From an optimization exercise on the open Yosys and OpenROAD flow, aimed at small area; shortcuts taken in it are not production practice. In this exercise RTL edits were held to simulation tests only and were not proved equivalent to the original. The series may have gaps, and a smaller design here may also do less where the tests do not look.

### flow/design.v
`timescale 1ns / 1ps
module Word(
	output reg	[679:0]	word	,
	input			[5:0]		choose
    );
always @(*) begin
	Word_Choose(choose);
	end
task Word_Choose;
	input	[5:0] d;
	begin
		word = 680'h0;
		case (d)
			0: word = 680'h00000000000000000000000000000000000000000000000000000000000000000000000000000000000000000000000000000000000000000000000000000000000000000000000000000000000000000000000000;
			1: word = 680'h00080000000000000000000000000000000000000000000000000000000000000000000000000000000000000000000000000000000000000000000000100000000000000000000060000000000040000000000000;
			2: word = 680'h001C1800000000600000003000000000070180000000400C00000001000000000000000000000000000000000000000000000000000000000000000000180000000020000000000030000000000060000000600000;
			3: word = 680'h001C0C000000003000000038000030000300E0000040600F00000000C000000000000000000000000000000000000000000000000000000000000000001E000030003800006000001C000000040070000000380000;
			4: word = 680'h00180E000000003800000031FFFFF8000300C0200060300E000C0C00E0000000000000000000000000000000000000000000000000000000000000000038000030001C0001F000001C0000000E00E00000001C0000;
			5: word = 680'h003806000000001C00000030C06000000300C0700030381C000FFE006000000000000000000003000000000000000000000000000000000000000000003F000030001C218FE000000E00001FFE00D00000001C0000;
			6: word = 680'h00300400C000001C000000300060003FFFFFFFF800383818000C1C406020000007F0FC003000FF000030000000000000000001F8801F807FF8000F880071C00030000871F00000000C0000000C01D0000200080020;
			7: word = 680'h007FFFFFE000001800000C300060001C0300C000001C1C18000C18404070000001C030007800070000780000000000000000060F8030C01C0E0038780070E000301FFFF9C00002000C0020000C0188000200000060;
			8: word = 680'h00E00C000002000000600F30006000000300C000001C1830000C18FFFFF0000001C0200078000700007800000000000000000C0380E0701C030060180060780030080080C0000200000070020C038C0003FFFFFFF0;
			9: word = 680'h00E00C000003FFFFFFF00E30006000000300C000001C1820000C10C00040000000E0600030000700003000000000000000001C0180C0301C0380C01800C03C20300101C0C00003FFFFFFF8078C03040006000000E0;
			10:word = 680'h01E00C000002000000780E30006000000300C00002080040100C31C00080000000E04000000007000000000000000000000038018180181C01C1C00C00C01C38300181C0C0000600000070060C0606000600000080;
			11:word = 680'h03600C030006000000C00E30806020000300800002000040300C21C00080000000704000000007000000000000000000000038008380181C01C1800401800C303000C180C00006080600C0060C0603000E00000500;
			12:word = 680'h067FFFFF8006000001800630FFFFF8018000000007FFFFFFF80C200000000000007080000000070000000000000000000000380083801C1C01C38004030000303000E300C0000E06078080060C0C03800E00000E00;
			13:word = 680'h0C600C00000E000001000630C0603000E000020006000000700C400006000000003080000000070000000000000000000000380003000C1C01C38000030000303000E200C0000E07870100061C1801C001FFFFFF00;
			14:word = 680'h08600C00000C000002000630C06030007030078006000000600C403FFF0000000039800030000700003000400000000000003C0003000C1C01C300000700403030004218C0300C0387000006181000F00000700000;
			15:word = 680'h10600C020000000000C00630C0603000313FFF800E000000800C4000000000000039000FF00007000FF007C7C03F9F8000001E0007000E1C01C7000005FFE0303000043CC0780001C70000061820037C0000E00000;
			16:word = 680'h207FFFFF0000000001E00630C0603000323003000E000019000C200000000000001F000070000700007001C8E00F060000001F0007000E1C0387000009807030301FFFFEFFFC000187000006185FFFB00001802000;
			17:word = 680'h00600C00000FFFFFFFF00630C0603010023003001CFFFFF8000C100000000000001E000070000700007001D06007040000000FC007000E1C030700001980603030000C00C18000808700000E188E00000003001800;
			18:word = 680'h00600C000000001800000630C060300C023003000040003C000C180000400000000E000070000700007001E070070C00000003F007000E1C0E0700002180E03030000C00C18000600700000C190000000006001C00;
			19:word = 680'h00600C008000001800000630C06030060430030000000070000C0C0000E00000000E000070000700007001C070039800000000FC07000E1FFC0700000180E03030000C00C18000780600000C1B0000000018000E00;
			20:word = 680'h00600C01C000001800000630C060300704300700000000C0000C0CFFFFF07FFFC00F000070000700007001C0700390000000003F07000E1C000700000180E03030000C00C180003C0600000FFF8100C000F0000700;
			21:word = 680'h007FFFFFE000001800000630C06030038830070000000300000C060630000000000F000070000700007001C07001F0000000000F87000E1C000700000180E03030000C31C180001C06000004032180E0007FFFFF00;
			22:word = 680'h006010000000001800000630C06030030830070000001600000C060630000000000B800070000700007001C07001E0000000000787000E1C000700000180C030300FFFF9C180001C06000000031080E0007E000300;
			23:word = 680'h00601C000000001800000E30C06030001830060000001C00200C0606300000000013800070000700007001C07000E00000000003C7000E1C000700000180C03030000C01818000080E0030000310C0C00000180300;
			24:word = 680'h000018001000001800000E30C06030001030060000001C00700C0606300000000013C00070000700007001C07000F00000000001C3000C1C000700000180C03030000C01818000000E0078000318E1C000001C0000;
			25:word = 680'h000018003800001800000E60C0603000303086003FFFFFFFF80D0E06300000000021C00070000700007001C07000F00000002001C3800C1C00038004018FC03030010D0181801FFFFFFFFC000F1861800000180000;
			26:word = 680'h3FFFFFFFFC00001800000860C060300020307E0018001C00000CFC0E300000000021E00070000700007001C07001380000002001C3801C1C00038004018784203003CC81818000000C000001F60C71800000180600;
			27:word = 680'h0000F9000000001800000060C060300060301C2000001C00000C380C301000000060E00070000700007001C07003380000003001C1801C1C000380080183040030038CE1818000001C00003F060C71000000180F00;
			28:word = 680'h0001D98000000018000000C0C063F007E030081000001C00000C200C301000000040E00070000700007001C070021C0000001001C180181C000180080180040030030C73018000001C000038060C730000FFFFFF80;
			29:word = 680'h000398C000000018000000C0C060E001C030001000001C00000C001C3010000000C0700070000700007001C070041E000000180380C0301C0001C0100180040030060C33018000003B800010060C62000000180000;
			30:word = 680'h0006186000000018000001808060C000C030003000001C00000C0018301000000080700070000700007001C0700C0E0000001C030060701C0000E0300180040030060C320180000070F00000060C02000000180000;
			31:word = 680'h001C1838000000180000018000600000C030003000001C00000C0038301000000180780070000700007001C0701C0F0000001E0E0030C01C0000704001800400300C0C2601800000E03E0000060C06000000180000;
			32:word = 680'h0038181C000000180000030000600000C030003800001C00000C00703010000007E0FE0FFF80FFF80FFF87F1FC7E3FC0000011FC001F807F00001F800180060030080C0C01800001C01F80000E0004000000180000;
			33:word = 680'h00E0180F80000E380000020000600000C038007800001C00000C00E0383800000000000000000000000000000000000000000000000000000000000001800F0070101C08018000038007C0039C0004100000180030;
			34:word = 680'h01801803FC0003F80000040000600000C01FFFF00003FC00000C01801FF800000000000000000000000000000000000000000000000000000000000001FFFE0FF020FC100180000E0003C000FC0008380000180078;
			35:word = 680'h06001800F80000F00000080000600000C00000000000F800000C03001FF0000000000000000000000000000000000000000000000000000000000000007FF803E0003820018000780001C00078FFFFFC1FFFFFFFFC;
			36:word = 680'h18001800300000700000100000600000C000000000007000000C1C00000000000000000000000000000000000000000000000000000000000000000000000000C0003040038003C00000C000200000000000000000;
			37:word = 680'h200010000000004000002000004000000000000000002000000800000000000000000000000000000000000000000000000000000000000000000000000000000000008002001C0000000000000000000000000000;
			38:word = 680'h00000000000000000000000000000000000000000000000000000000000000000000000000000000000000000000000000000000000000000000000000000000000000000000000000000000000000000000000000;
			39:word = 680'h00000000000000000000000000000000000000000000000000000000000000000000000000000000000000000000000000000000000000000000000000000000000000000000000000000000000000000000000000;
			endcase
		end
	endtask
endmodule
`timescale 1ns / 1ps
module Debouncer(
    input 	  		Raw		,
    input 	  		Clk		,
    input 	  		Rst		,
    output wire 	Enabled
    );
reg 			Debouncer		;
reg 			Debouncer_Prev	;
reg [7:0] 	Counter			;
always @ (posedge Clk) begin
	if (Rst) begin
		Counter <= 0;
		Debouncer <= 0;
		Debouncer_Prev <= 0;
		end
	else begin
		if (Counter == 130) begin
			Counter <= 0;
			Debouncer <= Raw;
			end
		else begin
			Counter <= Counter + 1;
			end
		Debouncer_Prev <= Debouncer;
		end
   end
assign Enabled = Debouncer && !Debouncer_Prev;
endmodule
`timescale 1ns / 1ps
module Game_Clock(
    input wire Clk		,
	 input wire	Rst		,
    input wire Pause		,
    output reg Game_Clk
    );
reg [14:0] Counter;
always @ (posedge Clk) begin
	if (Rst) begin
		Counter <= 0;
		Game_Clk <= 0;
		end
	else if (!Pause) begin
		if (Counter == 32500) begin
			Counter <= 0;
			Game_Clk <= 1;
			end
		else begin
			Counter <= Counter + 1;
			Game_Clk <= 0;
			end
		end
	else begin
		Game_Clk <= 0;
		end
  end
endmodule
`timescale 1ns / 1ps
module Cur_Type(
    input		[2:0] 		Type		,
    input 		[3:0] 		Pos_X		,
    input		[4:0] 		Pos_Y		,
    input 		[1:0] 		Cur_Rot	,
    output reg [7:0] 		Cur_1		,
    output reg [7:0] 		Cur_2		,
    output reg [7:0] 		Cur_3		,
    output reg [7:0] 		Cur_4		,
    output reg [2:0] 		Width		,
    output reg [2:0] 		Height
    );
parameter					BLOCKS_WIDE = 14			;
always @ (*) begin
	case (Type)
		3'b000: begin
			Cur_1 = 8'b11111111;
         Cur_2 = 8'b11111111;
         Cur_3 = 8'b11111111;
         Cur_4 = 8'b11111111;
         Width = 0;
         Height = 0;
         end
      3'b001: begin
         if (Cur_Rot == 0 || Cur_Rot == 2) begin
				Cur_1 = (Pos_Y * BLOCKS_WIDE) + Pos_X;
            Cur_2 = ((Pos_Y + 1) * BLOCKS_WIDE) + Pos_X;
            Cur_3 = ((Pos_Y + 2) * BLOCKS_WIDE) + Pos_X;
            Cur_4 = ((Pos_Y + 3) * BLOCKS_WIDE) + Pos_X;
            Width = 1;
            Height = 4;
            end
			else begin
            Cur_1 = (Pos_Y * BLOCKS_WIDE) + Pos_X;
            Cur_2 = (Pos_Y * BLOCKS_WIDE) + Pos_X + 1;
            Cur_3 = (Pos_Y * BLOCKS_WIDE) + Pos_X + 2;
            Cur_4 = (Pos_Y * BLOCKS_WIDE) + Pos_X + 3;
            Width = 4;
            Height = 1;
            end
         end
      3'b010: begin
         Cur_1 = (Pos_Y * BLOCKS_WIDE) + Pos_X;
         Cur_2 = (Pos_Y * BLOCKS_WIDE) + Pos_X + 1;
         Cur_3 = ((Pos_Y + 1) * BLOCKS_WIDE) + Pos_X;
         Cur_4 = ((Pos_Y + 1) * BLOCKS_WIDE) + Pos_X + 1;
         Width = 2;
         Height = 2;
         end
      3'b011: begin
         case (Cur_Rot)
				0: begin
					Cur_1 = (Pos_Y * BLOCKS_WIDE) + Pos_X + 1;
               Cur_2 = ((Pos_Y + 1) * BLOCKS_WIDE) + Pos_X;
               Cur_3 = ((Pos_Y + 1) * BLOCKS_WIDE) + Pos_X + 1;
               Cur_4 = ((Pos_Y + 1) * BLOCKS_WIDE) + Pos_X + 2;
               Width = 3;
               Height = 2;
               end
            1: begin
               Cur_1 = (Pos_Y * BLOCKS_WIDE) + Pos_X;
               Cur_2 = ((Pos_Y + 1) * BLOCKS_WIDE) + Pos_X;
               Cur_3 = ((Pos_Y + 2) * BLOCKS_WIDE) + Pos_X;
               Cur_4 = ((Pos_Y + 1) * BLOCKS_WIDE) + Pos_X + 1;
               Width = 2;
               Height = 3;
               end
            2: begin
               Cur_1 = (Pos_Y * BLOCKS_WIDE) + Pos_X;
               Cur_2 = (Pos_Y * BLOCKS_WIDE) + Pos_X + 1;
               Cur_3 = (Pos_Y * BLOCKS_WIDE) + Pos_X + 2;
               Cur_4 = ((Pos_Y + 1) * BLOCKS_WIDE) + Pos_X + 1;
               Width = 3;
               Height = 2;
               end
            3: begin
               Cur_1 = (Pos_Y * BLOCKS_WIDE) + Pos_X + 1;
               Cur_2 = ((Pos_Y + 1) * BLOCKS_WIDE) + Pos_X + 1;
               Cur_3 = ((Pos_Y + 2) * BLOCKS_WIDE) + Pos_X + 1;
               Cur_4 = ((Pos_Y + 1) * BLOCKS_WIDE) + Pos_X;
               Width = 2;
               Height = 3;
               end
            endcase
         end
		3'b100: begin
			if (Cur_Rot == 0 || Cur_Rot == 2) begin
				Cur_1 = (Pos_Y * BLOCKS_WIDE) + Pos_X + 1;
            Cur_2 = (Pos_Y * BLOCKS_WIDE) + Pos_X + 2;
            Cur_3 = ((Pos_Y + 1) * BLOCKS_WIDE) + Pos_X;
            Cur_4 = ((Pos_Y + 1) * BLOCKS_WIDE) + Pos_X + 1;
            Width = 3;
            Height = 2;
				end
			else begin
            Cur_1 = (Pos_Y * BLOCKS_WIDE) + Pos_X;
            Cur_2 = ((Pos_Y + 1) * BLOCKS_WIDE) + Pos_X;
            Cur_3 = ((Pos_Y + 1) * BLOCKS_WIDE) + Pos_X + 1;
            Cur_4 = ((Pos_Y + 2) * BLOCKS_WIDE) + Pos_X + 1;
            Width = 2;
            Height = 3;
            end
			end
      3'b101: begin
			if (Cur_Rot == 0 || Cur_Rot == 2) begin
				Cur_1 = (Pos_Y * BLOCKS_WIDE) + Pos_X;
            Cur_2 = (Pos_Y * BLOCKS_WIDE) + Pos_X + 1;
            Cur_3 = ((Pos_Y + 1) * BLOCKS_WIDE) + Pos_X + 1;
            Cur_4 = ((Pos_Y + 1) * BLOCKS_WIDE) + Pos_X + 2;
            Width = 3;
            Height = 2;
            end
			else begin
            Cur_1 = (Pos_Y * BLOCKS_WIDE) + Pos_X + 1;
            Cur_2 = ((Pos_Y + 1) * BLOCKS_WIDE) + Pos_X;
            Cur_3 = ((Pos_Y + 2) * BLOCKS_WIDE) + Pos_X;
            Cur_4 = ((Pos_Y + 1) * BLOCKS_WIDE) + Pos_X + 1;
            Width = 2;
            Height = 3;
            end
         end
      3'b110: begin
			case (Cur_Rot)
				0: begin
						Cur_1 = (Pos_Y * BLOCKS_WIDE) + Pos_X + 1;
						Cur_2 = ((Pos_Y + 1) * BLOCKS_WIDE) + Pos_X + 1;
						Cur_3 = ((Pos_Y + 2) * BLOCKS_WIDE) + Pos_X + 1;
						Cur_4 = ((Pos_Y + 2) * BLOCKS_WIDE) + Pos_X;
						Width = 2;
						Height = 3;
						end
            1: begin
						Cur_1 = (Pos_Y * BLOCKS_WIDE) + Pos_X;
						Cur_2 = ((Pos_Y + 1) * BLOCKS_WIDE) + Pos_X;
						Cur_3 = ((Pos_Y + 1) * BLOCKS_WIDE) + Pos_X + 1;
						Cur_4 = ((Pos_Y + 1) * BLOCKS_WIDE) + Pos_X + 2;
						Width = 3;
						Height = 2;
						end
            2: begin
                  Cur_1 = (Pos_Y * BLOCKS_WIDE) + Pos_X;
                  Cur_2 = ((Pos_Y + 1) * BLOCKS_WIDE) + Pos_X;
                  Cur_3 = ((Pos_Y + 2) * BLOCKS_WIDE) + Pos_X;
                  Cur_4 = (Pos_Y * BLOCKS_WIDE) + Pos_X + 1;
                  Width = 2;
                  Height = 3;
                  end
            3: begin
                  Cur_1 = (Pos_Y * BLOCKS_WIDE) + Pos_X;
                  Cur_2 = (Pos_Y * BLOCKS_WIDE) + Pos_X + 1;
                  Cur_3 = (Pos_Y * BLOCKS_WIDE) + Pos_X + 2;
                  Cur_4 = ((Pos_Y + 1) * BLOCKS_WIDE) + Pos_X + 2;
                  Width = 3;
                  Height = 2;
                  end
             endcase
          end
		3'b111: begin
			case (Cur_Rot)
				0: begin
						Cur_1 = (Pos_Y * BLOCKS_WIDE) + Pos_X;
                  Cur_2 = ((Pos_Y + 1) * BLOCKS_WIDE) + Pos_X;
                  Cur_3 = ((Pos_Y + 2) * BLOCKS_WIDE) + Pos_X;
                  Cur_4 = ((Pos_Y + 2) * BLOCKS_WIDE) + Pos_X + 1;
                  Width = 2;
                  Height = 3;
                  end
            1: begin
                  Cur_1 = ((Pos_Y + 1) * BLOCKS_WIDE) + Pos_X;
                  Cur_2 = (Pos_Y * BLOCKS_WIDE) + Pos_X;
                  Cur_3 = (Pos_Y * BLOCKS_WIDE) + Pos_X + 1;
                  Cur_4 = (Pos_Y * BLOCKS_WIDE) + Pos_X + 2;
                  Width = 3;
                  Height = 2;
                  end
            2: begin
                  Cur_1 = (Pos_Y * BLOCKS_WIDE) + Pos_X + 1;
                  Cur_2 = ((Pos_Y + 1) * BLOCKS_WIDE) + Pos_X + 1;
                  Cur_3 = ((Pos_Y + 2) * BLOCKS_WIDE) + Pos_X + 1;
                  Cur_4 = (Pos_Y * BLOCKS_WIDE) + Pos_X;
                  Width = 2;
                  Height = 3;
                  end
            3: begin
                  Cur_1 = ((Pos_Y + 1) * BLOCKS_WIDE) + Pos_X;
                  Cur_2 = ((Pos_Y + 1) * BLOCKS_WIDE) + Pos_X + 1;
                  Cur_3 = ((Pos_Y + 1) * BLOCKS_WIDE) + Pos_X + 2;
                  Cur_4 = (Pos_Y * BLOCKS_WIDE) + Pos_X + 2;
                  Width = 3;
                  Height = 2;
                  end
					endcase
				end
			endcase
		end
endmodule
`timescale 1ns / 1ps
module Cur_Control(
	 input					Clk			,
    input 	            Rst			,
    input	            Game_Clk		,
    input 	            Left_en		,
    input 	            Right_en		,
    input 	            Rotate_en	,
    input 	            Down_en		,
	 input 		[7:0] 	Cur_1			,
	 input 		[7:0] 	Cur_2			,
	 input 		[7:0] 	Cur_3			,
	 input 		[7:0] 	Cur_4			,
	 input 		[2:0] 	Cur_Width	,
	 input 		[2:0] 	Cur_Height	,
	 output reg	[251:0] 	Game			,
	 output reg  [3:0] 	Pos_X			,
    output reg  [4:0] 	Pos_Y			,
	 output reg 	[1:0]   	Cur_Rot		,
	 output reg	[2:0]		Type
    );
reg 		[2:0] 	Random				;
always @ (posedge Clk) begin
	if (Rst) begin
		Random <= 1;
		end
	else if (Random == 7) begin
		Random <= 1;
      end
	else begin
      Random <= Random + 1;
      end
   end
reg		[3:0]		Test_Pos_X			;
reg		[4:0]		Test_Pos_Y			;
reg		[1:0] 	Test_Cur_Rot		;
reg		[31:0]	New_Cur				;
reg 		[2:0] 	New_Width			;
reg		[2:0] 	New_Height			;
reg					Over					;
reg		[251:0]	g						;
reg		[255:0]	gx						;
reg		[3:0]		px						;
reg		[4:0]		py						;
reg		[1:0]		rot					;
reg		[2:0]		typ					;
always @ (posedge Clk) begin
	g = Game;
	px = Pos_X;
	py = Pos_Y;
	rot = Cur_Rot;
	typ = Type;
	if(Rst) begin
		px = 6;
		py = 0;
		rot = 0;
		g = 0;
		typ = 0;
		end
	else begin
		if(&g[251:238]) begin
			g = {g[237:0],14'b0};
			end
		if(&g[237:224]) begin
			g = {g[251:238],g[223:0],14'b0};
			end
		if(&g[223:210]) begin
			g = {g[251:224],g[209:0],14'b0};
			end
		if(&g[209:196]) begin
			g = {g[251:210],g[195:0],14'b0};
			end
		if(&g[195:182]) begin
			g = {g[251:196],g[181:0],14'b0};
			end
		if(&g[181:168]) begin
			g = {g[251:182],g[167:0],14'b0};
			end
		if(&g[167:154]) begin
			g = {g[251:168],g[153:0],14'b0};
			end
		if(&g[153:140]) begin
			g = {g[251:154],g[139:0],14'b0};
			end
		if(&g[139:126]) begin
			g = {g[251:140],g[125:0],14'b0};
			end
		if(&g[125: 112]) begin
			g = {g[251:126],g[111:0],14'b0};
			end
		if(&g[111: 98]) begin
			g = {g[251:112],g[97:0],14'b0};
			end
		if(&g[97 : 84]) begin
			g = {g[251:98],g[83:0],14'b0};
			end
		if(&g[83:70]) begin
			g = {g[251:84],g[69:0],14'b0};
			end
		if(&g[69:56]) begin
			g = {g[251:70],g[55:0],14'b0};
			end
		if(&g[55:42]) begin
			g = {g[251:56],g[41:0],14'b0};
			end
		if(&g[41:28]) begin
			g = {g[251:42],g[27:0],14'b0};
			end
		if(&g[27:14]) begin
			g = {g[251:28],g[13:0],14'b0};
			end
		if(&g[13:0]) begin
			g = {g[251:14],14'b0};
			end
		Over = |g[13:0];
		gx = {4'b0000, g};
		if(Over) begin
			g = { 14'b011111_11_111110,
						14'b000000_00_000000, 
						14'b000000_00_000000, 
						14'b011001_00_111110, 
						14'b000101_00_000010, 
						14'b001111_00_011110, 
						14'b010001_00_000010, 
						14'b001111_00_111110, 
						14'b000000_00_000000, 
						14'b000000_00_000000, 
						14'b000100_00_011100, 
						14'b001010_00_100010, 
						14'b001010_00_100010, 
						14'b010001_00_100010, 
						14'b010001_00_011100, 
						14'b000000_00_000000, 
						14'b000000_00_000000, 
						14'b011111_11_111110	 
						};
			typ = 0;
			end
		else begin
			if(Game_Clk || Down_en) begin
				Test_Pos_X = px;
				Test_Pos_Y = py + 1;
				Test_Cur_Rot = rot;
				Test_Cur(Test_Pos_X, Test_Pos_Y, Test_Cur_Rot, typ);
				if(py + New_Height < 18 &&
						!(gx[New_Cur[7:0]] || gx[New_Cur[15:8]] ||
							gx[New_Cur[23:16]]|| gx[New_Cur[31:24]])) begin
					py = Test_Pos_Y;
					end
				else begin
					g[Cur_1] = 1;
					g[Cur_2] = 1;
					g[Cur_3] = 1;
					g[Cur_4] = 1;
					typ = Random;
					px = 6;
					py = 0;
					rot = 0;
					end
				end
			else if (Left_en) begin
				Test_Pos_X = px - 1;
				Test_Pos_Y = py;
				Test_Cur_Rot = rot;
				Test_Cur(Test_Pos_X, Test_Pos_Y, Test_Cur_Rot, typ);
				if(px > 0 &&
						!(gx[New_Cur[7:0]] || gx[New_Cur[15:8]] ||
							gx[New_Cur[23:16]]|| gx[New_Cur[31:24]])) begin
					px = Test_Pos_X;
					end
				end
			else if (Right_en) begin
				Test_Pos_X = px + 1;
				Test_Pos_Y = py;
				Test_Cur_Rot = rot;
				Test_Cur(Test_Pos_X, Test_Pos_Y, Test_Cur_Rot, typ);
				if(px + New_Width < 14 &&
						!(gx[New_Cur[7:0]] || gx[New_Cur[15:8]] ||
							gx[New_Cur[23:16]]|| gx[New_Cur[31:24]])) begin
					px = Test_Pos_X;
					end
				end
			else if (Rotate_en) begin
				Test_Pos_X = px;
				Test_Pos_Y = py;
				Test_Cur_Rot = rot + 1;
				Test_Cur(Test_Pos_X, Test_Pos_Y, Test_Cur_Rot, typ);
				if (px + New_Width <= 14 &&
						py + New_Height <= 18 &&
							 !(gx[New_Cur[7:0]] || gx[New_Cur[15:8]] ||
									gx[New_Cur[23:16]]|| gx[New_Cur[31:24]])) begin
					rot = Test_Cur_Rot;
					end
				end
			end
		end
	Game <= g;
	Pos_X <= px;
	Pos_Y <= py;
	Cur_Rot <= rot;
	Type <= typ;
   end
task	Test_Cur;														 
	input 	[3:0] 	Test_Pos_X			;
   input	   [4:0] 	Test_Pos_Y			;
	input		[1:0]		Test_Cur_Rot		;
	input		[2:0]		Test_Type			;
   begin
		case (Test_Type)
		3'b000: begin
			New_Cur[7:0] = 8'b11111111;
         New_Cur[15:8] = 8'b11111111;
         New_Cur[23:16] = 8'b11111111;
         New_Cur[31:24] = 8'b11111111;
         New_Width = 0;
         New_Height = 0;
			end
      3'b001: begin
         if (Test_Cur_Rot == 0 || Test_Cur_Rot == 2) begin
				New_Cur[7:0] = (Test_Pos_Y * 14) + Test_Pos_X;
            New_Cur[15:8] = ((Test_Pos_Y + 1) * 14) + Test_Pos_X;
            New_Cur[23:16] = ((Test_Pos_Y + 2) * 14) + Test_Pos_X;
            New_Cur[31:24] = ((Test_Pos_Y + 3) * 14) + Test_Pos_X;
            New_Width = 1;
            New_Height = 4;
            end
			else begin
            New_Cur[7:0] = (Test_Pos_Y * 14) + Test_Pos_X;
            New_Cur[15:8] = (Test_Pos_Y * 14) + Test_Pos_X + 1;
            New_Cur[23:16] = (Test_Pos_Y * 14) + Test_Pos_X + 2;
            New_Cur[31:24] = (Test_Pos_Y * 14) + Test_Pos_X + 3;
            New_Width = 4;
            New_Height = 1;
            end
         end
      3'b010: begin
         New_Cur[7:0] = (Test_Pos_Y * 14) + Test_Pos_X;
         New_Cur[15:8] = (Test_Pos_Y * 14) + Test_Pos_X + 1;
         New_Cur[23:16] = ((Test_Pos_Y + 1) * 14) + Test_Pos_X;
         New_Cur[31:24] = ((Test_Pos_Y + 1) * 14) + Test_Pos_X + 1;
         New_Width = 2;
         New_Height = 2;
         end
      3'b011: begin
         case (Test_Cur_Rot)
				0: begin
					New_Cur[7:0] = (Test_Pos_Y * 14) + Test_Pos_X + 1;
               New_Cur[15:8] = ((Test_Pos_Y + 1) * 14) + Test_Pos_X;
               New_Cur[23:16] = ((Test_Pos_Y + 1) * 14) + Test_Pos_X + 1;
               New_Cur[31:24] = ((Test_Pos_Y + 1) * 14) + Test_Pos_X + 2;
               New_Width = 3;
               New_Height = 2;
               end
            1: begin
               New_Cur[7:0] = (Test_Pos_Y * 14) + Test_Pos_X;
               New_Cur[15:8] = ((Test_Pos_Y + 1) * 14) + Test_Pos_X;
               New_Cur[23:16] = ((Test_Pos_Y + 2) * 14) + Test_Pos_X;
               New_Cur[31:24] = ((Test_Pos_Y + 1) * 14) + Test_Pos_X + 1;
               New_Width = 2;
               New_Height = 3;
               end
            2: begin
               New_Cur[7:0] = (Test_Pos_Y * 14) + Test_Pos_X;
               New_Cur[15:8] = (Test_Pos_Y * 14) + Test_Pos_X + 1;
               New_Cur[23:16] = (Test_Pos_Y * 14) + Test_Pos_X + 2;
               New_Cur[31:24] = ((Test_Pos_Y + 1) * 14) + Test_Pos_X + 1;
               New_Width = 3;
               New_Height = 2;
               end
            3: begin
               New_Cur[7:0] = (Test_Pos_Y * 14) + Test_Pos_X + 1;
               New_Cur[15:8] = ((Test_Pos_Y + 1) * 14) + Test_Pos_X + 1;
               New_Cur[23:16] = ((Test_Pos_Y + 2) * 14) + Test_Pos_X + 1;
               New_Cur[31:24] = ((Test_Pos_Y + 1) * 14) + Test_Pos_X;
               New_Width = 2;
               New_Height = 3;
               end
            endcase
         end
		3'b100: begin
			if (Test_Cur_Rot == 0 || Test_Cur_Rot == 2) begin
				New_Cur[7:0] = (Test_Pos_Y * 14) + Test_Pos_X + 1;
            New_Cur[15:8] = (Test_Pos_Y * 14) + Test_Pos_X + 2;
            New_Cur[23:16] = ((Test_Pos_Y + 1) * 14) + Test_Pos_X;
            New_Cur[31:24] = ((Test_Pos_Y + 1) * 14) + Test_Pos_X + 1;
            New_Width = 3;
            New_Height = 2;
				end
			else begin
            New_Cur[7:0] = (Test_Pos_Y * 14) + Test_Pos_X;
            New_Cur[15:8] = ((Test_Pos_Y + 1) * 14) + Test_Pos_X;
            New_Cur[23:16] = ((Test_Pos_Y + 1) * 14) + Test_Pos_X + 1;
            New_Cur[31:24] = ((Test_Pos_Y + 2) * 14) + Test_Pos_X + 1;
            New_Width = 2;
            New_Height = 3;
            end
			end
      3'b101: begin
			if (Test_Cur_Rot == 0 || Test_Cur_Rot == 2) begin
				New_Cur[7:0] = (Test_Pos_Y * 14) + Test_Pos_X;
            New_Cur[15:8] = (Test_Pos_Y * 14) + Test_Pos_X + 1;
            New_Cur[23:16] = ((Test_Pos_Y + 1) * 14) + Test_Pos_X + 1;
            New_Cur[31:24] = ((Test_Pos_Y + 1) * 14) + Test_Pos_X + 2;
            New_Width = 3;
            New_Height = 2;
            end
			else begin
            New_Cur[7:0] = (Test_Pos_Y * 14) + Test_Pos_X + 1;
            New_Cur[15:8] = ((Test_Pos_Y + 1) * 14) + Test_Pos_X;
            New_Cur[23:16] = ((Test_Pos_Y + 2) * 14) + Test_Pos_X;
            New_Cur[31:24] = ((Test_Pos_Y + 1) * 14) + Test_Pos_X + 1;
            New_Width = 2;
            New_Height = 3;
            end
         end
      3'b110: begin			 
			case (Test_Cur_Rot)
				0: begin
						New_Cur[7:0] = (Test_Pos_Y * 14) + Test_Pos_X + 1;
						New_Cur[15:8] = ((Test_Pos_Y + 1) * 14) + Test_Pos_X + 1;
						New_Cur[23:16] = ((Test_Pos_Y + 2) * 14) + Test_Pos_X + 1;
						New_Cur[31:24] = ((Test_Pos_Y + 2) * 14) + Test_Pos_X;
						New_Width = 2;
						New_Height = 3;
						end
            1: begin
						New_Cur[7:0] = (Test_Pos_Y * 14) + Test_Pos_X;
						New_Cur[15:8] = ((Test_Pos_Y + 1) * 14) + Test_Pos_X;
						New_Cur[23:16] = ((Test_Pos_Y + 1) * 14) + Test_Pos_X + 1;
						New_Cur[31:24] = ((Test_Pos_Y + 1) * 14) + Test_Pos_X + 2;
						New_Width = 3;
						New_Height = 2;
						end
            2: begin
                  New_Cur[7:0] = (Test_Pos_Y * 14) + Test_Pos_X;
                  New_Cur[15:8] = ((Test_Pos_Y + 1) * 14) + Test_Pos_X;
                  New_Cur[23:16] = ((Test_Pos_Y + 2) * 14) + Test_Pos_X;
                  New_Cur[31:24] = (Test_Pos_Y * 14) + Test_Pos_X + 1;
                  New_Width = 2;
                  New_Height = 3;
                  end
            3: begin
                  New_Cur[7:0] = (Test_Pos_Y * 14) + Test_Pos_X;
                  New_Cur[15:8] = (Test_Pos_Y * 14) + Test_Pos_X + 1;
                  New_Cur[23:16] = (Test_Pos_Y * 14) + Test_Pos_X + 2;
                  New_Cur[31:24] = ((Test_Pos_Y + 1) * 14) + Test_Pos_X + 2;
                  New_Width = 3;
                  New_Height = 2;
                  end
             endcase
          end
		3'b111: begin
			case (Test_Cur_Rot)
				0: begin
						New_Cur[7:0] = (Test_Pos_Y * 14) + Test_Pos_X;
                  New_Cur[15:8] = ((Test_Pos_Y + 1) * 14) + Test_Pos_X;
                  New_Cur[23:16] = ((Test_Pos_Y + 2) * 14) + Test_Pos_X;
                  New_Cur[31:24] = ((Test_Pos_Y + 2) * 14) + Test_Pos_X + 1;
                  New_Width = 2;
                  New_Height = 3;
                  end
            1: begin
                  New_Cur[7:0] = ((Test_Pos_Y + 1) * 14) + Test_Pos_X;
                  New_Cur[15:8] = (Test_Pos_Y * 14) + Test_Pos_X;
                  New_Cur[23:16] = (Test_Pos_Y * 14) + Test_Pos_X + 1;
                  New_Cur[31:24] = (Test_Pos_Y * 14) + Test_Pos_X + 2;
                  New_Width = 3;
                  New_Height = 2;
                  end
            2: begin
                  New_Cur[7:0] = (Test_Pos_Y * 14) + Test_Pos_X + 1;
                  New_Cur[15:8] = ((Test_Pos_Y + 1) * 14) + Test_Pos_X + 1;
                  New_Cur[23:16] = ((Test_Pos_Y + 2) * 14) + Test_Pos_X + 1;
                  New_Cur[31:24] = (Test_Pos_Y * 14) + Test_Pos_X;
                  New_Width = 2;
                  New_Height = 3;
                  end
            3: begin
                  New_Cur[7:0] = ((Test_Pos_Y + 1) * 14) + Test_Pos_X;
                  New_Cur[15:8] = ((Test_Pos_Y + 1) * 14) + Test_Pos_X + 1;
                  New_Cur[23:16] = ((Test_Pos_Y + 1) * 14) + Test_Pos_X + 2;
                  New_Cur[31:24] = (Test_Pos_Y * 14) + Test_Pos_X + 2;
                  New_Width = 3;
                  New_Height = 2;
                  end
					endcase
				end
			endcase
      end
	endtask
endmodule
`timescale 1ns / 1ps
module Vga_Display(
    input 		                  Clk		,
    input 		                  Rst		,
    input [2:0]               	Type		,
    input [7:0]    					Cur_1		,
    input [7:0]               	Cur_2		,
    input [7:0]               	Cur_3		,
    input [7:0]               	Cur_4		,
    input [251:0]						Game		,
    output reg [7:0]             RGB		,
    output wire                  Hsync		,
    output wire                  Vsync
    );
reg [10:0] H_Cnt;
reg [9:0] V_Cnt;
parameter 		WINDOW_WIDTH = 1024;
parameter 		WINDOW_HEIGHT = 768;
parameter 		HSYNC_PULSE_WIDTH = 136;
parameter 		HSYNC_BACK_PORCH = 160;
parameter 		HSYNC_FRONT_PORCH = 24;
parameter 		VSYNC_PULSE_WIDTH = 6;
parameter 		VSYNC_BACK_PORCH = 29;
parameter 		VSYNC_FRONT_PORCH = 3;
parameter		GREEN  = 8'b00_111_000;
parameter		WHITE  = 8'b11_111_111;
parameter		BLACK  = 8'b00_000_000;
parameter		BROWN  = 8'b01_000_010;
parameter		YELLOW = 8'b10_111_111;
parameter		PINK   = 8'b10_001_111;
parameter		BULE   = 8'b11_110_000;
parameter		RED    = 8'b00_000_111;
parameter		GREY   = 8'b11_101_101;
parameter		ORANGE = 8'b00_101_111;
parameter		D_BLUE = 8'b11_000_000;
parameter		BLOCK  = 8'b00_101_111;
parameter		BLOCK_X_SIZE = 32;
parameter		BLOCK_Y_SIZE = 40;
parameter		BLOCKS_WIDE  = 14;
parameter		BLOCKS_HIGH  = 18;
parameter		BOARD_WIDTH  = (BLOCKS_WIDE * BLOCK_X_SIZE);
parameter		BOARD_HEIGHT = (BLOCKS_HIGH * BLOCK_Y_SIZE);
parameter		BOARD_X = (((WINDOW_WIDTH - BOARD_WIDTH) / 2) - 1);
parameter		BOARD_Y = (((WINDOW_HEIGHT - BOARD_HEIGHT) / 2) - 1);
parameter		H_BACK  = HSYNC_PULSE_WIDTH + HSYNC_BACK_PORCH;
parameter		V_BACK  = VSYNC_PULSE_WIDTH + VSYNC_BACK_PORCH;
parameter		H_TOTAL = H_BACK + WINDOW_WIDTH + HSYNC_FRONT_PORCH;
parameter		V_TOTAL = V_BACK + WINDOW_HEIGHT + VSYNC_FRONT_PORCH;
assign Hsync = ~(H_Cnt >= (WINDOW_WIDTH + HSYNC_FRONT_PORCH) &&
                     H_Cnt < (WINDOW_WIDTH + HSYNC_FRONT_PORCH + HSYNC_PULSE_WIDTH));
assign Vsync = ~(V_Cnt >= (WINDOW_HEIGHT + VSYNC_FRONT_PORCH) &&
                     V_Cnt < (WINDOW_HEIGHT + VSYNC_FRONT_PORCH + VSYNC_PULSE_WIDTH));
wire [9:0] Cur_Index = ((H_Cnt-BOARD_X)/BLOCK_X_SIZE) +
							(((V_Cnt-BOARD_Y)/BLOCK_Y_SIZE)*BLOCKS_WIDE);
wire		[679:0]	word_ji;
Word	ji		(	.word(word_ji)				,
					.choose(V_Cnt-25)
					);
reg [7:0] Pix;
always @ (posedge Clk) begin
	if (H_Cnt >= BOARD_X && V_Cnt >= BOARD_Y &&
			H_Cnt <= BOARD_X + BOARD_WIDTH && V_Cnt <= BOARD_Y + BOARD_HEIGHT) begin
		if (H_Cnt == BOARD_X || H_Cnt == BOARD_X + BOARD_WIDTH ||
				V_Cnt == BOARD_Y || V_Cnt == BOARD_Y + BOARD_HEIGHT) begin
			Pix = WHITE;
			end
		else begin
			if (Cur_Index == Cur_1 ||
					Cur_Index == Cur_2 ||
						Cur_Index == Cur_3 ||
							Cur_Index == Cur_4) begin
				case (Type)
					3'b000: Pix = BLOCK;
               3'b001: Pix = BROWN;
               3'b010: Pix = PINK;
               3'b011: Pix = BULE;
               3'b100: Pix = RED;
               3'b101: Pix = GREEN;
               3'b110: Pix = D_BLUE;
               3'b111: Pix = GREEN;
               endcase
				end
			else begin
				if(Game[Cur_Index] == 1) begin
					Pix = ORANGE;
					end
				else begin
					Pix = GREY;
					end
				end
			end
		if((H_Cnt-BOARD_X)%BLOCK_X_SIZE == 0 ||
				(V_Cnt-BOARD_Y)%BLOCK_Y_SIZE == 0) begin
			Pix = WHITE;
			end
		end
	else begin
      Pix = BLACK;
		end
	if(H_Cnt >= 172 && H_Cnt <= 679+172 &&
			V_Cnt >= 25 && V_Cnt <= 39+25 ) begin
		if(word_ji[679 - H_Cnt + 172] == 1) begin
			Pix = RED;
			end
		end
	RGB <= Pix;
   end
always@(posedge Clk)begin
   if (Rst) begin
      H_Cnt<=11'b0;
      end
   else if (H_Cnt==H_TOTAL-1) begin
      H_Cnt<=11'b0;
      end
   else begin
      H_Cnt<=H_Cnt+1'b1;
      end
   end
always@(posedge Clk)begin
   if (Rst) begin
      V_Cnt<=10'b0;
      end
   else if(H_Cnt==H_TOTAL-1) begin
      if(V_Cnt==V_TOTAL-1) begin
			V_Cnt<=10'b0;
         end
      else begin
         V_Cnt<=V_Cnt+1'b1;
         end
      end
	else begin
      V_Cnt<=V_Cnt;
      end
   end
endmodule
`timescale 1ns / 1ps
module Tetris(
    input wire        		Clk_In	,
    input wire        		Rotate	,
    input wire        		Left		,
    input wire        		Right		,
    input wire        		Down		,
    input wire        		Pause		,
    input wire        		Rst		,
    output wire [7:0] 		RGB		,
    output wire       		Hsync		,
    output wire       		Vsync
    );
wire		 	Clk	= Clk_In;
wire 		Rotate_En		;
wire 		Left_En			;
wire 		Right_En			;
wire 		Down_En			;
wire 		Count				;
Debouncer De_Rotate (.Raw(Rotate)			,
						   .Rst(Rst)				,
						   .Clk(Clk)				,
						   .Enabled(Rotate_En)
								);
Debouncer De_Left   (.Raw(Left)				,
						   .Rst(Rst)				,
					      .Clk(Clk)				,
					      .Enabled(Left_En)
								);
Debouncer De_Right  (.Raw(Right)				,
						   .Rst(Rst)				,
						   .Clk(Clk)				,
							.Enabled(Right_En)
								);
Debouncer De_Down  ( .Raw(Down)				,
						   .Rst(Rst)				,
						   .Clk(Clk)				,
						   .Enabled(Down_En)
								);
wire [7:0] 		Cur_1			;
wire [7:0] 		Cur_2			;
wire [7:0] 		Cur_3			;
wire [7:0] 		Cur_4			;
wire [2:0] 		Cur_Width	;
wire [2:0] 		Cur_Height	;
wire [3:0] 		Pos_X			;
wire [4:0] 		Pos_Y			;
wire [1:0] 		Cur_Rot		;
wire [2:0] 		Type			;
wire [251:0]	Game;
Cur_Type	   c1 ( .Type(Type)			,
					  .Pos_X(Pos_X)		,
					  .Pos_Y(Pos_Y)		,
					  .Cur_Rot(Cur_Rot)	,
					  .Cur_1(Cur_1)		,
					  .Cur_2(Cur_2)		,
					  .Cur_3(Cur_3)		,
					  .Cur_4(Cur_4)		,
					  .Width(Cur_Width)	,
					  .Height(Cur_Height)
						);
wire 		 Game_Clk	;
Game_Clock 	g1  (.Clk(Clk)				,
					  .Pause(Pause)		,
					  .Rst(Rst)				,
					  .Game_Clk(Game_Clk)
						);
Cur_Control c2 (.Game_Clk(Game_Clk)				,
					 .Clk(Clk)							,
					 .Rst(Rst)							,
					 .Left_en(Left_En)				,
					 .Right_en(Right_En)				,
					 .Rotate_en(Rotate_En)			,
					 .Down_en(Down_En)				,
					 .Cur_1(Cur_1)						,
					 .Cur_2(Cur_2)						,
					 .Cur_3(Cur_3)						,
					 .Cur_4(Cur_4)						,
					 .Cur_Rot(Cur_Rot)				,
					 .Pos_X(Pos_X)						,
					 .Game(Game)						,
					 .Pos_Y(Pos_Y)						,
					 .Type(Type)
						);
Vga_Display d1 ( .Clk(Clk)				,
					  .Rst(Rst)			,
					  .Type(Type)			,
					  .Cur_1(Cur_1)		,
					  .Cur_2(Cur_2)		,
					  .Cur_3(Cur_3)		,
					  .Cur_4(Cur_4)		,
					  .Game(Game)			,
					  .RGB(RGB)				,
					  .Hsync(Hsync)		,
					  .Vsync(Vsync)
						);
endmodule
### flow/run.sh
#!/bin/bash
# synth_recipe.tcl (not shown) runs the flow's synth.tcl, then flattens the netlist and writes it again
# the make line also repeats each setting of config.mk as NAME=value (left out here)
make -C /OpenROAD-flow-scripts/flow DESIGN_CONFIG=/design/flow/config.mk WORK_HOME=/design/flow/orfs CLKGATE_MAP_FILE= SYNTH_SCRIPT=/design/flow/synth_recipe.tcl finish
### flow/config.mk
export PLATFORM = sky130hd
export DESIGN_NAME = Tetris
export DESIGN_NICKNAME = Tetris
export VERILOG_FILES = /design/flow/design.v
export SDC_FILE = /design/flow/constraint.sdc
export NUM_CORES = 8
export LEC_CHECK = 0
export CAP_MARGIN = 20
export CELL_PAD_IN_SITES_DETAIL_PLACEMENT = 1
export CELL_PAD_IN_SITES_GLOBAL_PLACEMENT = 2
export CORE_MARGIN = 2
export CORE_UTILIZATION = 20
export PLACE_DENSITY = 0.3
export SLEW_MARGIN = 20
export SYNTH_MEMORY_MAX_BITS = 65536
### flow/constraint.sdc
create_clock -name core_clock -period 20.0 [get_ports {Clk_In}]
set_input_delay 4.0000 -clock core_clock [delete_from_list [all_inputs] [get_ports {Clk_In}]]
set_output_delay 4.0000 -clock core_clock [all_outputs]
set_load 0.01 [all_outputs]
Fig. 1: run 1, cells colored by class
Fill, decap, tap and diode cells in gray.
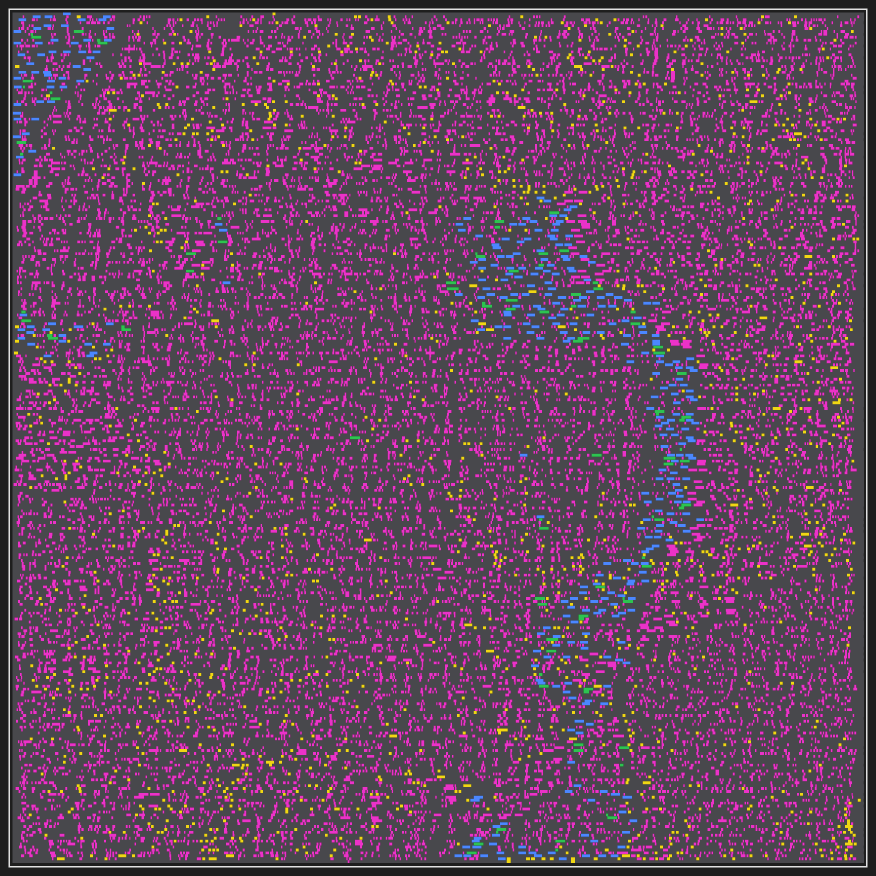
| color | class | cells |
|---|---|---|
| magenta | remaining logic cells | 17752 |
| green | clock drivers and dummy loads | 91 |
| yellow | remaining buffers and delay cells | 1425 |
| blue | registers | 360 |
Util after Layout: 22.9%
Row Count: 291

Fig. 2: run 1, I/O pins on the die edge
Scale bar: 200 um. Pins as bars across the die edge, other pins in gray.
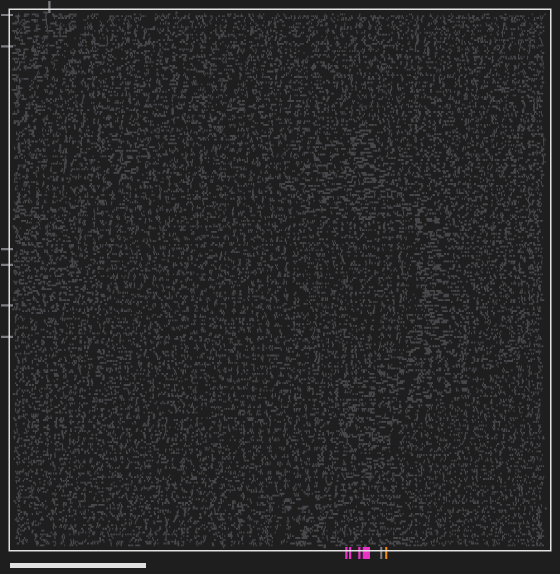
| color | port | pins | direction | edge |
|---|---|---|---|---|
| orange | Vsync | 1 | output | bottom |
| magenta | RGB | 8 | output | bottom |
all pins by edge: 10 bottom, 6 left, 1 top
die width: 797 um
vertical extent of the die: 797 um
# port buffers: 16

==> flow_summary.ini, run 1 <==
[run_status]
result_of_the_run = timing/DRC/antenna clean

[cells_and_area]
stdcell_count = 28000
fin_nets = 19800

[logic_synthesis]
synth-simple-area-share_pct = 24.6
syn_area_um2 = 126000
parity_gate_share_of_the_synthesized_area_counting_xor_and_xnor_cells_pct = 3.65
syn_inst = 20400
most_used_standard_cell_by_instance_count_after_synthesis = sky130_fd_sc_hd__nand2_1
dominantRegCellSynth = sky130_fd_sc_hd__dfxtp_1
syn_avg_cell_area_um2 = 6.16
synth_top_family_by_area = compound AO/OA/AOI/OAI gates
postSynth.asyncResetShare_pct = 0

[placement]
hpwlAfterDp_um = 1020000
dp.cells = 27900
place.gp.congestion = 0.995

[floorplan]
design.die.area_um2 = 634000

[worst_setup_path]
slowest_stage = sky130_fd_sc_hd__or4_2
path_buf_inv = 8
worst_setup_path_end_kind = flop
critPathMostFrequentCell = sky130_fd_sc_hd__buf_4

[clocking]
postCtsSetupBuffers = 0
post_cts_resized = 1

[global_routing]
grtUsageTotal_pct = 40.4
grt_overflow_total = 0

[timing]
slew_headroom_pct = 9.93
clock-skew-final_ns = 0.0833

[run]
cap_violations = 0
Fig. 3: run 1, the routed nets
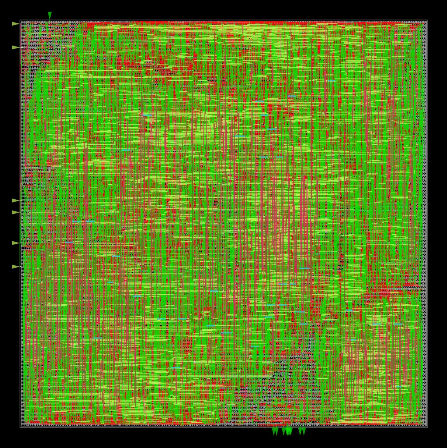
routed wl met2: 577000 um
met1 wire length: 597000 um
WL final: 1350000 um

## run 1: registers in the layout (all words and copies together) (netlist names), named ones only
signal,flops
De_Down.Debouncer_Prev,1
De_Down.Counter,8
De_Down.Debouncer,1
De_Rotate.Counter,8
De_Left.Debouncer_Prev,1
g1.Game_Clk,1
d1.V_Cnt,10
d1.RGB,7
De_Right.Debouncer_Prev,1
De_Left.Debouncer,1
g1.Counter,15
c2.Pos_Y,5
d1.H_Cnt,11
De_Rotate.Debouncer_Prev,1
De_Rotate.Debouncer,1
De_Left.Counter,8
c2.Random,3
De_Right.Counter,8
De_Right.Debouncer,1
c2.Type,3
c2.Pos_X,4
c2.Game,252
c2.Cur_Rot,2
## run 1: cell type report
type | instances | area, um^2
timing repair buffer | 1425 | 11300
tap | 8350 | 10400
sequential | 360 | 7250
inverter | 257 | 980
clock inverter | 23 | 332
clock buffer | 68 | 1480
antenna | 60 | 150
multi-input combinational | 17500 | 112000
fill | 77400 | 484000
## run 1: through the flow
step / instance area, um^2 / util [%]
2_1_floorplan: 126000 / -
3_3_place_gp: 141000 / 22.5
3_5_place_dp: 141000 / 22.5
4_1_cts: 143000 / 22.8
5_1_grt: 143000 / 22.9
6_report: 143000 / 22.9
## run 1: cell usage in the layout (no fill, tap or decap), drive strengths merged, types with 353 or more instances in the layout
cell / instances
xnor2: 353
nor3: 421
o21ai: 1947
a21oi: 2334
o211ai: 635
a211oi: 648
nand2: 2640
dfxtp: 360
nand3: 494
nor2: 2542
mux2i: 1055
buf: 1408
## run 1: metal layers
layer | GRT usage (%) | wire length [um] | vias up
li1 | - | - | 74600
met1 | 55.1 | 597000 | 95300
met2 | 61.6 | 577000 | 9271
met3 | 6.95 | 98700 | 1991
met4 | 19.4 | 77100 | 74
met5 | 0 | 503 | -
## run 1: final timing paths
kind	cells after the start	slack, ns	start	end
max	49	0.49	c2.Game[240]	c2.Cur_Rot[0]
min	1	0.46	flop	d1.RGB[5]
max reg2reg	49	0.49	c2.Game[240]	c2.Cur_Rot[0]
min reg2reg	1	0.46	flop	d1.RGB[5]
Fig. 4: run 1, M2 wires
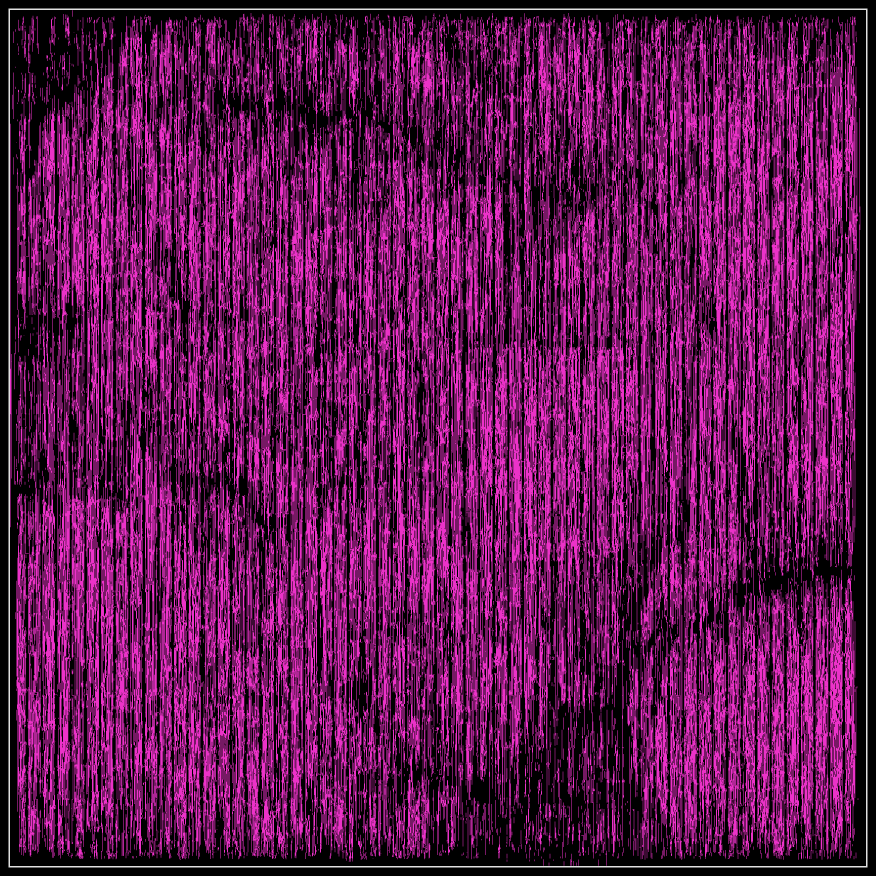

--- run 2 (changed files replaced; the others as in run 1) ---
==> flow/design.v <==
`timescale 1ns / 1ps
module Word(
	output reg	[679:0]	word	,
	input			[5:0]		choose
    );
always @(*) begin
	Word_Choose(choose);
	end
task Word_Choose;
	input	[5:0] d;
	begin
		word = 680'h0;
		case (d)
			0: word = 680'h00000000000000000000000000000000000000000000000000000000000000000000000000000000000000000000000000000000000000000000000000000000000000000000000000000000000000000000000000;
			1: word = 680'h00080000000000000000000000000000000000000000000000000000000000000000000000000000000000000000000000000000000000000000000000100000000000000000000060000000000040000000000000;
			2: word = 680'h001C1800000000600000003000000000070180000000400C00000001000000000000000000000000000000000000000000000000000000000000000000180000000020000000000030000000000060000000600000;
			3: word = 680'h001C0C000000003000000038000030000300E0000040600F00000000C000000000000000000000000000000000000000000000000000000000000000001E000030003800006000001C000000040070000000380000;
			4: word = 680'h00180E000000003800000031FFFFF8000300C0200060300E000C0C00E0000000000000000000000000000000000000000000000000000000000000000038000030001C0001F000001C0000000E00E00000001C0000;
			5: word = 680'h003806000000001C00000030C06000000300C0700030381C000FFE006000000000000000000003000000000000000000000000000000000000000000003F000030001C218FE000000E00001FFE00D00000001C0000;
			6: word = 680'h00300400C000001C000000300060003FFFFFFFF800383818000C1C406020000007F0FC003000FF000030000000000000000001F8801F807FF8000F880071C00030000871F00000000C0000000C01D0000200080020;
			7: word = 680'h007FFFFFE000001800000C300060001C0300C000001C1C18000C18404070000001C030007800070000780000000000000000060F8030C01C0E0038780070E000301FFFF9C00002000C0020000C0188000200000060;
			8: word = 680'h00E00C000002000000600F30006000000300C000001C1830000C18FFFFF0000001C0200078000700007800000000000000000C0380E0701C030060180060780030080080C0000200000070020C038C0003FFFFFFF0;
			9: word = 680'h00E00C000003FFFFFFF00E30006000000300C000001C1820000C10C00040000000E0600030000700003000000000000000001C0180C0301C0380C01800C03C20300101C0C00003FFFFFFF8078C03040006000000E0;
			10:word = 680'h01E00C000002000000780E30006000000300C00002080040100C31C00080000000E04000000007000000000000000000000038018180181C01C1C00C00C01C38300181C0C0000600000070060C0606000600000080;
			11:word = 680'h03600C030006000000C00E30806020000300800002000040300C21C00080000000704000000007000000000000000000000038008380181C01C1800401800C303000C180C00006080600C0060C0603000E00000500;
			12:word = 680'h067FFFFF8006000001800630FFFFF8018000000007FFFFFFF80C200000000000007080000000070000000000000000000000380083801C1C01C38004030000303000E300C0000E06078080060C0C03800E00000E00;
			13:word = 680'h0C600C00000E000001000630C0603000E000020006000000700C400006000000003080000000070000000000000000000000380003000C1C01C38000030000303000E200C0000E07870100061C1801C001FFFFFF00;
			14:word = 680'h08600C00000C000002000630C06030007030078006000000600C403FFF0000000039800030000700003000400000000000003C0003000C1C01C300000700403030004218C0300C0387000006181000F00000700000;
			15:word = 680'h10600C020000000000C00630C0603000313FFF800E000000800C4000000000000039000FF00007000FF007C7C03F9F8000001E0007000E1C01C7000005FFE0303000043CC0780001C70000061820037C0000E00000;
			16:word = 680'h207FFFFF0000000001E00630C0603000323003000E000019000C200000000000001F000070000700007001C8E00F060000001F0007000E1C0387000009807030301FFFFEFFFC000187000006185FFFB00001802000;
			17:word = 680'h00600C00000FFFFFFFF00630C0603010023003001CFFFFF8000C100000000000001E000070000700007001D06007040000000FC007000E1C030700001980603030000C00C18000808700000E188E00000003001800;
			18:word = 680'h00600C000000001800000630C060300C023003000040003C000C180000400000000E000070000700007001E070070C00000003F007000E1C0E0700002180E03030000C00C18000600700000C190000000006001C00;
			19:word = 680'h00600C008000001800000630C06030060430030000000070000C0C0000E00000000E000070000700007001C070039800000000FC07000E1FFC0700000180E03030000C00C18000780600000C1B0000000018000E00;
			20:word = 680'h00600C01C000001800000630C060300704300700000000C0000C0CFFFFF07FFFC00F000070000700007001C0700390000000003F07000E1C000700000180E03030000C00C180003C0600000FFF8100C000F0000700;
			21:word = 680'h007FFFFFE000001800000630C06030038830070000000300000C060630000000000F000070000700007001C07001F0000000000F87000E1C000700000180E03030000C31C180001C06000004032180E0007FFFFF00;
			22:word = 680'h006010000000001800000630C06030030830070000001600000C060630000000000B800070000700007001C07001E0000000000787000E1C000700000180C030300FFFF9C180001C06000000031080E0007E000300;
			23:word = 680'h00601C000000001800000E30C06030001830060000001C00200C0606300000000013800070000700007001C07000E00000000003C7000E1C000700000180C03030000C01818000080E0030000310C0C00000180300;
			24:word = 680'h000018001000001800000E30C06030001030060000001C00700C0606300000000013C00070000700007001C07000F00000000001C3000C1C000700000180C03030000C01818000000E0078000318E1C000001C0000;
			25:word = 680'h000018003800001800000E60C0603000303086003FFFFFFFF80D0E06300000000021C00070000700007001C07000F00000002001C3800C1C00038004018FC03030010D0181801FFFFFFFFC000F1861800000180000;
			26:word = 680'h3FFFFFFFFC00001800000860C060300020307E0018001C00000CFC0E300000000021E00070000700007001C07001380000002001C3801C1C00038004018784203003CC81818000000C000001F60C71800000180600;
			27:word = 680'h0000F9000000001800000060C060300060301C2000001C00000C380C301000000060E00070000700007001C07003380000003001C1801C1C000380080183040030038CE1818000001C00003F060C71000000180F00;
			28:word = 680'h0001D98000000018000000C0C063F007E030081000001C00000C200C301000000040E00070000700007001C070021C0000001001C180181C000180080180040030030C73018000001C000038060C730000FFFFFF80;
			29:word = 680'h000398C000000018000000C0C060E001C030001000001C00000C001C3010000000C0700070000700007001C070041E000000180380C0301C0001C0100180040030060C33018000003B800010060C62000000180000;
			30:word = 680'h0006186000000018000001808060C000C030003000001C00000C0018301000000080700070000700007001C0700C0E0000001C030060701C0000E0300180040030060C320180000070F00000060C02000000180000;
			31:word = 680'h001C1838000000180000018000600000C030003000001C00000C0038301000000180780070000700007001C0701C0F0000001E0E0030C01C0000704001800400300C0C2601800000E03E0000060C06000000180000;
			32:word = 680'h0038181C000000180000030000600000C030003800001C00000C00703010000007E0FE0FFF80FFF80FFF87F1FC7E3FC0000011FC001F807F00001F800180060030080C0C01800001C01F80000E0004000000180000;
			33:word = 680'h00E0180F80000E380000020000600000C038007800001C00000C00E0383800000000000000000000000000000000000000000000000000000000000001800F0070101C08018000038007C0039C0004100000180030;
			34:word = 680'h01801803FC0003F80000040000600000C01FFFF00003FC00000C01801FF800000000000000000000000000000000000000000000000000000000000001FFFE0FF020FC100180000E0003C000FC0008380000180078;
			35:word = 680'h06001800F80000F00000080000600000C00000000000F800000C03001FF0000000000000000000000000000000000000000000000000000000000000007FF803E0003820018000780001C00078FFFFFC1FFFFFFFFC;
			36:word = 680'h18001800300000700000100000600000C000000000007000000C1C00000000000000000000000000000000000000000000000000000000000000000000000000C0003040038003C00000C000200000000000000000;
			37:word = 680'h200010000000004000002000004000000000000000002000000800000000000000000000000000000000000000000000000000000000000000000000000000000000008002001C0000000000000000000000000000;
			38:word = 680'h00000000000000000000000000000000000000000000000000000000000000000000000000000000000000000000000000000000000000000000000000000000000000000000000000000000000000000000000000;
			39:word = 680'h00000000000000000000000000000000000000000000000000000000000000000000000000000000000000000000000000000000000000000000000000000000000000000000000000000000000000000000000000;
			endcase
		end
	endtask
endmodule
`timescale 1ns / 1ps
module Cur_Control(
    input  wire         Clk,
    input  wire         Rst,
    input  wire         Game_Clk,
    input  wire         Down_en,
    input  wire         Left_en,
    input  wire         Right_en,
    input  wire         Rotate_en,
    input  wire [2:0]   rnd,
    output reg  [251:0] G,
    output reg  [3:0]   px,
    output reg  [4:0]   py,
    output reg  [1:0]   rot,
    output reg  [2:0]   typ,
    output reg          over
    );
function [15:0] shape;
    input [2:0] t;
    input [1:0] r;
    begin
        case ({t, r})
            5'b00100, 5'b00110: shape = 16'h1111;
            5'b00101, 5'b00111: shape = 16'h000f;
            5'b01000, 5'b01001, 5'b01010, 5'b01011: shape = 16'h0033;
            5'b01100: shape = 16'h0072;
            5'b01101: shape = 16'h0131;
            5'b01110: shape = 16'h0027;
            5'b01111: shape = 16'h0232;
            5'b10000, 5'b10010: shape = 16'h0036;
            5'b10001, 5'b10011: shape = 16'h0231;
            5'b10100, 5'b10110: shape = 16'h0063;
            5'b10101, 5'b10111: shape = 16'h0132;
            5'b11000: shape = 16'h0322;
            5'b11001: shape = 16'h0071;
            5'b11010: shape = 16'h0113;
            5'b11011: shape = 16'h0047;
            5'b11100: shape = 16'h0311;
            5'b11101: shape = 16'h0017;
            5'b11110: shape = 16'h0223;
            5'b11111: shape = 16'h0074;
            default:  shape = 16'h0000;
        endcase
    end
endfunction
function [5:0] wh;
    input [2:0] t;
    input [1:0] r;
    begin
        case (t)
            3'd0: wh = {3'd0, 3'd0};
            3'd1: wh = r[0] ? {3'd4, 3'd1} : {3'd1, 3'd4};
            3'd2: wh = {3'd2, 3'd2};
            3'd3, 3'd4, 3'd5: wh = r[0] ? {3'd2, 3'd3} : {3'd3, 3'd2};
            default: wh = r[0] ? {3'd3, 3'd2} : {3'd2, 3'd3};
        endcase
    end
endfunction
wire [17:0] full;
wire [2:0]  sel [0:18];
wire [17:0] rem;
wire [13:0] g1 [0:17];
assign sel[18] = {2'b00, ~Rst};
genvar k;
generate
    for (k = 0; k < 18; k = k + 1) begin : rows
        assign full[k] = &G[14*k +: 14];
        wire [2:0] fr;
        assign fr[0] = full[k];
        if (k >= 1) assign fr[1] = full[k-1]; else assign fr[1] = 1'b0;
        if (k >= 2) assign fr[2] = full[k-2]; else assign fr[2] = 1'b0;
        assign rem[k] = |(sel[k+1] & fr);
        assign sel[k] = rem[k] ? {sel[k+1][1:0], 1'b0} : sel[k+1];
        wire [13:0] r0 = G[14*k +: 14];
        wire [13:0] r1, r2;
        if (k >= 1) assign r1 = G[14*(k-1) +: 14]; else assign r1 = 14'd0;
        if (k >= 2) assign r2 = G[14*(k-2) +: 14]; else assign r2 = 14'd0;
        assign g1[k] = ({14{sel[k][0]}} & r0) | ({14{sel[k][1]}} & r1) |
                       ({14{sel[k][2]}} & r2);
    end
endgenerate
wire over_now = ~over & (|g1[0]);
wire act      = ~Rst & ~over & ~over_now;
wire drop     = Game_Clk | Down_en;
wire a_drop   = act & drop;
wire a_left   = act & ~drop & Left_en;
wire a_right  = act & ~drop & ~Left_en & Right_en;
wire a_rot    = act & ~drop & ~Left_en & ~Right_en & Rotate_en;
wire [3:0] tx   = px + {{3{a_left}}, a_left | a_right};
wire [4:0] ty   = py + {4'd0, a_drop};
wire [1:0] trot = rot + {1'b0, a_rot};
wire [5:0] twh  = wh(typ, trot);
wire [4:0] txw  = {1'b0, tx} + {2'b00, twh[5:3]};
wire [4:0] tyh  = ty + {2'b00, twh[2:0]};
wire bound_ok   = (txw <= 5'd14) && (tyh <= 5'd18);
wire [15:0] tshape = shape(typ, trot);
wire [13:0] srow [0:3];
wire [13:0] slot [0:3];
genvar i;
generate
    for (i = 0; i < 4; i = i + 1) begin : srows
        wire [17:0] sh = {14'd0, tshape[4*i +: 4]} << tx;
        assign srow[i] = sh[13:0];
    end
    for (i = 0; i < 4; i = i + 1) begin : slots
        wire [1:0] idx = i - ty[1:0];
        assign slot[i] = srow[idx];
    end
endgenerate
wire [18:0] inr;
wire [17:0] hitrow;
generate
    for (k = 0; k < 19; k = k + 1) begin : inrows
        wire [4:0] d = k - ty;
        assign inr[k] = (d < 5'd4);
    end
    for (k = 0; k < 18; k = k + 1) begin : hits
        assign hitrow[k] = inr[k] & (|(g1[k] & slot[k % 4]));
    end
endgenerate
wire coll = |hitrow;
wire ok   = bound_ok & ~coll;
wire lock = a_drop & ~ok;
wire move = (a_drop | a_left | a_right | a_rot) & ok;
wire [251:0] gnext;
generate
    for (k = 0; k < 18; k = k + 1) begin : nxt
        assign gnext[14*k +: 14] = g1[k] | ({14{lock & inr[k+1]}} & slot[(k+1) % 4]);
    end
endgenerate
always @(posedge Clk) begin
    G <= gnext;
    if (Rst) begin
        px   <= 4'd6;
        py   <= 5'd0;
        rot  <= 2'd0;
        typ  <= 3'd0;
        over <= 1'b0;
    end
    else begin
        if (over_now) begin
            over <= 1'b1;
            typ  <= 3'd0;
        end
        if (move) begin
            px  <= tx;
            py  <= ty;
            rot <= trot;
        end
        if (lock) begin
            px  <= 4'd6;
            py  <= 5'd0;
            rot <= 2'd0;
            typ <= rnd;
        end
    end
end
endmodule
`timescale 1ns / 1ps
module Tetris(
    input wire        Clk_In,
    input wire        Rotate,
    input wire        Left,
    input wire        Right,
    input wire        Down,
    input wire        Pause,
    input wire        Rst,
    output wire [7:0] RGB,
    output wire       Hsync,
    output wire       Vsync
    );
wire Clk = Clk_In;
function [15:0] shape;
    input [2:0] t;
    input [1:0] r;
    begin
        case ({t, r})
            5'b00100, 5'b00110: shape = 16'h1111;
            5'b00101, 5'b00111: shape = 16'h000f;
            5'b01000, 5'b01001, 5'b01010, 5'b01011: shape = 16'h0033;
            5'b01100: shape = 16'h0072;
            5'b01101: shape = 16'h0131;
            5'b01110: shape = 16'h0027;
            5'b01111: shape = 16'h0232;
            5'b10000, 5'b10010: shape = 16'h0036;
            5'b10001, 5'b10011: shape = 16'h0231;
            5'b10100, 5'b10110: shape = 16'h0063;
            5'b10101, 5'b10111: shape = 16'h0132;
            5'b11000: shape = 16'h0322;
            5'b11001: shape = 16'h0071;
            5'b11010: shape = 16'h0113;
            5'b11011: shape = 16'h0047;
            5'b11100: shape = 16'h0311;
            5'b11101: shape = 16'h0017;
            5'b11110: shape = 16'h0223;
            5'b11111: shape = 16'h0074;
            default:  shape = 16'h0000;
        endcase
    end
endfunction
reg  [7:0] dcnt;
reg  [3:0] bd;
reg  [3:0] be;
wire       samp = (dcnt == 8'd130);
wire [3:0] raw  = {Rotate, Left, Right, Down};
always @(posedge Clk) begin
    if (Rst) begin
        dcnt <= 8'd0;
        bd   <= 4'd0;
        be   <= 4'd0;
    end
    else begin
        dcnt <= samp ? 8'd0 : dcnt + 8'd1;
        be   <= samp ? (raw & ~bd) : 4'd0;
        if (samp)
            bd <= raw;
    end
end
wire down_en   = be[0];
wire right_en  = be[1];
wire left_en   = be[2];
wire rotate_en = be[3];
reg [14:0] gcnt;
reg        gclk;
always @(posedge Clk) begin
    if (Rst) begin
        gcnt <= 15'd0;
        gclk <= 1'b0;
    end
    else if (!Pause) begin
        if (gcnt == 15'd32500) begin
            gcnt <= 15'd0;
            gclk <= 1'b1;
        end
        else begin
            gcnt <= gcnt + 15'd1;
            gclk <= 1'b0;
        end
    end
    else
        gclk <= 1'b0;
end
reg [2:0] rnd;
always @(posedge Clk) begin
    if (Rst || rnd == 3'd7)
        rnd <= 3'd1;
    else
        rnd <= rnd + 3'd1;
end
wire [251:0] G;
wire [3:0]   px;
wire [4:0]   py;
wire [1:0]   rot;
wire [2:0]   typ;
wire         over;
Cur_Control c2 (.Clk(Clk), .Rst(Rst), .Game_Clk(gclk), .Down_en(down_en),
                .Left_en(left_en), .Right_en(right_en), .Rotate_en(rotate_en),
                .rnd(rnd), .G(G), .px(px), .py(py), .rot(rot), .typ(typ),
                .over(over));
reg [10:0] hc;
reg [4:0]  vr;
reg [5:0]  vs;
wire hend = (hc == 11'd1343);
always @(posedge Clk) begin
    if (Rst) begin
        hc <= 11'd0;
        vr <= 5'd31;
        vs <= 6'd17;
    end
    else begin
        hc <= hend ? 11'd0 : hc + 11'd1;
        if (hend) begin
            if (vr == 5'd19 && vs == 6'd22) begin
                vr <= 5'd31;
                vs <= 6'd17;
            end
            else if (vs == 6'd39) begin
                vr <= vr + 5'd1;
                vs <= 6'd0;
            end
            else
                vs <= vs + 6'd1;
        end
    end
end
assign Hsync = ~(hc >= 11'd1048 && hc < 11'd1184);
assign Vsync = ~(vr == 5'd18 && vs >= 6'd28 && vs <= 6'd33);
wire in_v     = (vr <= 5'd17) || (vr == 5'd18 && vs == 6'd0);
wire in_h     = (hc >= 11'd287) && (hc <= 11'd735);
wire grid     = (hc[4:0] == 5'd31) || (vs == 6'd0);
wire [3:0] col = hc[8:5] - 4'd9;
wire [4:0] row = vr;
localparam [251:0] OVER_PAT = 252'h7ff8000000193e1408f1e4408f3e00000001070a22288912244700000001ffe;
reg [13:0] grow;
integer rr;
always @(*) begin
    grow = 14'd0;
    for (rr = 0; rr < 18; rr = rr + 1)
        if (row == rr)
            grow = over ? OVER_PAT[14*rr +: 14] : G[14*rr +: 14];
end
wire bcell = grow[col];
wire [4:0]  dy = row - py;
wire [4:0]  dx = {1'b0, col} - {1'b0, px};
wire [15:0] cshape = shape(typ, rot);
wire piece = (dy < 5'd4) && (dx < 5'd4) && cshape[{dy[1:0], dx[1:0]}];
reg [7:0] pcol;
always @(*) begin
    case (typ)
        3'd1: pcol = 8'b01_000_010;
        3'd2: pcol = 8'b10_001_111;
        3'd3: pcol = 8'b11_110_000;
        3'd4: pcol = 8'b00_000_111;
        3'd5: pcol = 8'b00_111_000;
        3'd6: pcol = 8'b11_000_000;
        3'd7: pcol = 8'b00_111_000;
        default: pcol = 8'b00_101_111;
    endcase
end
wire [679:0] word_row;
Word ji (.word(word_row), .choose(vs - 6'd2));
wire in_text = (vr == 5'd0) && (vs >= 6'd2) && (hc >= 11'd172) && (hc <= 11'd851);
wire [9:0] widx = 10'd851 - hc[9:0];
wire text = in_text && word_row[widx];
reg [7:0] pix;
always @(*) begin
    if (in_v && in_h) begin
        if (grid)
            pix = 8'hFF;
        else if (piece)
            pix = pcol;
        else if (bcell)
            pix = 8'b00_101_111;
        else
            pix = 8'b11_101_101;
    end
    else
        pix = 8'h00;
    if (text)
        pix = 8'b00_000_111;
end
reg [7:0] rgb_r;
always @(posedge Clk) rgb_r <= pix;
assign RGB = rgb_r;
endmodule
Fig. 5: run 2, M2 wires
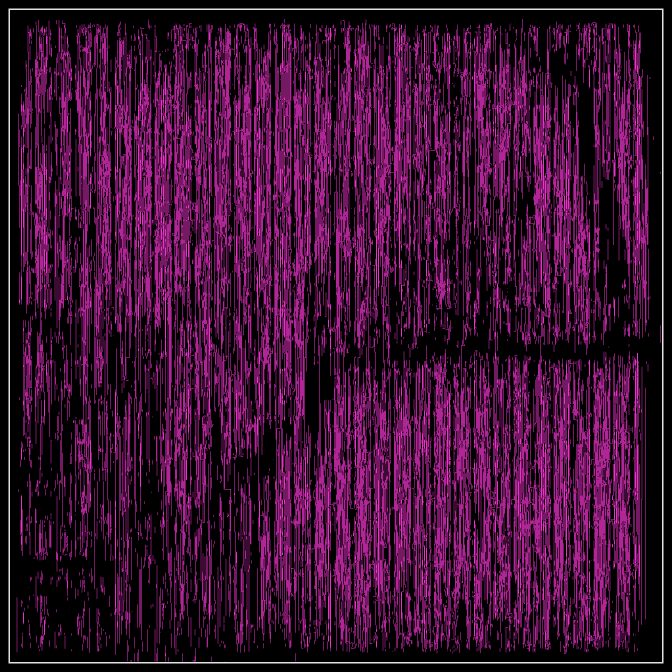
main direction: vertical
longest straight run: 168 um
nets with wire on the layer: 4663
share of all routed wire: 40%
WL final: 387000 um
routed vias: 53300

Fig. 6: run 2, the routed nets
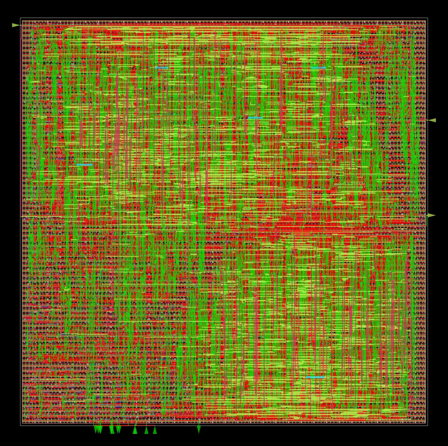
met1 wire length: 178000 um
routed wl met2: 154000 um
Top Metal Used: met5

Fig. 7: run 2, cells colored by class
Fill, decap, tap and diode cells in gray.
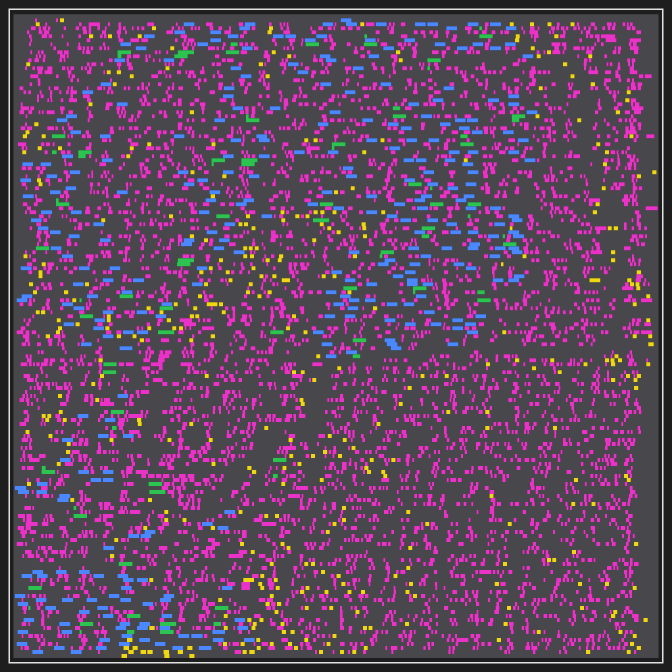
| color | class | cells |
|---|---|---|
| green | clock drivers and dummy loads | 86 |
| yellow | remaining buffers and delay cells | 390 |
| magenta | remaining logic cells | 4705 |
| blue | registers | 331 |
fraction of area in registers: 14.8%
final std cell area, no fill: 44800 um^2
placeable core area: 192000 um^2

==> flow_summary.ini, run 2 <==
[cells_and_area]
largestRegisters = c2.G (252), gcnt (15), hc (11)
mostFrequentLayoutCell = sky130_fd_sc_hd__nand2_1
multi_input_area_share_pct = 66.9
multi_input_cells = 4609
max_flop_register = c2.G
fill_cells = 23300
post-route-util_pct = 23.3
final_cell_mix = sky130_fd_sc_hd__nand2_1 (639), sky130_fd_sc_hd__a21oi_1 (517), sky130_fd_sc_hd__nor2_1 (449)
fin_nets = 5588
num-nonclk-inverters = 96

[worst_setup_path]
ff2ff_setup_slack_ns = 6.98
timing.reg2reg.worst_path_depth = 30
worst_setup_path_end_kind = flop
critPathLaunch = Rst
critPathCapture = c2.G[46]

[run_status]
result_of_the_run = timing/DRC/antenna clean

[logic_synthesis]
syn_avg_cell_area_um2 = 6.94
synth-simple-area-share_pct = 23.8
parity_gate_share_of_the_synthesized_area_counting_xor_and_xnor_cells_pct = 1.69
syn_area_um2 = 38600
most_used_standard_cell_by_instance_count_after_synthesis = sky130_fd_sc_hd__nand2_1
synth_top_family_by_area = compound AO/OA/AOI/OAI gates

[floorplan]
die_width_um = 444
design.die.area_um2 = 197000

[placement]
place.gp.congestion = 0.992
hpwlAfterDp_um = 290000

[global_routing]
gr-usage-met1_pct = 54.6
top_usage_layer = met1
grt_overflow_total = 0
grtUsageMet3_pct = 10.0
grt_util_met2_pct = 52.6

[hold_path]
min_delay_worst_endpoint = rnd[0]

[clocking]
postCtsSetupBuffers = 0
post_cts_resized = 0

[run]
cap_violations = 0

[timing]
slew_headroom_pct = 12.4

[drt]
routed-wl-met3_um = 39700
## run 2: cell types whose count changed in the layout (fill, tap and decap cells not counted), sizes merged, moves of 548 or more
cell | previous run | this run
o211ai | 635 | 87
a211oi | 648 | 84
nand2 | 2640 | 643
mux2i | 1055 | 43
nor2 | 2542 | 467
a21oi | 2334 | 522
buf | 1408 | 375
o21ai | 1947 | 397
## run 2: cells by family (layout without fill, tap and decap cells)
| kind of cell | count (synthesis) | after routing |
|---|---|---|
| compound gates | 2445 | 2445 |
| xor+xnor | 73 | 73 |
| fa+ha+maj | 107 | 107 |
| buf+inv | 629 | 572 |
| flops | 331 | 331 |
| mux | 65 | 65 |
| other cells | 0 | 5 |
| simple gates | 1919 | 1919 |
## run 2: worst max-delay path, cell delays in order
cell and delay (ns):
sky130_fd_sc_hd__buf_4 0.17, sky130_fd_sc_hd__nor2_1 0.63, sky130_fd_sc_hd__buf_4 0.31, sky130_fd_sc_hd__nand2_1 0.21
sky130_fd_sc_hd__nor4_1 0.29, sky130_fd_sc_hd__ha_1 0.22, sky130_fd_sc_hd__inv_1 0.06, sky130_fd_sc_hd__fa_1 0.50
sky130_fd_sc_hd__buf_4 0.27, sky130_fd_sc_hd__clkinv_1 0.62, sky130_fd_sc_hd__a2111oi_0 0.58, sky130_fd_sc_hd__buf_4 0.22
sky130_fd_sc_hd__a311oi_1 0.05, sky130_fd_sc_hd__o21ai_1 0.32, sky130_fd_sc_hd__a22o_1 0.55, sky130_fd_sc_hd__o21a_1 0.22
sky130_fd_sc_hd__nand2b_1 0.68, sky130_fd_sc_hd__nor2_1 0.11, sky130_fd_sc_hd__a211o_1 0.25, sky130_fd_sc_hd__a31oi_1 0.44
sky130_fd_sc_hd__o211ai_1 0.20, sky130_fd_sc_hd__o41ai_1 1.00, sky130_fd_sc_hd__nand4_1 0.80, sky130_fd_sc_hd__nor3_4 0.85
sky130_fd_sc_hd__a311o_2 0.70, sky130_fd_sc_hd__buf_4 0.72, sky130_fd_sc_hd__o221ai_1 0.24
Fig. 8: run 2, I/O pins on the die edge
Scale bar: 100 um. Pins as bars across the die edge, other pins in gray.
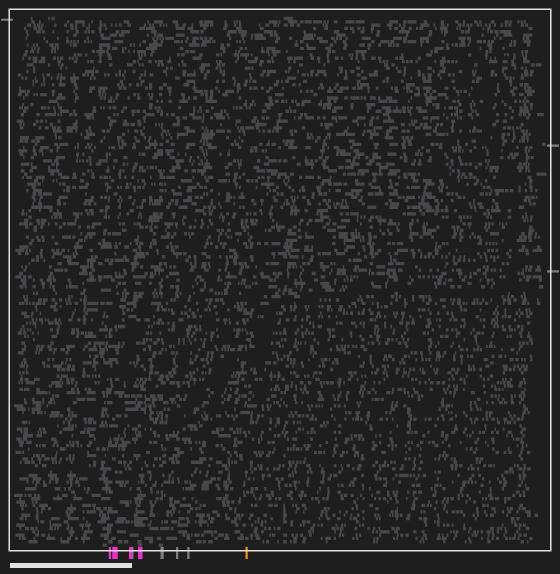

--- run 3: outline of the changes from run 2 ---
flow/design.v: 402 -> 2514 lines; modules unchanged: 0
  Word: edited, 56 -> 2157 lines
  Cur_Control: edited, 157 -> 166 lines
  Tetris: edited, 186 -> 188 lines
==> module Cur_Control as of run 3 <==
module Cur_Control(
    input  wire         Clk,
    input  wire         Rst,
    input  wire         Game_Clk,
    input  wire         Down_en,
    input  wire         Left_en,
    input  wire         Right_en,
    input  wire         Rotate_en,
    input  wire [2:0]   rnd,
    output reg  [251:0] G,
    output reg  [3:0]   px,
    output reg  [4:0]   py,
    output reg  [1:0]   rot,
    output reg  [2:0]   typ,
    output reg          over
    );
function [15:0] shape;
    input [2:0] t;
    input [1:0] r;
    begin
        case ({t, r})
            5'b00100, 5'b00110: shape = 16'h1111;
            5'b00101, 5'b00111: shape = 16'h000f;
            5'b01000, 5'b01001, 5'b01010, 5'b01011: shape = 16'h0033;
            5'b01100: shape = 16'h0072;
            5'b01101: shape = 16'h0131;
            5'b01110: shape = 16'h0027;
            5'b01111: shape = 16'h0232;
            5'b10000, 5'b10010: shape = 16'h0036;
            5'b10001, 5'b10011: shape = 16'h0231;
            5'b10100, 5'b10110: shape = 16'h0063;
            5'b10101, 5'b10111: shape = 16'h0132;
            5'b11000: shape = 16'h0322;
            5'b11001: shape = 16'h0071;
            5'b11010: shape = 16'h0113;
            5'b11011: shape = 16'h0047;
            5'b11100: shape = 16'h0311;
            5'b11101: shape = 16'h0017;
            5'b11110: shape = 16'h0223;
            5'b11111: shape = 16'h0074;
            default:  shape = 16'h0000;
        endcase
    end
endfunction
function [5:0] wh;
    input [2:0] t;
    input [1:0] r;
    begin
        case (t)
            3'd0: wh = {3'd0, 3'd0};
            3'd1: wh = r[0] ? {3'd4, 3'd1} : {3'd1, 3'd4};
            3'd2: wh = {3'd2, 3'd2};
            3'd3, 3'd4, 3'd5: wh = r[0] ? {3'd2, 3'd3} : {3'd3, 3'd2};
            default: wh = r[0] ? {3'd3, 3'd2} : {3'd2, 3'd3};
        endcase
    end
endfunction
wire [17:0] full;
wire [2:0]  sel [0:18];
wire [17:0] rem;
wire [13:0] g1 [0:17];
assign sel[18] = {2'b00, ~Rst};
genvar k;
generate
    for (k = 0; k < 18; k = k + 1) begin : rows
        assign full[k] = &G[14*k +: 14];
        wire [2:0] fr;
        assign fr[0] = full[k];
        if (k >= 1) assign fr[1] = full[k-1]; else assign fr[1] = 1'b0;
        if (k >= 2) assign fr[2] = full[k-2]; else assign fr[2] = 1'b0;
        assign rem[k] = |(sel[k+1] & fr);
        assign sel[k] = rem[k] ? {sel[k+1][1:0], 1'b0} : sel[k+1];
        wire [13:0] r0 = G[14*k +: 14];
        wire [13:0] r1, r2;
        if (k >= 1) assign r1 = G[14*(k-1) +: 14]; else assign r1 = 14'd0;
        if (k >= 2) assign r2 = G[14*(k-2) +: 14]; else assign r2 = 14'd0;
        assign g1[k] = ({14{sel[k][0]}} & r0) | ({14{sel[k][1]}} & r1) |
                       ({14{sel[k][2]}} & r2);
    end
endgenerate
wire over_now = ~over & (|g1[0]);
wire act      = ~Rst & ~over & ~over_now;
wire drop     = Game_Clk | Down_en;
wire a_drop   = act & drop;
wire a_left   = act & ~drop & Left_en;
wire a_right  = act & ~drop & ~Left_en & Right_en;
wire a_rot    = act & ~drop & ~Left_en & ~Right_en & Rotate_en;
wire [3:0] tx   = px + {{3{a_left}}, a_left | a_right};
wire [4:0] ty   = py + {4'd0, a_drop};
wire [1:0] trot = rot + {1'b0, a_rot};
wire [5:0] twh  = wh(typ, trot);
wire [4:0] txw  = {1'b0, tx} + {2'b00, twh[5:3]};
wire [4:0] tyh  = ty + {2'b00, twh[2:0]};
wire bound_ok   = (txw <= 5'd14) && (tyh <= 5'd18);
wire [15:0] txo = 16'd1 << tx;
wire [19:0] tyo = 20'd1 << ty;
wire [15:0] tshape = shape(typ, trot);
wire [13:0] slot [0:3];
genvar i, c;
generate
    for (i = 0; i < 4; i = i + 1) begin : slots
        wire [1:0] idx = i - ty[1:0];
        wire [3:0] srow = tshape[4*idx +: 4];
        for (c = 0; c < 14; c = c + 1) begin : cols
            wire [3:0] t;
            assign t[0] = txo[c] & srow[0];
            if (c >= 1) assign t[1] = txo[c-1] & srow[1]; else assign t[1] = 1'b0;
            if (c >= 2) assign t[2] = txo[c-2] & srow[2]; else assign t[2] = 1'b0;
            if (c >= 3) assign t[3] = txo[c-3] & srow[3]; else assign t[3] = 1'b0;
            assign slot[i][c] = |t;
        end
    end
endgenerate
wire [18:0] inr;
wire [17:0] hitrow;
generate
    for (k = 0; k < 19; k = k + 1) begin : inrows
        wire [3:0] t;
        assign t[0] = tyo[k];
        if (k >= 1) assign t[1] = tyo[k-1]; else assign t[1] = 1'b0;
        if (k >= 2) assign t[2] = tyo[k-2]; else assign t[2] = 1'b0;
        if (k >= 3) assign t[3] = tyo[k-3]; else assign t[3] = 1'b0;
        assign inr[k] = |t;
    end
    for (k = 0; k < 18; k = k + 1) begin : hits
        assign hitrow[k] = inr[k] & (|(g1[k] & slot[k % 4]));
    end
endgenerate
wire coll = |hitrow;
wire ok   = bound_ok & ~coll;
wire lock = a_drop & ~ok;
wire move = (a_drop | a_left | a_right | a_rot) & ok;
wire [251:0] gnext;
generate
    for (k = 0; k < 18; k = k + 1) begin : nxt
        assign gnext[14*k +: 14] = g1[k] | ({14{lock & inr[k+1]}} & slot[(k+1) % 4]);
    end
endgenerate
always @(posedge Clk) begin
    G <= gnext;
    if (Rst) begin
        px   <= 4'd6;
        py   <= 5'd0;
        rot  <= 2'd0;
        typ  <= 3'd0;
        over <= 1'b0;
    end
    else begin
        if (over_now) begin
            over <= 1'b1;
            typ  <= 3'd0;
        end
        if (move) begin
            px  <= tx;
            py  <= ty;
            rot <= trot;
        end
        if (lock) begin
            px  <= 4'd6;
            py  <= 5'd0;
            rot <= 2'd0;
            typ <= rnd;
        end
    end
end
endmodule
==> module Tetris as of run 3 <==
module Tetris(
    input wire        Clk_In,
    input wire        Rotate,
    input wire        Left,
    input wire        Right,
    input wire        Down,
    input wire        Pause,
    input wire        Rst,
    output wire [7:0] RGB,
    output wire       Hsync,
    output wire       Vsync
    );
wire Clk = Clk_In;
function [15:0] shape;
    input [2:0] t;
    input [1:0] r;
    begin
        case ({t, r})
            5'b00100, 5'b00110: shape = 16'h1111;
            5'b00101, 5'b00111: shape = 16'h000f;
            5'b01000, 5'b01001, 5'b01010, 5'b01011: shape = 16'h0033;
            5'b01100: shape = 16'h0072;
            5'b01101: shape = 16'h0131;
            5'b01110: shape = 16'h0027;
            5'b01111: shape = 16'h0232;
            5'b10000, 5'b10010: shape = 16'h0036;
            5'b10001, 5'b10011: shape = 16'h0231;
            5'b10100, 5'b10110: shape = 16'h0063;
            5'b10101, 5'b10111: shape = 16'h0132;
            5'b11000: shape = 16'h0322;
            5'b11001: shape = 16'h0071;
            5'b11010: shape = 16'h0113;
            5'b11011: shape = 16'h0047;
            5'b11100: shape = 16'h0311;
            5'b11101: shape = 16'h0017;
            5'b11110: shape = 16'h0223;
            5'b11111: shape = 16'h0074;
            default:  shape = 16'h0000;
        endcase
    end
endfunction
reg  [7:0] dcnt;
reg  [3:0] bd;
reg  [3:0] be;
wire       samp = (dcnt == 8'd130);
wire [3:0] raw  = {Rotate, Left, Right, Down};
always @(posedge Clk) begin
    if (Rst) begin
        dcnt <= 8'd0;
        bd   <= 4'd0;
        be   <= 4'd0;
    end
    else begin
        dcnt <= samp ? 8'd0 : dcnt + 8'd1;
        be   <= samp ? (raw & ~bd) : 4'd0;
        if (samp)
            bd <= raw;
    end
end
wire down_en   = be[0];
wire right_en  = be[1];
wire left_en   = be[2];
wire rotate_en = be[3];
reg [14:0] gcnt;
reg        gclk;
always @(posedge Clk) begin
    if (Rst) begin
        gcnt <= 15'd0;
        gclk <= 1'b0;
    end
    else if (!Pause) begin
        if (gcnt == 15'd32500) begin
            gcnt <= 15'd0;
            gclk <= 1'b1;
        end
        else begin
            gcnt <= gcnt + 15'd1;
            gclk <= 1'b0;
        end
    end
    else
        gclk <= 1'b0;
end
reg [2:0] rnd;
always @(posedge Clk) begin
    if (Rst || rnd == 3'd7)
        rnd <= 3'd1;
    else
        rnd <= rnd + 3'd1;
end
wire [251:0] G;
wire [3:0]   px;
wire [4:0]   py;
wire [1:0]   rot;
wire [2:0]   typ;
wire         over;
Cur_Control c2 (.Clk(Clk), .Rst(Rst), .Game_Clk(gclk), .Down_en(down_en),
                .Left_en(left_en), .Right_en(right_en), .Rotate_en(rotate_en),
                .rnd(rnd), .G(G), .px(px), .py(py), .rot(rot), .typ(typ),
                .over(over));
reg [10:0] hc;
reg [4:0]  vr;
reg [5:0]  vs;
wire hend = (hc == 11'd1343);
always @(posedge Clk) begin
    if (Rst) begin
        hc <= 11'd0;
        vr <= 5'd31;
        vs <= 6'd17;
    end
    else begin
        hc <= hend ? 11'd0 : hc + 11'd1;
        if (hend) begin
            if (vr == 5'd19 && vs == 6'd22) begin
                vr <= 5'd31;
                vs <= 6'd17;
            end
            else if (vs == 6'd39) begin
                vr <= vr + 5'd1;
                vs <= 6'd0;
            end
            else
                vs <= vs + 6'd1;
        end
    end
end
assign Hsync = ~(hc >= 11'd1048 && hc < 11'd1184);
assign Vsync = ~(vr == 5'd18 && vs >= 6'd28 && vs <= 6'd33);
wire in_v     = (vr <= 5'd17) || (vr == 5'd18 && vs == 6'd0);
wire in_h     = (hc >= 11'd287) && (hc <= 11'd735);
wire grid     = (hc[4:0] == 5'd31) || (vs == 6'd0);
wire [3:0] col = hc[8:5] - 4'd9;
wire [4:0] row = vr;
localparam [251:0] OVER_PAT = 252'h7ff8000000193e1408f1e4408f3e00000001070a22288912244700000001ffe;
reg [13:0] grow;
reg [13:0] prow;
integer rr;
always @(*) begin
    grow = 14'd0;
    prow = 14'd0;
    for (rr = 0; rr < 18; rr = rr + 1)
        if (row == rr) begin
            grow = G[14*rr +: 14];
            prow = OVER_PAT[14*rr +: 14];
        end
end
wire bcell = over ? prow[col] : grow[col];
wire [4:0]  dy = row - py;
wire [4:0]  dx = {1'b0, col} - {1'b0, px};
wire [15:0] cshape = shape(typ, rot);
wire piece = (dy < 5'd4) && (dx < 5'd4) && cshape[{dy[1:0], dx[1:0]}];
reg [7:0] pcol;
always @(*) begin
    case (typ)
        3'd1: pcol = 8'b01_000_010;
        3'd2: pcol = 8'b10_001_111;
        3'd3: pcol = 8'b11_110_000;
        3'd4: pcol = 8'b00_000_111;
        3'd5: pcol = 8'b00_111_000;
        3'd6: pcol = 8'b11_000_000;
        3'd7: pcol = 8'b00_111_000;
        default: pcol = 8'b00_101_111;
    endcase
end
wire wbit;
Word ji (.vs(vs), .hx(hc), .text(wbit));
wire text = (vr == 5'd0) && wbit;
reg [7:0] pix;
always @(*) begin
    if (in_v && in_h) begin
        if (grid)
            pix = 8'hFF;
        else if (piece)
            pix = pcol;
        else if (bcell)
            pix = 8'b00_101_111;
        else
            pix = 8'b11_101_101;
    end
    else
        pix = 8'h00;
    if (text)
        pix = 8'b00_000_111;
end
reg [7:0] rgb_r;
always @(posedge Clk) rgb_r <= pix;
assign RGB = rgb_r;
endmodule
--- a/flow/config.mk
+++ b/flow/config.mk
@@ -6,10 +6,11 @@
 export NUM_CORES = 8
 export LEC_CHECK = 0
+export ABC_AREA = 1
 export CAP_MARGIN = 20
 export CELL_PAD_IN_SITES_DETAIL_PLACEMENT = 1
 export CELL_PAD_IN_SITES_GLOBAL_PLACEMENT = 2
 export CORE_MARGIN = 2
-export CORE_UTILIZATION = 20
-export PLACE_DENSITY = 0.3
+export CORE_UTILIZATION = 30
+export PLACE_DENSITY = 0.45
 export SLEW_MARGIN = 20
 export SYNTH_MEMORY_MAX_BITS = 65536
Fig. 9: run 3, I/O pins on the die edge
Scale bar: 100 um. Pins as bars across the die edge, other pins in gray.
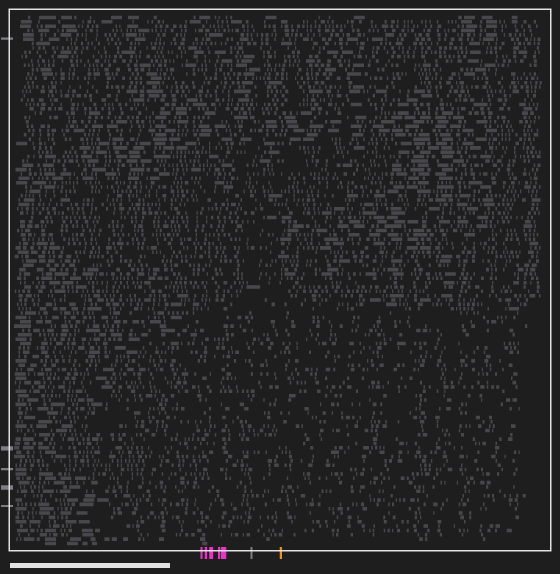
| color | port | pins | direction | edge |
|---|---|---|---|---|
| orange | Vsync | 1 | output | bottom |
| magenta | RGB | 8 | output | bottom |
die width: 338 um
vertical extent of the die: 338 um

Fig. 10: run 3, cells by drive strength
Scale bar: 100 um.
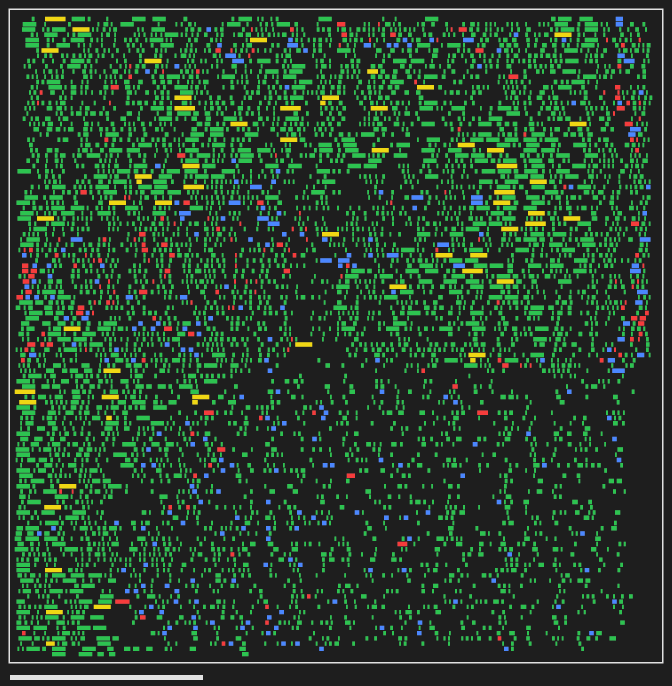
| color | size | cells | share |
|---|---|---|---|
| yellow | x6 and larger | 58 | 1.0% |
| green | x1 and smaller | 5322 | 92% |
| blue | x3 and x4 | 235 | 4.1% |
| red | x2 | 182 | 3.1% |
nonclk buf count: 205
final std cell area, no fill: 37600 um^2
worst-case setup margin in the final layout: 0.807 ns

==> flow_summary.ini, run 3 <==
[worst_setup_path]
critPathLaunch = Rst
critPathMostFrequentCell = sky130_fd_sc_hd__nand2_1
timing.reg2reg.worst_path_depth = 75
ff2ff_setup_slack_ns = 3.86
slowest_stage = sky130_fd_sc_hd__o21ai_0
critical_r2r_launch = c2.G[250]
worst_setup_path_end_kind = flop
slowest_delay_ns = 0.64

[run]
cap_violations = 0

[drt]
routed-wl-met3_um = 50500
routed-wl-met2_um = 106000
wirelength_met1_um = 122000
highest_layer = met5
via_count = 49400
detail_route.wl_per_cell_um = 40.4

[timing]
clock-skew-final_ns = 0.0520
slew_headroom_pct = 9.78

[cells_and_area]
final_cell_mix = sky130_fd_sc_hd__nand2_1 (1031), sky130_fd_sc_hd__inv_1 (846), sky130_fd_sc_hd__nor2_1 (683)
max_flop_register = c2.G
fin_nets = 5851
largestRegisters = c2.G (252), gcnt (15), hc (11)
number_of_flip_flops_in_the_largest_register = 252
fill_cells = 14700
mostFrequentLayoutCell = sky130_fd_sc_hd__nand2_1

[hold_path]
hold_path_startpoint = bd[1]
min_delay_worst_endpoint = be[1]
min_path_cells = 1

[logic_synthesis]
synth_warn = 2
postSynth.asyncResetShare_pct = 0
dominantRegCellSynth = sky130_fd_sc_hd__dfxtp_1
synth_cell_type_count = 75
syn_area_um2 = 33400
syn_avg_cell_area_um2 = 5.85
syn_inst = 5712
most_used_standard_cell_by_instance_count_after_synthesis = sky130_fd_sc_hd__nand2_1

[floorplan]
design.die.area_um2 = 114000

[run_status]
result_of_the_run = timing/DRC/antenna clean

[placement]
place.gp.congestion = 1.17
io_buffer_count = 16
hpwlAfterDp_um = 236000

[global_routing]
grtUsageTotal_pct = 49.9
grt_overflow_total = 0

[clocking]
postCtsSetupBuffers = 0
post_cts_resized = 0
Fig. 11: run 3, cells colored by class
Fill, decap, tap and diode cells in gray.
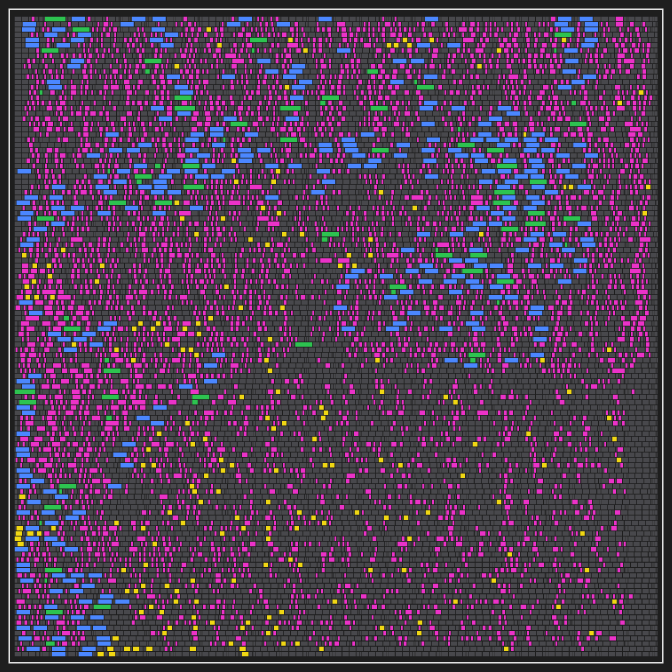
| color | class | cells |
|---|---|---|
| blue | registers | 331 |
| magenta | remaining logic cells | 5183 |
| yellow | remaining buffers and delay cells | 205 |
| green | clock drivers and dummy loads | 78 |
placeable core area: 111000 um^2
fraction of area in registers: 17.6%
Row Count: 122
Util after Layout: 34.0%

[run 3: metal layers]
layer / track usage [%] / vias up
met5: 2.64 / -
met4: 23.7 / 60
met3: 27.7 / 902
met2: 62.4 / 4430
met1: 66.9 / 24400
li1: - / 19700
[run 3: how the worst max path moves through the flow]
stage / end / slack [ns]
floorplan: c2.G[21] / 6.56
global placement: c2.G[166] / 0.76
detailed placement: c2.G[166] / 0.46
CTS: c2.G[41] / 1.04
global route: c2.G[166] / 0.05
finish: c2.G[166] / 0.81
[run 3: kinds of logic after synthesis]
family          Yosys count  synth area share, %
simple gates           2581                 34.3
buf+inv                1144                 13.6
flops                   331                 19.8
xor+xnor                 23                0.602
fa+ha+maj                81                 3.14
compound gates         1552                 28.5
[run 3: area by class of cell]
cell class,instances,area (um^2),share of cell area (%)
Antenna cell,26,65.1,0.173
Clock buffer,49,1090,2.89
Clock inverter,29,422,1.12
Inverter,946,3560,9.45
Multi-Input combinational cell,4237,22400,59.6
Sequential cell,331,6630,17.6
Tap cell,1488,1860,4.95
Timing Repair Buffer,205,1570,4.18
[run 3: stage by stage]
stage | instance area [um^2] | util (%) | setup slack [ns] | instances
final | 37600 | 34.0 | 0.807 | 7311
after detailed placement | 36000 | 32.5 | 0.459 | 7204
after floorplan | 33400 | - | 6.56 | 5712
after global routing | 37600 | 33.9 | 0.0501 | 7289
after CTS | 37500 | 33.9 | 1.04 | 7282
after global placement | 35900 | 32.5 | 0.762 | 7203
[run 3: critical path: cells and delay by family]
kind                     cells  cell delay (ns)
buffers and inverters       15             3.56
AO/OA/AOI/OAI                8             2.68
adder cells (fa/ha/maj)      2             0.77
AND/OR/NAND/NOR             49             8.56
--- run 4 (diff from run 3) ---
==> flow/config.mk (replaced) <==
export PLATFORM = sky130hd
export DESIGN_NAME = Tetris
export DESIGN_NICKNAME = Tetris
export VERILOG_FILES = /design/flow/design.v
export SDC_FILE = /design/flow/constraint.sdc
export NUM_CORES = 8
export LEC_CHECK = 0
export ABC_AREA = 1
export CAP_MARGIN = 20
export CELL_PAD_IN_SITES_DETAIL_PLACEMENT = 0
export CELL_PAD_IN_SITES_GLOBAL_PLACEMENT = 0
export CORE_MARGIN = 2
export CORE_UTILIZATION = 65
export PLACE_DENSITY = 0.75
export SLEW_MARGIN = 20
export SYNTH_MEMORY_MAX_BITS = 65536
==> flow_summary.ini, run 4 <==
[clocking]
cts_root_buf = sky130_fd_sc_hd__clkbuf_16
ctsHtreeMaxLevel = 2
tritoncts.num_buffers = 40
post_cts_hold_buffer_count = 0
post_cts_resized = 0
postCtsSetupBuffers = 0
clk_path_buf_depth = 3
clock_sink_count = 331

[floorplan]
die_y_um = 231
floorplan.initialDensity_pct = 65.5
std_cell_rows = 83
die_width_um = 231
ios = 17

[run_status]
result_of_the_run = did not finish
lastStage = global routing (5_1_grt)
firstError = [ERROR GRT-0116] Global routing finished with congestion. Check the congestion regions in the DRC Viewer.

[global_routing]
first_global_vias = 49300
grt_overflow_total = 128
grt_pass1_wl_um = 327000
grtUsageTotal_pct = 82.0
maximum_number_of_pins_on_one_net_before_global_route_repair = 118

[logic_synthesis]
syn_inst = 5712
synth_cell_type_count = 75
synth_area_leaders = sky130_fd_sc_hd__dfxtp_1 (20%), sky130_fd_sc_hd__nand2_1 (12%), sky130_fd_sc_hd__inv_1 (9.5%), sky130_fd_sc_hd__nor2_1 (7.8%), sky130_fd_sc_hd__nand3_1 (6.6%)
ys_seq_area_share_pct = 19.8
synth_area_leader_cell = sky130_fd_sc_hd__dfxtp_1
synth_warn = 2
syn_nets = 5800
yosys_register_bits = 331
dominantRegCellSynth = sky130_fd_sc_hd__dfxtp_1
netlist_top_cells_count = sky130_fd_sc_hd__nand2_1 (1031), sky130_fd_sc_hd__inv_1 (846), sky130_fd_sc_hd__nor2_1 (697)
syn_area_um2 = 33400
syn_avg_cell_area_um2 = 5.85
postSynth.asyncResetShare_pct = 0
post_synth_edffs = 0
synth_top_cell_area_share_pct = 19.8
most_used_standard_cell_by_instance_count_after_synthesis = sky130_fd_sc_hd__nand2_1

[placement]
place.gp.congestion = 1.71
io_buffer_count = 16
hpwlAfterDp_um = 155000
run 4: how the worst max path moves through the flow:
stage / startpoint / to / slack, ns / cells after the start
2_1_floorplan: Rst / c2.G[21] / 6.56 / 78
3_3_place_gp: Rst / c2.G[142] / 1.64 / 66
3_5_place_dp: Rst / c2.G[30] / 1.22 / 66
4_1_cts: Rst / c2.G[31] / 1.52 / 66
run 4: through the flow:
step	cells	setup slack [ns]	util [%]	area (um^2)
2_1_floorplan	5712	6.56	-	33400
4_1_cts	6360	1.52	69.5	35500
3_3_place_gp	6288	1.64	66.7	34100
3_5_place_dp	6288	1.22	66.7	34100
run 4: kinds of logic after synthesis:
group,count (synthesis),share of synthesized area (%)
AO/OA/AOI/OAI,1552,28.5
XOR/XNOR,23,0.602
adder cells (fa/ha/maj),81,3.14
buffers and inverters,1144,13.6
flip-flops,331,19.8
AND/OR/NAND/NOR,2581,34.3
run 4: routing by layer:
metal,GRT overflow,global-route usage [%]
met1,14,85.8
met2,36,91.8
met3,39,74.0
met4,34,69.6
met5,5,55.5
--- run 5 (diff from run 4) ---
--- a/flow/design.v
+++ b/flow/design.v
@@ -2216,18 +2216,22 @@
 endfunction
 wire [17:0] full;
-wire [2:0]  sel [0:18];
-wire [17:0] rem;
+wire [19:0] below;       
+wire [17:0] second;      
+wire [18:0] two;         
+wire [2:0]  sel [0:17];  
 wire [13:0] g1 [0:17];
-assign sel[18] = {2'b00, ~Rst};
+assign below[19] = 1'b0;
+assign below[18] = 1'b0;
+assign two[18]   = 1'b0;
 genvar k;
 generate
-    for (k = 0; k < 18; k = k + 1) begin : rows
-        assign full[k] = &G[14*k +: 14];
-        wire [2:0] fr;
-        assign fr[0] = full[k];
-        if (k >= 1) assign fr[1] = full[k-1]; else assign fr[1] = 1'b0;
-        if (k >= 2) assign fr[2] = full[k-2]; else assign fr[2] = 1'b0;
-        assign rem[k] = |(sel[k+1] & fr);
-        assign sel[k] = rem[k] ? {sel[k+1][1:0], 1'b0} : sel[k+1];
+    for (k = 17; k >= 0; k = k - 1) begin : rows
+        if (k == 0) assign full[k] = 1'b0;
+        else        assign full[k] = &G[14*k +: 14];
+        assign below[k]  = below[k+1] | full[k];
+        assign second[k] = full[k] & below[k+2];
+        if (k >= 1) assign two[k] = two[k+1] | second[k-1];
+        else        assign two[k] = two[k+1];
+        assign sel[k] = {3{~Rst}} & {two[k], below[k] & ~two[k], ~below[k]};
         wire [13:0] r0 = G[14*k +: 14];
         wire [13:0] r1, r2;
@@ -2241,11 +2245,10 @@
 wire act      = ~Rst & ~over & ~over_now;
 wire drop     = Game_Clk | Down_en;
-wire a_drop   = act & drop;
-wire a_left   = act & ~drop & Left_en;
-wire a_right  = act & ~drop & ~Left_en & Right_en;
-wire a_rot    = act & ~drop & ~Left_en & ~Right_en & Rotate_en;
-wire [3:0] tx   = px + {{3{a_left}}, a_left | a_right};
-wire [4:0] ty   = py + {4'd0, a_drop};
-wire [1:0] trot = rot + {1'b0, a_rot};
+wire d_left   = ~drop & Left_en;
+wire d_right  = ~drop & ~Left_en & Right_en;
+wire d_rot    = ~drop & ~Left_en & ~Right_en & Rotate_en;
+wire [3:0] tx   = px + {{3{d_left}}, d_left | d_right};
+wire [4:0] ty   = py + {4'd0, drop};
+wire [1:0] trot = rot + {1'b0, d_rot};
 wire [5:0] twh  = wh(typ, trot);
 wire [4:0] txw  = {1'b0, tx} + {2'b00, twh[5:3]};
@@ -2283,15 +2286,17 @@
     end
     for (k = 0; k < 18; k = k + 1) begin : hits
-        assign hitrow[k] = inr[k] & (|(g1[k] & slot[k % 4]));
+        if (k == 0) assign hitrow[k] = 1'b0;
+        else        assign hitrow[k] = inr[k] & (|(g1[k] & slot[k % 4]));
     end
 endgenerate
 wire coll = |hitrow;
 wire ok   = bound_ok & ~coll;
-wire lock = a_drop & ~ok;
-wire move = (a_drop | a_left | a_right | a_rot) & ok;
+wire lock = act & drop & ~ok;
+wire move = act & (drop | d_left | d_right | d_rot) & ok;
 wire [251:0] gnext;
 generate
     for (k = 0; k < 18; k = k + 1) begin : nxt
-        assign gnext[14*k +: 14] = g1[k] | ({14{lock & inr[k+1]}} & slot[(k+1) % 4]);
+        if (k == 0) assign gnext[14*k +: 14] = {14{lock & inr[k+1]}} & slot[(k+1) % 4];
+        else        assign gnext[14*k +: 14] = g1[k] | ({14{lock & inr[k+1]}} & slot[(k+1) % 4]);
     end
 endgenerate
==> flow/config.mk (replaced) <==
export PLATFORM = sky130hd
export DESIGN_NAME = Tetris
export DESIGN_NICKNAME = Tetris
export VERILOG_FILES = /design/flow/design.v
export SDC_FILE = /design/flow/constraint.sdc
export NUM_CORES = 8
export LEC_CHECK = 0
export ABC_AREA = 1
export CAP_MARGIN = 20
export CELL_PAD_IN_SITES_DETAIL_PLACEMENT = 1
export CELL_PAD_IN_SITES_GLOBAL_PLACEMENT = 2
export CORE_MARGIN = 2
export CORE_UTILIZATION = 30
export CTS_BUF_LIST = sky130_fd_sc_hd__clkbuf_8
export CTS_CLUSTER_DIAMETER = 60
export CTS_CLUSTER_SIZE = 20
export GPL_TIMING_DRIVEN = 0
export PLACE_DENSITY = 0.45
export SLEW_MARGIN = 20
export SYNTH_MEMORY_MAX_BITS = 65536
Fig. 12: run 5, the routed nets
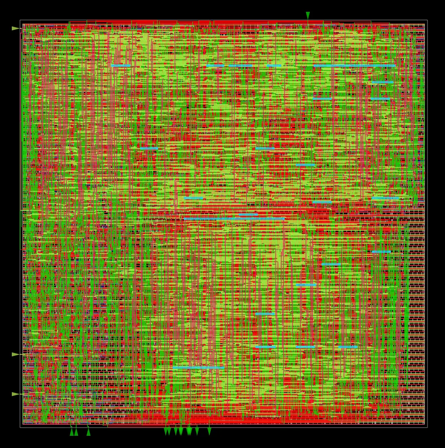
routed wl met2: 107000 um
GRT Util Overall: 49.2%
routed vias: 48500
met1 wire length: 118000 um

Fig. 13: run 5, cells by drive strength
Scale bar: 100 um.
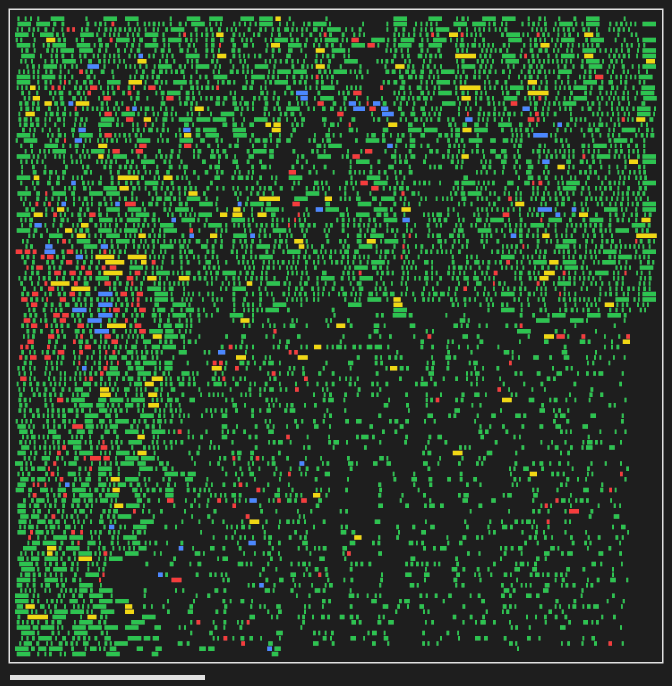
| color | size | cells | share |
|---|---|---|---|
| green | x1 and smaller | 5589 | 93% |
| yellow | x6 and larger | 118 | 2.0% |
| blue | x3 and x4 | 55 | 0.92% |
| red | x2 | 240 | 4.0% |
synthesis-to-layout area growth: 12.2%
final std cell area, no fill: 36900 um^2
nonclk buf count: 245
worst-case setup margin in the final layout: 9.31 ns

Fig. 14: run 5, cells colored by class
Fill, decap, tap and diode cells in gray.
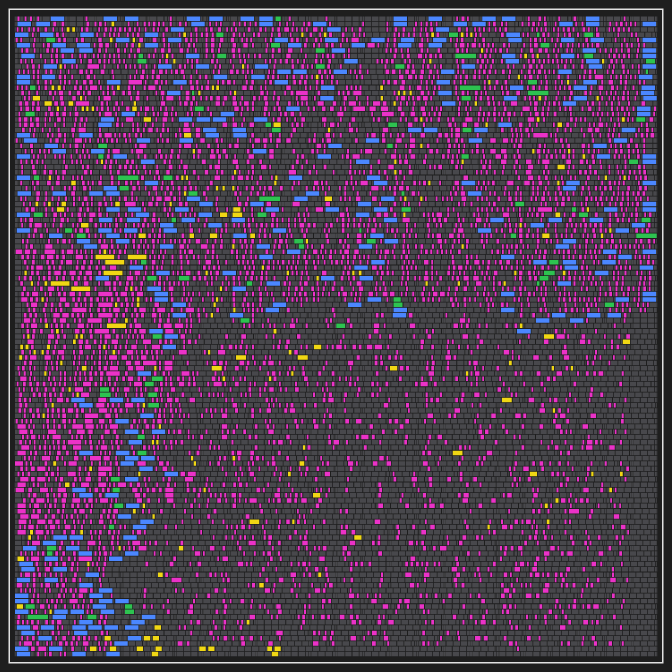
| color | class | cells |
|---|---|---|
| green | clock drivers and dummy loads | 92 |
| magenta | remaining logic cells | 5334 |
| yellow | remaining buffers and delay cells | 245 |
| blue | registers | 331 |
placeable core area: 109000 um^2
Row Count: 121
fraction of area in registers: 18.0%
Util after Layout: 33.9%

==> flow_summary.ini, run 5 <==
[hold_path]
min_path_cells = 1

[cells_and_area]
number_of_flip_flops_in_the_largest_register = 252
max_flop_register = c2.G
stdcell_count = 7447
final_cell_mix = sky130_fd_sc_hd__nand2_1 (1769), sky130_fd_sc_hd__inv_1 (706), sky130_fd_sc_hd__nor2_1 (669)
fill_cells = 14800
largestRegisters = c2.G (252), gcnt (15), hc (11)

[run]
cap_violations = 1

[clocking]
cts_root_buf = sky130_fd_sc_hd__clkbuf_8
clk_path_buf_depth = 3
tritoncts.num_buffers = 49

[placement]
dpl_cell_area_um2 = 35500
placement.setup.worst_slack_ns = 10.25

[worst_setup_path]
path_buf_inv = 7
critPathMostFrequentCell = sky130_fd_sc_hd__clkbuf_1
crit_cells = 11

[run_status]
result_of_the_run = complete, but fails checks
checkFailReasons = capacitance limit, slew limit

[logic_synthesis]
syn_avg_cell_area_um2 = 5.60
synth_area_leaders = sky130_fd_sc_hd__nand2_1 (20%), sky130_fd_sc_hd__dfxtp_1 (20%), sky130_fd_sc_hd__nand3_1 (10%), sky130_fd_sc_hd__nor2_1 (8.0%), sky130_fd_sc_hd__inv_1 (8.0%)
ys_seq_area_share_pct = 20.2
synth_warn = 2

[timing]
final_max_slew_viol_count = 2

[drt]
detail_route.wl_per_cell_um = 38.6
drt-total-wl_um = 287000

[global_routing]
grt_overflow_total = 0
[run 5: cell types whose count changed after synthesis, moves of 25 or more]
cell                       previous run  this run
sky130_fd_sc_hd__a21oi_1            320       246
sky130_fd_sc_hd__a221oi_1            64        33
sky130_fd_sc_hd__buf_2               18        43
sky130_fd_sc_hd__inv_1              846       703
sky130_fd_sc_hd__inv_2               73        42
sky130_fd_sc_hd__nand2_1           1031      1769
sky130_fd_sc_hd__nand3_1            442       659
sky130_fd_sc_hd__nand4_1            127       174
sky130_fd_sc_hd__nor4_1              68        34
sky130_fd_sc_hd__o21ai_0            368       282
sky130_fd_sc_hd__o21ai_1            235        14
sky130_fd_sc_hd__o221ai_1            43        11
sky130_fd_sc_hd__o22ai_1            144        31
[run 5: area by class of cell]
cell class	instances	area, um^2	area share [%]
Sequential cell	331	6630	18.0
Clock buffer	52	716	1.94
Inverter	767	2880	7.82
Antenna cell	31	77.6	0.210
Buffer	201	950	2.58
Clock inverter	40	524	1.42
Tap cell	1414	1770	4.80
Multi-Input combinational cell	4567	22700	61.6
Timing Repair Buffer	44	602	1.63
[run 5: layer usage]
layer	share of wire, %	vias to the layer above	wire length (um)	GRT usage [%]
li1	-	19800	-	-
met1	41	24000	118000	65.6
met2	37	3819	107000	65.1
met3	15	896	42200	21.9
met4	6.5	48	18700	26.1
met5	0.17	-	484	0.521
[run 5: worst paths after layout]
path                            startpoint  endpoint  slack [ns]
worst max-delay path                 vs[0]     Vsync        9.31
worst min-delay path                 bd[1]     be[1]        0.43
worst max register to register       vs[0]  rgb_r[5]        9.34
worst min register to register       bd[1]     be[1]        0.43
[run 5: kinds of logic (layout without fill, tap and decap cells)]
kind of cell               Yosys count  after routing  synth area share, %
xor gates and xnor gates            20             20                0.556
DFF                                331            331                 20.2
adders and majority gates           79             79                 3.12
other                                0             31                    0
AOI/OAI and AO/OA                  933            933                 17.9
buffers and inverters              968           1104                 11.6
muxes                                1              1               0.0305
and+or+nand+nor                   3534           3534                 46.7
[run 5: worst reg2reg max path, delay by kind of cell, from the launching register on]
family	cells	cell delay [ns]
buffers and inverters	8	4.66
AND/OR/NAND/NOR	10	3.51
adder cells (fa/ha/maj)	1	0.48
flip-flops	1	0.36
AO/OA/AOI/OAI	4	1.57
Fig. 15: run 5, M2 wires
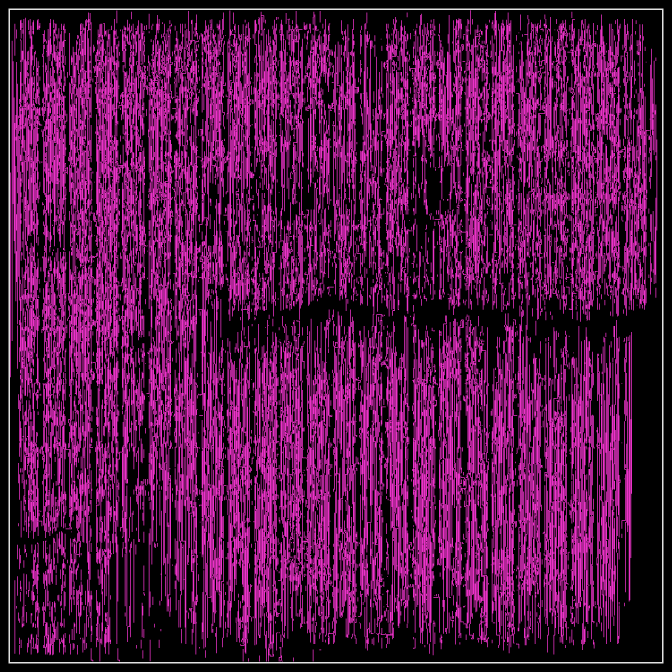

--- run 6 (diff from run 5) ---
==> flow/flow/run.sh (new file) <==
#!/bin/bash
# Own layout flow: the standard flow (standard.sh) with one change.  The
# ABC script that maps the synthesised logic to standard cells is replaced by
# an area-oriented one (flow/abc_area.script).  Everything else (synthesis
# passes, register names and cells, floorplan, power grid, placement, CTS,
# routing) is the standard flow's.  The make output goes to flow_make.log;
# ORFS keeps each step's log under orfs/logs/.
set -euo pipefail
W=$(pwd)
cat > "$W/own_synth.tcl" <<TCL
# The standard flow's synthesis script (synth_recipe.tcl), with ABC's -script replaced
proc abc {args} {
  set i [lsearch -exact \$args -script]
  if {\$i >= 0} { lset args [expr {\$i + 1}] {$W/flow/abc_area.script} }
  yosys abc {*}\$args
}
source {$W/synth_recipe.tcl}
TCL
sed "s#SYNTH_SCRIPT=[^ ]*#SYNTH_SCRIPT=$W/own_synth.tcl#" "$W/standard.sh" > "$W/own_standard.sh"
grep -q "SYNTH_SCRIPT=$W/own_synth.tcl" "$W/own_standard.sh"
bash "$W/own_standard.sh" > "$W/flow_make.log" 2>&1
==> flow/flow/abc_area.script (new file) <==
strash
dc2
balance
rewrite
refactor
balance
rewrite
rewrite -z
balance
refactor -z
rewrite -z
balance
dc2
amap
topo
==> flow/standard.sh (new file) <==
#!/bin/bash
# synth_recipe.tcl (not shown) runs the flow's synth.tcl, then flattens the netlist and writes it again
# the make line also repeats each setting of config.mk as NAME=value (left out here)
make -C /OpenROAD-flow-scripts/flow DESIGN_CONFIG=/design/flow/config.mk WORK_HOME=/design/flow/orfs CLKGATE_MAP_FILE= SYNTH_SCRIPT=/design/flow/synth_recipe.tcl "${@:-finish}"
--- a/flow/config.mk
+++ b/flow/config.mk
@@ -11,10 +11,10 @@
 export CELL_PAD_IN_SITES_GLOBAL_PLACEMENT = 2
 export CORE_MARGIN = 2
-export CORE_UTILIZATION = 30
+export CORE_UTILIZATION = 28
 export CTS_BUF_LIST = sky130_fd_sc_hd__clkbuf_8
-export CTS_CLUSTER_DIAMETER = 60
-export CTS_CLUSTER_SIZE = 20
+export CTS_CLUSTER_DIAMETER = 50
+export CTS_CLUSTER_SIZE = 16
 export GPL_TIMING_DRIVEN = 0
-export PLACE_DENSITY = 0.45
+export PLACE_DENSITY = 0.55
 export SLEW_MARGIN = 20
 export SYNTH_MEMORY_MAX_BITS = 65536
removed: flow/run.sh
Fig. 16: run 6, M2 wires
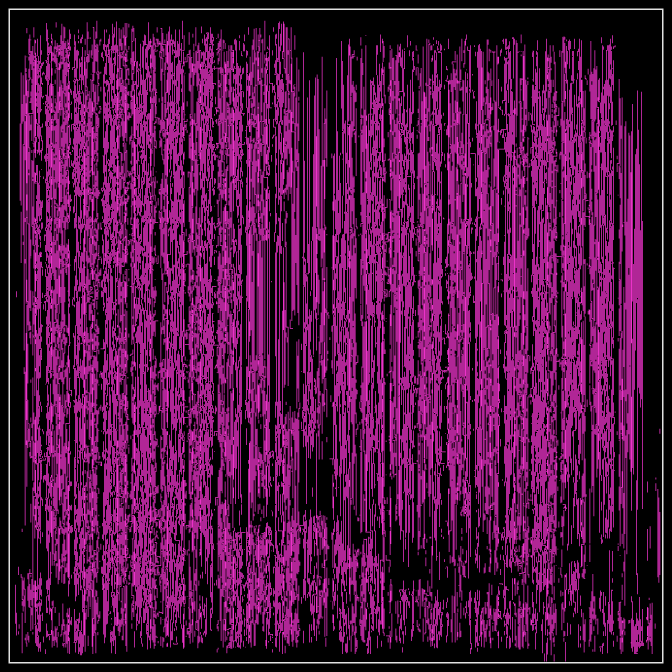
share of all routed wire: 41%
wire length on this layer: 96.3 mm
main direction: vertical
longest straight run: 146 um
met2 global-route usage: 70.5%
routed vias: 38300
WL final: 233000 um

Fig. 17: run 6, cells colored by class
Fill, decap, tap and diode cells in gray.
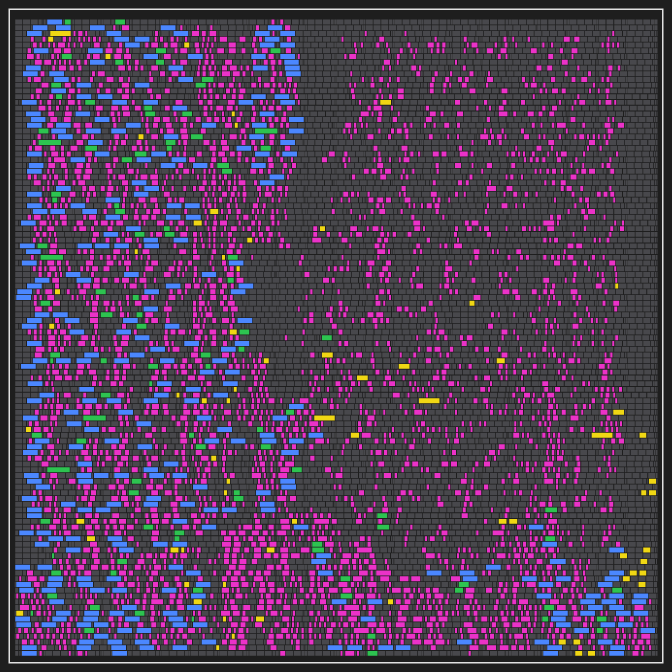
| color | class | cells |
|---|---|---|
| blue | registers | 331 |
| yellow | remaining buffers and delay cells | 70 |
| green | clock drivers and dummy loads | 101 |
| magenta | remaining logic cells | 3372 |
final std cell area, no fill: 29900 um^2
Row Count: 111

==> flow_summary.ini, run 6 <==
[timing]
final_max_slew_viol_count = 0

[global_routing]
maximum_number_of_pins_on_one_net_before_global_route_repair = 49
first_global_vias = 37000

[logic_synthesis]
most_used_standard_cell_by_instance_count_after_synthesis = sky130_fd_sc_hd__nor2_1
synth_cell_type_count = 58
yosys_register_bits = 331
synth_area_leaders = sky130_fd_sc_hd__dfxtp_1 (25%), sky130_fd_sc_hd__a222oi_1 (11%), sky130_fd_sc_hd__nor2_1 (11%), sky130_fd_sc_hd__o21ai_0 (8.4%), sky130_fd_sc_hd__clkinv_1 (5.9%)
synth_warn = 2
syn_avg_cell_area_um2 = 7.03
syn_inst = 3704
syn_area_um2 = 26000
synth_top_cell_area_share_pct = 25.4

[floorplan]
placeable_core_area_um2 = 91900
die_width_um = 309
floorplan.initialDensity_pct = 28.3

[worst_setup_path]
path_buf_inv = 6
worst_setup_path_end_kind = flop
slowest_delay_ns = 0.98

[cells_and_area]
area_occupied_by_multi_input_gates_um2 = 18100
mostFrequentLayoutCell = sky130_fd_sc_hd__nor2_1
largestRegisters = c2.G (252), gcnt (15), hc (11)
fin_nets = 3915
final_cell_mix = sky130_fd_sc_hd__nor2_1 (691), sky130_fd_sc_hd__o21ai_0 (426), sky130_fd_sc_hd__clkinv_1 (406)
synthToLayoutAreaGrowth_pct = 14.9
max_flop_register = c2.G
number_of_flip_flops_in_the_largest_register = 252
fill_cells = 11500
final-seq-area_um2 = 6630

[run_status]
result_of_the_run = timing/DRC/antenna clean

[clocking]
postCtsSetupBuffers = 0
cts_root_buf = sky130_fd_sc_hd__clkbuf_8
tritoncts.num_buffers = 54
clock_sink_count = 331
ctsHtreeMaxLevel = 2
clk_path_buf_depth = 3

[drt]
highest_layer = met5
detail_route.wl_per_cell_um = 45.5

[placement]
place.gp.congestion = 1.11
Fig. 18: run 6, the routed nets
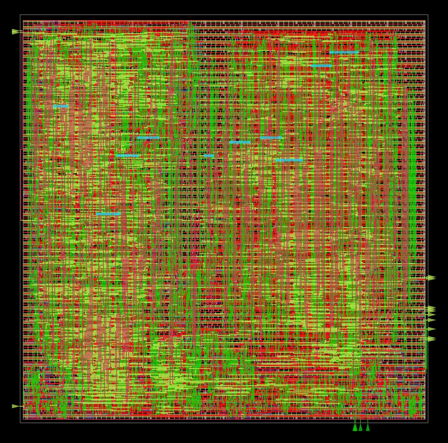
GRT Util Overall: 47.4%
routed wl met2: 96300 um
detailed-routed wire length on met3: 27400 um

run 6: cell types whose count changed after synthesis, sizes merged, moves of 80 or more:
cell / delta
o22ai: +108
a21oi: -103
inv: -746
clkbuf: -120
nand3: -625
clkinv: +388
o21ai: +142
buf: -80
a222oi: +279
nand4: -147
nand2: -1604
run 6: cells by family (layout without fill, tap and decap cells):
kind of cell               Yosys count  after routing  synth area share (%)
AOI/OAI and AO/OA                 1518           1518                  41.4
adders and majority gates           79             79                  3.94
buffers and inverters              410            580                  5.92
DFF                                331            331                  25.4
other                                0             11                     0
and+or+nand+nor                   1366           1366                  23.3
run 6: through the flow:
step	cell area, um^2	instances	util, %	hold WS, ns
3_3_place_gp	27800	4963	30.2	0.402
6_report	29900	5128	32.5	0.433
3_5_place_dp	28500	5012	31.0	0.413
2_1_floorplan	26000	3704	-	0.387
4_1_cts	29800	5113	32.4	0.432
5_1_grt	29900	5119	32.5	0.443
run 6: final cells by class:
type                            count  share of cell area (%)
Multi-Input combinational cell   2963                    60.6
Sequential cell                   331                    22.2
Tap cell                         1243                    5.20
Inverter                          409                    5.16
Clock buffer                       56                    2.58
Timing Repair Buffer               69                    2.27
Clock inverter                     45                    1.87
Antenna cell                       11                  0.0920
Buffer                              1                  0.0251
run 6: worst paths after layout:
check / slack, ns / cells after the start / to / from
worst max-delay path: 8.71 / 26 / rgb_r[3] / vs[4]
worst min-delay path: 0.43 / 1 / be[3] / bd[3]
worst max register to register: 8.71 / 26 / rgb_r[3] / vs[4]
worst min register to register: 0.43 / 1 / be[3] / bd[3]
run 6: routing by layer:
layer	global-route usage, %	up-vias
met4	43.0	20
met1	54.5	18700
met5	0	-
met2	70.5	3479
met3	14.4	1144
li1	-	14900
Fig. 19: run 6, I/O pins on the die edge
Scale bar: 100 um. Pins as bars across the die edge, other pins in gray.
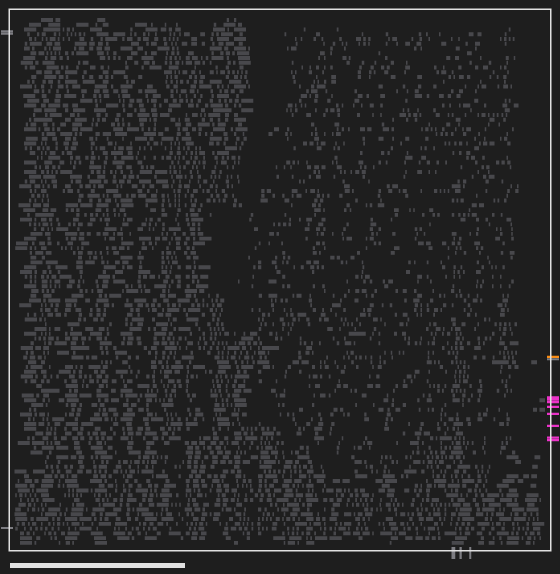

--- run 7 (diff from run 6) ---
--- a/flow/config.mk
+++ b/flow/config.mk
@@ -12,8 +12,4 @@
 export CORE_MARGIN = 2
 export CORE_UTILIZATION = 28
-export CTS_BUF_LIST = sky130_fd_sc_hd__clkbuf_8
-export CTS_CLUSTER_DIAMETER = 50
-export CTS_CLUSTER_SIZE = 16
-export GPL_TIMING_DRIVEN = 0
 export PLACE_DENSITY = 0.55
 export SLEW_MARGIN = 20
Fig. 20: run 7, I/O pins on the die edge
Scale bar: 100 um. Pins as bars across the die edge, other pins in gray.
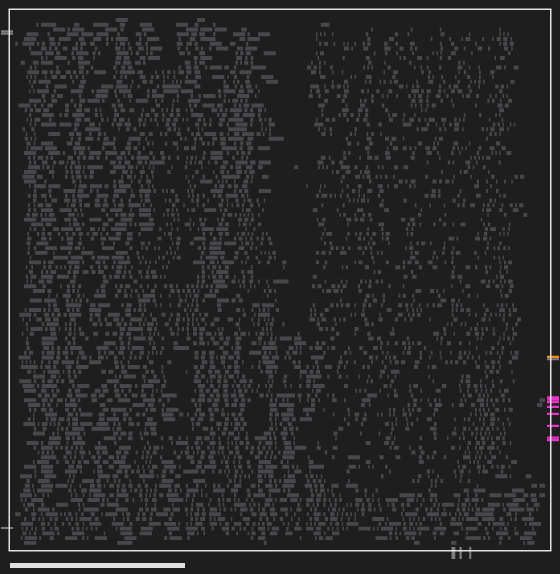
| color | port | pins | direction | edge |
|---|---|---|---|---|
| orange | Vsync | 1 | output | right |
| magenta | RGB | 8 | output | right |
all pins by edge: 10 right, 4 bottom, 3 left
die width: 309 um
vertical extent of the die: 309 um

Fig. 21: run 7, M2 wires
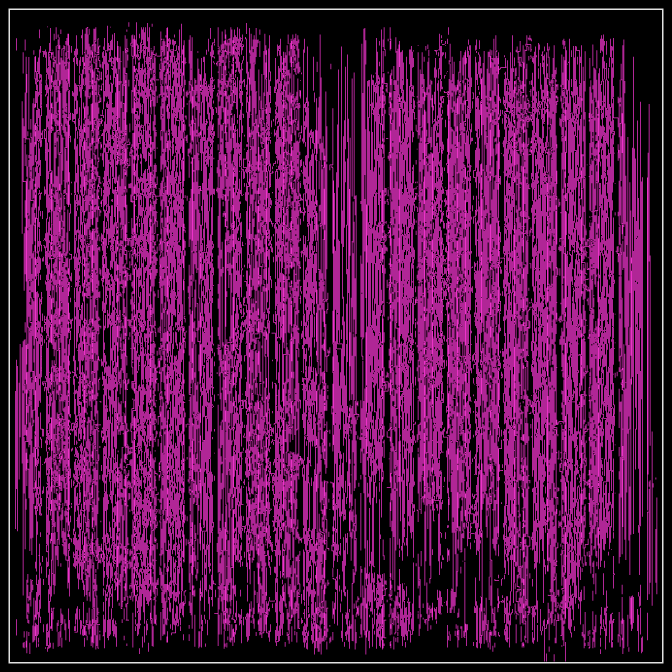
main direction: vertical
longest straight run: 161 um
nets with wire on the layer: 3691
routed vias: 40700
met2 global-route usage: 74.3%
WL final: 247000 um

Fig. 22: run 7, the routed nets
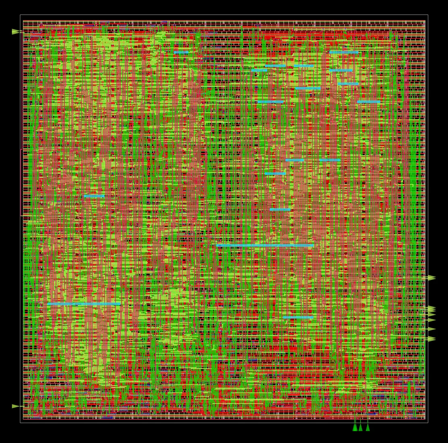
routed length per placed instance: 46.7 um
GRT Util Overall: 51.4%
routed wl met2: 102000 um
met1 wire length: 80400 um

==> flow_summary.ini, run 7 <==
[run_status]
result_of_the_run = timing/DRC/antenna clean

[logic_synthesis]
ys_seq_area_share_pct = 25.4
netlist_top_cells_count = sky130_fd_sc_hd__nor2_1 (738), sky130_fd_sc_hd__o21ai_0 (438), sky130_fd_sc_hd__clkinv_1 (409)
synth_warn = 2
postSynth.asyncResetShare_pct = 0
syn_nets = 3790
synth_area_leader_cell = sky130_fd_sc_hd__dfxtp_1
syn_area_um2 = 26000
post_synth_edffs = 0
yosys_register_bits = 331
syn_avg_cell_area_um2 = 7.03
syn_inst = 3704
synth_top_cell_area_share_pct = 25.4
synth_area_leaders = sky130_fd_sc_hd__dfxtp_1 (25%), sky130_fd_sc_hd__a222oi_1 (11%), sky130_fd_sc_hd__nor2_1 (11%), sky130_fd_sc_hd__o21ai_0 (8.4%), sky130_fd_sc_hd__clkinv_1 (5.9%)
synth_cell_type_count = 58
most_used_standard_cell_by_instance_count_after_synthesis = sky130_fd_sc_hd__nor2_1

[timing]
post-route-worst-setup-slack_ns = 9.66
clock-skew-final_ns = 0.0667
final_max_slew_viol_count = 0

[cells_and_area]
largestRegisters = c2.G (252), gcnt (15), hc (11)
fill_cells = 11500
post-route-cell-area_um2 = 31100
final_cell_mix = sky130_fd_sc_hd__nor2_1 (709), sky130_fd_sc_hd__o21ai_0 (432), sky130_fd_sc_hd__clkinv_1 (409)
synthToLayoutAreaGrowth_pct = 19.3
stdcell_count = 5288
max_flop_register = c2.G

[worst_setup_path]
path_buf_inv = 4
slowest_delay_ns = 1.01
critPathMostFrequentCell = sky130_fd_sc_hd__o21ai_0
slowest_stage = sky130_fd_sc_hd__o21a_1
timing.reg2reg.worst_path_depth = 29
worstReg2RegEnd = c2.G[220]

[floorplan]
design.die.area_um2 = 95500
placeable_core_area_um2 = 91900
floorplan.initialDensity_pct = 28.3
std_cell_rows = 111

[clocking]
post_cts_resized = 0
clk_path_buf_depth = 3
ctsHtreeMaxLevel = 2
postCtsSetupBuffers = 0
clock_sink_count = 331
tritoncts.num_buffers = 43
cts_root_buf = sky130_fd_sc_hd__clkbuf_16

[placement]
placement.setup.worst_slack_ns = 9.51
io_buffer_count = 16
dpl_cell_area_um2 = 29200
place.gp.congestion = 1.21
hpwlAfterDp_um = 180000

[hold_path]
min_path_cells = 1
hold_path_startpoint = rnd[0]
min_delay_worst_endpoint = rnd[0]

[global_routing]
first_global_vias = 39400

[run]
cap_violations = 0
[run 7: metal layers]
metal,vias to the layer above,GRT usage [%],part of all wire (%)
met5,-,0.809,0.15
met4,36,49.3,12
met3,1683,25.9,14
met2,4060,74.3,41
met1,19700,53.6,33
li1,15200,-,-
[run 7: final cells by class]
class                   count  area share, %
flip-flops and latches    331           21.3
repair buffers            220           5.55
multi-input cells        2963           58.0
well taps                1243           5.01
clock inverters            20          0.902
clock buffers              57           3.86
diodes                     45          0.363
inverters                 409           4.94
[run 7: worst register-to-register path: cells and delay by family, from the launching register on]
family	cells	cell delay, ns
buf+inv	4	1.78
simple gates	10	3.39
flops	1	0.75
compound gates	15	4.20
[run 7: cells by family (layout without fill, tap and decap cells)]
family / Yosys count / in the layout / share of synthesized area, %
other cells: 0 / 45 / 0
fa+ha+maj: 79 / 79 / 3.94
simple gates: 1366 / 1366 / 23.3
buf+inv: 410 / 706 / 5.92
flops: 331 / 331 / 25.4
compound gates: 1518 / 1518 / 41.4
[run 7: worst max path at each step]
stage | end | depth (start not counted) | from | slack, ns
5_1_grt | c2.G[215] | 43 | c2.G[242] | 9.29
6_report | c2.G[220] | 29 | c2.typ[0] | 9.66
4_1_cts | c2.G[163] | 24 | Rst | 10.06
3_5_place_dp | c2.G[163] | 24 | Rst | 9.51
2_1_floorplan | c2.G[20] | 20 | Rst | 11.42
3_3_place_gp | c2.G[212] | 24 | Rst | 9.51
[run 7: through the flow]
| step | utilization (%) | hold WS, ns |
|---|---|---|
| after floorplan | - | 0.387 |
| after global placement | 31.8 | 0.413 |
| after detailed placement | 31.8 | 0.425 |
| after CTS | 33.4 | 0.442 |
| after global routing | 33.7 | 0.463 |
| final | 33.8 | 0.434 |
Fig. 23: run 7, cells by drive strength
Scale bar: 100 um.
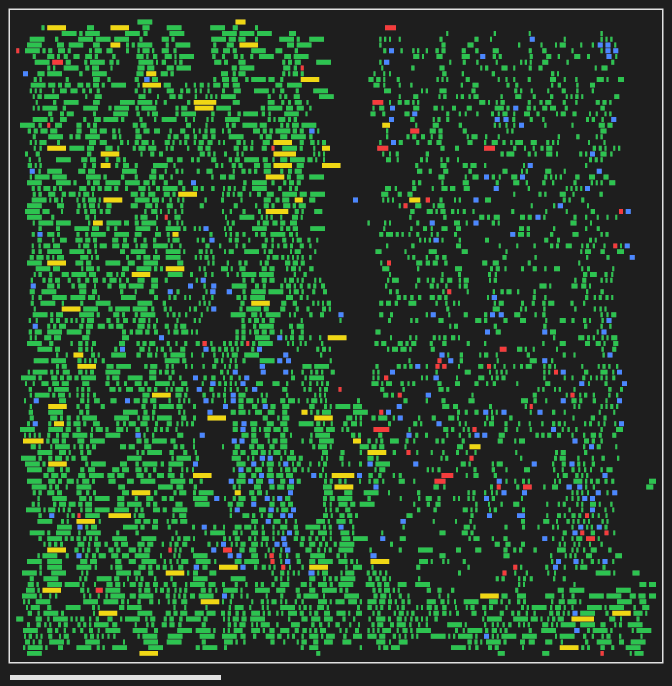

--- run 8 (diff from run 7) ---
--- a/flow/config.mk
+++ b/flow/config.mk
@@ -12,4 +12,8 @@
 export CORE_MARGIN = 2
 export CORE_UTILIZATION = 28
+export CTS_BUF_LIST = sky130_fd_sc_hd__clkbuf_16
+export CTS_CLUSTER_DIAMETER = 80
+export CTS_CLUSTER_SIZE = 30
+export GPL_TIMING_DRIVEN = 0
 export PLACE_DENSITY = 0.55
 export SLEW_MARGIN = 20
Fig. 24: run 8, cells by drive strength
Scale bar: 100 um.
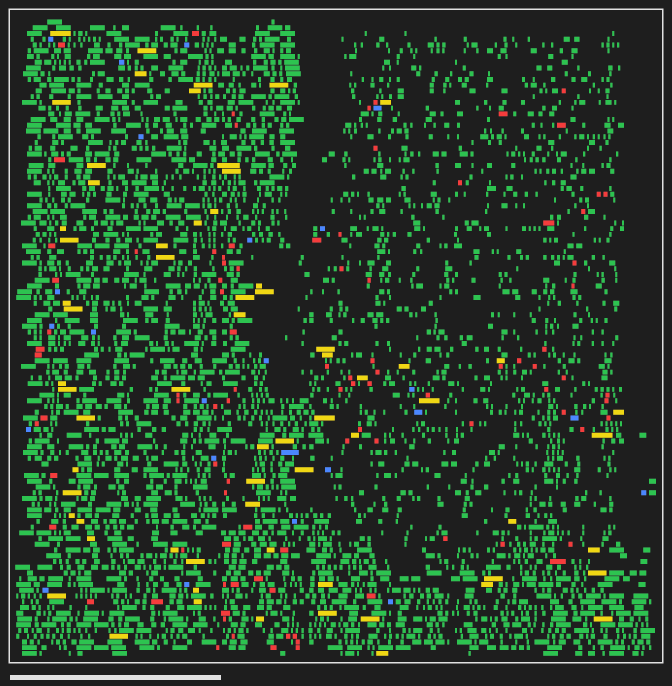
| color | size | cells | share |
|---|---|---|---|
| red | x2 | 95 | 2.5% |
| yellow | x6 and larger | 66 | 1.7% |
| green | x1 and smaller | 3639 | 95% |
| blue | x3 and x4 | 24 | 0.63% |
final std cell area, no fill: 29600 um^2
worst-case setup margin in the final layout: 8.31 ns

Fig. 25: run 8, I/O pins on the die edge
Scale bar: 100 um. Pins as bars across the die edge, other pins in gray.
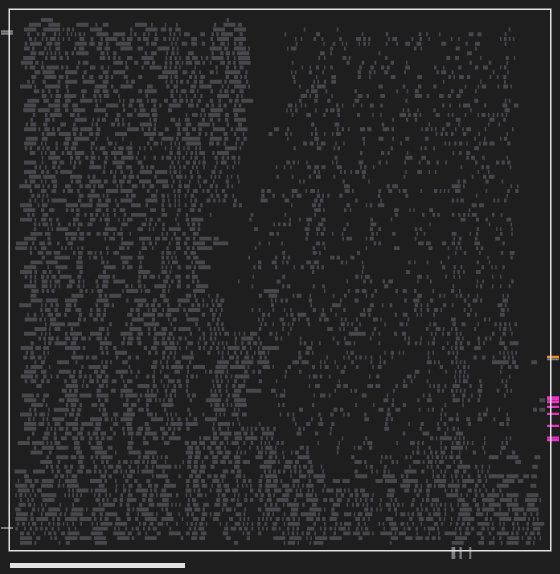
| color | port | pins | direction | edge |
|---|---|---|---|---|
| magenta | RGB | 8 | output | right |
| orange | Vsync | 1 | output | right |
all pins by edge: 10 right, 4 bottom, 3 left

==> flow_summary.ini, run 8 <==
[run_status]
result_of_the_run = timing/DRC/antenna clean

[logic_synthesis]
synth_area_leader_cell = sky130_fd_sc_hd__dfxtp_1
ys_seq_area_share_pct = 25.4
syn_area_um2 = 26000
syn_inst = 3704
netlist_top_cells_count = sky130_fd_sc_hd__nor2_1 (738), sky130_fd_sc_hd__o21ai_0 (438), sky130_fd_sc_hd__clkinv_1 (409)
most_used_standard_cell_by_instance_count_after_synthesis = sky130_fd_sc_hd__nor2_1
syn_avg_cell_area_um2 = 7.03
synth_top_cell_area_share_pct = 25.4

[worst_setup_path]
worst_setup_path_end_kind = flop
slowest_delay_ns = 0.97
critical_r2r_launch = vs[4]
path_buf_inv = 6

[floorplan]
ios = 17
die_y_um = 309
die_width_um = 309
std_cell_rows = 111
floorplan.initialDensity_pct = 28.3

[global_routing]
maximum_number_of_pins_on_one_net_before_global_route_repair = 49
grtUsageTotal_pct = 47.2
first_global_vias = 36800

[clocking]
ctsHtreeMaxLevel = 1
postCtsSetupBuffers = 0
clock_sink_count = 331
tritoncts.num_buffers = 27

[cells_and_area]
fin_nets = 3889
max_flop_register = c2.G
area_occupied_by_multi_input_gates_um2 = 18100
final_cell_mix = sky130_fd_sc_hd__nor2_1 (689), sky130_fd_sc_hd__o21ai_0 (426), sky130_fd_sc_hd__clkinv_1 (407)
mostFrequentLayoutCell = sky130_fd_sc_hd__nor2_1
number_of_flip_flops_in_the_largest_register = 252
final-seq-area_um2 = 6630

[timing]
slew_headroom_pct = 13.7
final.hold.worst_slack_ns = 0.437

[placement]
placement.setup.worst_slack_ns = 9.31

[run]
cap_violations = 0

[drt]
routed-wl-met2_um = 95600
Fig. 26: run 8, M2 wires
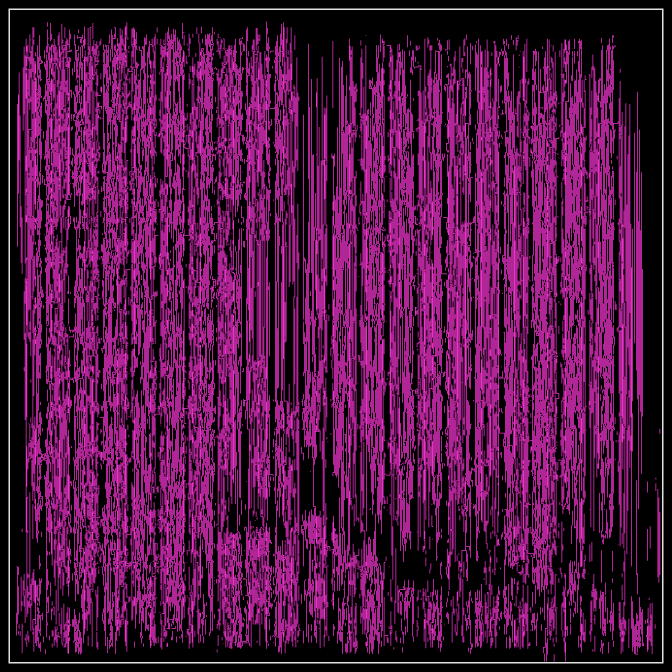
wire length on this layer: 95.6 mm
longest straight run: 146 um
share of all routed wire: 41%
main direction: vertical
routed vias: 38200
met2 global-route usage: 70.1%
WL final: 233000 um

-- run 8: cell counts after synthesis --
Identical to the previous run, type by type.
-- run 8: area by class of cell --
class	count	share of cell area [%]
antenna	16	0.135
buffer	1	0.0254
clock buffer	27	2.28
clock inverter	23	1.03
inverter	409	5.22
multi-input combinational	2963	61.3
sequential	331	22.4
tap	1243	5.26
timing repair buffer	70	2.31
-- run 8: layer usage --
layer	track usage (%)	up-vias
met5	0	-
met4	43.2	12
met3	14.6	1118
met2	70.1	3433
met1	54.1	18800
li1	-	14800
-- run 8: cell families (layout without fill, tap and decap cells) --
group                      count (synthesis)  in the layout  synth area share, %
adders and majority gates                 79             79                 3.94
buffers and inverters                    410            530                 5.92
DFF                                      331            331                 25.4
and+or+nand+nor                         1366           1366                 23.3
other                                      0             16                    0
AOI/OAI and AO/OA                       1518           1518                 41.4
-- run 8: worst max path at each step --
stage,from,to,slack [ns],cells after the start
final,vs[4],rgb_r[3],8.31,26
after global routing,c2.G[243],c2.G[221],8.43,44
after detailed placement,Rst,c2.G[220],9.31,24
after floorplan,Rst,c2.G[20],11.42,20
after global placement,Rst,c2.G[195],3.80,21
after CTS,c2.typ[0],c2.G[220],9.21,30
Fig. 27: run 8, the routed nets
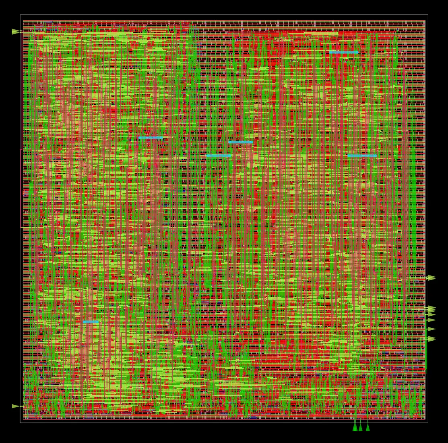

## Run 9: large edit since run 8, in outline
flow/design.v: 2519 -> 2447 lines; modules unchanged: 1
  Word: edited, 2157 -> 2070 lines
  Tetris: edited, 188 -> 203 lines
==> module Tetris as of run 9 <==
module Tetris(
    input wire        Clk_In,
    input wire        Rotate,
    input wire        Left,
    input wire        Right,
    input wire        Down,
    input wire        Pause,
    input wire        Rst,
    output wire [7:0] RGB,
    output wire       Hsync,
    output wire       Vsync
    );
wire Clk = Clk_In;
function [15:0] shape;
    input [2:0] t;
    input [1:0] r;
    begin
        case ({t, r})
            5'b00100, 5'b00110: shape = 16'h1111;
            5'b00101, 5'b00111: shape = 16'h000f;
            5'b01000, 5'b01001, 5'b01010, 5'b01011: shape = 16'h0033;
            5'b01100: shape = 16'h0072;
            5'b01101: shape = 16'h0131;
            5'b01110: shape = 16'h0027;
            5'b01111: shape = 16'h0232;
            5'b10000, 5'b10010: shape = 16'h0036;
            5'b10001, 5'b10011: shape = 16'h0231;
            5'b10100, 5'b10110: shape = 16'h0063;
            5'b10101, 5'b10111: shape = 16'h0132;
            5'b11000: shape = 16'h0322;
            5'b11001: shape = 16'h0071;
            5'b11010: shape = 16'h0113;
            5'b11011: shape = 16'h0047;
            5'b11100: shape = 16'h0311;
            5'b11101: shape = 16'h0017;
            5'b11110: shape = 16'h0223;
            5'b11111: shape = 16'h0074;
            default:  shape = 16'h0000;
        endcase
    end
endfunction
reg  [7:0] dcnt;
reg  [3:0] bd;
reg  [3:0] be;
wire       samp = (dcnt == 8'he4);
wire [3:0] raw  = {Rotate, Left, Right, Down};
wire       dfb  = ~(dcnt[7] ^ dcnt[5] ^ dcnt[4] ^ dcnt[3]);
always @(posedge Clk) begin
    if (Rst) begin
        dcnt <= 8'd0;
        bd   <= 4'd0;
        be   <= 4'd0;
    end
    else begin
        dcnt <= samp ? 8'd0 : {dcnt[6:0], dfb};
        be   <= samp ? (raw & ~bd) : 4'd0;
        if (samp)
            bd <= raw;
    end
end
wire down_en   = be[0];
wire right_en  = be[1];
wire left_en   = be[2];
wire rotate_en = be[3];
reg [14:0] gcnt;
reg        gclk;
always @(posedge Clk) begin
    if (Rst) begin
        gcnt <= 15'd0;
        gclk <= 1'b0;
    end
    else if (!Pause) begin
        if (gcnt == 15'd32500) begin
            gcnt <= 15'd0;
            gclk <= 1'b1;
        end
        else begin
            gcnt <= gcnt + 15'd1;
            gclk <= 1'b0;
        end
    end
    else
        gclk <= 1'b0;
end
reg [2:0] rnd;
always @(posedge Clk) begin
    if (Rst || rnd == 3'd7)
        rnd <= 3'd1;
    else
        rnd <= rnd + 3'd1;
end
wire [251:0] G;
wire [3:0]   px;
wire [4:0]   py;
wire [1:0]   rot;
wire [2:0]   typ;
wire         over;
Cur_Control c2 (.Clk(Clk), .Rst(Rst), .Game_Clk(gclk), .Down_en(down_en),
                .Left_en(left_en), .Right_en(right_en), .Rotate_en(rotate_en),
                .rnd(rnd), .G(G), .px(px), .py(py), .rot(rot), .typ(typ),
                .over(over));
reg [10:0] hc;
reg [4:0]  vr;
reg [5:0]  vs;
wire hend = (hc == 11'd1343);
always @(posedge Clk) begin
    if (Rst) begin
        hc <= 11'd0;
        vr <= 5'd31;
        vs <= 6'd17;
    end
    else begin
        hc <= hend ? 11'd0 : hc + 11'd1;
        if (hend) begin
            if (vr == 5'd19 && vs == 6'd22) begin
                vr <= 5'd31;
                vs <= 6'd17;
            end
            else if (vs == 6'd39) begin
                vr <= vr + 5'd1;
                vs <= 6'd0;
            end
            else
                vs <= vs + 6'd1;
        end
    end
end
assign Hsync = ~(hc >= 11'd1048 && hc < 11'd1184);
assign Vsync = ~(vr == 5'd18 && vs >= 6'd28 && vs <= 6'd33);
wire in_v     = (vr <= 5'd17) || (vr == 5'd18 && vs == 6'd0);
wire in_h     = (hc >= 11'd287) && (hc <= 11'd735);
wire grid     = (hc[4:0] == 5'd31) || (vs == 6'd0);
wire [3:0] col = hc[8:5] - 4'd9;
wire [4:0] row = vr;
localparam [251:0] OVER_PAT = 252'h7ff8000000193e1408f1e4408f3e00000001070a22288912244700000001ffe;
wire [17:0] rowoh;
wire [13:0] coloh;
wire [13:0] colbit;
genvar gr, gc;
generate
    for (gr = 0; gr < 18; gr = gr + 1) begin : rsel
        assign rowoh[gr] = (row == gr);
    end
    for (gc = 0; gc < 14; gc = gc + 1) begin : csel
        assign coloh[gc] = (col == gc);
        wire [17:0] colv;
        for (gr = 0; gr < 18; gr = gr + 1) begin : cv
            assign colv[gr] = G[14*gr + gc];
        end
        assign colbit[gc] = |(rowoh & colv);
    end
endgenerate
wire gbit = |(coloh & colbit);
reg [13:0] prow;
integer rr;
always @(*) begin
    prow = 14'd0;
    for (rr = 0; rr < 18; rr = rr + 1)
        if (row == rr)
            prow = OVER_PAT[14*rr +: 14];
end
wire bcell = over ? prow[col] : gbit;
wire [4:0]  dy = row - py;
wire [4:0]  dx = {1'b0, col} - {1'b0, px};
wire [15:0] cshape = shape(typ, rot);
wire piece = (dy < 5'd4) && (dx < 5'd4) && cshape[{dy[1:0], dx[1:0]}];
reg [7:0] pcol;
always @(*) begin
    case (typ)
        3'd1: pcol = 8'b01_000_010;
        3'd2: pcol = 8'b10_001_111;
        3'd3: pcol = 8'b11_110_000;
        3'd4: pcol = 8'b00_000_111;
        3'd5: pcol = 8'b00_111_000;
        3'd6: pcol = 8'b11_000_000;
        3'd7: pcol = 8'b00_111_000;
        default: pcol = 8'b00_101_111;
    endcase
end
wire wbit;
Word ji (.vs(vs), .hx(hc), .text(wbit));
wire text = (vr == 5'd0) && wbit;
reg [7:0] pix;
always @(*) begin
    if (in_v && in_h) begin
        if (grid)
            pix = 8'hFF;
        else if (piece)
            pix = pcol;
        else if (bcell)
            pix = 8'b00_101_111;
        else
            pix = 8'b11_101_101;
    end
    else
        pix = 8'h00;
    if (text)
        pix = 8'b00_000_111;
end
reg [7:0] rgb_r;
always @(posedge Clk) rgb_r <= pix;
assign RGB = rgb_r;
endmodule
==> flow/flow/run.sh (replaced) <==
#!/bin/bash
# Own layout flow: the standard flow (standard.sh) with three changes.
#  1. The ABC script that maps the synthesised logic to standard cells is an
#     area-oriented one (flow/abc_area.script) instead of ORFS's.
#  2. Clock tree synthesis builds fewer, larger sink clusters and inserts no
#     dummy loads (CTS_ARGS below).
#  3. The port buffers are buf_2 cells (BUFFER_PORTS_ARGS below).
# Everything else (synthesis passes, register names and cells, floorplan,
# power grid, placement, routing) is the standard flow's.  The make output
# goes to flow_make.log; ORFS keeps each step's log under orfs/logs/.
set -euo pipefail
W=$(pwd)
cat > "$W/own_synth.tcl" <<TCL
# The standard flow's synthesis script (synth_recipe.tcl), with ABC's -script replaced
proc abc {args} {
  set i [lsearch -exact \$args -script]
  if {\$i >= 0} { lset args [expr {\$i + 1}] {$W/flow/abc_area.script} }
  yosys abc {*}\$args
}
source {$W/synth_recipe.tcl}
TCL
sed "s#SYNTH_SCRIPT=[^ ]*#SYNTH_SCRIPT=$W/own_synth.tcl#" "$W/standard.sh" > "$W/own_standard.sh"
grep -q "SYNTH_SCRIPT=$W/own_synth.tcl" "$W/own_standard.sh"
CTS="-sink_clustering_enable -repair_clock_nets -sink_clustering_size 24"
CTS="$CTS -sink_clustering_max_diameter 70 -buf_list sky130_fd_sc_hd__clkbuf_16"
CTS="$CTS -dont_use_dummy_load"
PORTS="-inputs -outputs -buffer_cell sky130_fd_sc_hd__buf_2"
bash "$W/own_standard.sh" "CTS_ARGS=$CTS" "BUFFER_PORTS_ARGS=$PORTS" finish \
  > "$W/flow_make.log" 2>&1
==> flow/config.mk (replaced) <==
export PLATFORM = sky130hd
export DESIGN_NAME = Tetris
export DESIGN_NICKNAME = Tetris
export VERILOG_FILES = /design/flow/design.v
export SDC_FILE = /design/flow/constraint.sdc
export NUM_CORES = 8
export LEC_CHECK = 0
export ABC_AREA = 1
export CAP_MARGIN = 30
export CELL_PAD_IN_SITES_DETAIL_PLACEMENT = 1
export CELL_PAD_IN_SITES_GLOBAL_PLACEMENT = 2
export CORE_MARGIN = 2
export CORE_UTILIZATION = 28
export GPL_TIMING_DRIVEN = 0
export PLACE_DENSITY = 0.55
export SLEW_MARGIN = 30
export SYNTH_MEMORY_MAX_BITS = 65536
Fig. 28: run 9, the routed nets
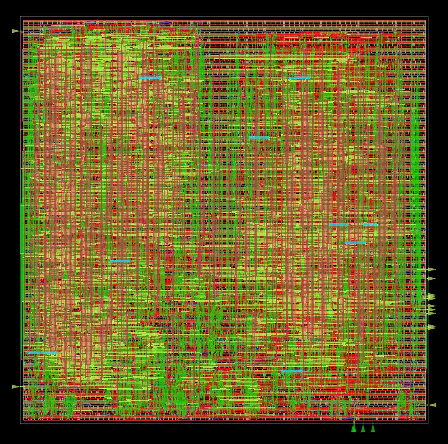
routed wl met2: 101000 um
WL final: 244000 um

Fig. 29: run 9, cells colored by class
Fill, decap, tap and diode cells in gray.
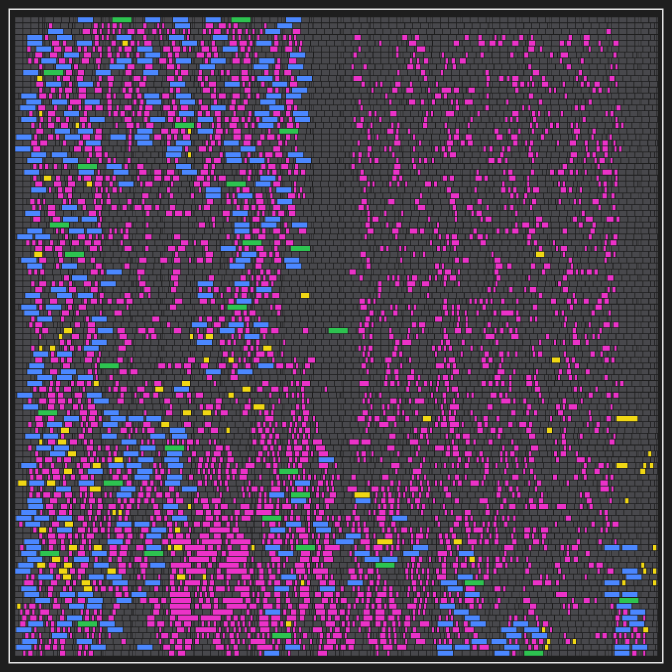
| color | class | cells |
|---|---|---|
| yellow | remaining buffers and delay cells | 89 |
| blue | registers | 331 |
| green | clock-net drivers | 29 |
| magenta | remaining logic cells | 3096 |
placeable core area: 88400 um^2
fraction of area in registers: 22.9%
final std cell area, no fill: 28900 um^2
Util after Layout: 32.7%

Fig. 30: run 9, M2 wires
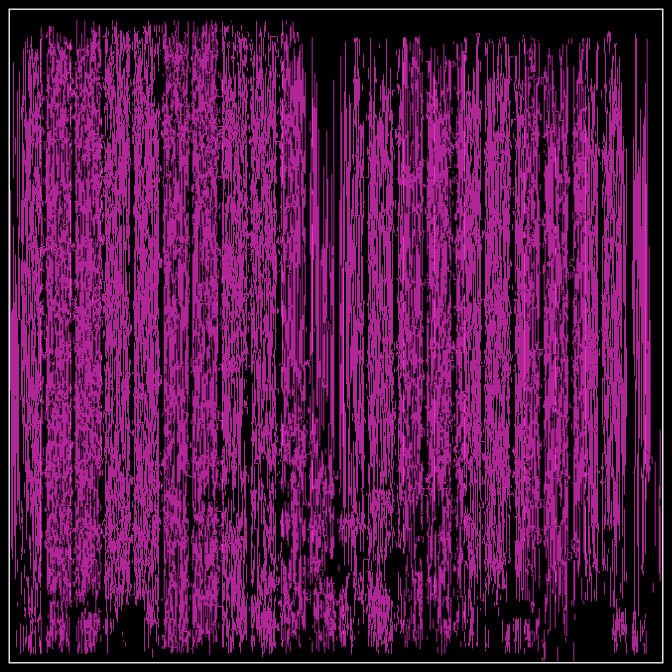
share of all routed wire: 42%
longest straight run: 176 um
main direction: vertical
wire length on this layer: 101 mm
nets with wire on the layer: 3341
routed vias: 37800
met2 global-route usage: 76.9%

==> flow_summary.ini, run 9 <==
[run_status]
result_of_the_run = timing/DRC/antenna clean

[cells_and_area]
mostFrequentLayoutCell = sky130_fd_sc_hd__nor2_1
largestRegisters = c2.G (252), gcnt (15), hc (11)
number_of_flip_flops_in_the_largest_register = 252
max_flop_register = c2.G
stdcell_count = 4743
fin_nets = 3644

[timing]
post-route-worst-setup-slack_ns = 8.23
slew_headroom_pct = 17.7
final.hold.worst_slack_ns = 0.424
final_max_slew_viol_count = 0
clock-skew-final_ns = 0.133

[logic_synthesis]
synth_top_cell_area_share_pct = 26.6
post_synth_edffs = 0
dominantRegCellSynth = sky130_fd_sc_hd__dfxtp_1
synth_warn = 2
syn_inst = 3428
synth-simple-area-share_pct = 21.1
syn_avg_cell_area_um2 = 7.27
parity_gate_share_of_the_synthesized_area_counting_xor_and_xnor_cells_pct = 0
netlist_top_cells_count = sky130_fd_sc_hd__nor2_1 (619), sky130_fd_sc_hd__o21ai_0 (415), sky130_fd_sc_hd__clkinv_1 (390)
synth_cell_type_count = 60
portion_of_netlist_area_occupied_by_mux_cells_pct = 0
synth_compound_gate_area_share_pct = 41.7
synth_adder_area_share_pct = 4.67
synth_area_leaders = sky130_fd_sc_hd__dfxtp_1 (27%), sky130_fd_sc_hd__a222oi_1 (12%), sky130_fd_sc_hd__nor2_1 (9.3%), sky130_fd_sc_hd__o21ai_0 (8.3%), sky130_fd_sc_hd__clkinv_1 (5.9%)
postSynth.asyncResetShare_pct = 0
ys_seq_area_share_pct = 26.6

[worst_setup_path]
crit_cells = 28
worst_setup_path_end_kind = flop
slowest_stage = sky130_fd_sc_hd__clkinv_1
path_delay_family = simple AND/OR/NAND/NOR gates
worstReg2RegEnd = rgb_r[3]
critical_r2r_launch = vs[4]
path_buf_inv = 7
slowest_delay_ns = 1.02

[run]
cap_violations = 0

[floorplan]
std_cell_rows = 109
design.die.area_um2 = 91400
die_width_um = 302
ios = 17
floorplan.initialDensity_pct = 28.2
die_y_um = 302

[global_routing]
grtUsageTotal_pct = 51.8
grt_pass1_wl_um = 325000
grt_overflow_total = 0
maximum_number_of_pins_on_one_net_before_global_route_repair = 61

[clocking]
post_cts_hold_buffer_count = 0
cts_root_buf = sky130_fd_sc_hd__clkbuf_16
postCtsSetupBuffers = 0
clock_sink_count = 331
ctsHtreeMaxLevel = 1

[hold_path]
hold_path_startpoint = rnd[0]

[placement]
dp.cells = 4676
hpwlAfterDp_um = 184000
## run 9: cell types whose count changed after synthesis, sizes merged, moves of 24 or more
cell / previous run / this run
nor2: 738 / 619
nor3: 150 / 90
a211oi: 51 / 22
a221oi: 28 / 55
a222oi: 279 / 304
a21oi: 143 / 119
## run 9: area by class of cell
class,instances,area [um^2],share of cell area [%]
clock buffer,29,726,2.51
tap,1165,1460,5.04
multi-input combinational,2706,17700,61.4
sequential,331,6630,22.9
buffer,1,7.51,0.0260
antenna,33,82.6,0.286
inverter,390,1470,5.08
timing repair buffer,88,790,2.73
## run 9: kinds of logic after synthesis
kind of cell               after synthesis
DFF                                    331
adders and majority gates               90
AOI/OAI and AO/OA                     1445
and+or+nand+nor                       1171
buffers and inverters                  391
## run 9: how the worst min path moves through the flow
stage / to / slack (ns) / cells past startpoint
2_1_floorplan: rnd[0] / 0.39 / 1
3_3_place_gp: rnd[0] / 0.40 / 1
3_5_place_dp: rnd[0] / 0.41 / 1
4_1_cts: be[2] / 0.43 / 1
5_1_grt: be[2] / 0.43 / 1
6_report: rnd[0] / 0.42 / 1
## run 9: worst reg2reg max path: cells and delay by family (launching register included)
family                 cells  cell delay (ns)
AND/OR/NAND/NOR           17             6.33
AO/OA/AOI/OAI              4             0.95
flip-flops                 1             0.70
buffers and inverters      7             3.65
## run 9: metrics by stage
stage / util (%) / area, um^2
floorplan: - / 24900
global placement: 30.0 / 26500
detailed placement: 31.6 / 27900
CTS: 32.4 / 28700
global route: 32.6 / 28800
finish: 32.7 / 28900
## run 9: routing by layer
layer / vias to the layer above / share of wire (%) / global-route usage (%)
met2: 3852 / 42 / 76.9
met5: - / 0.050 / 0.104
met4: 18 / 13 / 53.9
li1: 14000 / - / -
met1: 18300 / 32 / 54.2
met3: 1549 / 13 / 21.0
Fig. 31: run 9, I/O pins on the die edge
Scale bar: 100 um. Pins as bars across the die edge, other pins in gray.
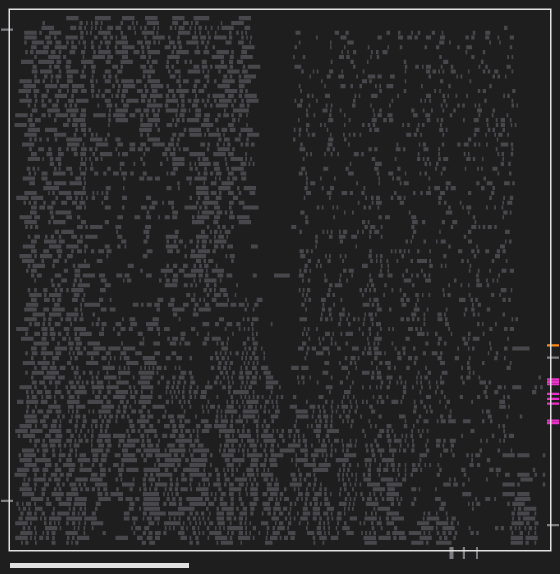

--- run 10 (diff from run 9) ---
--- a/flow/config.mk
+++ b/flow/config.mk
@@ -11,7 +11,7 @@
 export CELL_PAD_IN_SITES_GLOBAL_PLACEMENT = 2
 export CORE_MARGIN = 2
-export CORE_UTILIZATION = 28
+export CORE_UTILIZATION = 32
 export GPL_TIMING_DRIVEN = 0
-export PLACE_DENSITY = 0.55
+export PLACE_DENSITY = 0.6
 export SLEW_MARGIN = 30
 export SYNTH_MEMORY_MAX_BITS = 65536
Fig. 32: run 10, I/O pins on the die edge
Scale bar: 100 um. Pins as bars across the die edge, other pins in gray.
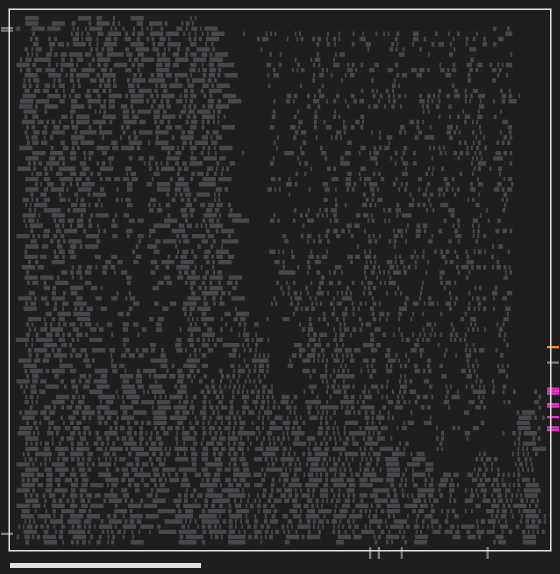
| color | port | pins | direction | edge |
|---|---|---|---|---|
| magenta | RGB | 8 | output | right |
| orange | Vsync | 1 | output | right |
vertical extent of the die: 283 um
die width: 283 um

Fig. 33: run 10, cells colored by class
Fill, decap, tap and diode cells in gray.
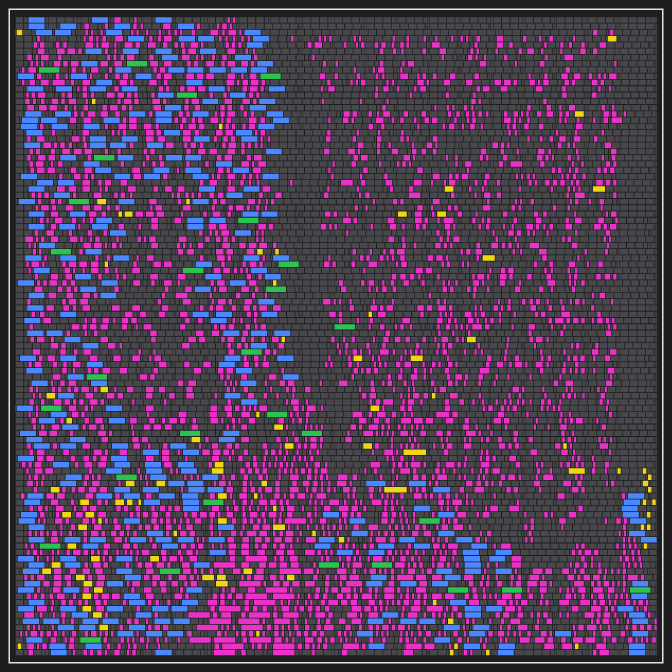
| color | class | cells |
|---|---|---|
| green | clock-net drivers | 29 |
| magenta | remaining logic cells | 3096 |
| blue | registers | 331 |
| yellow | remaining buffers and delay cells | 95 |
fraction of area in registers: 23.0%
placeable core area: 77300 um^2
Row Count: 102

==> flow_summary.ini, run 10 <==
[drt]
wirelength_met1_um = 73900
detail_route.wl_per_cell_um = 49.5
routed-wl-met2_um = 90600
highest_layer = met5
routed-wl-met3_um = 34300

[timing]
final_max_slew_viol_count = 0
final.hold.worst_slack_ns = 0.423

[floorplan]
floorplan.initialDensity_pct = 32.2

[logic_synthesis]
most_used_standard_cell_by_instance_count_after_synthesis = sky130_fd_sc_hd__nor2_1
postSynth.asyncResetShare_pct = 0
synth_area_leaders = sky130_fd_sc_hd__dfxtp_1 (27%), sky130_fd_sc_hd__a222oi_1 (12%), sky130_fd_sc_hd__nor2_1 (9.3%), sky130_fd_sc_hd__o21ai_0 (8.3%), sky130_fd_sc_hd__clkinv_1 (5.9%)
syn_inst = 3428
synth_top_cell_area_share_pct = 26.6
syn_area_um2 = 24900
synth_cell_type_count = 60

[placement]
place.gp.congestion = 1.24
dp.cells = 4556
placement.setup.worst_slack_ns = 9.04
dpl_cell_area_um2 = 27800
hpwlAfterDp_um = 171000

[cells_and_area]
post-route-util_pct = 37.2
number_of_flip_flops_in_the_largest_register = 252
final_cell_mix = sky130_fd_sc_hd__nor2_1 (545), sky130_fd_sc_hd__o21ai_0 (403), sky130_fd_sc_hd__clkinv_1 (388)
largestRegisters = c2.G (252), gcnt (15), hc (11)
synthToLayoutAreaGrowth_pct = 15.5
stdcell_count = 4628

[clocking]
cts_root_buf = sky130_fd_sc_hd__clkbuf_16
post_cts_resized = 0
clock_sink_count = 331
ctsHtreeMaxLevel = 1
clk_path_buf_depth = 3

[global_routing]
first_global_vias = 36300
grtUsageTotal_pct = 54.8
grt_overflow_total = 0
grt_pass1_wl_um = 311000

[worst_setup_path]
worst_setup_path_end_kind = flop

[run_status]
result_of_the_run = timing/DRC/antenna clean
Fig. 34: run 10, M2 wires
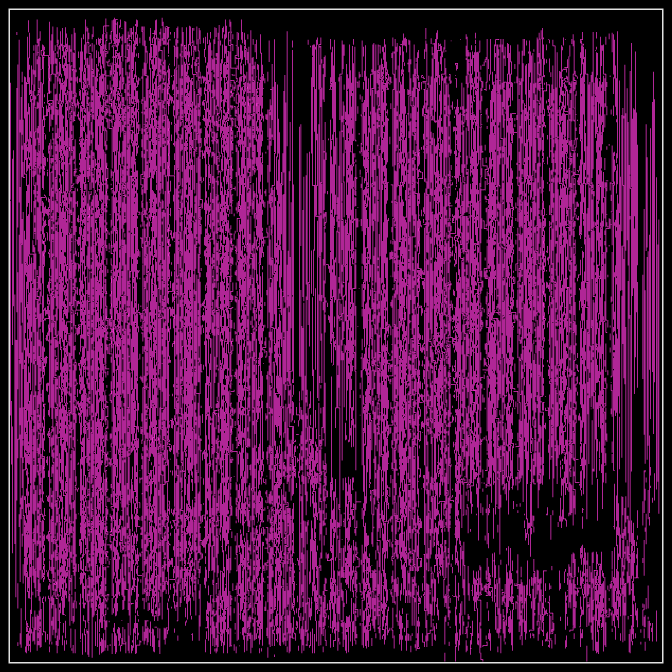
main direction: vertical
longest straight run: 157 um
wire length on this layer: 90.6 mm
WL final: 229000 um
routed vias: 38300

run 10: cell count changes in the layout (fill, tap and decap cells not counted), sizes merged:
cell / change
diode: +4
clkbuf: +1
clkdlybuf4s15: +2
buf: +3
run 10: cells by family (layout without fill, tap and decap cells):
family                   after synthesis  count (layout)  synth area share [%]
AO/OA/AOI/OAI                       1445            1445                  41.7
adder cells (fa/ha/maj)               90              90                  4.67
buffers and inverters                391             514                  5.90
flip-flops                           331             331                  26.6
other                                  0              37                     0
AND/OR/NAND/NOR                     1171            1171                  21.1
run 10: final cells by class:
cell class,count,area [um^2]
antenna,37,92.6
buffer,1,7.51
clock buffer,29,726
fill,9597,48500
inverter,390,1470
multi-input combinational,2706,17700
sequential,331,6630
tap,1040,1300
timing repair buffer,94,876
run 10: worst max-delay path: cells and delay by family, from the launching register on:
family | cells | cell delay [ns]
buf+inv | 10 | 3.62
simple gates | 10 | 3.61
compound gates | 10 | 3.59
flops | 1 | 0.77
run 10: worst paths after layout:
| check | from | endpoint | slack, ns | depth (start not counted) |
|---|---|---|---|---|
| max | c2.typ[0] | c2.G[135] | 8.17 | 30 |
| min | dcnt[2] | dcnt[3] | 0.42 | 2 |
| max reg2reg | c2.typ[0] | c2.G[135] | 8.17 | 30 |
| min reg2reg | dcnt[2] | dcnt[3] | 0.42 | 2 |
run 10: layer usage:
metal	vias to the layer above	track usage, %
li1	14000	-
met1	18300	57.6
met2	4206	76.6
met3	1741	28.2
met4	20	55.4
met5	-	2.14
Fig. 35: run 10, the routed nets
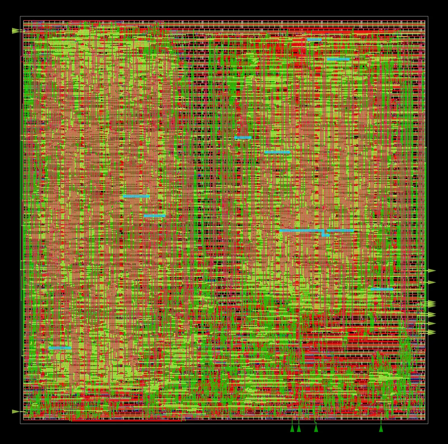

--- run 11 (diff from run 10) ---
--- a/flow/design.v
+++ b/flow/design.v
@@ -2309,4 +2309,5 @@
 reg [14:0] gcnt;
 reg        gclk;
+wire       gfb = ~(gcnt[14] ^ gcnt[13]);
 always @(posedge Clk) begin
     if (Rst) begin
@@ -2315,10 +2316,10 @@
     end
     else if (!Pause) begin
-        if (gcnt == 15'd32500) begin
+        if (gcnt == 15'h42f4) begin
             gcnt <= 15'd0;
             gclk <= 1'b1;
         end
         else begin
-            gcnt <= gcnt + 15'd1;
+            gcnt <= {gcnt[13:0], gfb};
             gclk <= 1'b0;
         end
--- a/flow/flow/run.sh
+++ b/flow/flow/run.sh
@@ -1,4 +1,4 @@
 #!/bin/bash
-# Own layout flow: the standard flow (standard.sh) with three changes.
+# Own layout flow: the standard flow (standard.sh) with four changes.
 #  1. The ABC script that maps the synthesised logic to standard cells is an
 #     area-oriented one (flow/abc_area.script) instead of ORFS's.
@@ -6,4 +6,6 @@
 #     dummy loads (CTS_ARGS below).
 #  3. The port buffers are buf_2 cells (BUFFER_PORTS_ARGS below).
+#  4. Synthesis does not map adders to half/full-adder cells
+#     (ADDER_MAP_FILE empty), so ABC optimises that logic with the rest.
 # Everything else (synthesis passes, register names and cells, floorplan,
 # power grid, placement, routing) is the standard flow's.  The make output
@@ -26,4 +28,4 @@
 CTS="$CTS -dont_use_dummy_load"
 PORTS="-inputs -outputs -buffer_cell sky130_fd_sc_hd__buf_2"
-bash "$W/own_standard.sh" "CTS_ARGS=$CTS" "BUFFER_PORTS_ARGS=$PORTS" finish \
+bash "$W/own_standard.sh" "CTS_ARGS=$CTS" "BUFFER_PORTS_ARGS=$PORTS" ADDER_MAP_FILE= finish \
   > "$W/flow_make.log" 2>&1
--- a/flow/config.mk
+++ b/flow/config.mk
@@ -11,7 +11,7 @@
 export CELL_PAD_IN_SITES_GLOBAL_PLACEMENT = 2
 export CORE_MARGIN = 2
-export CORE_UTILIZATION = 32
+export CORE_UTILIZATION = 28
 export GPL_TIMING_DRIVEN = 0
-export PLACE_DENSITY = 0.6
+export PLACE_DENSITY = 0.55
 export SLEW_MARGIN = 30
 export SYNTH_MEMORY_MAX_BITS = 65536
Fig. 36: run 11, the routed nets
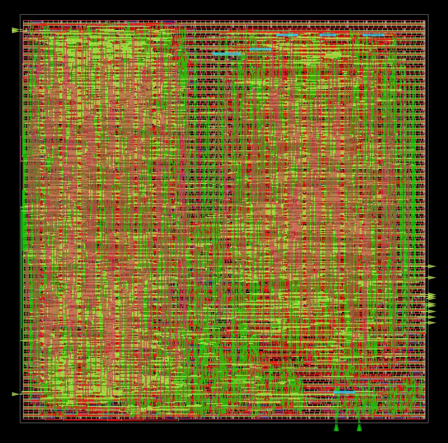
detailed-routed wire length on met3: 30700 um
WL final: 236000 um

Fig. 37: run 11, cells by drive strength
Scale bar: 100 um.
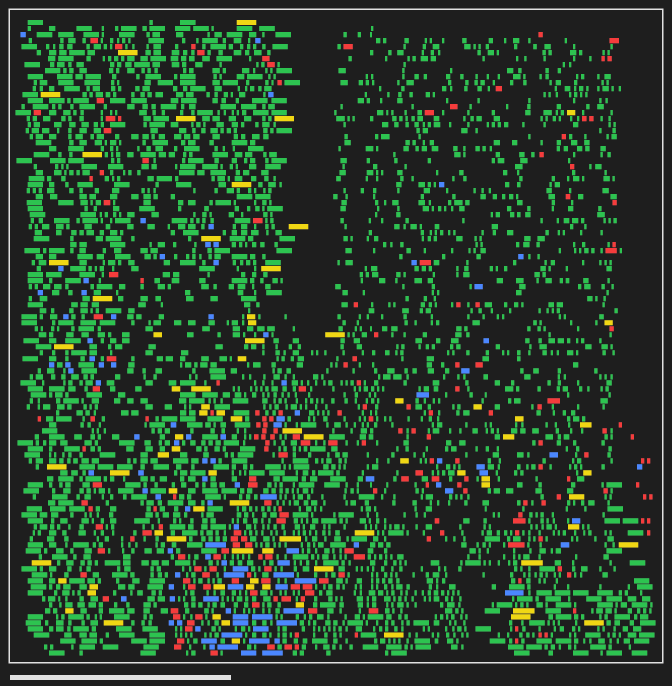
| color | size | cells | share |
|---|---|---|---|
| blue | x3 and x4 | 100 | 2.8% |
| yellow | x6 and larger | 77 | 2.2% |
| red | x2 | 197 | 5.5% |
| green | x1 and smaller | 3181 | 89% |
worst-case setup margin in the final layout: 7.98 ns
nonclk buf count: 140
synthesis-to-layout area growth: 19.3%
final std cell area, no fill: 28400 um^2

Fig. 38: run 11, M2 wires
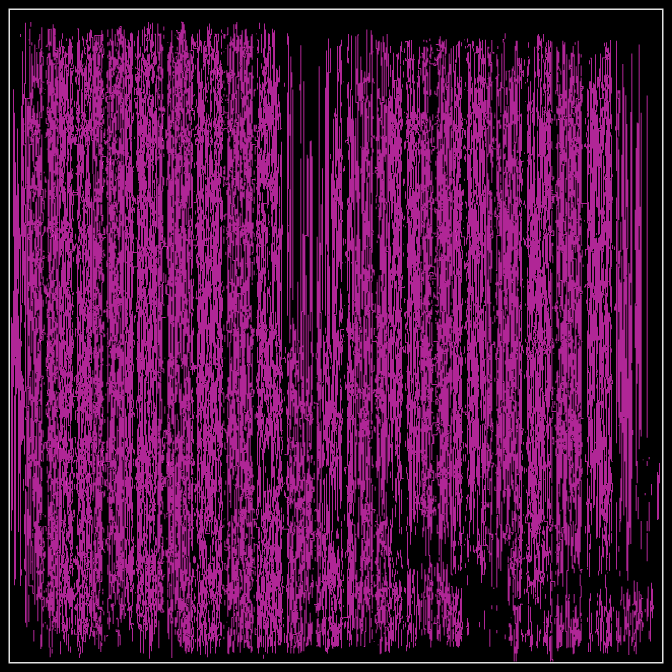
wire length on this layer: 95.7 mm
longest straight run: 155 um
nets with wire on the layer: 3283
routed vias: 37600
met2 global-route usage: 76.0%

==> flow_summary.ini, run 11 <==
[clocking]
clk_path_buf_depth = 3
tritoncts.num_buffers = 30
postCtsSetupBuffers = 0
post_cts_hold_buffer_count = 0
ctsHtreeMaxLevel = 1
cts_root_buf = sky130_fd_sc_hd__clkbuf_16
clock_sink_count = 331

[logic_synthesis]
postSynth.asyncResetShare_pct = 0
ys_seq_area_share_pct = 27.9
synth_area_leaders = sky130_fd_sc_hd__dfxtp_1 (28%), sky130_fd_sc_hd__a222oi_1 (12%), sky130_fd_sc_hd__nor2_1 (11%), sky130_fd_sc_hd__o21ai_0 (8.7%), sky130_fd_sc_hd__clkinv_1 (5.4%)
synth_top_cell_area_share_pct = 27.9
post_synth_edffs = 0
syn_inst = 3386
dominantRegCellSynth = sky130_fd_sc_hd__dfxtp_1
syn_avg_cell_area_um2 = 7.02
synth_area_leader_cell = sky130_fd_sc_hd__dfxtp_1
synth_cell_type_count = 56
syn_nets = 3393
synth_warn = 2
yosys_register_bits = 331
syn_area_um2 = 23800
most_used_standard_cell_by_instance_count_after_synthesis = sky130_fd_sc_hd__nor2_1

[timing]
clock-skew-final_ns = 0.0631
slew_at_the_pin_with_the_worst_max_slew_slack_ns = 1.21
final.hold.worst_slack_ns = 0.421
final_max_slew_viol_count = 0
slew_headroom_pct = 18.9

[global_routing]
maximum_number_of_pins_on_one_net_before_global_route_repair = 59
first_global_vias = 35500
grt_overflow_total = 0
grtUsageTotal_pct = 52.5
grt_pass1_wl_um = 315000

[run]
cap_violations = 0

[cells_and_area]
fill_cells = 10500
final_cell_mix = sky130_fd_sc_hd__nor2_1 (630), sky130_fd_sc_hd__o21ai_0 (402), sky130_fd_sc_hd__clkinv_1 (338)
mostFrequentLayoutCell = sky130_fd_sc_hd__nor2_1
area_occupied_by_multi_input_gates_um2 = 16900
number_of_flip_flops_in_the_largest_register = 252
final-seq-area_um2 = 6630
fin_nets = 3564
max_flop_register = c2.G

[placement]
io_buffer_count = 16
placement.setup.worst_slack_ns = 7.85
dp.cells = 4655
hpwlAfterDp_um = 180000
place.gp.congestion = 1.14

[worst_setup_path]
slowest_delay_ns = 0.81
critPathMostFrequentCell = sky130_fd_sc_hd__clkinv_1
worst_setup_path_end_kind = flop
slowest_stage = sky130_fd_sc_hd__nor4_2

[floorplan]
die_width_um = 295
ios = 17
floorplan.initialDensity_pct = 28.4

[run_status]
result_of_the_run = timing/DRC/antenna clean

[pwr]
run 11: changes by cell type after synthesis, sizes merged, moves of 19 or more:
cell	previous run	this run
nor2	619	716
ha	85	0
clkinv	390	343
o22ai	147	180
a222oi	304	277
nor3	90	114
a221oi	55	32
nor4	46	65
run 11: metrics by stage:
step	util, %	cell area (um^2)
6_report	33.8	28400
5_1_grt	33.8	28300
3_5_place_dp	32.7	27400
2_1_floorplan	-	23800
4_1_cts	33.6	28200
3_3_place_gp	30.1	25300
run 11: worst paths after layout:
path                                 from   endpoint  slack (ns)  cells past startpoint
worst min-delay path               rnd[0]     rnd[0]        0.42                      1
worst min register to register     rnd[0]     rnd[0]        0.42                      1
worst max register to register  c2.G[244]  c2.G[166]        7.98                     38
worst max-delay path            c2.G[244]  c2.G[166]        7.98                     38
run 11: per-layer routing:
layer | share of wire (%) | global-route usage [%] | vias to the layer above
li1 | - | - | 13900
met1 | 33 | 55.3 | 18200
met2 | 41 | 76.0 | 3854
met3 | 13 | 21.3 | 1572
met4 | 14 | 56.7 | 12
met5 | 0.035 | 1.44 | -
run 11: layout make-up:
class                      count  share of cell area [%]
multi-input combinational   2711                    59.7
sequential                   331                    23.4
tap                         1134                    5.00
inverter                     343                    4.56
timing repair buffer         139                    4.45
clock buffer                  30                    2.65
antenna                       31                   0.274
buffer                         1                  0.0265
run 11: critical path: cells and delay by family, from the launching register on:
kind	cells	cell delay, ns
and+or+nand+nor	17	6.27
DFF	1	0.38
AOI/OAI and AO/OA	10	2.78
buffers and inverters	11	2.45
run 11: cell families after synthesis:
group / share of synthesized area [%]
buffers and inverters: 5.45
and+or+nand+nor: 24.2
DFF: 27.9
AOI/OAI and AO/OA: 42.4
Fig. 39: run 11, cells colored by class
Fill, decap, tap and diode cells in gray.
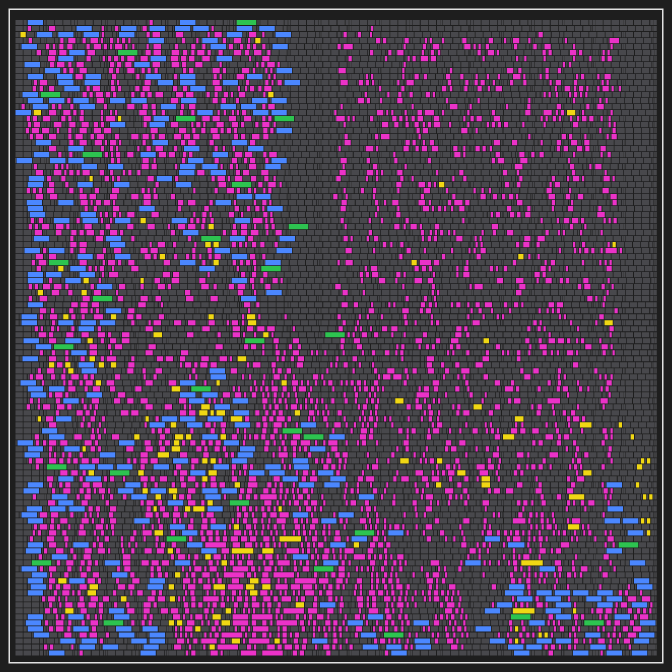

--- run 12 (diff from run 11) ---
--- a/flow/config.mk
+++ b/flow/config.mk
@@ -7,5 +7,5 @@
 export LEC_CHECK = 0
 export ABC_AREA = 1
-export CAP_MARGIN = 30
+export CAP_MARGIN = 15
 export CELL_PAD_IN_SITES_DETAIL_PLACEMENT = 1
 export CELL_PAD_IN_SITES_GLOBAL_PLACEMENT = 2
@@ -14,4 +14,4 @@
 export GPL_TIMING_DRIVEN = 0
 export PLACE_DENSITY = 0.55
-export SLEW_MARGIN = 30
+export SLEW_MARGIN = 15
 export SYNTH_MEMORY_MAX_BITS = 65536
Fig. 40: run 12, cells colored by class
Fill, decap, tap and diode cells in gray.
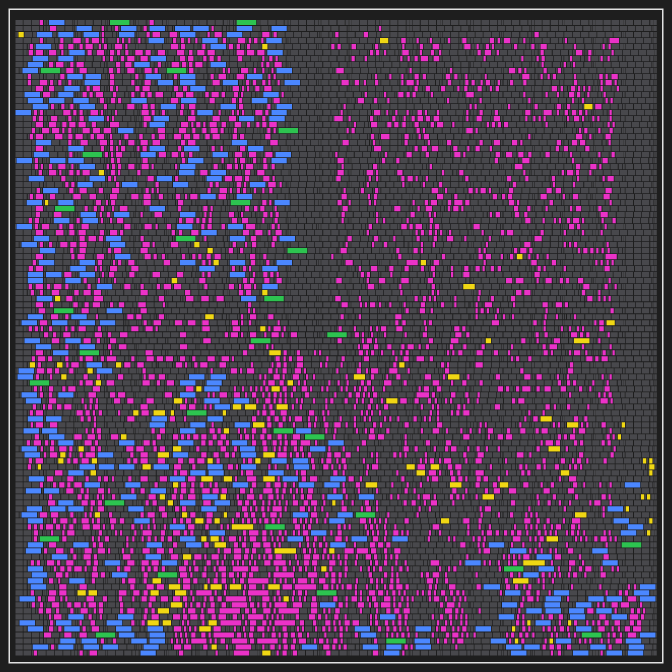
| color | class | cells |
|---|---|---|
| magenta | remaining logic cells | 3054 |
| green | clock-net drivers | 30 |
| blue | registers | 331 |
| yellow | remaining buffers and delay cells | 129 |
final std cell area, no fill: 28200 um^2
fraction of area in registers: 23.5%
placeable core area: 83800 um^2

Fig. 41: run 12, M2 wires
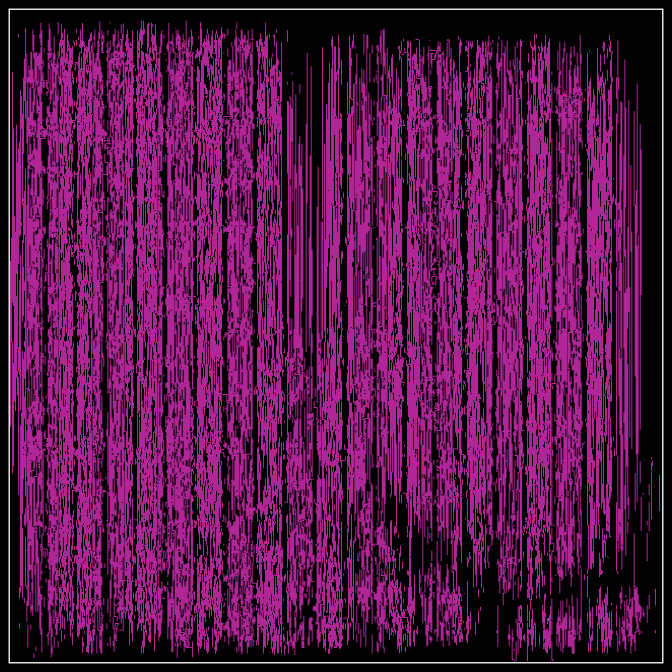
wire length on this layer: 95.9 mm
main direction: vertical
longest straight run: 140 um
WL final: 237000 um
routed vias: 37400
met2 global-route usage: 76.2%

==> flow_summary.ini, run 12 <==
[cells_and_area]
number_of_flip_flops_in_the_largest_register = 252
largestRegisters = c2.G (252), gcnt (15), hc (11)
final_cell_mix = sky130_fd_sc_hd__nor2_1 (659), sky130_fd_sc_hd__o21ai_0 (403), sky130_fd_sc_hd__clkinv_1 (341)
max_flop_register = c2.G

[timing]
slew_at_the_pin_with_the_worst_max_slew_slack_ns = 1.43
clock-skew-final_ns = 0.0764
final_max_slew_viol_count = 0
slew_headroom_pct = 3.98

[logic_synthesis]
netlist_top_cells_count = sky130_fd_sc_hd__nor2_1 (716), sky130_fd_sc_hd__o21ai_0 (413), sky130_fd_sc_hd__clkinv_1 (343)
ys_seq_area_share_pct = 27.9
syn_area_um2 = 23800
synth_area_leaders = sky130_fd_sc_hd__dfxtp_1 (28%), sky130_fd_sc_hd__a222oi_1 (12%), sky130_fd_sc_hd__nor2_1 (11%), sky130_fd_sc_hd__o21ai_0 (8.7%), sky130_fd_sc_hd__clkinv_1 (5.4%)
synth-simple-area-share_pct = 24.2
most_used_standard_cell_by_instance_count_after_synthesis = sky130_fd_sc_hd__nor2_1
dominantRegCellSynth = sky130_fd_sc_hd__dfxtp_1
postSynth.asyncResetShare_pct = 0
parity_gate_share_of_the_synthesized_area_counting_xor_and_xnor_cells_pct = 0
synth_compound_gate_area_share_pct = 42.4
syn_nets = 3393
syn_inst = 3386
synth_area_leader_cell = sky130_fd_sc_hd__dfxtp_1
post_synth_edffs = 0
synth_top_family_by_area = compound AO/OA/AOI/OAI gates

[drt]
detail_route.wl_per_cell_um = 50.3
highest_layer = met5
routed-wl-met2_um = 95900

[clocking]
cts_root_buf = sky130_fd_sc_hd__clkbuf_16
ctsHtreeMaxLevel = 1
post_cts_hold_buffer_count = 0
clock_sink_count = 331
post_cts_resized = 0
postCtsSetupBuffers = 0
clk_path_buf_depth = 3

[placement]
hpwlAfterDp_um = 181000
io_buffer_count = 16
place.gp.congestion = 1.14

[floorplan]
std_cell_rows = 106
design.die.area_um2 = 87200

[global_routing]
maximum_number_of_pins_on_one_net_before_global_route_repair = 59
grt_overflow_total = 0
grt_pass1_wl_um = 315000
first_global_vias = 35400

[run_status]
result_of_the_run = timing/DRC/antenna clean

[worst_setup_path]
slowest_stage = sky130_fd_sc_hd__nor2b_1
Fig. 42: run 12, I/O pins on the die edge
Scale bar: 100 um. Pins as bars across the die edge, other pins in gray.
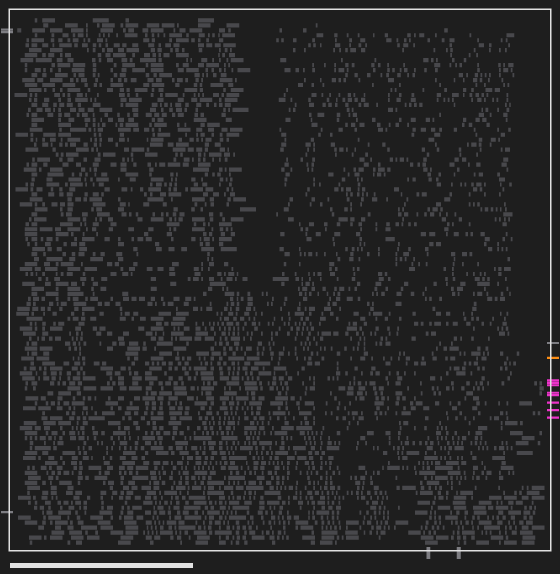
| color | port | pins | direction | edge |
|---|---|---|---|---|
| magenta | RGB | 8 | output | right |
| orange | Vsync | 1 | output | right |
all pins by edge: 10 right, 4 bottom, 3 left
vertical extent of the die: 295 um
die width: 295 um

-- run 12: changes by cell type in the layout (fill, tap and decap cells not counted), moves of 4 or more --
cell,previous run,this run
sky130_fd_sc_hd__o22ai_1,171,175
sky130_fd_sc_hd__nor2_2,75,55
sky130_fd_sc_hd__nor2b_1,3,7
sky130_fd_sc_hd__buf_8,8,31
sky130_fd_sc_hd__nor2b_2,4,0
sky130_fd_sc_hd__nor2_4,11,2
sky130_fd_sc_hd__buf_4,62,45
sky130_fd_sc_hd__buf_2,27,22
sky130_fd_sc_hd__nor2_1,630,659
sky130_fd_sc_hd__diode_2,31,27
sky130_fd_sc_hd__o22ai_2,9,5
sky130_fd_sc_hd__buf_6,34,26
-- run 12: cell type report --
type                    instances  area (um^2)
diodes                         27         67.6
plain buffers                   1         7.51
clock buffers                  30          751
fillers                     10400        55600
inverters                     343         1290
multi-input cells            2711        16700
flip-flops and latches        331         6630
well taps                    1134         1420
repair buffers                128         1320
-- run 12: critical path: cells and delay by family (launching register included) --
| kind | cells | cell delay, ns |
|---|---|---|
| buffers and inverters | 10 | 2.32 |
| AO/OA/AOI/OAI | 7 | 1.69 |
| AND/OR/NAND/NOR | 20 | 8.11 |
| flip-flops | 1 | 0.38 |
-- run 12: worst paths after layout --
path / from / to / slack [ns] / cells past startpoint
max: c2.G[244] / c2.G[131] / 7.35 / 37
min: rnd[0] / rnd[0] / 0.42 / 1
max reg2reg: c2.G[244] / c2.G[131] / 7.35 / 37
min reg2reg: rnd[0] / rnd[0] / 0.42 / 1
-- run 12: cells by family after synthesis --
| group | Yosys count |
|---|---|
| AOI/OAI and AO/OA | 1420 |
| and+or+nand+nor | 1291 |
| buffers and inverters | 344 |
| DFF | 331 |
-- run 12: per-stage QoR --
stage               cell area, um^2  util, %  std cells
floorplan                     23800        -       3386
global placement              25300     30.1       4536
detailed placement            27200     32.5       4645
CTS                           28000     33.4       4675
global route                  28100     33.6       4685
finish                        28200     33.6       4705
-- run 12: metal layers --
layer / GRT usage, % / up-vias
met5: 1.50 / -
met4: 57.0 / 14
met3: 21.0 / 1453
met2: 76.2 / 3847
met1: 55.4 / 18200
li1: - / 13900
Fig. 43: run 12, the routed nets
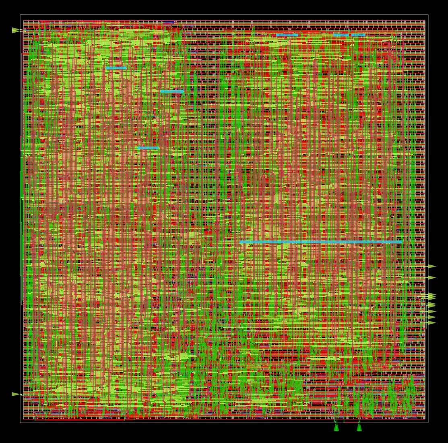

--- run 13 (diff from run 12) ---
--- a/flow/flow/run.sh
+++ b/flow/flow/run.sh
@@ -2,5 +2,6 @@
 # Own layout flow: the standard flow (standard.sh) with four changes.
 #  1. The ABC script that maps the synthesised logic to standard cells is an
-#     area-oriented one (flow/abc_area.script) instead of ORFS's.
+#     area-oriented one (flow/abc_area.script) instead of ORFS's, and does not
+#     use the weakest (_0) cells.
 #  2. Clock tree synthesis builds fewer, larger sink clusters and inserts no
 #     dummy loads (CTS_ARGS below).
@@ -18,4 +19,7 @@
   set i [lsearch -exact \$args -script]
   if {\$i >= 0} { lset args [expr {\$i + 1}] {$W/flow/abc_area.script} }
+  foreach c {a2111oi_0 a21boi_0 and2_0 o21ai_0 o311ai_0 or2_0} {
+    lappend args -dont_use sky130_fd_sc_hd__\$c
+  }
   yosys abc {*}\$args
 }
--- a/flow/config.mk
+++ b/flow/config.mk
@@ -7,5 +7,5 @@
 export LEC_CHECK = 0
 export ABC_AREA = 1
-export CAP_MARGIN = 15
+export CAP_MARGIN = 10
 export CELL_PAD_IN_SITES_DETAIL_PLACEMENT = 1
 export CELL_PAD_IN_SITES_GLOBAL_PLACEMENT = 2
@@ -14,4 +14,4 @@
 export GPL_TIMING_DRIVEN = 0
 export PLACE_DENSITY = 0.55
-export SLEW_MARGIN = 15
+export SLEW_MARGIN = 10
 export SYNTH_MEMORY_MAX_BITS = 65536
Fig. 44: run 13, the routed nets
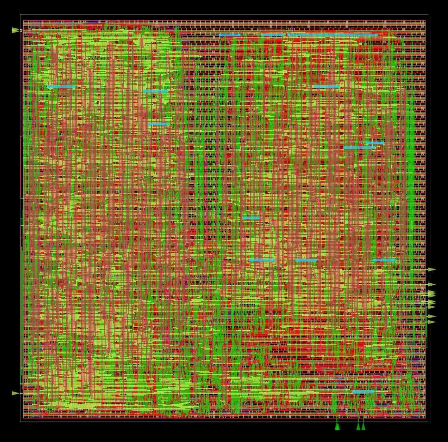
GRT Util Overall: 52.2%
routed wl met2: 95100 um
detailed-routed wire length on met3: 30900 um
routed vias: 37100
routed length per placed instance: 50.2 um

Fig. 45: run 13, I/O pins on the die edge
Scale bar: 100 um. Pins as bars across the die edge, other pins in gray.
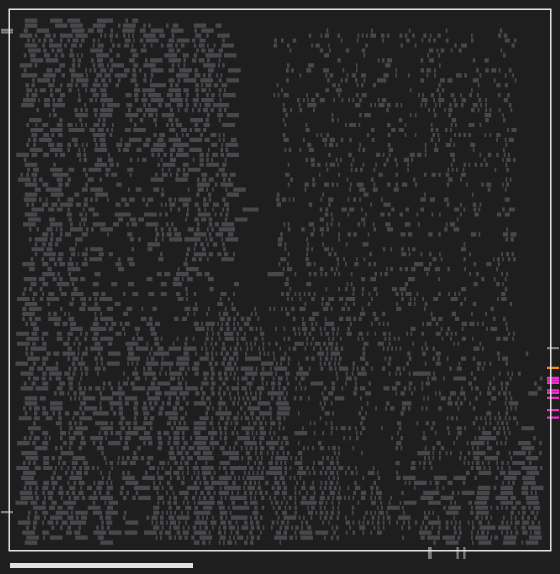
| color | port | pins | direction | edge |
|---|---|---|---|---|
| orange | Vsync | 1 | output | right |
| magenta | RGB | 8 | output | right |
all pins by edge: 10 right, 4 bottom, 3 left
vertical extent of the die: 296 um
die width: 296 um

Fig. 46: run 13, M2 wires
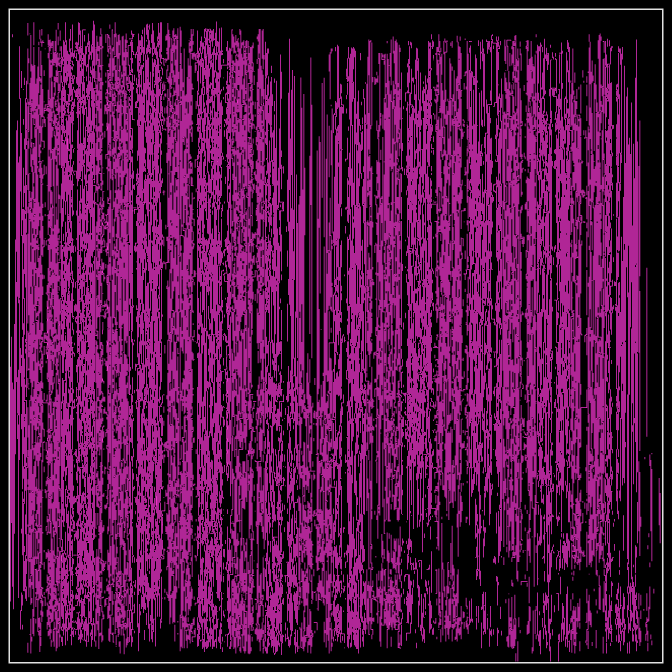
longest straight run: 154 um
wire length on this layer: 95.1 mm
nets with wire on the layer: 3270
main direction: vertical
WL final: 235000 um
met2 global-route usage: 76.1%

==> flow_summary.ini, run 13 <==
[cells_and_area]
post-route-cell-area_um2 = 27900
largestRegisters = c2.G (252), gcnt (15), hc (11)
fill_cells = 10400
number_of_flip_flops_in_the_largest_register = 252

[logic_synthesis]
synth_area_leaders = sky130_fd_sc_hd__dfxtp_1 (28%), sky130_fd_sc_hd__a222oi_1 (12%), sky130_fd_sc_hd__nor2_1 (11%), sky130_fd_sc_hd__o21ai_1 (8.6%), sky130_fd_sc_hd__clkinv_1 (5.5%)
postSynth.asyncResetShare_pct = 0
dominantRegCellSynth = sky130_fd_sc_hd__dfxtp_1
syn_avg_cell_area_um2 = 7.02
synth_warn = 2
syn_inst = 3390
netlist_top_cells_count = sky130_fd_sc_hd__nor2_1 (714), sky130_fd_sc_hd__o21ai_1 (411), sky130_fd_sc_hd__clkinv_1 (348)
syn_area_um2 = 23800
ys_seq_area_share_pct = 27.9

[timing]
slew_at_the_pin_with_the_worst_max_slew_slack_ns = 1.56
final_max_slew_viol_count = 2

[placement]
io_buffer_count = 16
place.gp.congestion = 1.14

[worst_setup_path]
worstReg2RegEnd = c2.G[154]
timing.reg2reg.worst_path_depth = 37
slowest_stage = sky130_fd_sc_hd__nor2b_1
critical_r2r_launch = c2.G[246]
ff2ff_setup_slack_ns = 7.06

[global_routing]
maximum_number_of_pins_on_one_net_before_global_route_repair = 59
first_global_vias = 35700
grt_overflow_total = 0

[run_status]
result_of_the_run = complete, but fails checks
checkFailReasons = capacitance limit, slew limit

[clocking]
ctsHtreeMaxLevel = 1
cts_root_buf = sky130_fd_sc_hd__clkbuf_16
tritoncts.num_buffers = 29

[run]
cap_violations = 3

[floorplan]
floorplan.initialDensity_pct = 28.3

[hold_path]
hold_path_startpoint = bd[2]
==> run 13: changes by cell type after synthesis, moves of 5 or more <==
cell                        previous run  this run
sky130_fd_sc_hd__a2111oi_0             9         0
sky130_fd_sc_hd__or2_1                 0        11
sky130_fd_sc_hd__a2111oi_1             0         6
sky130_fd_sc_hd__o21ai_1               0       411
sky130_fd_sc_hd__clkinv_1            343       348
sky130_fd_sc_hd__o21ai_0             413         0
sky130_fd_sc_hd__or2_0                10         0
==> run 13: layer usage <==
metal  vias up  track usage (%)  share of wire (%)
met5         -            0.277               0.11
met4        28             56.1                 14
met3      1602             20.6                 13
met2      3677             76.1                 41
met1     17900             55.2                 33
li1      13900                -                  -
==> run 13: worst max-delay path, delay by kind of cell (launching register included) <==
family / cells / cell delay (ns)
compound gates: 10 / 3.18
buf+inv: 10 / 2.10
flops: 1 / 0.34
simple gates: 17 / 7.20
==> run 13: worst min-delay path by stage <==
stage                        end  slack, ns
final                      be[2]       0.40
after global placement    rnd[0]       0.39
after global routing       be[1]       0.42
after floorplan           rnd[0]       0.38
after CTS                  be[2]       0.40
after detailed placement  rnd[0]       0.42
==> run 13: final cells by class <==
type                       instances  area, um^2  area share [%]
multi-input combinational       2710       16600            59.5
sequential                       331        6630            23.7
tap                             1134        1420            5.08
inverter                         348        1310            4.69
timing repair buffer             114        1210            4.32
clock buffer                      29         726            2.60
antenna                           12        30.0           0.107
buffer                             1        7.51          0.0269
==> run 13: per-stage QoR <==
step	utilization [%]	cells	hold slack, ns	worst slack (ns)
floorplan	-	3390	0.375	8.97
global placement	30.1	4540	0.393	1.46
detailed placement	32.2	4635	0.418	7.50
CTS	33.1	4664	0.400	7.94
global route	33.3	4668	0.424	6.75
finish	33.3	4679	0.400	7.06
==> run 13: cells by family after synthesis <==
logic type	count (synthesis)	synth area share, %
compound gates	1418	42.4
buf+inv	349	5.52
flops	331	27.9
simple gates	1292	24.2
Fig. 47: run 13, cells colored by class
Fill, decap, tap and diode cells in gray.
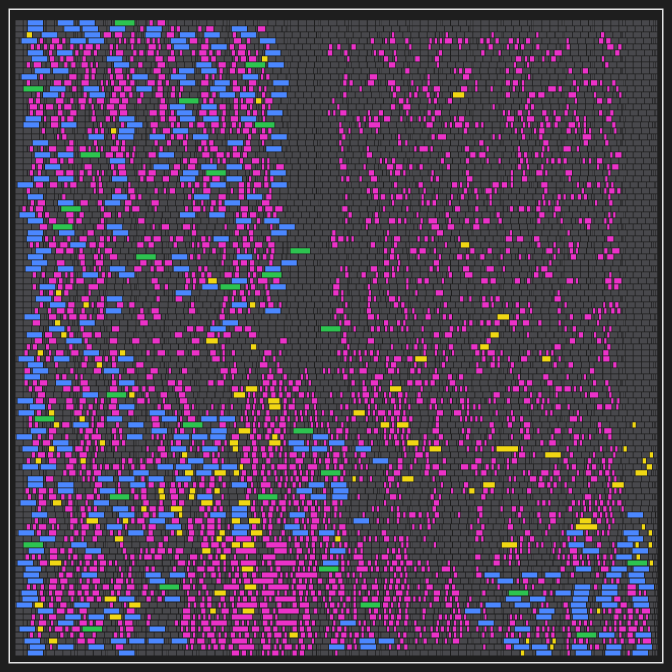

--- run 14 (diff from run 13) ---
--- a/flow/config.mk
+++ b/flow/config.mk
@@ -7,5 +7,5 @@
 export LEC_CHECK = 0
 export ABC_AREA = 1
-export CAP_MARGIN = 10
+export CAP_MARGIN = 30
 export CELL_PAD_IN_SITES_DETAIL_PLACEMENT = 1
 export CELL_PAD_IN_SITES_GLOBAL_PLACEMENT = 2
@@ -14,4 +14,4 @@
 export GPL_TIMING_DRIVEN = 0
 export PLACE_DENSITY = 0.55
-export SLEW_MARGIN = 10
+export SLEW_MARGIN = 30
 export SYNTH_MEMORY_MAX_BITS = 65536
Fig. 48: run 14, cells colored by class
Fill, decap, tap and diode cells in gray.
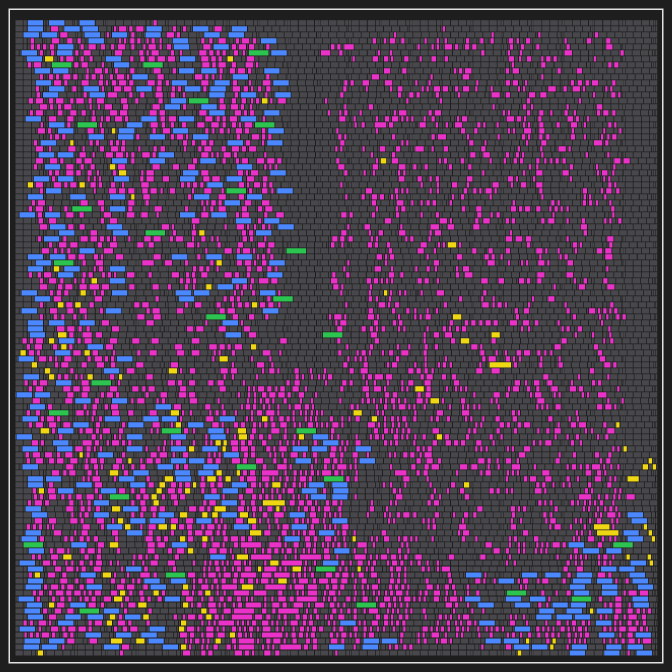
| color | class | cells |
|---|---|---|
| magenta | remaining logic cells | 3058 |
| yellow | remaining buffers and delay cells | 141 |
| green | clock-net drivers | 29 |
| blue | registers | 331 |
final std cell area, no fill: 28300 um^2
Row Count: 106
placeable core area: 84000 um^2
fraction of area in registers: 23.4%

Fig. 49: run 14, the routed nets
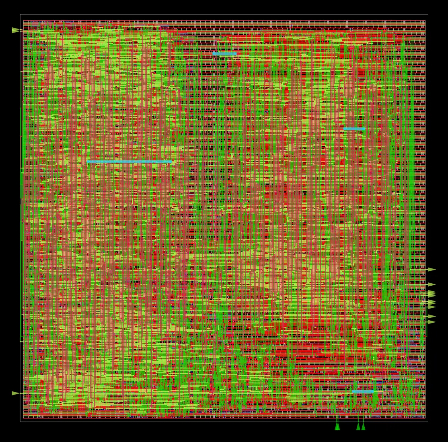
met1 wire length: 76800 um
routed vias: 37400
GRT Util Overall: 52.4%
routed wl met2: 95700 um

==> flow_summary.ini, run 14 <==
[global_routing]
grt_overflow_total = 0
maximum_number_of_pins_on_one_net_before_global_route_repair = 59

[cells_and_area]
mostFrequentLayoutCell = sky130_fd_sc_hd__nor2_1
area_occupied_by_multi_input_gates_um2 = 16900
largestRegisters = c2.G (252), gcnt (15), hc (11)
final-seq-area_um2 = 6630
number_of_flip_flops_in_the_largest_register = 252
fin_nets = 3568
fill_cells = 10300
final_cell_mix = sky130_fd_sc_hd__nor2_1 (622), sky130_fd_sc_hd__o21ai_1 (402), sky130_fd_sc_hd__clkinv_1 (344)

[run]
cap_violations = 0

[logic_synthesis]
synth_warn = 2
syn_nets = 3397
syn_area_um2 = 23800
postSynth.asyncResetShare_pct = 0
most_used_standard_cell_by_instance_count_after_synthesis = sky130_fd_sc_hd__nor2_1
synth_area_leaders = sky130_fd_sc_hd__dfxtp_1 (28%), sky130_fd_sc_hd__a222oi_1 (12%), sky130_fd_sc_hd__nor2_1 (11%), sky130_fd_sc_hd__o21ai_1 (8.6%), sky130_fd_sc_hd__clkinv_1 (5.5%)
post_synth_edffs = 0
dominantRegCellSynth = sky130_fd_sc_hd__dfxtp_1
syn_inst = 3390
ys_seq_area_share_pct = 27.9
syn_avg_cell_area_um2 = 7.02
synth_cell_type_count = 56

[floorplan]
floorplan.initialDensity_pct = 28.3
design.die.area_um2 = 87300
die_width_um = 296
ios = 17

[placement]
hpwlAfterDp_um = 181000
io_buffer_count = 16

[timing]
slew_headroom_pct = 21.2
slew_at_the_pin_with_the_worst_max_slew_slack_ns = 1.18
final_max_slew_viol_count = 0

[worst_setup_path]
slowest_stage = sky130_fd_sc_hd__nor2_1
worst_setup_path_end_kind = flop
path_buf_inv = 11
path_delay_family = simple AND/OR/NAND/NOR gates
slowest_delay_ns = 0.79

[drt]
drt-total-wl_um = 236000
detail_route.wl_per_cell_um = 50.2

[run_status]
result_of_the_run = timing/DRC/antenna clean

[clocking]
post_cts_resized = 0
ctsHtreeMaxLevel = 1
postCtsSetupBuffers = 0
clk_path_buf_depth = 3
tritoncts.num_buffers = 29

[hold_path]
min_path_cells = 1
Fig. 50: run 14, cells by drive strength
Scale bar: 100 um.
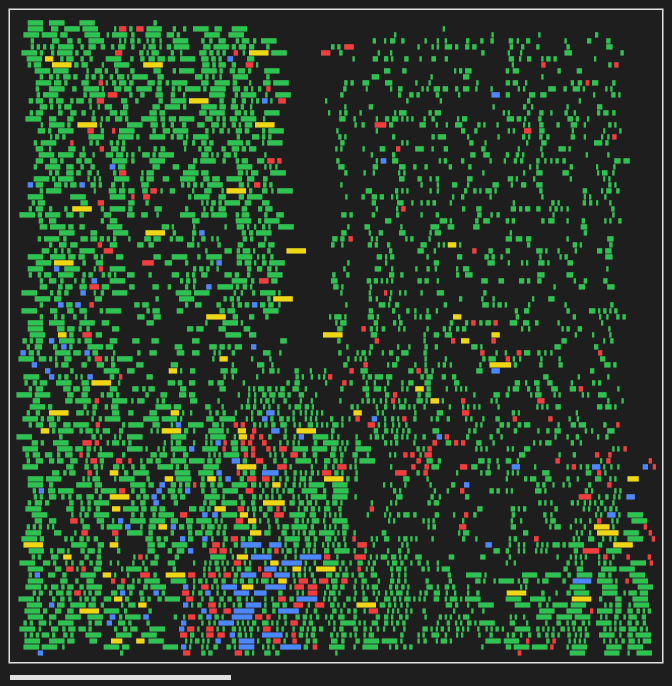
| color | size | cells | share |
|---|---|---|---|
| yellow | x6 and larger | 71 | 2.0% |
| red | x2 | 215 | 6.0% |
| blue | x3 and x4 | 101 | 2.8% |
| green | x1 and smaller | 3172 | 89% |
synthesis-to-layout area growth: 19.0%
worst-case setup margin in the final layout: 8.02 ns

-- run 14: area by class of cell --
class	count	share of cell area (%)
timing repair buffer	140	4.31
sequential	331	23.4
inverter	348	4.65
multi-input combinational	2710	59.9
clock buffer	29	2.56
antenna	16	0.141
buffer	1	0.0265
tap	1134	5.01
-- run 14: worst paths after layout --
check / startpoint / endpoint / slack, ns
hold / removal: bd[2] / be[2] / 0.40
hold reg to reg: bd[2] / be[2] / 0.40
setup / recovery: c2.G[246] / c2.G[221] / 8.02
setup reg to reg: c2.G[246] / c2.G[221] / 8.02
-- run 14: through the flow --
stage	instances	util [%]	instance area, um^2	setup WS, ns
2_1_floorplan	3390	-	23800	8.97
3_3_place_gp	4540	30.1	25300	1.46
3_5_place_dp	4663	32.6	27400	7.92
4_1_cts	4692	33.5	28100	8.16
5_1_grt	4693	33.7	28300	8.10
6_report	4709	33.7	28300	8.02
-- run 14: kinds of logic (layout without fill, tap and decap cells) --
group                  count (synthesis)  count (layout)  share of synthesized area, %
flip-flops                           331             331                          27.9
AO/OA/AOI/OAI                       1418            1418                          42.4
AND/OR/NAND/NOR                     1292            1292                          24.2
buffers and inverters                349             518                          5.52
other                                  0              16                             0
-- run 14: metal layers --
layer | routed length, um | global-route usage [%] | part of all wire (%) | up-vias
met5 | 103 | 0.831 | 0.044 | -
met4 | 32100 | 55.5 | 14 | 8
met3 | 31600 | 21.1 | 13 | 1596
met2 | 95700 | 76.8 | 40 | 3871
met1 | 76800 | 55.1 | 32 | 17900
li1 | - | - | - | 14000
Fig. 51: run 14, I/O pins on the die edge
Scale bar: 100 um. Pins as bars across the die edge, other pins in gray.
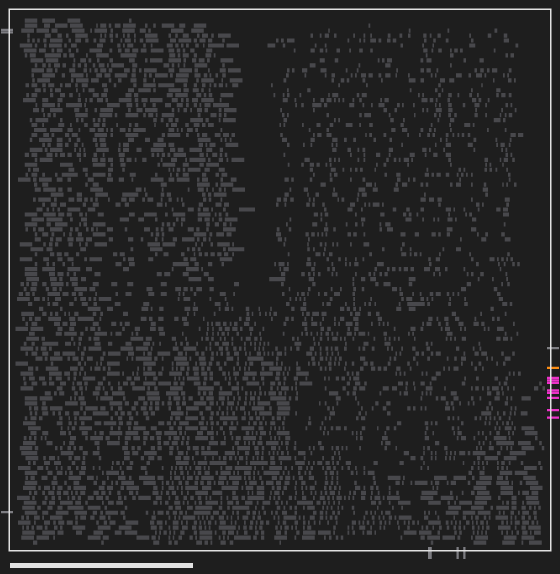

--- run 15 (diff from run 14) ---
--- a/flow/config.mk
+++ b/flow/config.mk
@@ -7,5 +7,5 @@
 export LEC_CHECK = 0
 export ABC_AREA = 1
-export CAP_MARGIN = 30
+export CAP_MARGIN = 5
 export CELL_PAD_IN_SITES_DETAIL_PLACEMENT = 1
 export CELL_PAD_IN_SITES_GLOBAL_PLACEMENT = 2
@@ -14,4 +14,4 @@
 export GPL_TIMING_DRIVEN = 0
 export PLACE_DENSITY = 0.55
-export SLEW_MARGIN = 30
+export SLEW_MARGIN = 5
 export SYNTH_MEMORY_MAX_BITS = 65536
Fig. 52: run 15, I/O pins on the die edge
Scale bar: 100 um. Pins as bars across the die edge, other pins in gray.
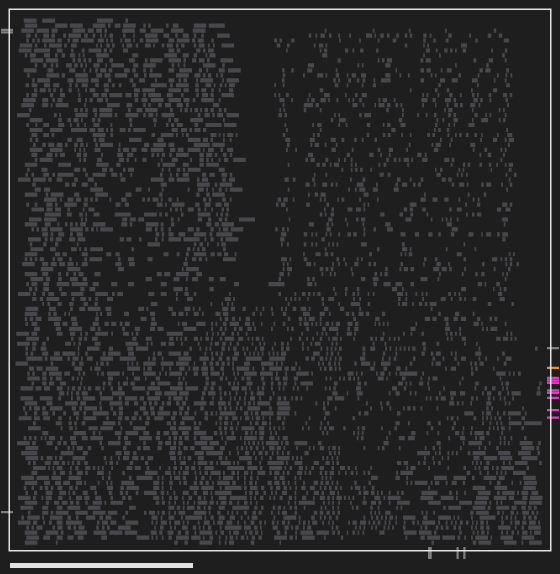
| color | port | pins | direction | edge |
|---|---|---|---|---|
| magenta | RGB | 8 | output | right |
| orange | Vsync | 1 | output | right |
all pins by edge: 10 right, 4 bottom, 3 left

Fig. 53: run 15, the routed nets
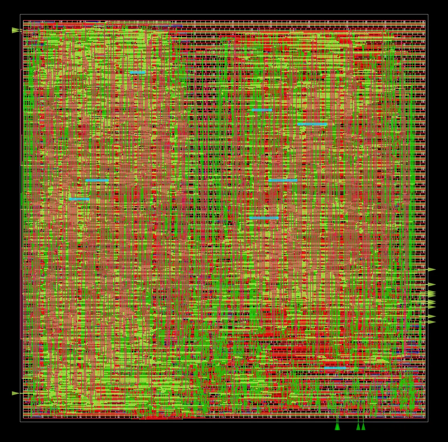
detailed-routed wire length on met3: 30500 um
GRT Util Overall: 52.2%
WL final: 234000 um
routed vias: 37300

==> flow_summary.ini, run 15 <==
[run_status]
result_of_the_run = complete, but fails checks
checkFailReasons = capacitance limit, slew limit

[logic_synthesis]
syn_avg_cell_area_um2 = 7.02
syn_inst = 3390
yosys_register_bits = 331
ys_seq_area_share_pct = 27.9
synth_area_leaders = sky130_fd_sc_hd__dfxtp_1 (28%), sky130_fd_sc_hd__a222oi_1 (12%), sky130_fd_sc_hd__nor2_1 (11%), sky130_fd_sc_hd__o21ai_1 (8.6%), sky130_fd_sc_hd__clkinv_1 (5.5%)
synth_warn = 2
synth_area_leader_cell = sky130_fd_sc_hd__dfxtp_1
postSynth.asyncResetShare_pct = 0
netlist_top_cells_count = sky130_fd_sc_hd__nor2_1 (714), sky130_fd_sc_hd__o21ai_1 (411), sky130_fd_sc_hd__clkinv_1 (348)
dominantRegCellSynth = sky130_fd_sc_hd__dfxtp_1

[run]
cap_violations = 6

[clocking]
tritoncts.num_buffers = 30
cts_root_buf = sky130_fd_sc_hd__clkbuf_16
clk_path_buf_depth = 3
ctsHtreeMaxLevel = 1
post_cts_resized = 0
postCtsSetupBuffers = 0
post_cts_hold_buffer_count = 0

[cells_and_area]
largestRegisters = c2.G (252), gcnt (15), hc (11)
final_cell_mix = sky130_fd_sc_hd__nor2_1 (678), sky130_fd_sc_hd__o21ai_1 (411), sky130_fd_sc_hd__clkinv_1 (346)
stdcell_count = 4684
synthToLayoutAreaGrowth_pct = 17.2
number_of_flip_flops_in_the_largest_register = 252
max_flop_register = c2.G

[global_routing]
first_global_vias = 35800
grt_overflow_total = 0
grt_pass1_wl_um = 314000
maximum_number_of_pins_on_one_net_before_global_route_repair = 59

[floorplan]
ios = 17
placeable_core_area_um2 = 84000
std_cell_rows = 106
die_width_um = 296
design.die.area_um2 = 87300
die_y_um = 296

[placement]
place.gp.congestion = 1.14
dp.cells = 4633

[worst_setup_path]
worst_setup_path_end_kind = flop
timing.reg2reg.worst_path_depth = 37
critical_r2r_launch = c2.G[246]

[hold_path]
min_delay_worst_endpoint = be[2]

[drt]
detail_route.wl_per_cell_um = 50.1

[timing]
clock-skew-final_ns = 0.0747
slew_at_the_pin_with_the_worst_max_slew_slack_ns = 1.59
post-route-worst-setup-slack_ns = 6.95
final_max_slew_viol_count = 30
Fig. 54: run 15, M2 wires
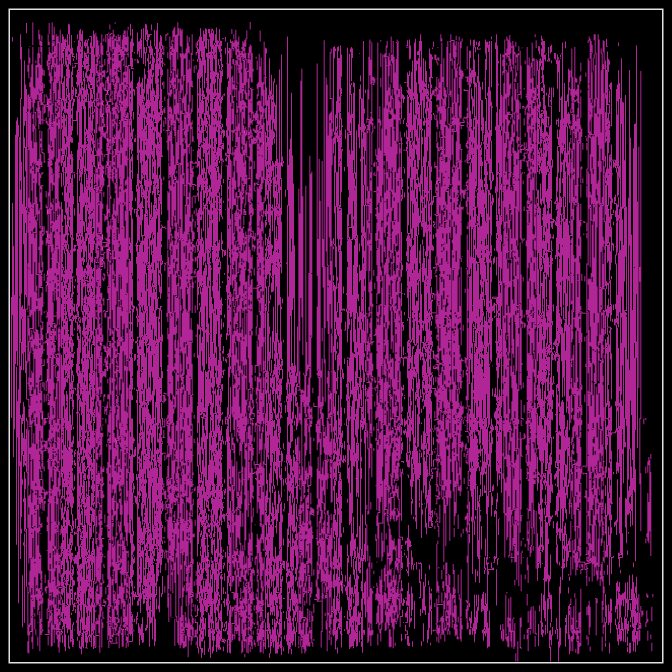
share of all routed wire: 40%
nets with wire on the layer: 3256
main direction: vertical
longest straight run: 157 um
met2 global-route usage: 76.2%

run 15: cell counts after synthesis:
No cell type changed its count.
run 15: critical path, delay by kind of cell, from the launching register on:
family,cells,cell delay [ns]
DFF,1,0.34
buffers and inverters,10,2.10
and+or+nand+nor,17,7.25
AOI/OAI and AO/OA,10,3.21
run 15: worst max-delay path by stage:
stage | start | endpoint | slack [ns] | cells past startpoint
CTS | c2.G[246] | c2.typ[2] | 7.93 | 38
finish | c2.G[246] | c2.G[154] | 6.95 | 37
global placement | Rst | c2.typ[0] | 1.46 | 20
detailed placement | Rst | c2.typ[2] | 7.54 | 22
floorplan | Rst | c2.G[154] | 8.97 | 16
global route | c2.G[246] | c2.G[180] | 6.89 | 37
run 15: through the flow:
step	instance area [um^2]	utilization, %	hold slack [ns]
4_1_cts	27700	33.0	0.405
3_3_place_gp	25300	30.1	0.393
6_report	27900	33.2	0.403
2_1_floorplan	23800	-	0.375
5_1_grt	27800	33.2	0.426
3_5_place_dp	27000	32.1	0.416
run 15: logic make-up after synthesis:
kind of cell    synth area share, %
simple gates                   24.2
flops                          27.9
buf+inv                        5.52
compound gates                 42.4
run 15: area by class of cell:
cell class,instances,area (um^2)
multi-input cells,2710,16500
plain buffers,1,7.51
repair buffers,113,1200
well taps,1134,1420
flip-flops and latches,331,6630
diodes,17,42.5
clock buffers,30,751
fillers,10300,56100
inverters,348,1310
run 15: routing by layer:
metal	part of all wire, %	wire (um)	GRT usage [%]	vias up
li1	-	-	-	13900
met1	33	76300	55.0	18100
met2	40	94900	76.2	3733
met3	13	30500	20.7	1587
met4	14	32600	56.3	16
met5	0.052	121	0.333	-
Fig. 55: run 15, cells by drive strength
Scale bar: 100 um.
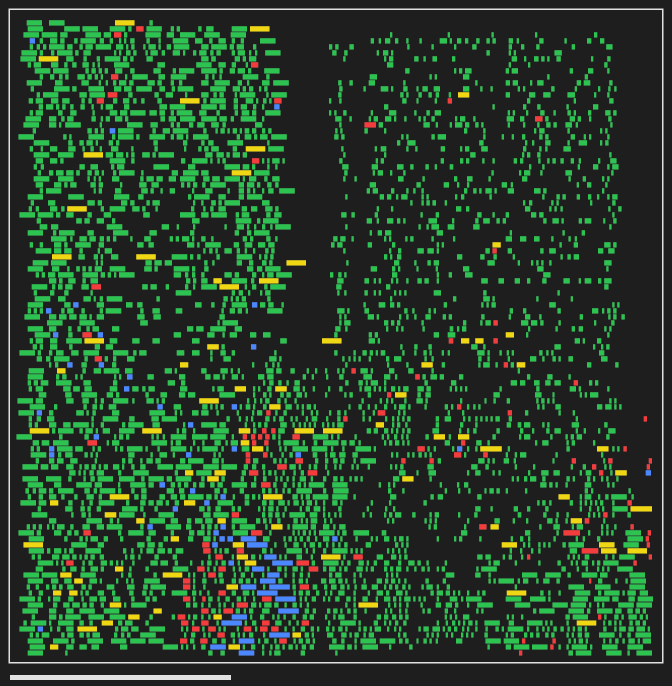

--- run 16 (diff from run 15) ---
--- a/flow/flow/run.sh
+++ b/flow/flow/run.sh
@@ -28,6 +28,6 @@
 sed "s#SYNTH_SCRIPT=[^ ]*#SYNTH_SCRIPT=$W/own_synth.tcl#" "$W/standard.sh" > "$W/own_standard.sh"
 grep -q "SYNTH_SCRIPT=$W/own_synth.tcl" "$W/own_standard.sh"
-CTS="-sink_clustering_enable -repair_clock_nets -sink_clustering_size 24"
-CTS="$CTS -sink_clustering_max_diameter 70 -buf_list sky130_fd_sc_hd__clkbuf_16"
+CTS="-sink_clustering_enable -repair_clock_nets -sink_clustering_size 20"
+CTS="$CTS -sink_clustering_max_diameter 60 -buf_list sky130_fd_sc_hd__clkbuf_8"
 CTS="$CTS -dont_use_dummy_load"
 PORTS="-inputs -outputs -buffer_cell sky130_fd_sc_hd__buf_2"
--- a/flow/config.mk
+++ b/flow/config.mk
@@ -7,5 +7,5 @@
 export LEC_CHECK = 0
 export ABC_AREA = 1
-export CAP_MARGIN = 5
+export CAP_MARGIN = 15
 export CELL_PAD_IN_SITES_DETAIL_PLACEMENT = 1
 export CELL_PAD_IN_SITES_GLOBAL_PLACEMENT = 2
@@ -14,4 +14,4 @@
 export GPL_TIMING_DRIVEN = 0
 export PLACE_DENSITY = 0.55
-export SLEW_MARGIN = 5
+export SLEW_MARGIN = 15
 export SYNTH_MEMORY_MAX_BITS = 65536
Fig. 56: run 16, cells by drive strength
Scale bar: 100 um.
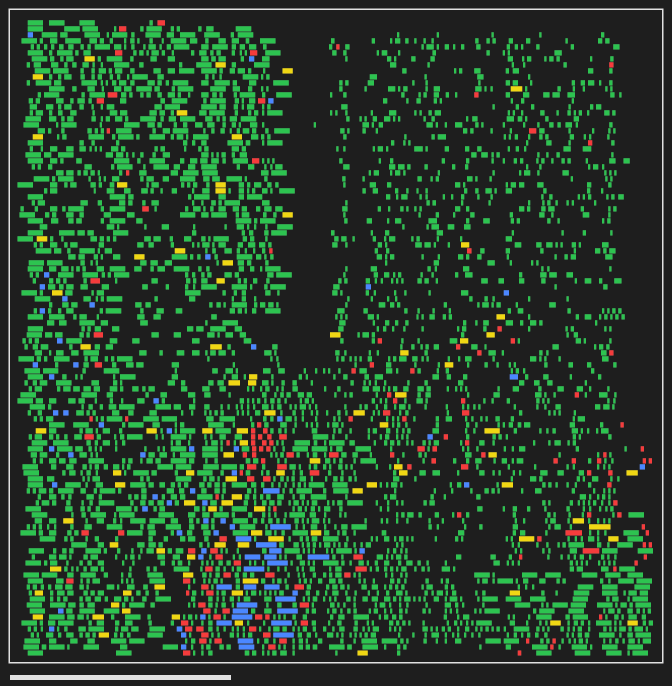
| color | size | cells | share |
|---|---|---|---|
| yellow | x6 and larger | 90 | 2.5% |
| green | x1 and smaller | 3245 | 91% |
| blue | x3 and x4 | 76 | 2.1% |
| red | x2 | 146 | 4.1% |
nonclk buf count: 130
synthesis-to-layout area growth: 16.9%
final std cell area, no fill: 27800 um^2
worst-case setup margin in the final layout: 6.94 ns

Fig. 57: run 16, M2 wires
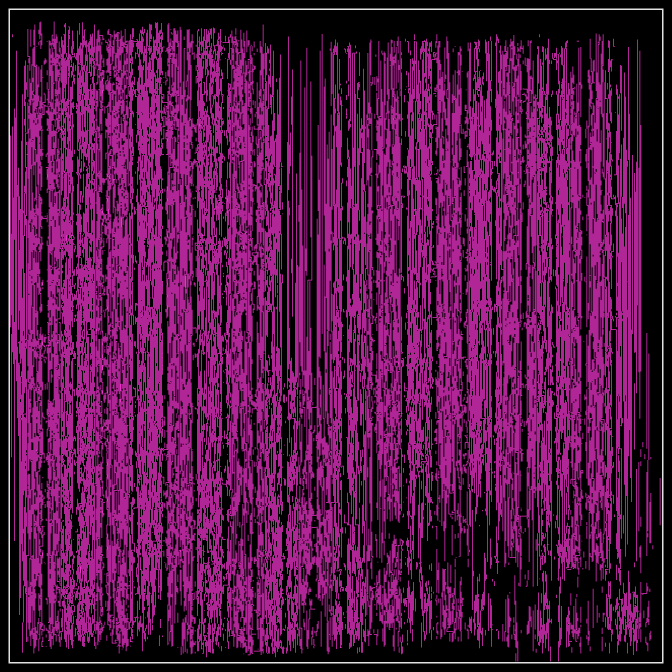
main direction: vertical
wire length on this layer: 96.0 mm
share of all routed wire: 41%
longest straight run: 167 um
WL final: 235000 um
routed vias: 37600
met2 global-route usage: 75.9%

Fig. 58: run 16, cells colored by class
Fill, decap, tap and diode cells in gray.
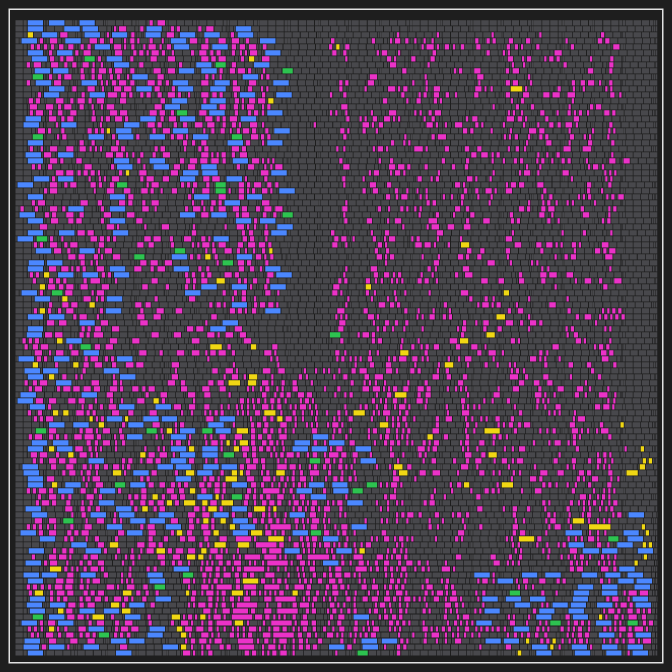
| color | class | cells |
|---|---|---|
| magenta | remaining logic cells | 3058 |
| yellow | remaining buffers and delay cells | 130 |
| green | clock-net drivers | 38 |
| blue | registers | 331 |
fraction of area in registers: 23.8%
Util after Layout: 33.1%

==> flow_summary.ini, run 16 <==
[worst_setup_path]
worst_setup_path_end_kind = flop
path_buf_inv = 10
slowest_delay_ns = 1.05
slowest_stage = sky130_fd_sc_hd__nor2b_1
path_delay_family = simple AND/OR/NAND/NOR gates

[floorplan]
floorplan.initialDensity_pct = 28.3
std_cell_rows = 106
placeable_core_area_um2 = 84000
die_y_um = 296
die_width_um = 296

[logic_synthesis]
syn_inst = 3390
synth_warn = 2
yosys_register_bits = 331
syn_area_um2 = 23800
most_used_standard_cell_by_instance_count_after_synthesis = sky130_fd_sc_hd__nor2_1
synth_area_leader_cell = sky130_fd_sc_hd__dfxtp_1
synth_cell_type_count = 56
synth_top_cell_area_share_pct = 27.9

[global_routing]
first_global_vias = 35900
grt_overflow_total = 0
grt_pass1_wl_um = 316000
maximum_number_of_pins_on_one_net_before_global_route_repair = 59

[clocking]
postCtsSetupBuffers = 0
post_cts_hold_buffer_count = 0
ctsHtreeMaxLevel = 2
tritoncts.num_buffers = 38
clock_sink_count = 331
cts_root_buf = sky130_fd_sc_hd__clkbuf_8

[cells_and_area]
fin_nets = 3566
mostFrequentLayoutCell = sky130_fd_sc_hd__nor2_1
fill_cells = 10400

[timing]
clock-skew-final_ns = 0.110
final_max_slew_viol_count = 0
slew_headroom_pct = 1.74
slew_at_the_pin_with_the_worst_max_slew_slack_ns = 1.47

[placement]
place.gp.congestion = 1.14

[run]
cap_violations = 1

[run_status]
checkFailReasons = capacitance limit
result_of_the_run = complete, but fails checks
[run 16: changes by cell type in the layout (fill, tap and decap cells not counted), sizes merged]
cell | before | now
buf | 114 | 130
clkbuf | 30 | 38
diode | 17 | 20
clkinv | 347 | 348
inv | 1 | 0
[run 16: stage by stage]
step	cells	utilization [%]	instance area, um^2	hold slack [ns]	setup WS (ns)
after global routing	4693	33.1	27800	0.416	6.79
after floorplan	3390	-	23800	0.375	8.97
after detailed placement	4651	32.4	27200	0.416	7.65
final	4711	33.1	27800	0.390	6.94
after CTS	4689	33.0	27700	0.389	7.91
after global placement	4540	30.1	25300	0.393	1.46
[run 16: cells by family (layout without fill, tap and decap cells)]
family	after synthesis	count (layout)	synth area share, %
AOI/OAI and AO/OA	1418	1418	42.4
other	0	20	0
buffers and inverters	349	516	5.52
and+or+nand+nor	1292	1292	24.2
DFF	331	331	27.9
[run 16: metal layers]
layer / wire length [um] / track usage (%) / part of all wire, % / vias to the layer above
li1: - / - / - / 13900
met1: 77100 / 56.0 / 33 / 18100
met2: 96000 / 75.9 / 41 / 3945
met3: 30600 / 20.4 / 13 / 1573
met4: 31300 / 56.5 / 13 / 18
met5: 193 / 1.61 / 0.082 / -
[run 16: worst paths after layout]
check,startpoint,to,slack [ns],depth (start not counted)
worst max-delay path,c2.G[246],c2.typ[2],6.94,39
worst min register to register,bd[2],be[2],0.39,1
worst max register to register,c2.G[246],c2.typ[2],6.94,39
worst min-delay path,bd[2],be[2],0.39,1
[run 16: final cells by class]
type,count,area (um^2),area share [%]
clock buffers,38,523,1.88
diodes,20,50.0,0.180
multi-input cells,2710,16700,59.9
well taps,1134,1420,5.10
plain buffers,1,7.51,0.0270
repair buffers,129,1220,4.40
inverters,348,1310,4.71
flip-flops and latches,331,6630,23.8
[run 16: worst reg2reg max path: cells and delay by family, from the launching register on]
kind / cells / cell delay [ns]
AND/OR/NAND/NOR: 19 / 7.26
buffers and inverters: 10 / 2.31
AO/OA/AOI/OAI: 10 / 2.95
flip-flops: 1 / 0.35
Fig. 59: run 16, I/O pins on the die edge
Scale bar: 100 um. Pins as bars across the die edge, other pins in gray.
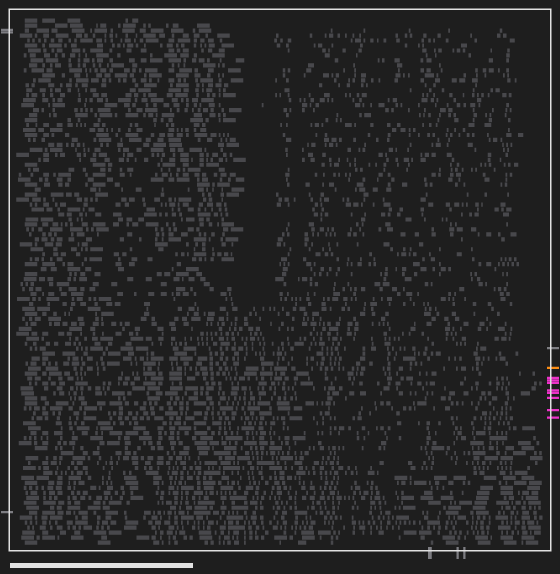

--- run 17 (diff from run 16) ---
--- a/flow/config.mk
+++ b/flow/config.mk
@@ -7,5 +7,5 @@
 export LEC_CHECK = 0
 export ABC_AREA = 1
-export CAP_MARGIN = 15
+export CAP_MARGIN = 20
 export CELL_PAD_IN_SITES_DETAIL_PLACEMENT = 1
 export CELL_PAD_IN_SITES_GLOBAL_PLACEMENT = 2
@@ -14,4 +14,4 @@
 export GPL_TIMING_DRIVEN = 0
 export PLACE_DENSITY = 0.55
-export SLEW_MARGIN = 15
+export SLEW_MARGIN = 20
 export SYNTH_MEMORY_MAX_BITS = 65536
Fig. 60: run 17, I/O pins on the die edge
Scale bar: 100 um. Pins as bars across the die edge, other pins in gray.
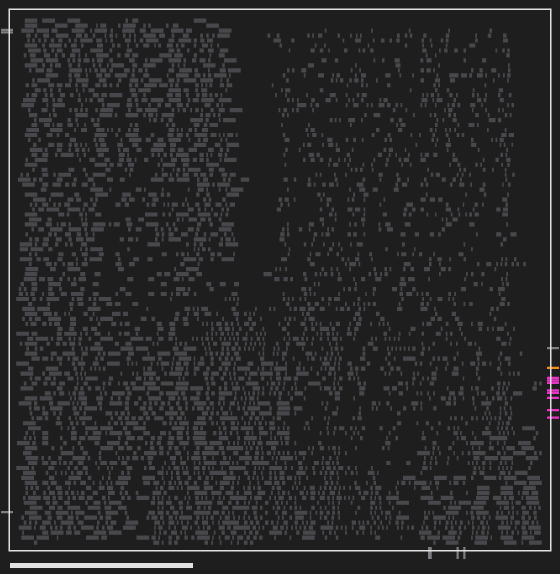
| color | port | pins | direction | edge |
|---|---|---|---|---|
| magenta | RGB | 8 | output | right |
| orange | Vsync | 1 | output | right |

Fig. 61: run 17, M2 wires
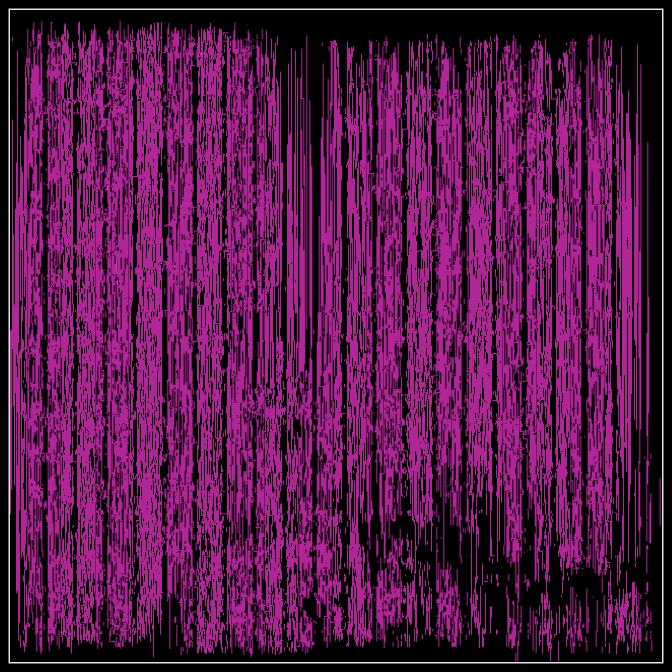
wire length on this layer: 95.8 mm
nets with wire on the layer: 3287
longest straight run: 192 um
routed vias: 37200
WL final: 235000 um
met2 global-route usage: 76.7%

Fig. 62: run 17, the routed nets
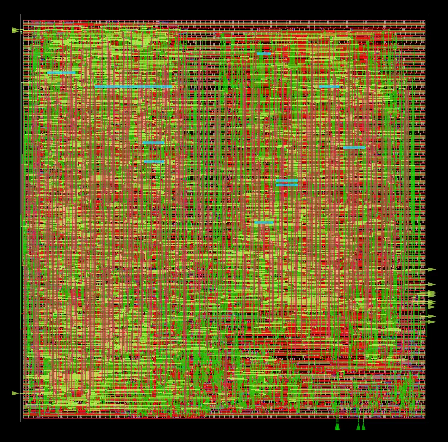
routed length per placed instance: 50.0 um
routed wl met2: 95800 um

==> flow_summary.ini, run 17 <==
[run_status]
result_of_the_run = timing/DRC/antenna clean

[clocking]
cts_root_buf = sky130_fd_sc_hd__clkbuf_8
clock_sink_count = 331
clk_path_buf_depth = 3
postCtsSetupBuffers = 0
post_cts_resized = 0
post_cts_hold_buffer_count = 0
tritoncts.num_buffers = 41

[cells_and_area]
fill_cells = 10400
post-route-cell-area_um2 = 27900
largestRegisters = c2.G (252), gcnt (15), hc (11)
synthToLayoutAreaGrowth_pct = 17.4

[worst_setup_path]
slowest_stage = sky130_fd_sc_hd__nor2b_1
worst_setup_path_end_kind = flop

[floorplan]
placeable_core_area_um2 = 84000
design.die.area_um2 = 87300
ios = 17
die_width_um = 296
std_cell_rows = 106

[logic_synthesis]
ys_seq_area_share_pct = 27.9
syn_avg_cell_area_um2 = 7.02
postSynth.asyncResetShare_pct = 0
most_used_standard_cell_by_instance_count_after_synthesis = sky130_fd_sc_hd__nor2_1
syn_area_um2 = 23800

[global_routing]
grt_pass1_wl_um = 315000
grtUsageTotal_pct = 52.4

[drt]
routed-wl-met3_um = 30700

[timing]
slew_at_the_pin_with_the_worst_max_slew_slack_ns = 1.34
[run 17: cell type report]
cell class	instances	area, um^2	area share [%]
timing repair buffer	128	1200	4.31
clock buffer	41	564	2.02
sequential	331	6630	23.7
buffer	1	7.51	0.0269
inverter	348	1310	4.69
multi-input combinational	2710	16800	60.0
tap	1134	1420	5.08
antenna	15	37.5	0.134
[run 17: logic make-up (layout without fill, tap and decap cells)]
group	count (synthesis)	in the layout	share of synthesized area (%)
AO/OA/AOI/OAI	1418	1418	42.4
flip-flops	331	331	27.9
AND/OR/NAND/NOR	1292	1292	24.2
other	0	15	0
buffers and inverters	349	518	5.52
[run 17: per-layer routing]
layer | GRT usage [%] | vias to the layer above
met5 | 0 | -
met4 | 56.2 | 20
met3 | 19.8 | 1531
met2 | 76.7 | 3722
met1 | 55.6 | 18000
li1 | - | 13900
[run 17: path summary, 6_finish.rpt]
path                                  end  depth (start not counted)  startpoint  slack, ns
worst max-delay path            c2.G[217]                         38   c2.G[246]       6.51
worst min register to register    dcnt[2]                          2     dcnt[1]       0.41
worst min-delay path              dcnt[2]                          2     dcnt[1]       0.41
worst max register to register  c2.G[217]                         38   c2.G[246]       6.51
[run 17: tightest hold or removal path: cells and delay by family, from the launching register on]
family | cells | cell delay (ns)
flip-flops | 1 | 0.30
AND/OR/NAND/NOR | 1 | 0.04
buffers and inverters | 1 | 0.05
[run 17: through the flow]
step                      setup slack, ns  util, %  cells
final                                6.51     33.3   4708
after global routing                 6.53     33.2   4696
after CTS                            7.55     33.1   4692
after detailed placement             7.34     32.4   4651
after global placement               1.46     30.1   4540
after floorplan                      8.97        -   3390
Fig. 63: run 17, cells by drive strength
Scale bar: 100 um.
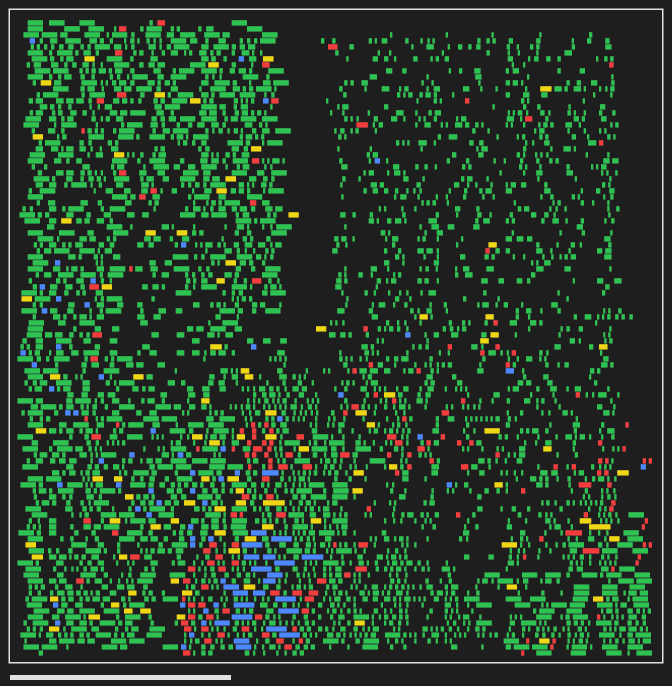

--- run 18 (diff from run 17) ---
--- a/flow/config.mk
+++ b/flow/config.mk
@@ -9,5 +9,5 @@
 export CAP_MARGIN = 20
 export CELL_PAD_IN_SITES_DETAIL_PLACEMENT = 1
-export CELL_PAD_IN_SITES_GLOBAL_PLACEMENT = 2
+export CELL_PAD_IN_SITES_GLOBAL_PLACEMENT = 1
 export CORE_MARGIN = 2
 export CORE_UTILIZATION = 28
Fig. 64: run 18, cells by drive strength
Scale bar: 100 um.
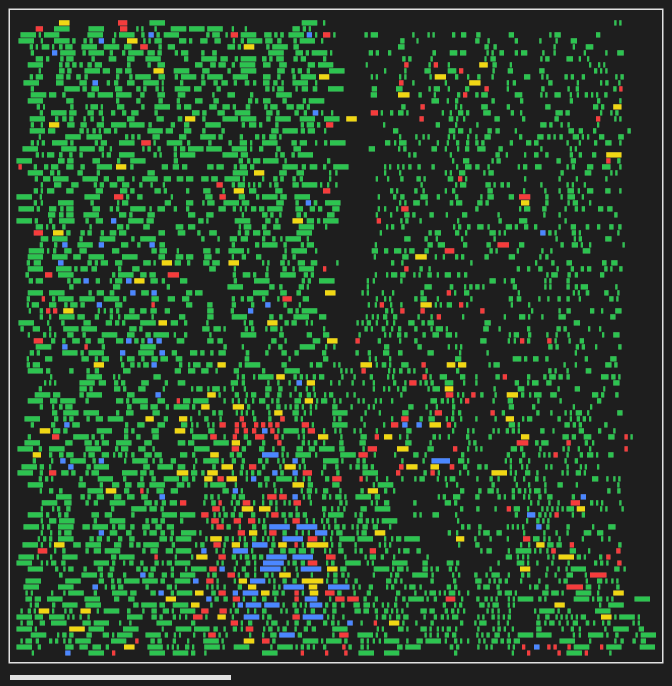
| color | size | cells | share |
|---|---|---|---|
| red | x2 | 180 | 5.0% |
| yellow | x6 and larger | 105 | 2.9% |
| green | x1 and smaller | 3211 | 90% |
| blue | x3 and x4 | 83 | 2.3% |
final std cell area, no fill: 28200 um^2
nonclk buf count: 149

Fig. 65: run 18, the routed nets
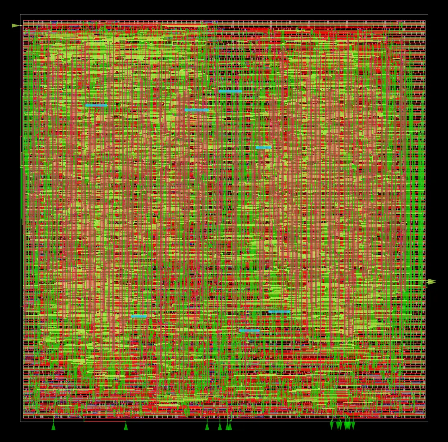
routed wl met2: 94400 um
detailed-routed wire length on met3: 31400 um
routed length per placed instance: 49.7 um
WL final: 235000 um

==> flow_summary.ini, run 18 <==
[run_status]
result_of_the_run = timing/DRC/antenna clean

[run]
cap_violations = 0

[logic_synthesis]
yosys_register_bits = 331
post_synth_edffs = 0
syn_area_um2 = 23800
synth_cell_type_count = 56
synth_top_cell_area_share_pct = 27.9
dominantRegCellSynth = sky130_fd_sc_hd__dfxtp_1
synth_warn = 2

[floorplan]
design.die.area_um2 = 87300
die_width_um = 296
floorplan.initialDensity_pct = 28.3
std_cell_rows = 106
ios = 17

[placement]
hpwlAfterDp_um = 179000
placement.setup.worst_slack_ns = 8.02
dpl_cell_area_um2 = 27400
place.gp.congestion = 1.18

[global_routing]
grtUsageTotal_pct = 53.1
gr-usage-met1_pct = 56.4
maximum_number_of_pins_on_one_net_before_global_route_repair = 32

[clocking]
postCtsSetupBuffers = 0
tritoncts.num_buffers = 41
post_cts_resized = 0
ctsHtreeMaxLevel = 2
post_cts_hold_buffer_count = 0

[worst_setup_path]
ff2ff_setup_slack_ns = 7.46
worst_setup_path_end_kind = flop
critical_r2r_launch = c2.G[246]
slowest_delay_ns = 1.05

[hold_path]
min_path_cells = 1
min_delay_worst_endpoint = rnd[0]

[timing]
post-route-worst-setup-slack_ns = 7.46

[cells_and_area]
final_cell_mix = sky130_fd_sc_hd__nor2_1 (648), sky130_fd_sc_hd__o21ai_1 (404), sky130_fd_sc_hd__clkinv_1 (346)
number_of_flip_flops_in_the_largest_register = 252
max_flop_register = c2.G
Fig. 66: run 18, M2 wires
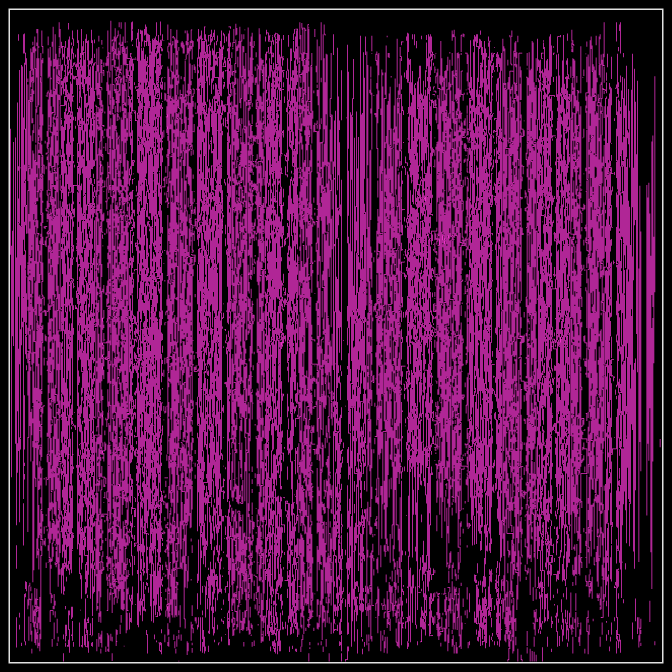
nets with wire on the layer: 3229
share of all routed wire: 40%
main direction: vertical
met2 global-route usage: 74.3%
routed vias: 36900

[run 18: cell counts after synthesis]
Identical to the previous run, type by type.
[run 18: how the worst max path moves through the flow]
stage | endpoint | slack, ns | cells past startpoint
5_1_grt | c2.typ[2] | 6.97 | 37
3_5_place_dp | c2.typ[2] | 8.02 | 21
2_1_floorplan | c2.G[154] | 8.97 | 16
6_report | c2.typ[2] | 7.46 | 37
4_1_cts | c2.typ[2] | 7.99 | 37
3_3_place_gp | c2.typ[1] | -0.06 | 20
[run 18: final cells by class]
cell class / instances / area [um^2] / area share, %
repair buffers: 148 / 1430 / 5.05
well taps: 1134 / 1420 / 5.03
diodes: 23 / 57.6 / 0.204
flip-flops and latches: 331 / 6630 / 23.5
plain buffers: 1 / 7.51 / 0.0266
clock buffers: 41 / 564 / 2.00
inverters: 348 / 1310 / 4.64
multi-input cells: 2710 / 16800 / 59.6
[run 18: through the flow]
stage          hold WS (ns)  instances
2_1_floorplan         0.375       3390
3_3_place_gp          0.395       4540
3_5_place_dp          0.411       4662
4_1_cts               0.429       4703
5_1_grt               0.450       4716
6_report              0.416       4736
[run 18: logic make-up after synthesis]
kind of cell	after synthesis	share of synthesized area, %
buffers and inverters	349	5.52
DFF	331	27.9
AOI/OAI and AO/OA	1418	42.4
and+or+nand+nor	1292	24.2
[run 18: critical path: cells and delay by family, from the launching register on]
kind | cells | cell delay [ns]
DFF | 1 | 0.35
and+or+nand+nor | 21 | 8.08
buffers and inverters | 8 | 1.85
AOI/OAI and AO/OA | 8 | 2.02
[run 18: per-layer routing]
metal / vias to the layer above / part of all wire [%]
met3: 1459 / 13
met1: 17900 / 33
met2: 3561 / 40
li1: 14000 / -
met4: 14 / 13
met5: - / 0.038
Fig. 67: run 18, I/O pins on the die edge
Scale bar: 100 um. Pins as bars across the die edge, other pins in gray.
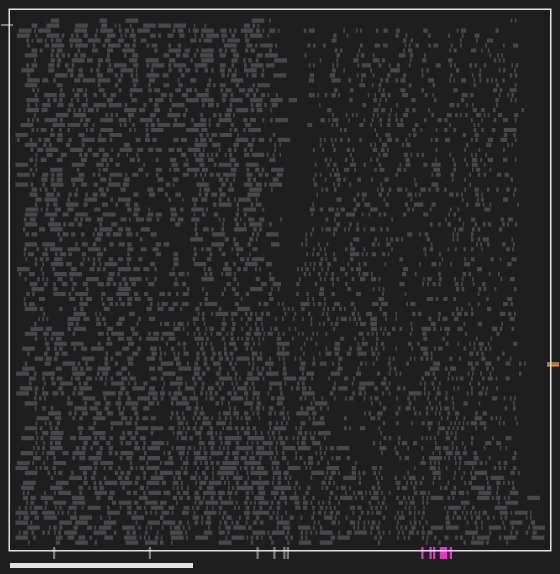

--- run 19 (diff from run 18) ---
--- a/flow/flow/run.sh
+++ b/flow/flow/run.sh
@@ -28,6 +28,6 @@
 sed "s#SYNTH_SCRIPT=[^ ]*#SYNTH_SCRIPT=$W/own_synth.tcl#" "$W/standard.sh" > "$W/own_standard.sh"
 grep -q "SYNTH_SCRIPT=$W/own_synth.tcl" "$W/own_standard.sh"
-CTS="-sink_clustering_enable -repair_clock_nets -sink_clustering_size 20"
-CTS="$CTS -sink_clustering_max_diameter 60 -buf_list sky130_fd_sc_hd__clkbuf_8"
+CTS="-sink_clustering_enable -repair_clock_nets -sink_clustering_size 16"
+CTS="$CTS -sink_clustering_max_diameter 50 -buf_list sky130_fd_sc_hd__clkbuf_8"
 CTS="$CTS -dont_use_dummy_load"
 PORTS="-inputs -outputs -buffer_cell sky130_fd_sc_hd__buf_2"
--- a/flow/config.mk
+++ b/flow/config.mk
@@ -9,5 +9,5 @@
 export CAP_MARGIN = 20
 export CELL_PAD_IN_SITES_DETAIL_PLACEMENT = 1
-export CELL_PAD_IN_SITES_GLOBAL_PLACEMENT = 1
+export CELL_PAD_IN_SITES_GLOBAL_PLACEMENT = 2
 export CORE_MARGIN = 2
 export CORE_UTILIZATION = 28
Fig. 68: run 19, I/O pins on the die edge
Scale bar: 100 um. Pins as bars across the die edge, other pins in gray.
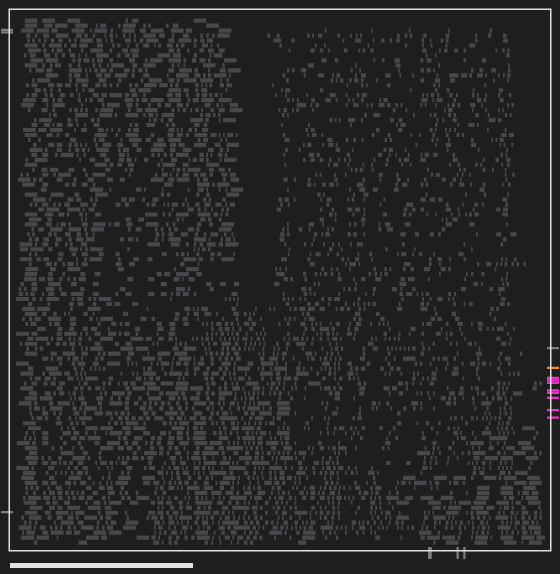
| color | port | pins | direction | edge |
|---|---|---|---|---|
| magenta | RGB | 8 | output | right |
| orange | Vsync | 1 | output | right |
all pins by edge: 10 right, 4 bottom, 3 left

Fig. 69: run 19, M2 wires
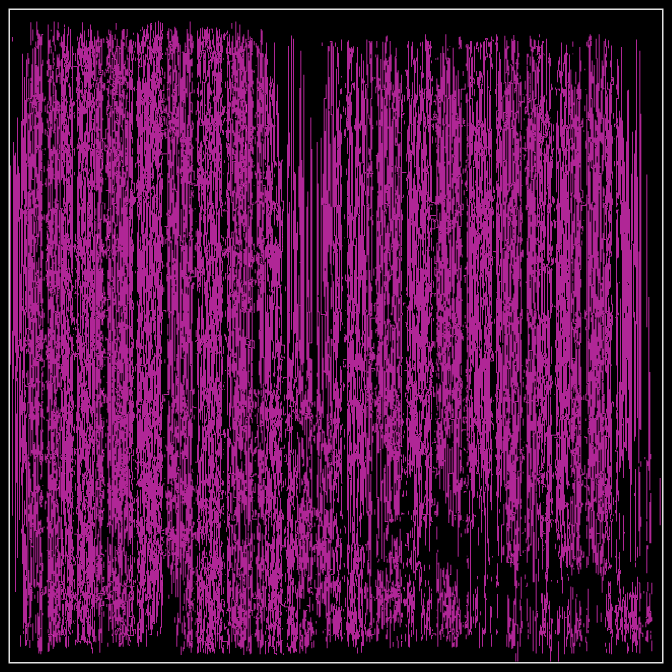
nets with wire on the layer: 3298
longest straight run: 171 um
share of all routed wire: 40%
wire length on this layer: 94.8 mm
main direction: vertical
WL final: 235000 um
routed vias: 37400
met2 global-route usage: 76.1%

==> flow_summary.ini, run 19 <==
[logic_synthesis]
syn_area_um2 = 23800
most_used_standard_cell_by_instance_count_after_synthesis = sky130_fd_sc_hd__nor2_1
synth_cell_type_count = 56
synth_top_cell_area_share_pct = 27.9
syn_inst = 3390
synth_area_leaders = sky130_fd_sc_hd__dfxtp_1 (28%), sky130_fd_sc_hd__a222oi_1 (12%), sky130_fd_sc_hd__nor2_1 (11%), sky130_fd_sc_hd__o21ai_1 (8.6%), sky130_fd_sc_hd__clkinv_1 (5.5%)
ys_seq_area_share_pct = 27.9

[cells_and_area]
fin_nets = 3573
post-route-util_pct = 33.3
fill_cells = 10400
final_cell_mix = sky130_fd_sc_hd__nor2_1 (653), sky130_fd_sc_hd__o21ai_1 (405), sky130_fd_sc_hd__clkinv_1 (345)
number_of_flip_flops_in_the_largest_register = 252

[timing]
clock-skew-final_ns = 0.109
final_max_slew_viol_count = 0

[clocking]
postCtsSetupBuffers = 0
cts_root_buf = sky130_fd_sc_hd__clkbuf_8
ctsHtreeMaxLevel = 2
clock_sink_count = 331
tritoncts.num_buffers = 47

[placement]
placement.setup.worst_slack_ns = 7.34
io_buffer_count = 16
hpwlAfterDp_um = 182000

[floorplan]
placeable_core_area_um2 = 84000
die_width_um = 296
ios = 17

[global_routing]
grt_overflow_total = 0
grt_pass1_wl_um = 314000
first_global_vias = 35900

[worst_setup_path]
path_delay_family = simple AND/OR/NAND/NOR gates
path_buf_inv = 11
slowest_stage = sky130_fd_sc_hd__nor2b_1

[drt]
detail_route.wl_per_cell_um = 49.9

[run_status]
result_of_the_run = timing/DRC/antenna clean

[run]
cap_violations = 0
Fig. 70: run 19, cells by drive strength
Scale bar: 100 um.
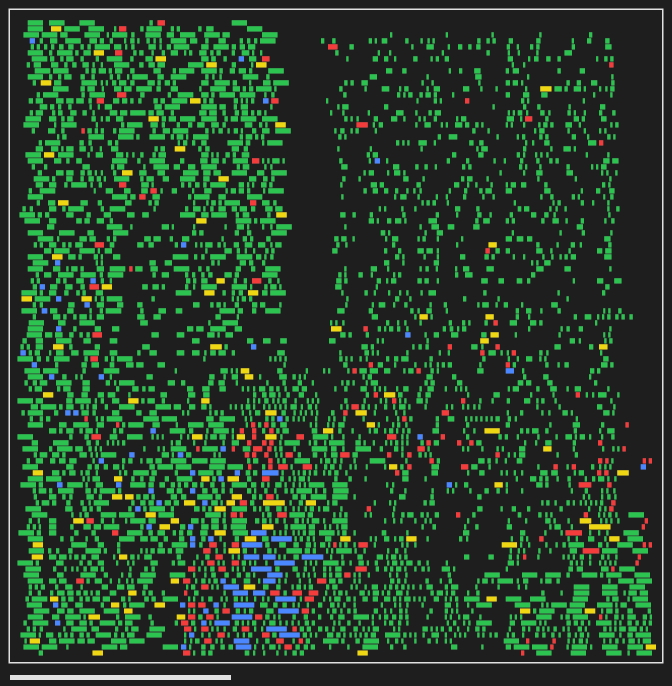
| color | size | cells | share |
|---|---|---|---|
| yellow | x6 and larger | 96 | 2.7% |
| blue | x3 and x4 | 77 | 2.2% |
| green | x1 and smaller | 3225 | 90% |
| red | x2 | 166 | 4.7% |
synthesis-to-layout area growth: 17.7%
worst-case setup margin in the final layout: 6.77 ns
nonclk buf count: 128

-- run 19: cell counts after synthesis --
Identical to the previous run, type by type.
-- run 19: cell type report --
| class | instances | area [um^2] | share of cell area (%) |
|---|---|---|---|
| antenna | 17 | 42.5 | 0.152 |
| buffer | 1 | 7.51 | 0.0268 |
| clock buffer | 47 | 647 | 2.31 |
| inverter | 348 | 1310 | 4.68 |
| multi-input combinational | 2710 | 16700 | 59.8 |
| sequential | 331 | 6630 | 23.7 |
| tap | 1134 | 1420 | 5.07 |
| timing repair buffer | 127 | 1190 | 4.27 |
-- run 19: final timing paths --
kind | start | slack, ns | cells after the start | to
max | c2.G[246] | 6.77 | 38 | c2.G[213]
min | bd[3] | 0.41 | 1 | be[3]
max reg2reg | c2.G[246] | 6.77 | 38 | c2.G[213]
min reg2reg | bd[3] | 0.41 | 1 | be[3]
-- run 19: layer usage --
layer | global-route usage [%] | part of all wire, %
met5 | 0.443 | 0.038
met4 | 57.5 | 14
met3 | 20.6 | 13
met2 | 76.1 | 40
met1 | 55.3 | 33
-- run 19: through the flow --
step,cell area [um^2],cells
floorplan,23800,3390
global placement,25300,4540
detailed placement,27200,4651
CTS,27900,4698
global route,28000,4701
finish,28000,4715
-- run 19: kinds of logic (layout without fill, tap and decap cells) --
family | Yosys count | count (layout) | synth area share, %
AOI/OAI and AO/OA | 1418 | 1418 | 42.4
and+or+nand+nor | 1292 | 1292 | 24.2
other | 0 | 17 | 0
buffers and inverters | 349 | 523 | 5.52
DFF | 331 | 331 | 27.9

==> notes/layouts.md <==
Pictures saved along the way, in no particular order.

Cells by drive strength.
Scale bar: 100 um.
panel A
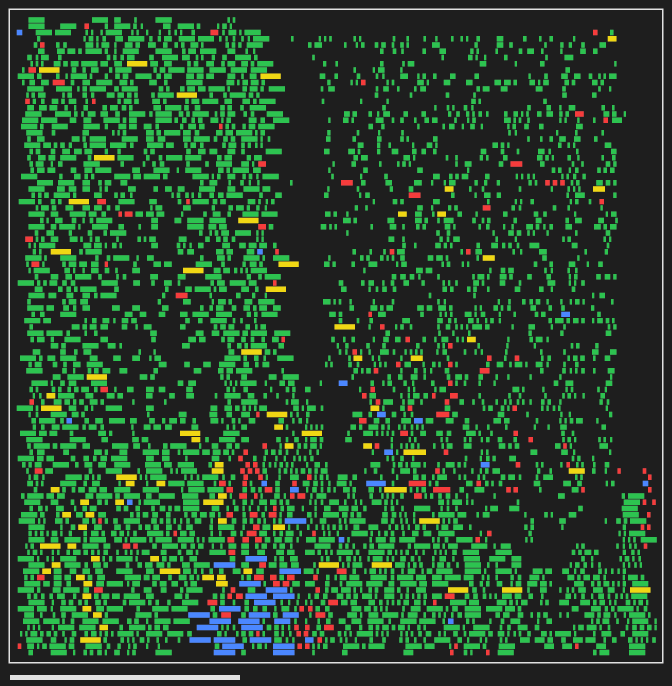
panel B
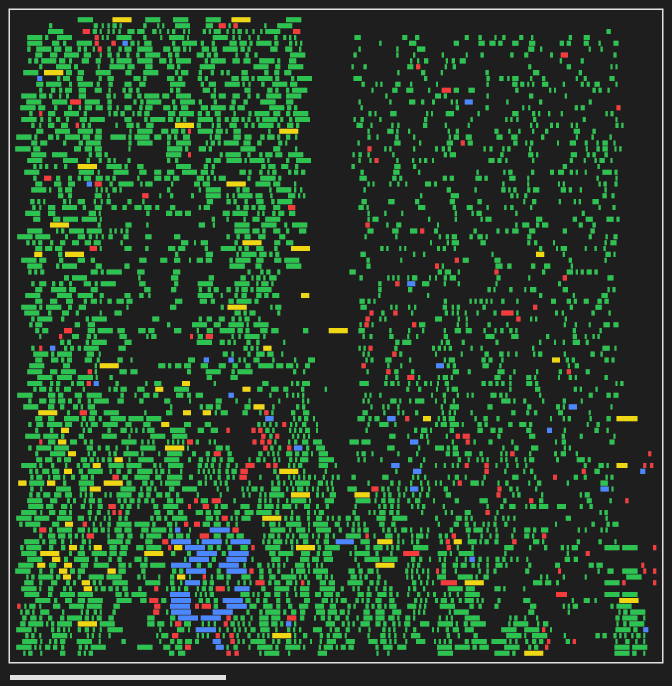
panel C
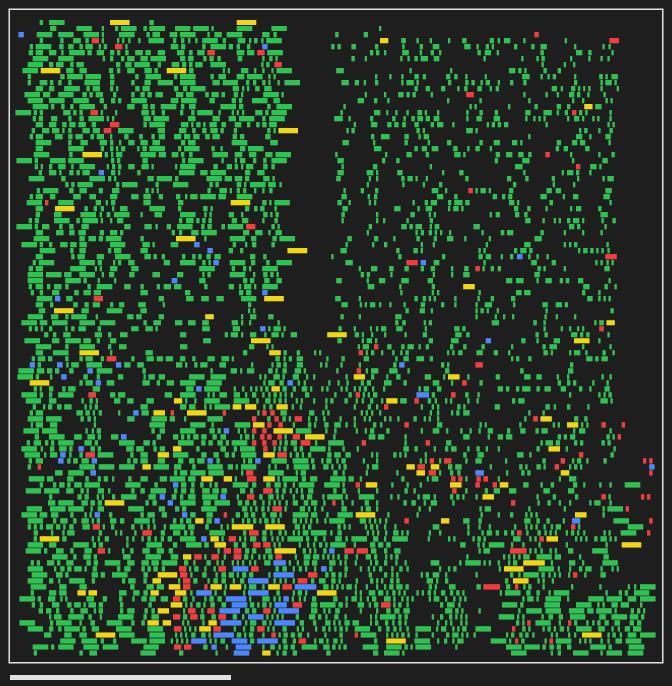
panel D
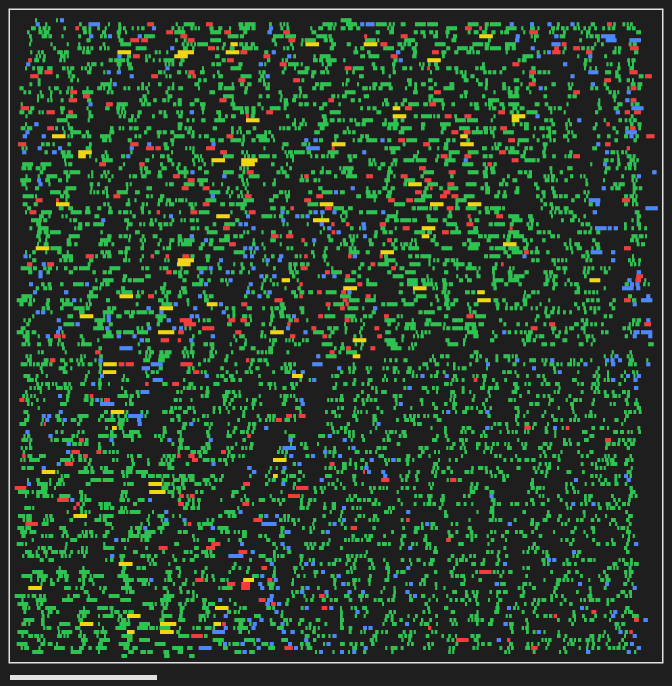
- panel B = run 9
- panel D = run 2
- panel C = run 12
- panel A = run 10
The one with the largest die is panel D.
The one with the most cells is panel D.


## Gallery

Cells colored by class.
Fill, decap, tap and diode cells in gray.
picture 1
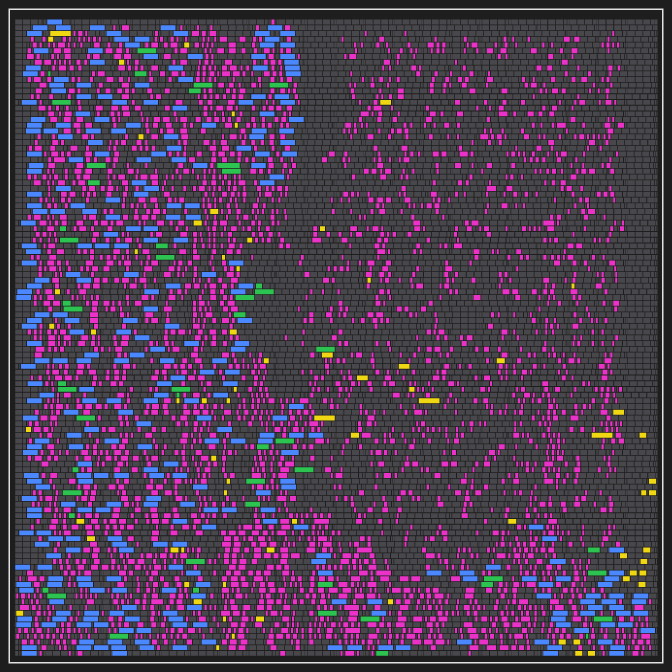
picture 2
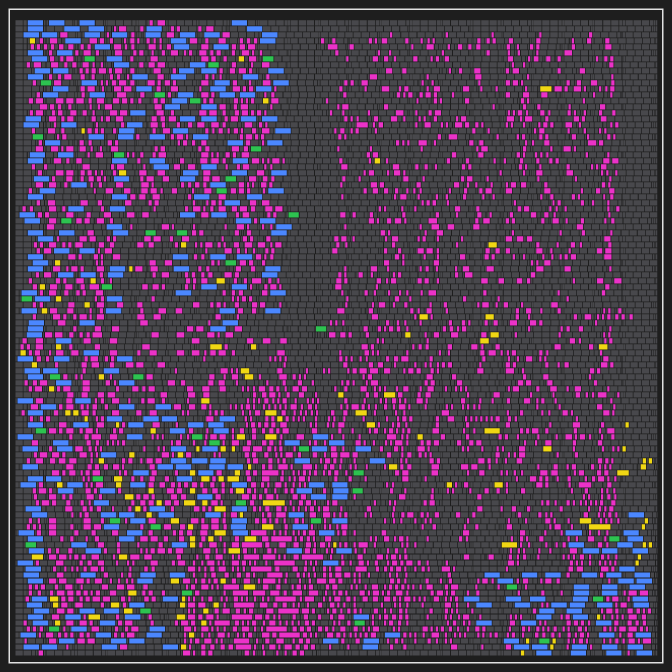
picture 2: run 17
picture 1: run 8

Key to picture 2:
| color | class | cells |
|---|---|---|
| magenta | remaining logic cells | 3058 |
| green | clock-net drivers | 41 |
| yellow | remaining buffers and delay cells | 129 |
| blue | registers | 331 |

## static timing again, ports no longer ideal
In the flow no input, the clock included, has a driving cell. The finished layouts below were timed again as built, in two steps. Step 1 sets driving cells, clkbuf_16 on the clock port and buf_2 on the other inputs (assumed; they add their load-dependent delay and slew). Step 2 moves the port delays by t, midway between the first and last clock arrival at a register: inputs arrive t later, outputs are due t later. That takes back most of the time a late clock gives input paths. Slacks: ideal / step 1 / step 2; pairs: ideal / step 1.
run | t (ns) | setup slack, ns | clock arrival spread, ns | pins driven straight from the clock port
run 1 | 0.863 | 0.492 / 0.492 / 0.492 | 0.083 / 0.083 | 1
run 2 | 0.750 | 5.208 / 5.260 / 4.509 | 0.079 / 0.079 | 1
run 3 | 0.695 | 0.807 / 0.849 / 0.154 | 0.052 / 0.052 | 1
run 5 | 0.853 | 9.307 / 9.228 / 9.339 | 0.146 / 0.147 | 1
run 6 | 0.822 | 8.708 / 8.708 / 8.708 | 0.079 / 0.079 | 1
run 7 | 0.676 | 9.659 / 9.659 / 9.204 | 0.067 / 0.066 | 1
run 8 | 0.694 | 8.312 / 8.312 / 8.312 | 0.066 / 0.067 | 1
run 9 | 0.681 | 8.228 / 8.228 / 8.083 | 0.133 / 0.133 | 1
run 10 | 0.689 | 8.170 / 8.169 / 8.169 | 0.089 / 0.088 | 1
run 11 | 0.688 | 7.977 / 7.977 / 7.828 | 0.063 / 0.063 | 1
run 12 | 0.701 | 7.355 / 7.355 / 7.160 | 0.076 / 0.076 | 1
run 13 | 0.664 | 7.062 / 7.062 / 6.844 | 0.095 / 0.095 | 1
run 14 | 0.683 | 8.021 / 8.021 / 8.021 | 0.071 / 0.071 | 1
run 15 | 0.688 | 6.955 / 6.955 / 6.876 | 0.074 / 0.075 | 1
run 16 | 0.710 | 6.940 / 6.940 / 6.895 | 0.110 / 0.110 | 1
run 17 | 0.723 | 6.509 / 6.509 / 6.396 | 0.145 / 0.145 | 1
run 18 | 0.717 | 7.456 / 7.456 / 7.456 | 0.145 / 0.145 | 1
run 19 | 0.796 | 6.771 / 6.771 / 6.524 | 0.109 / 0.109 | 1
For run 2, which loses most, drivers alone change the setup slack by +0.052 ns; drivers and shift together by -0.699 ns.
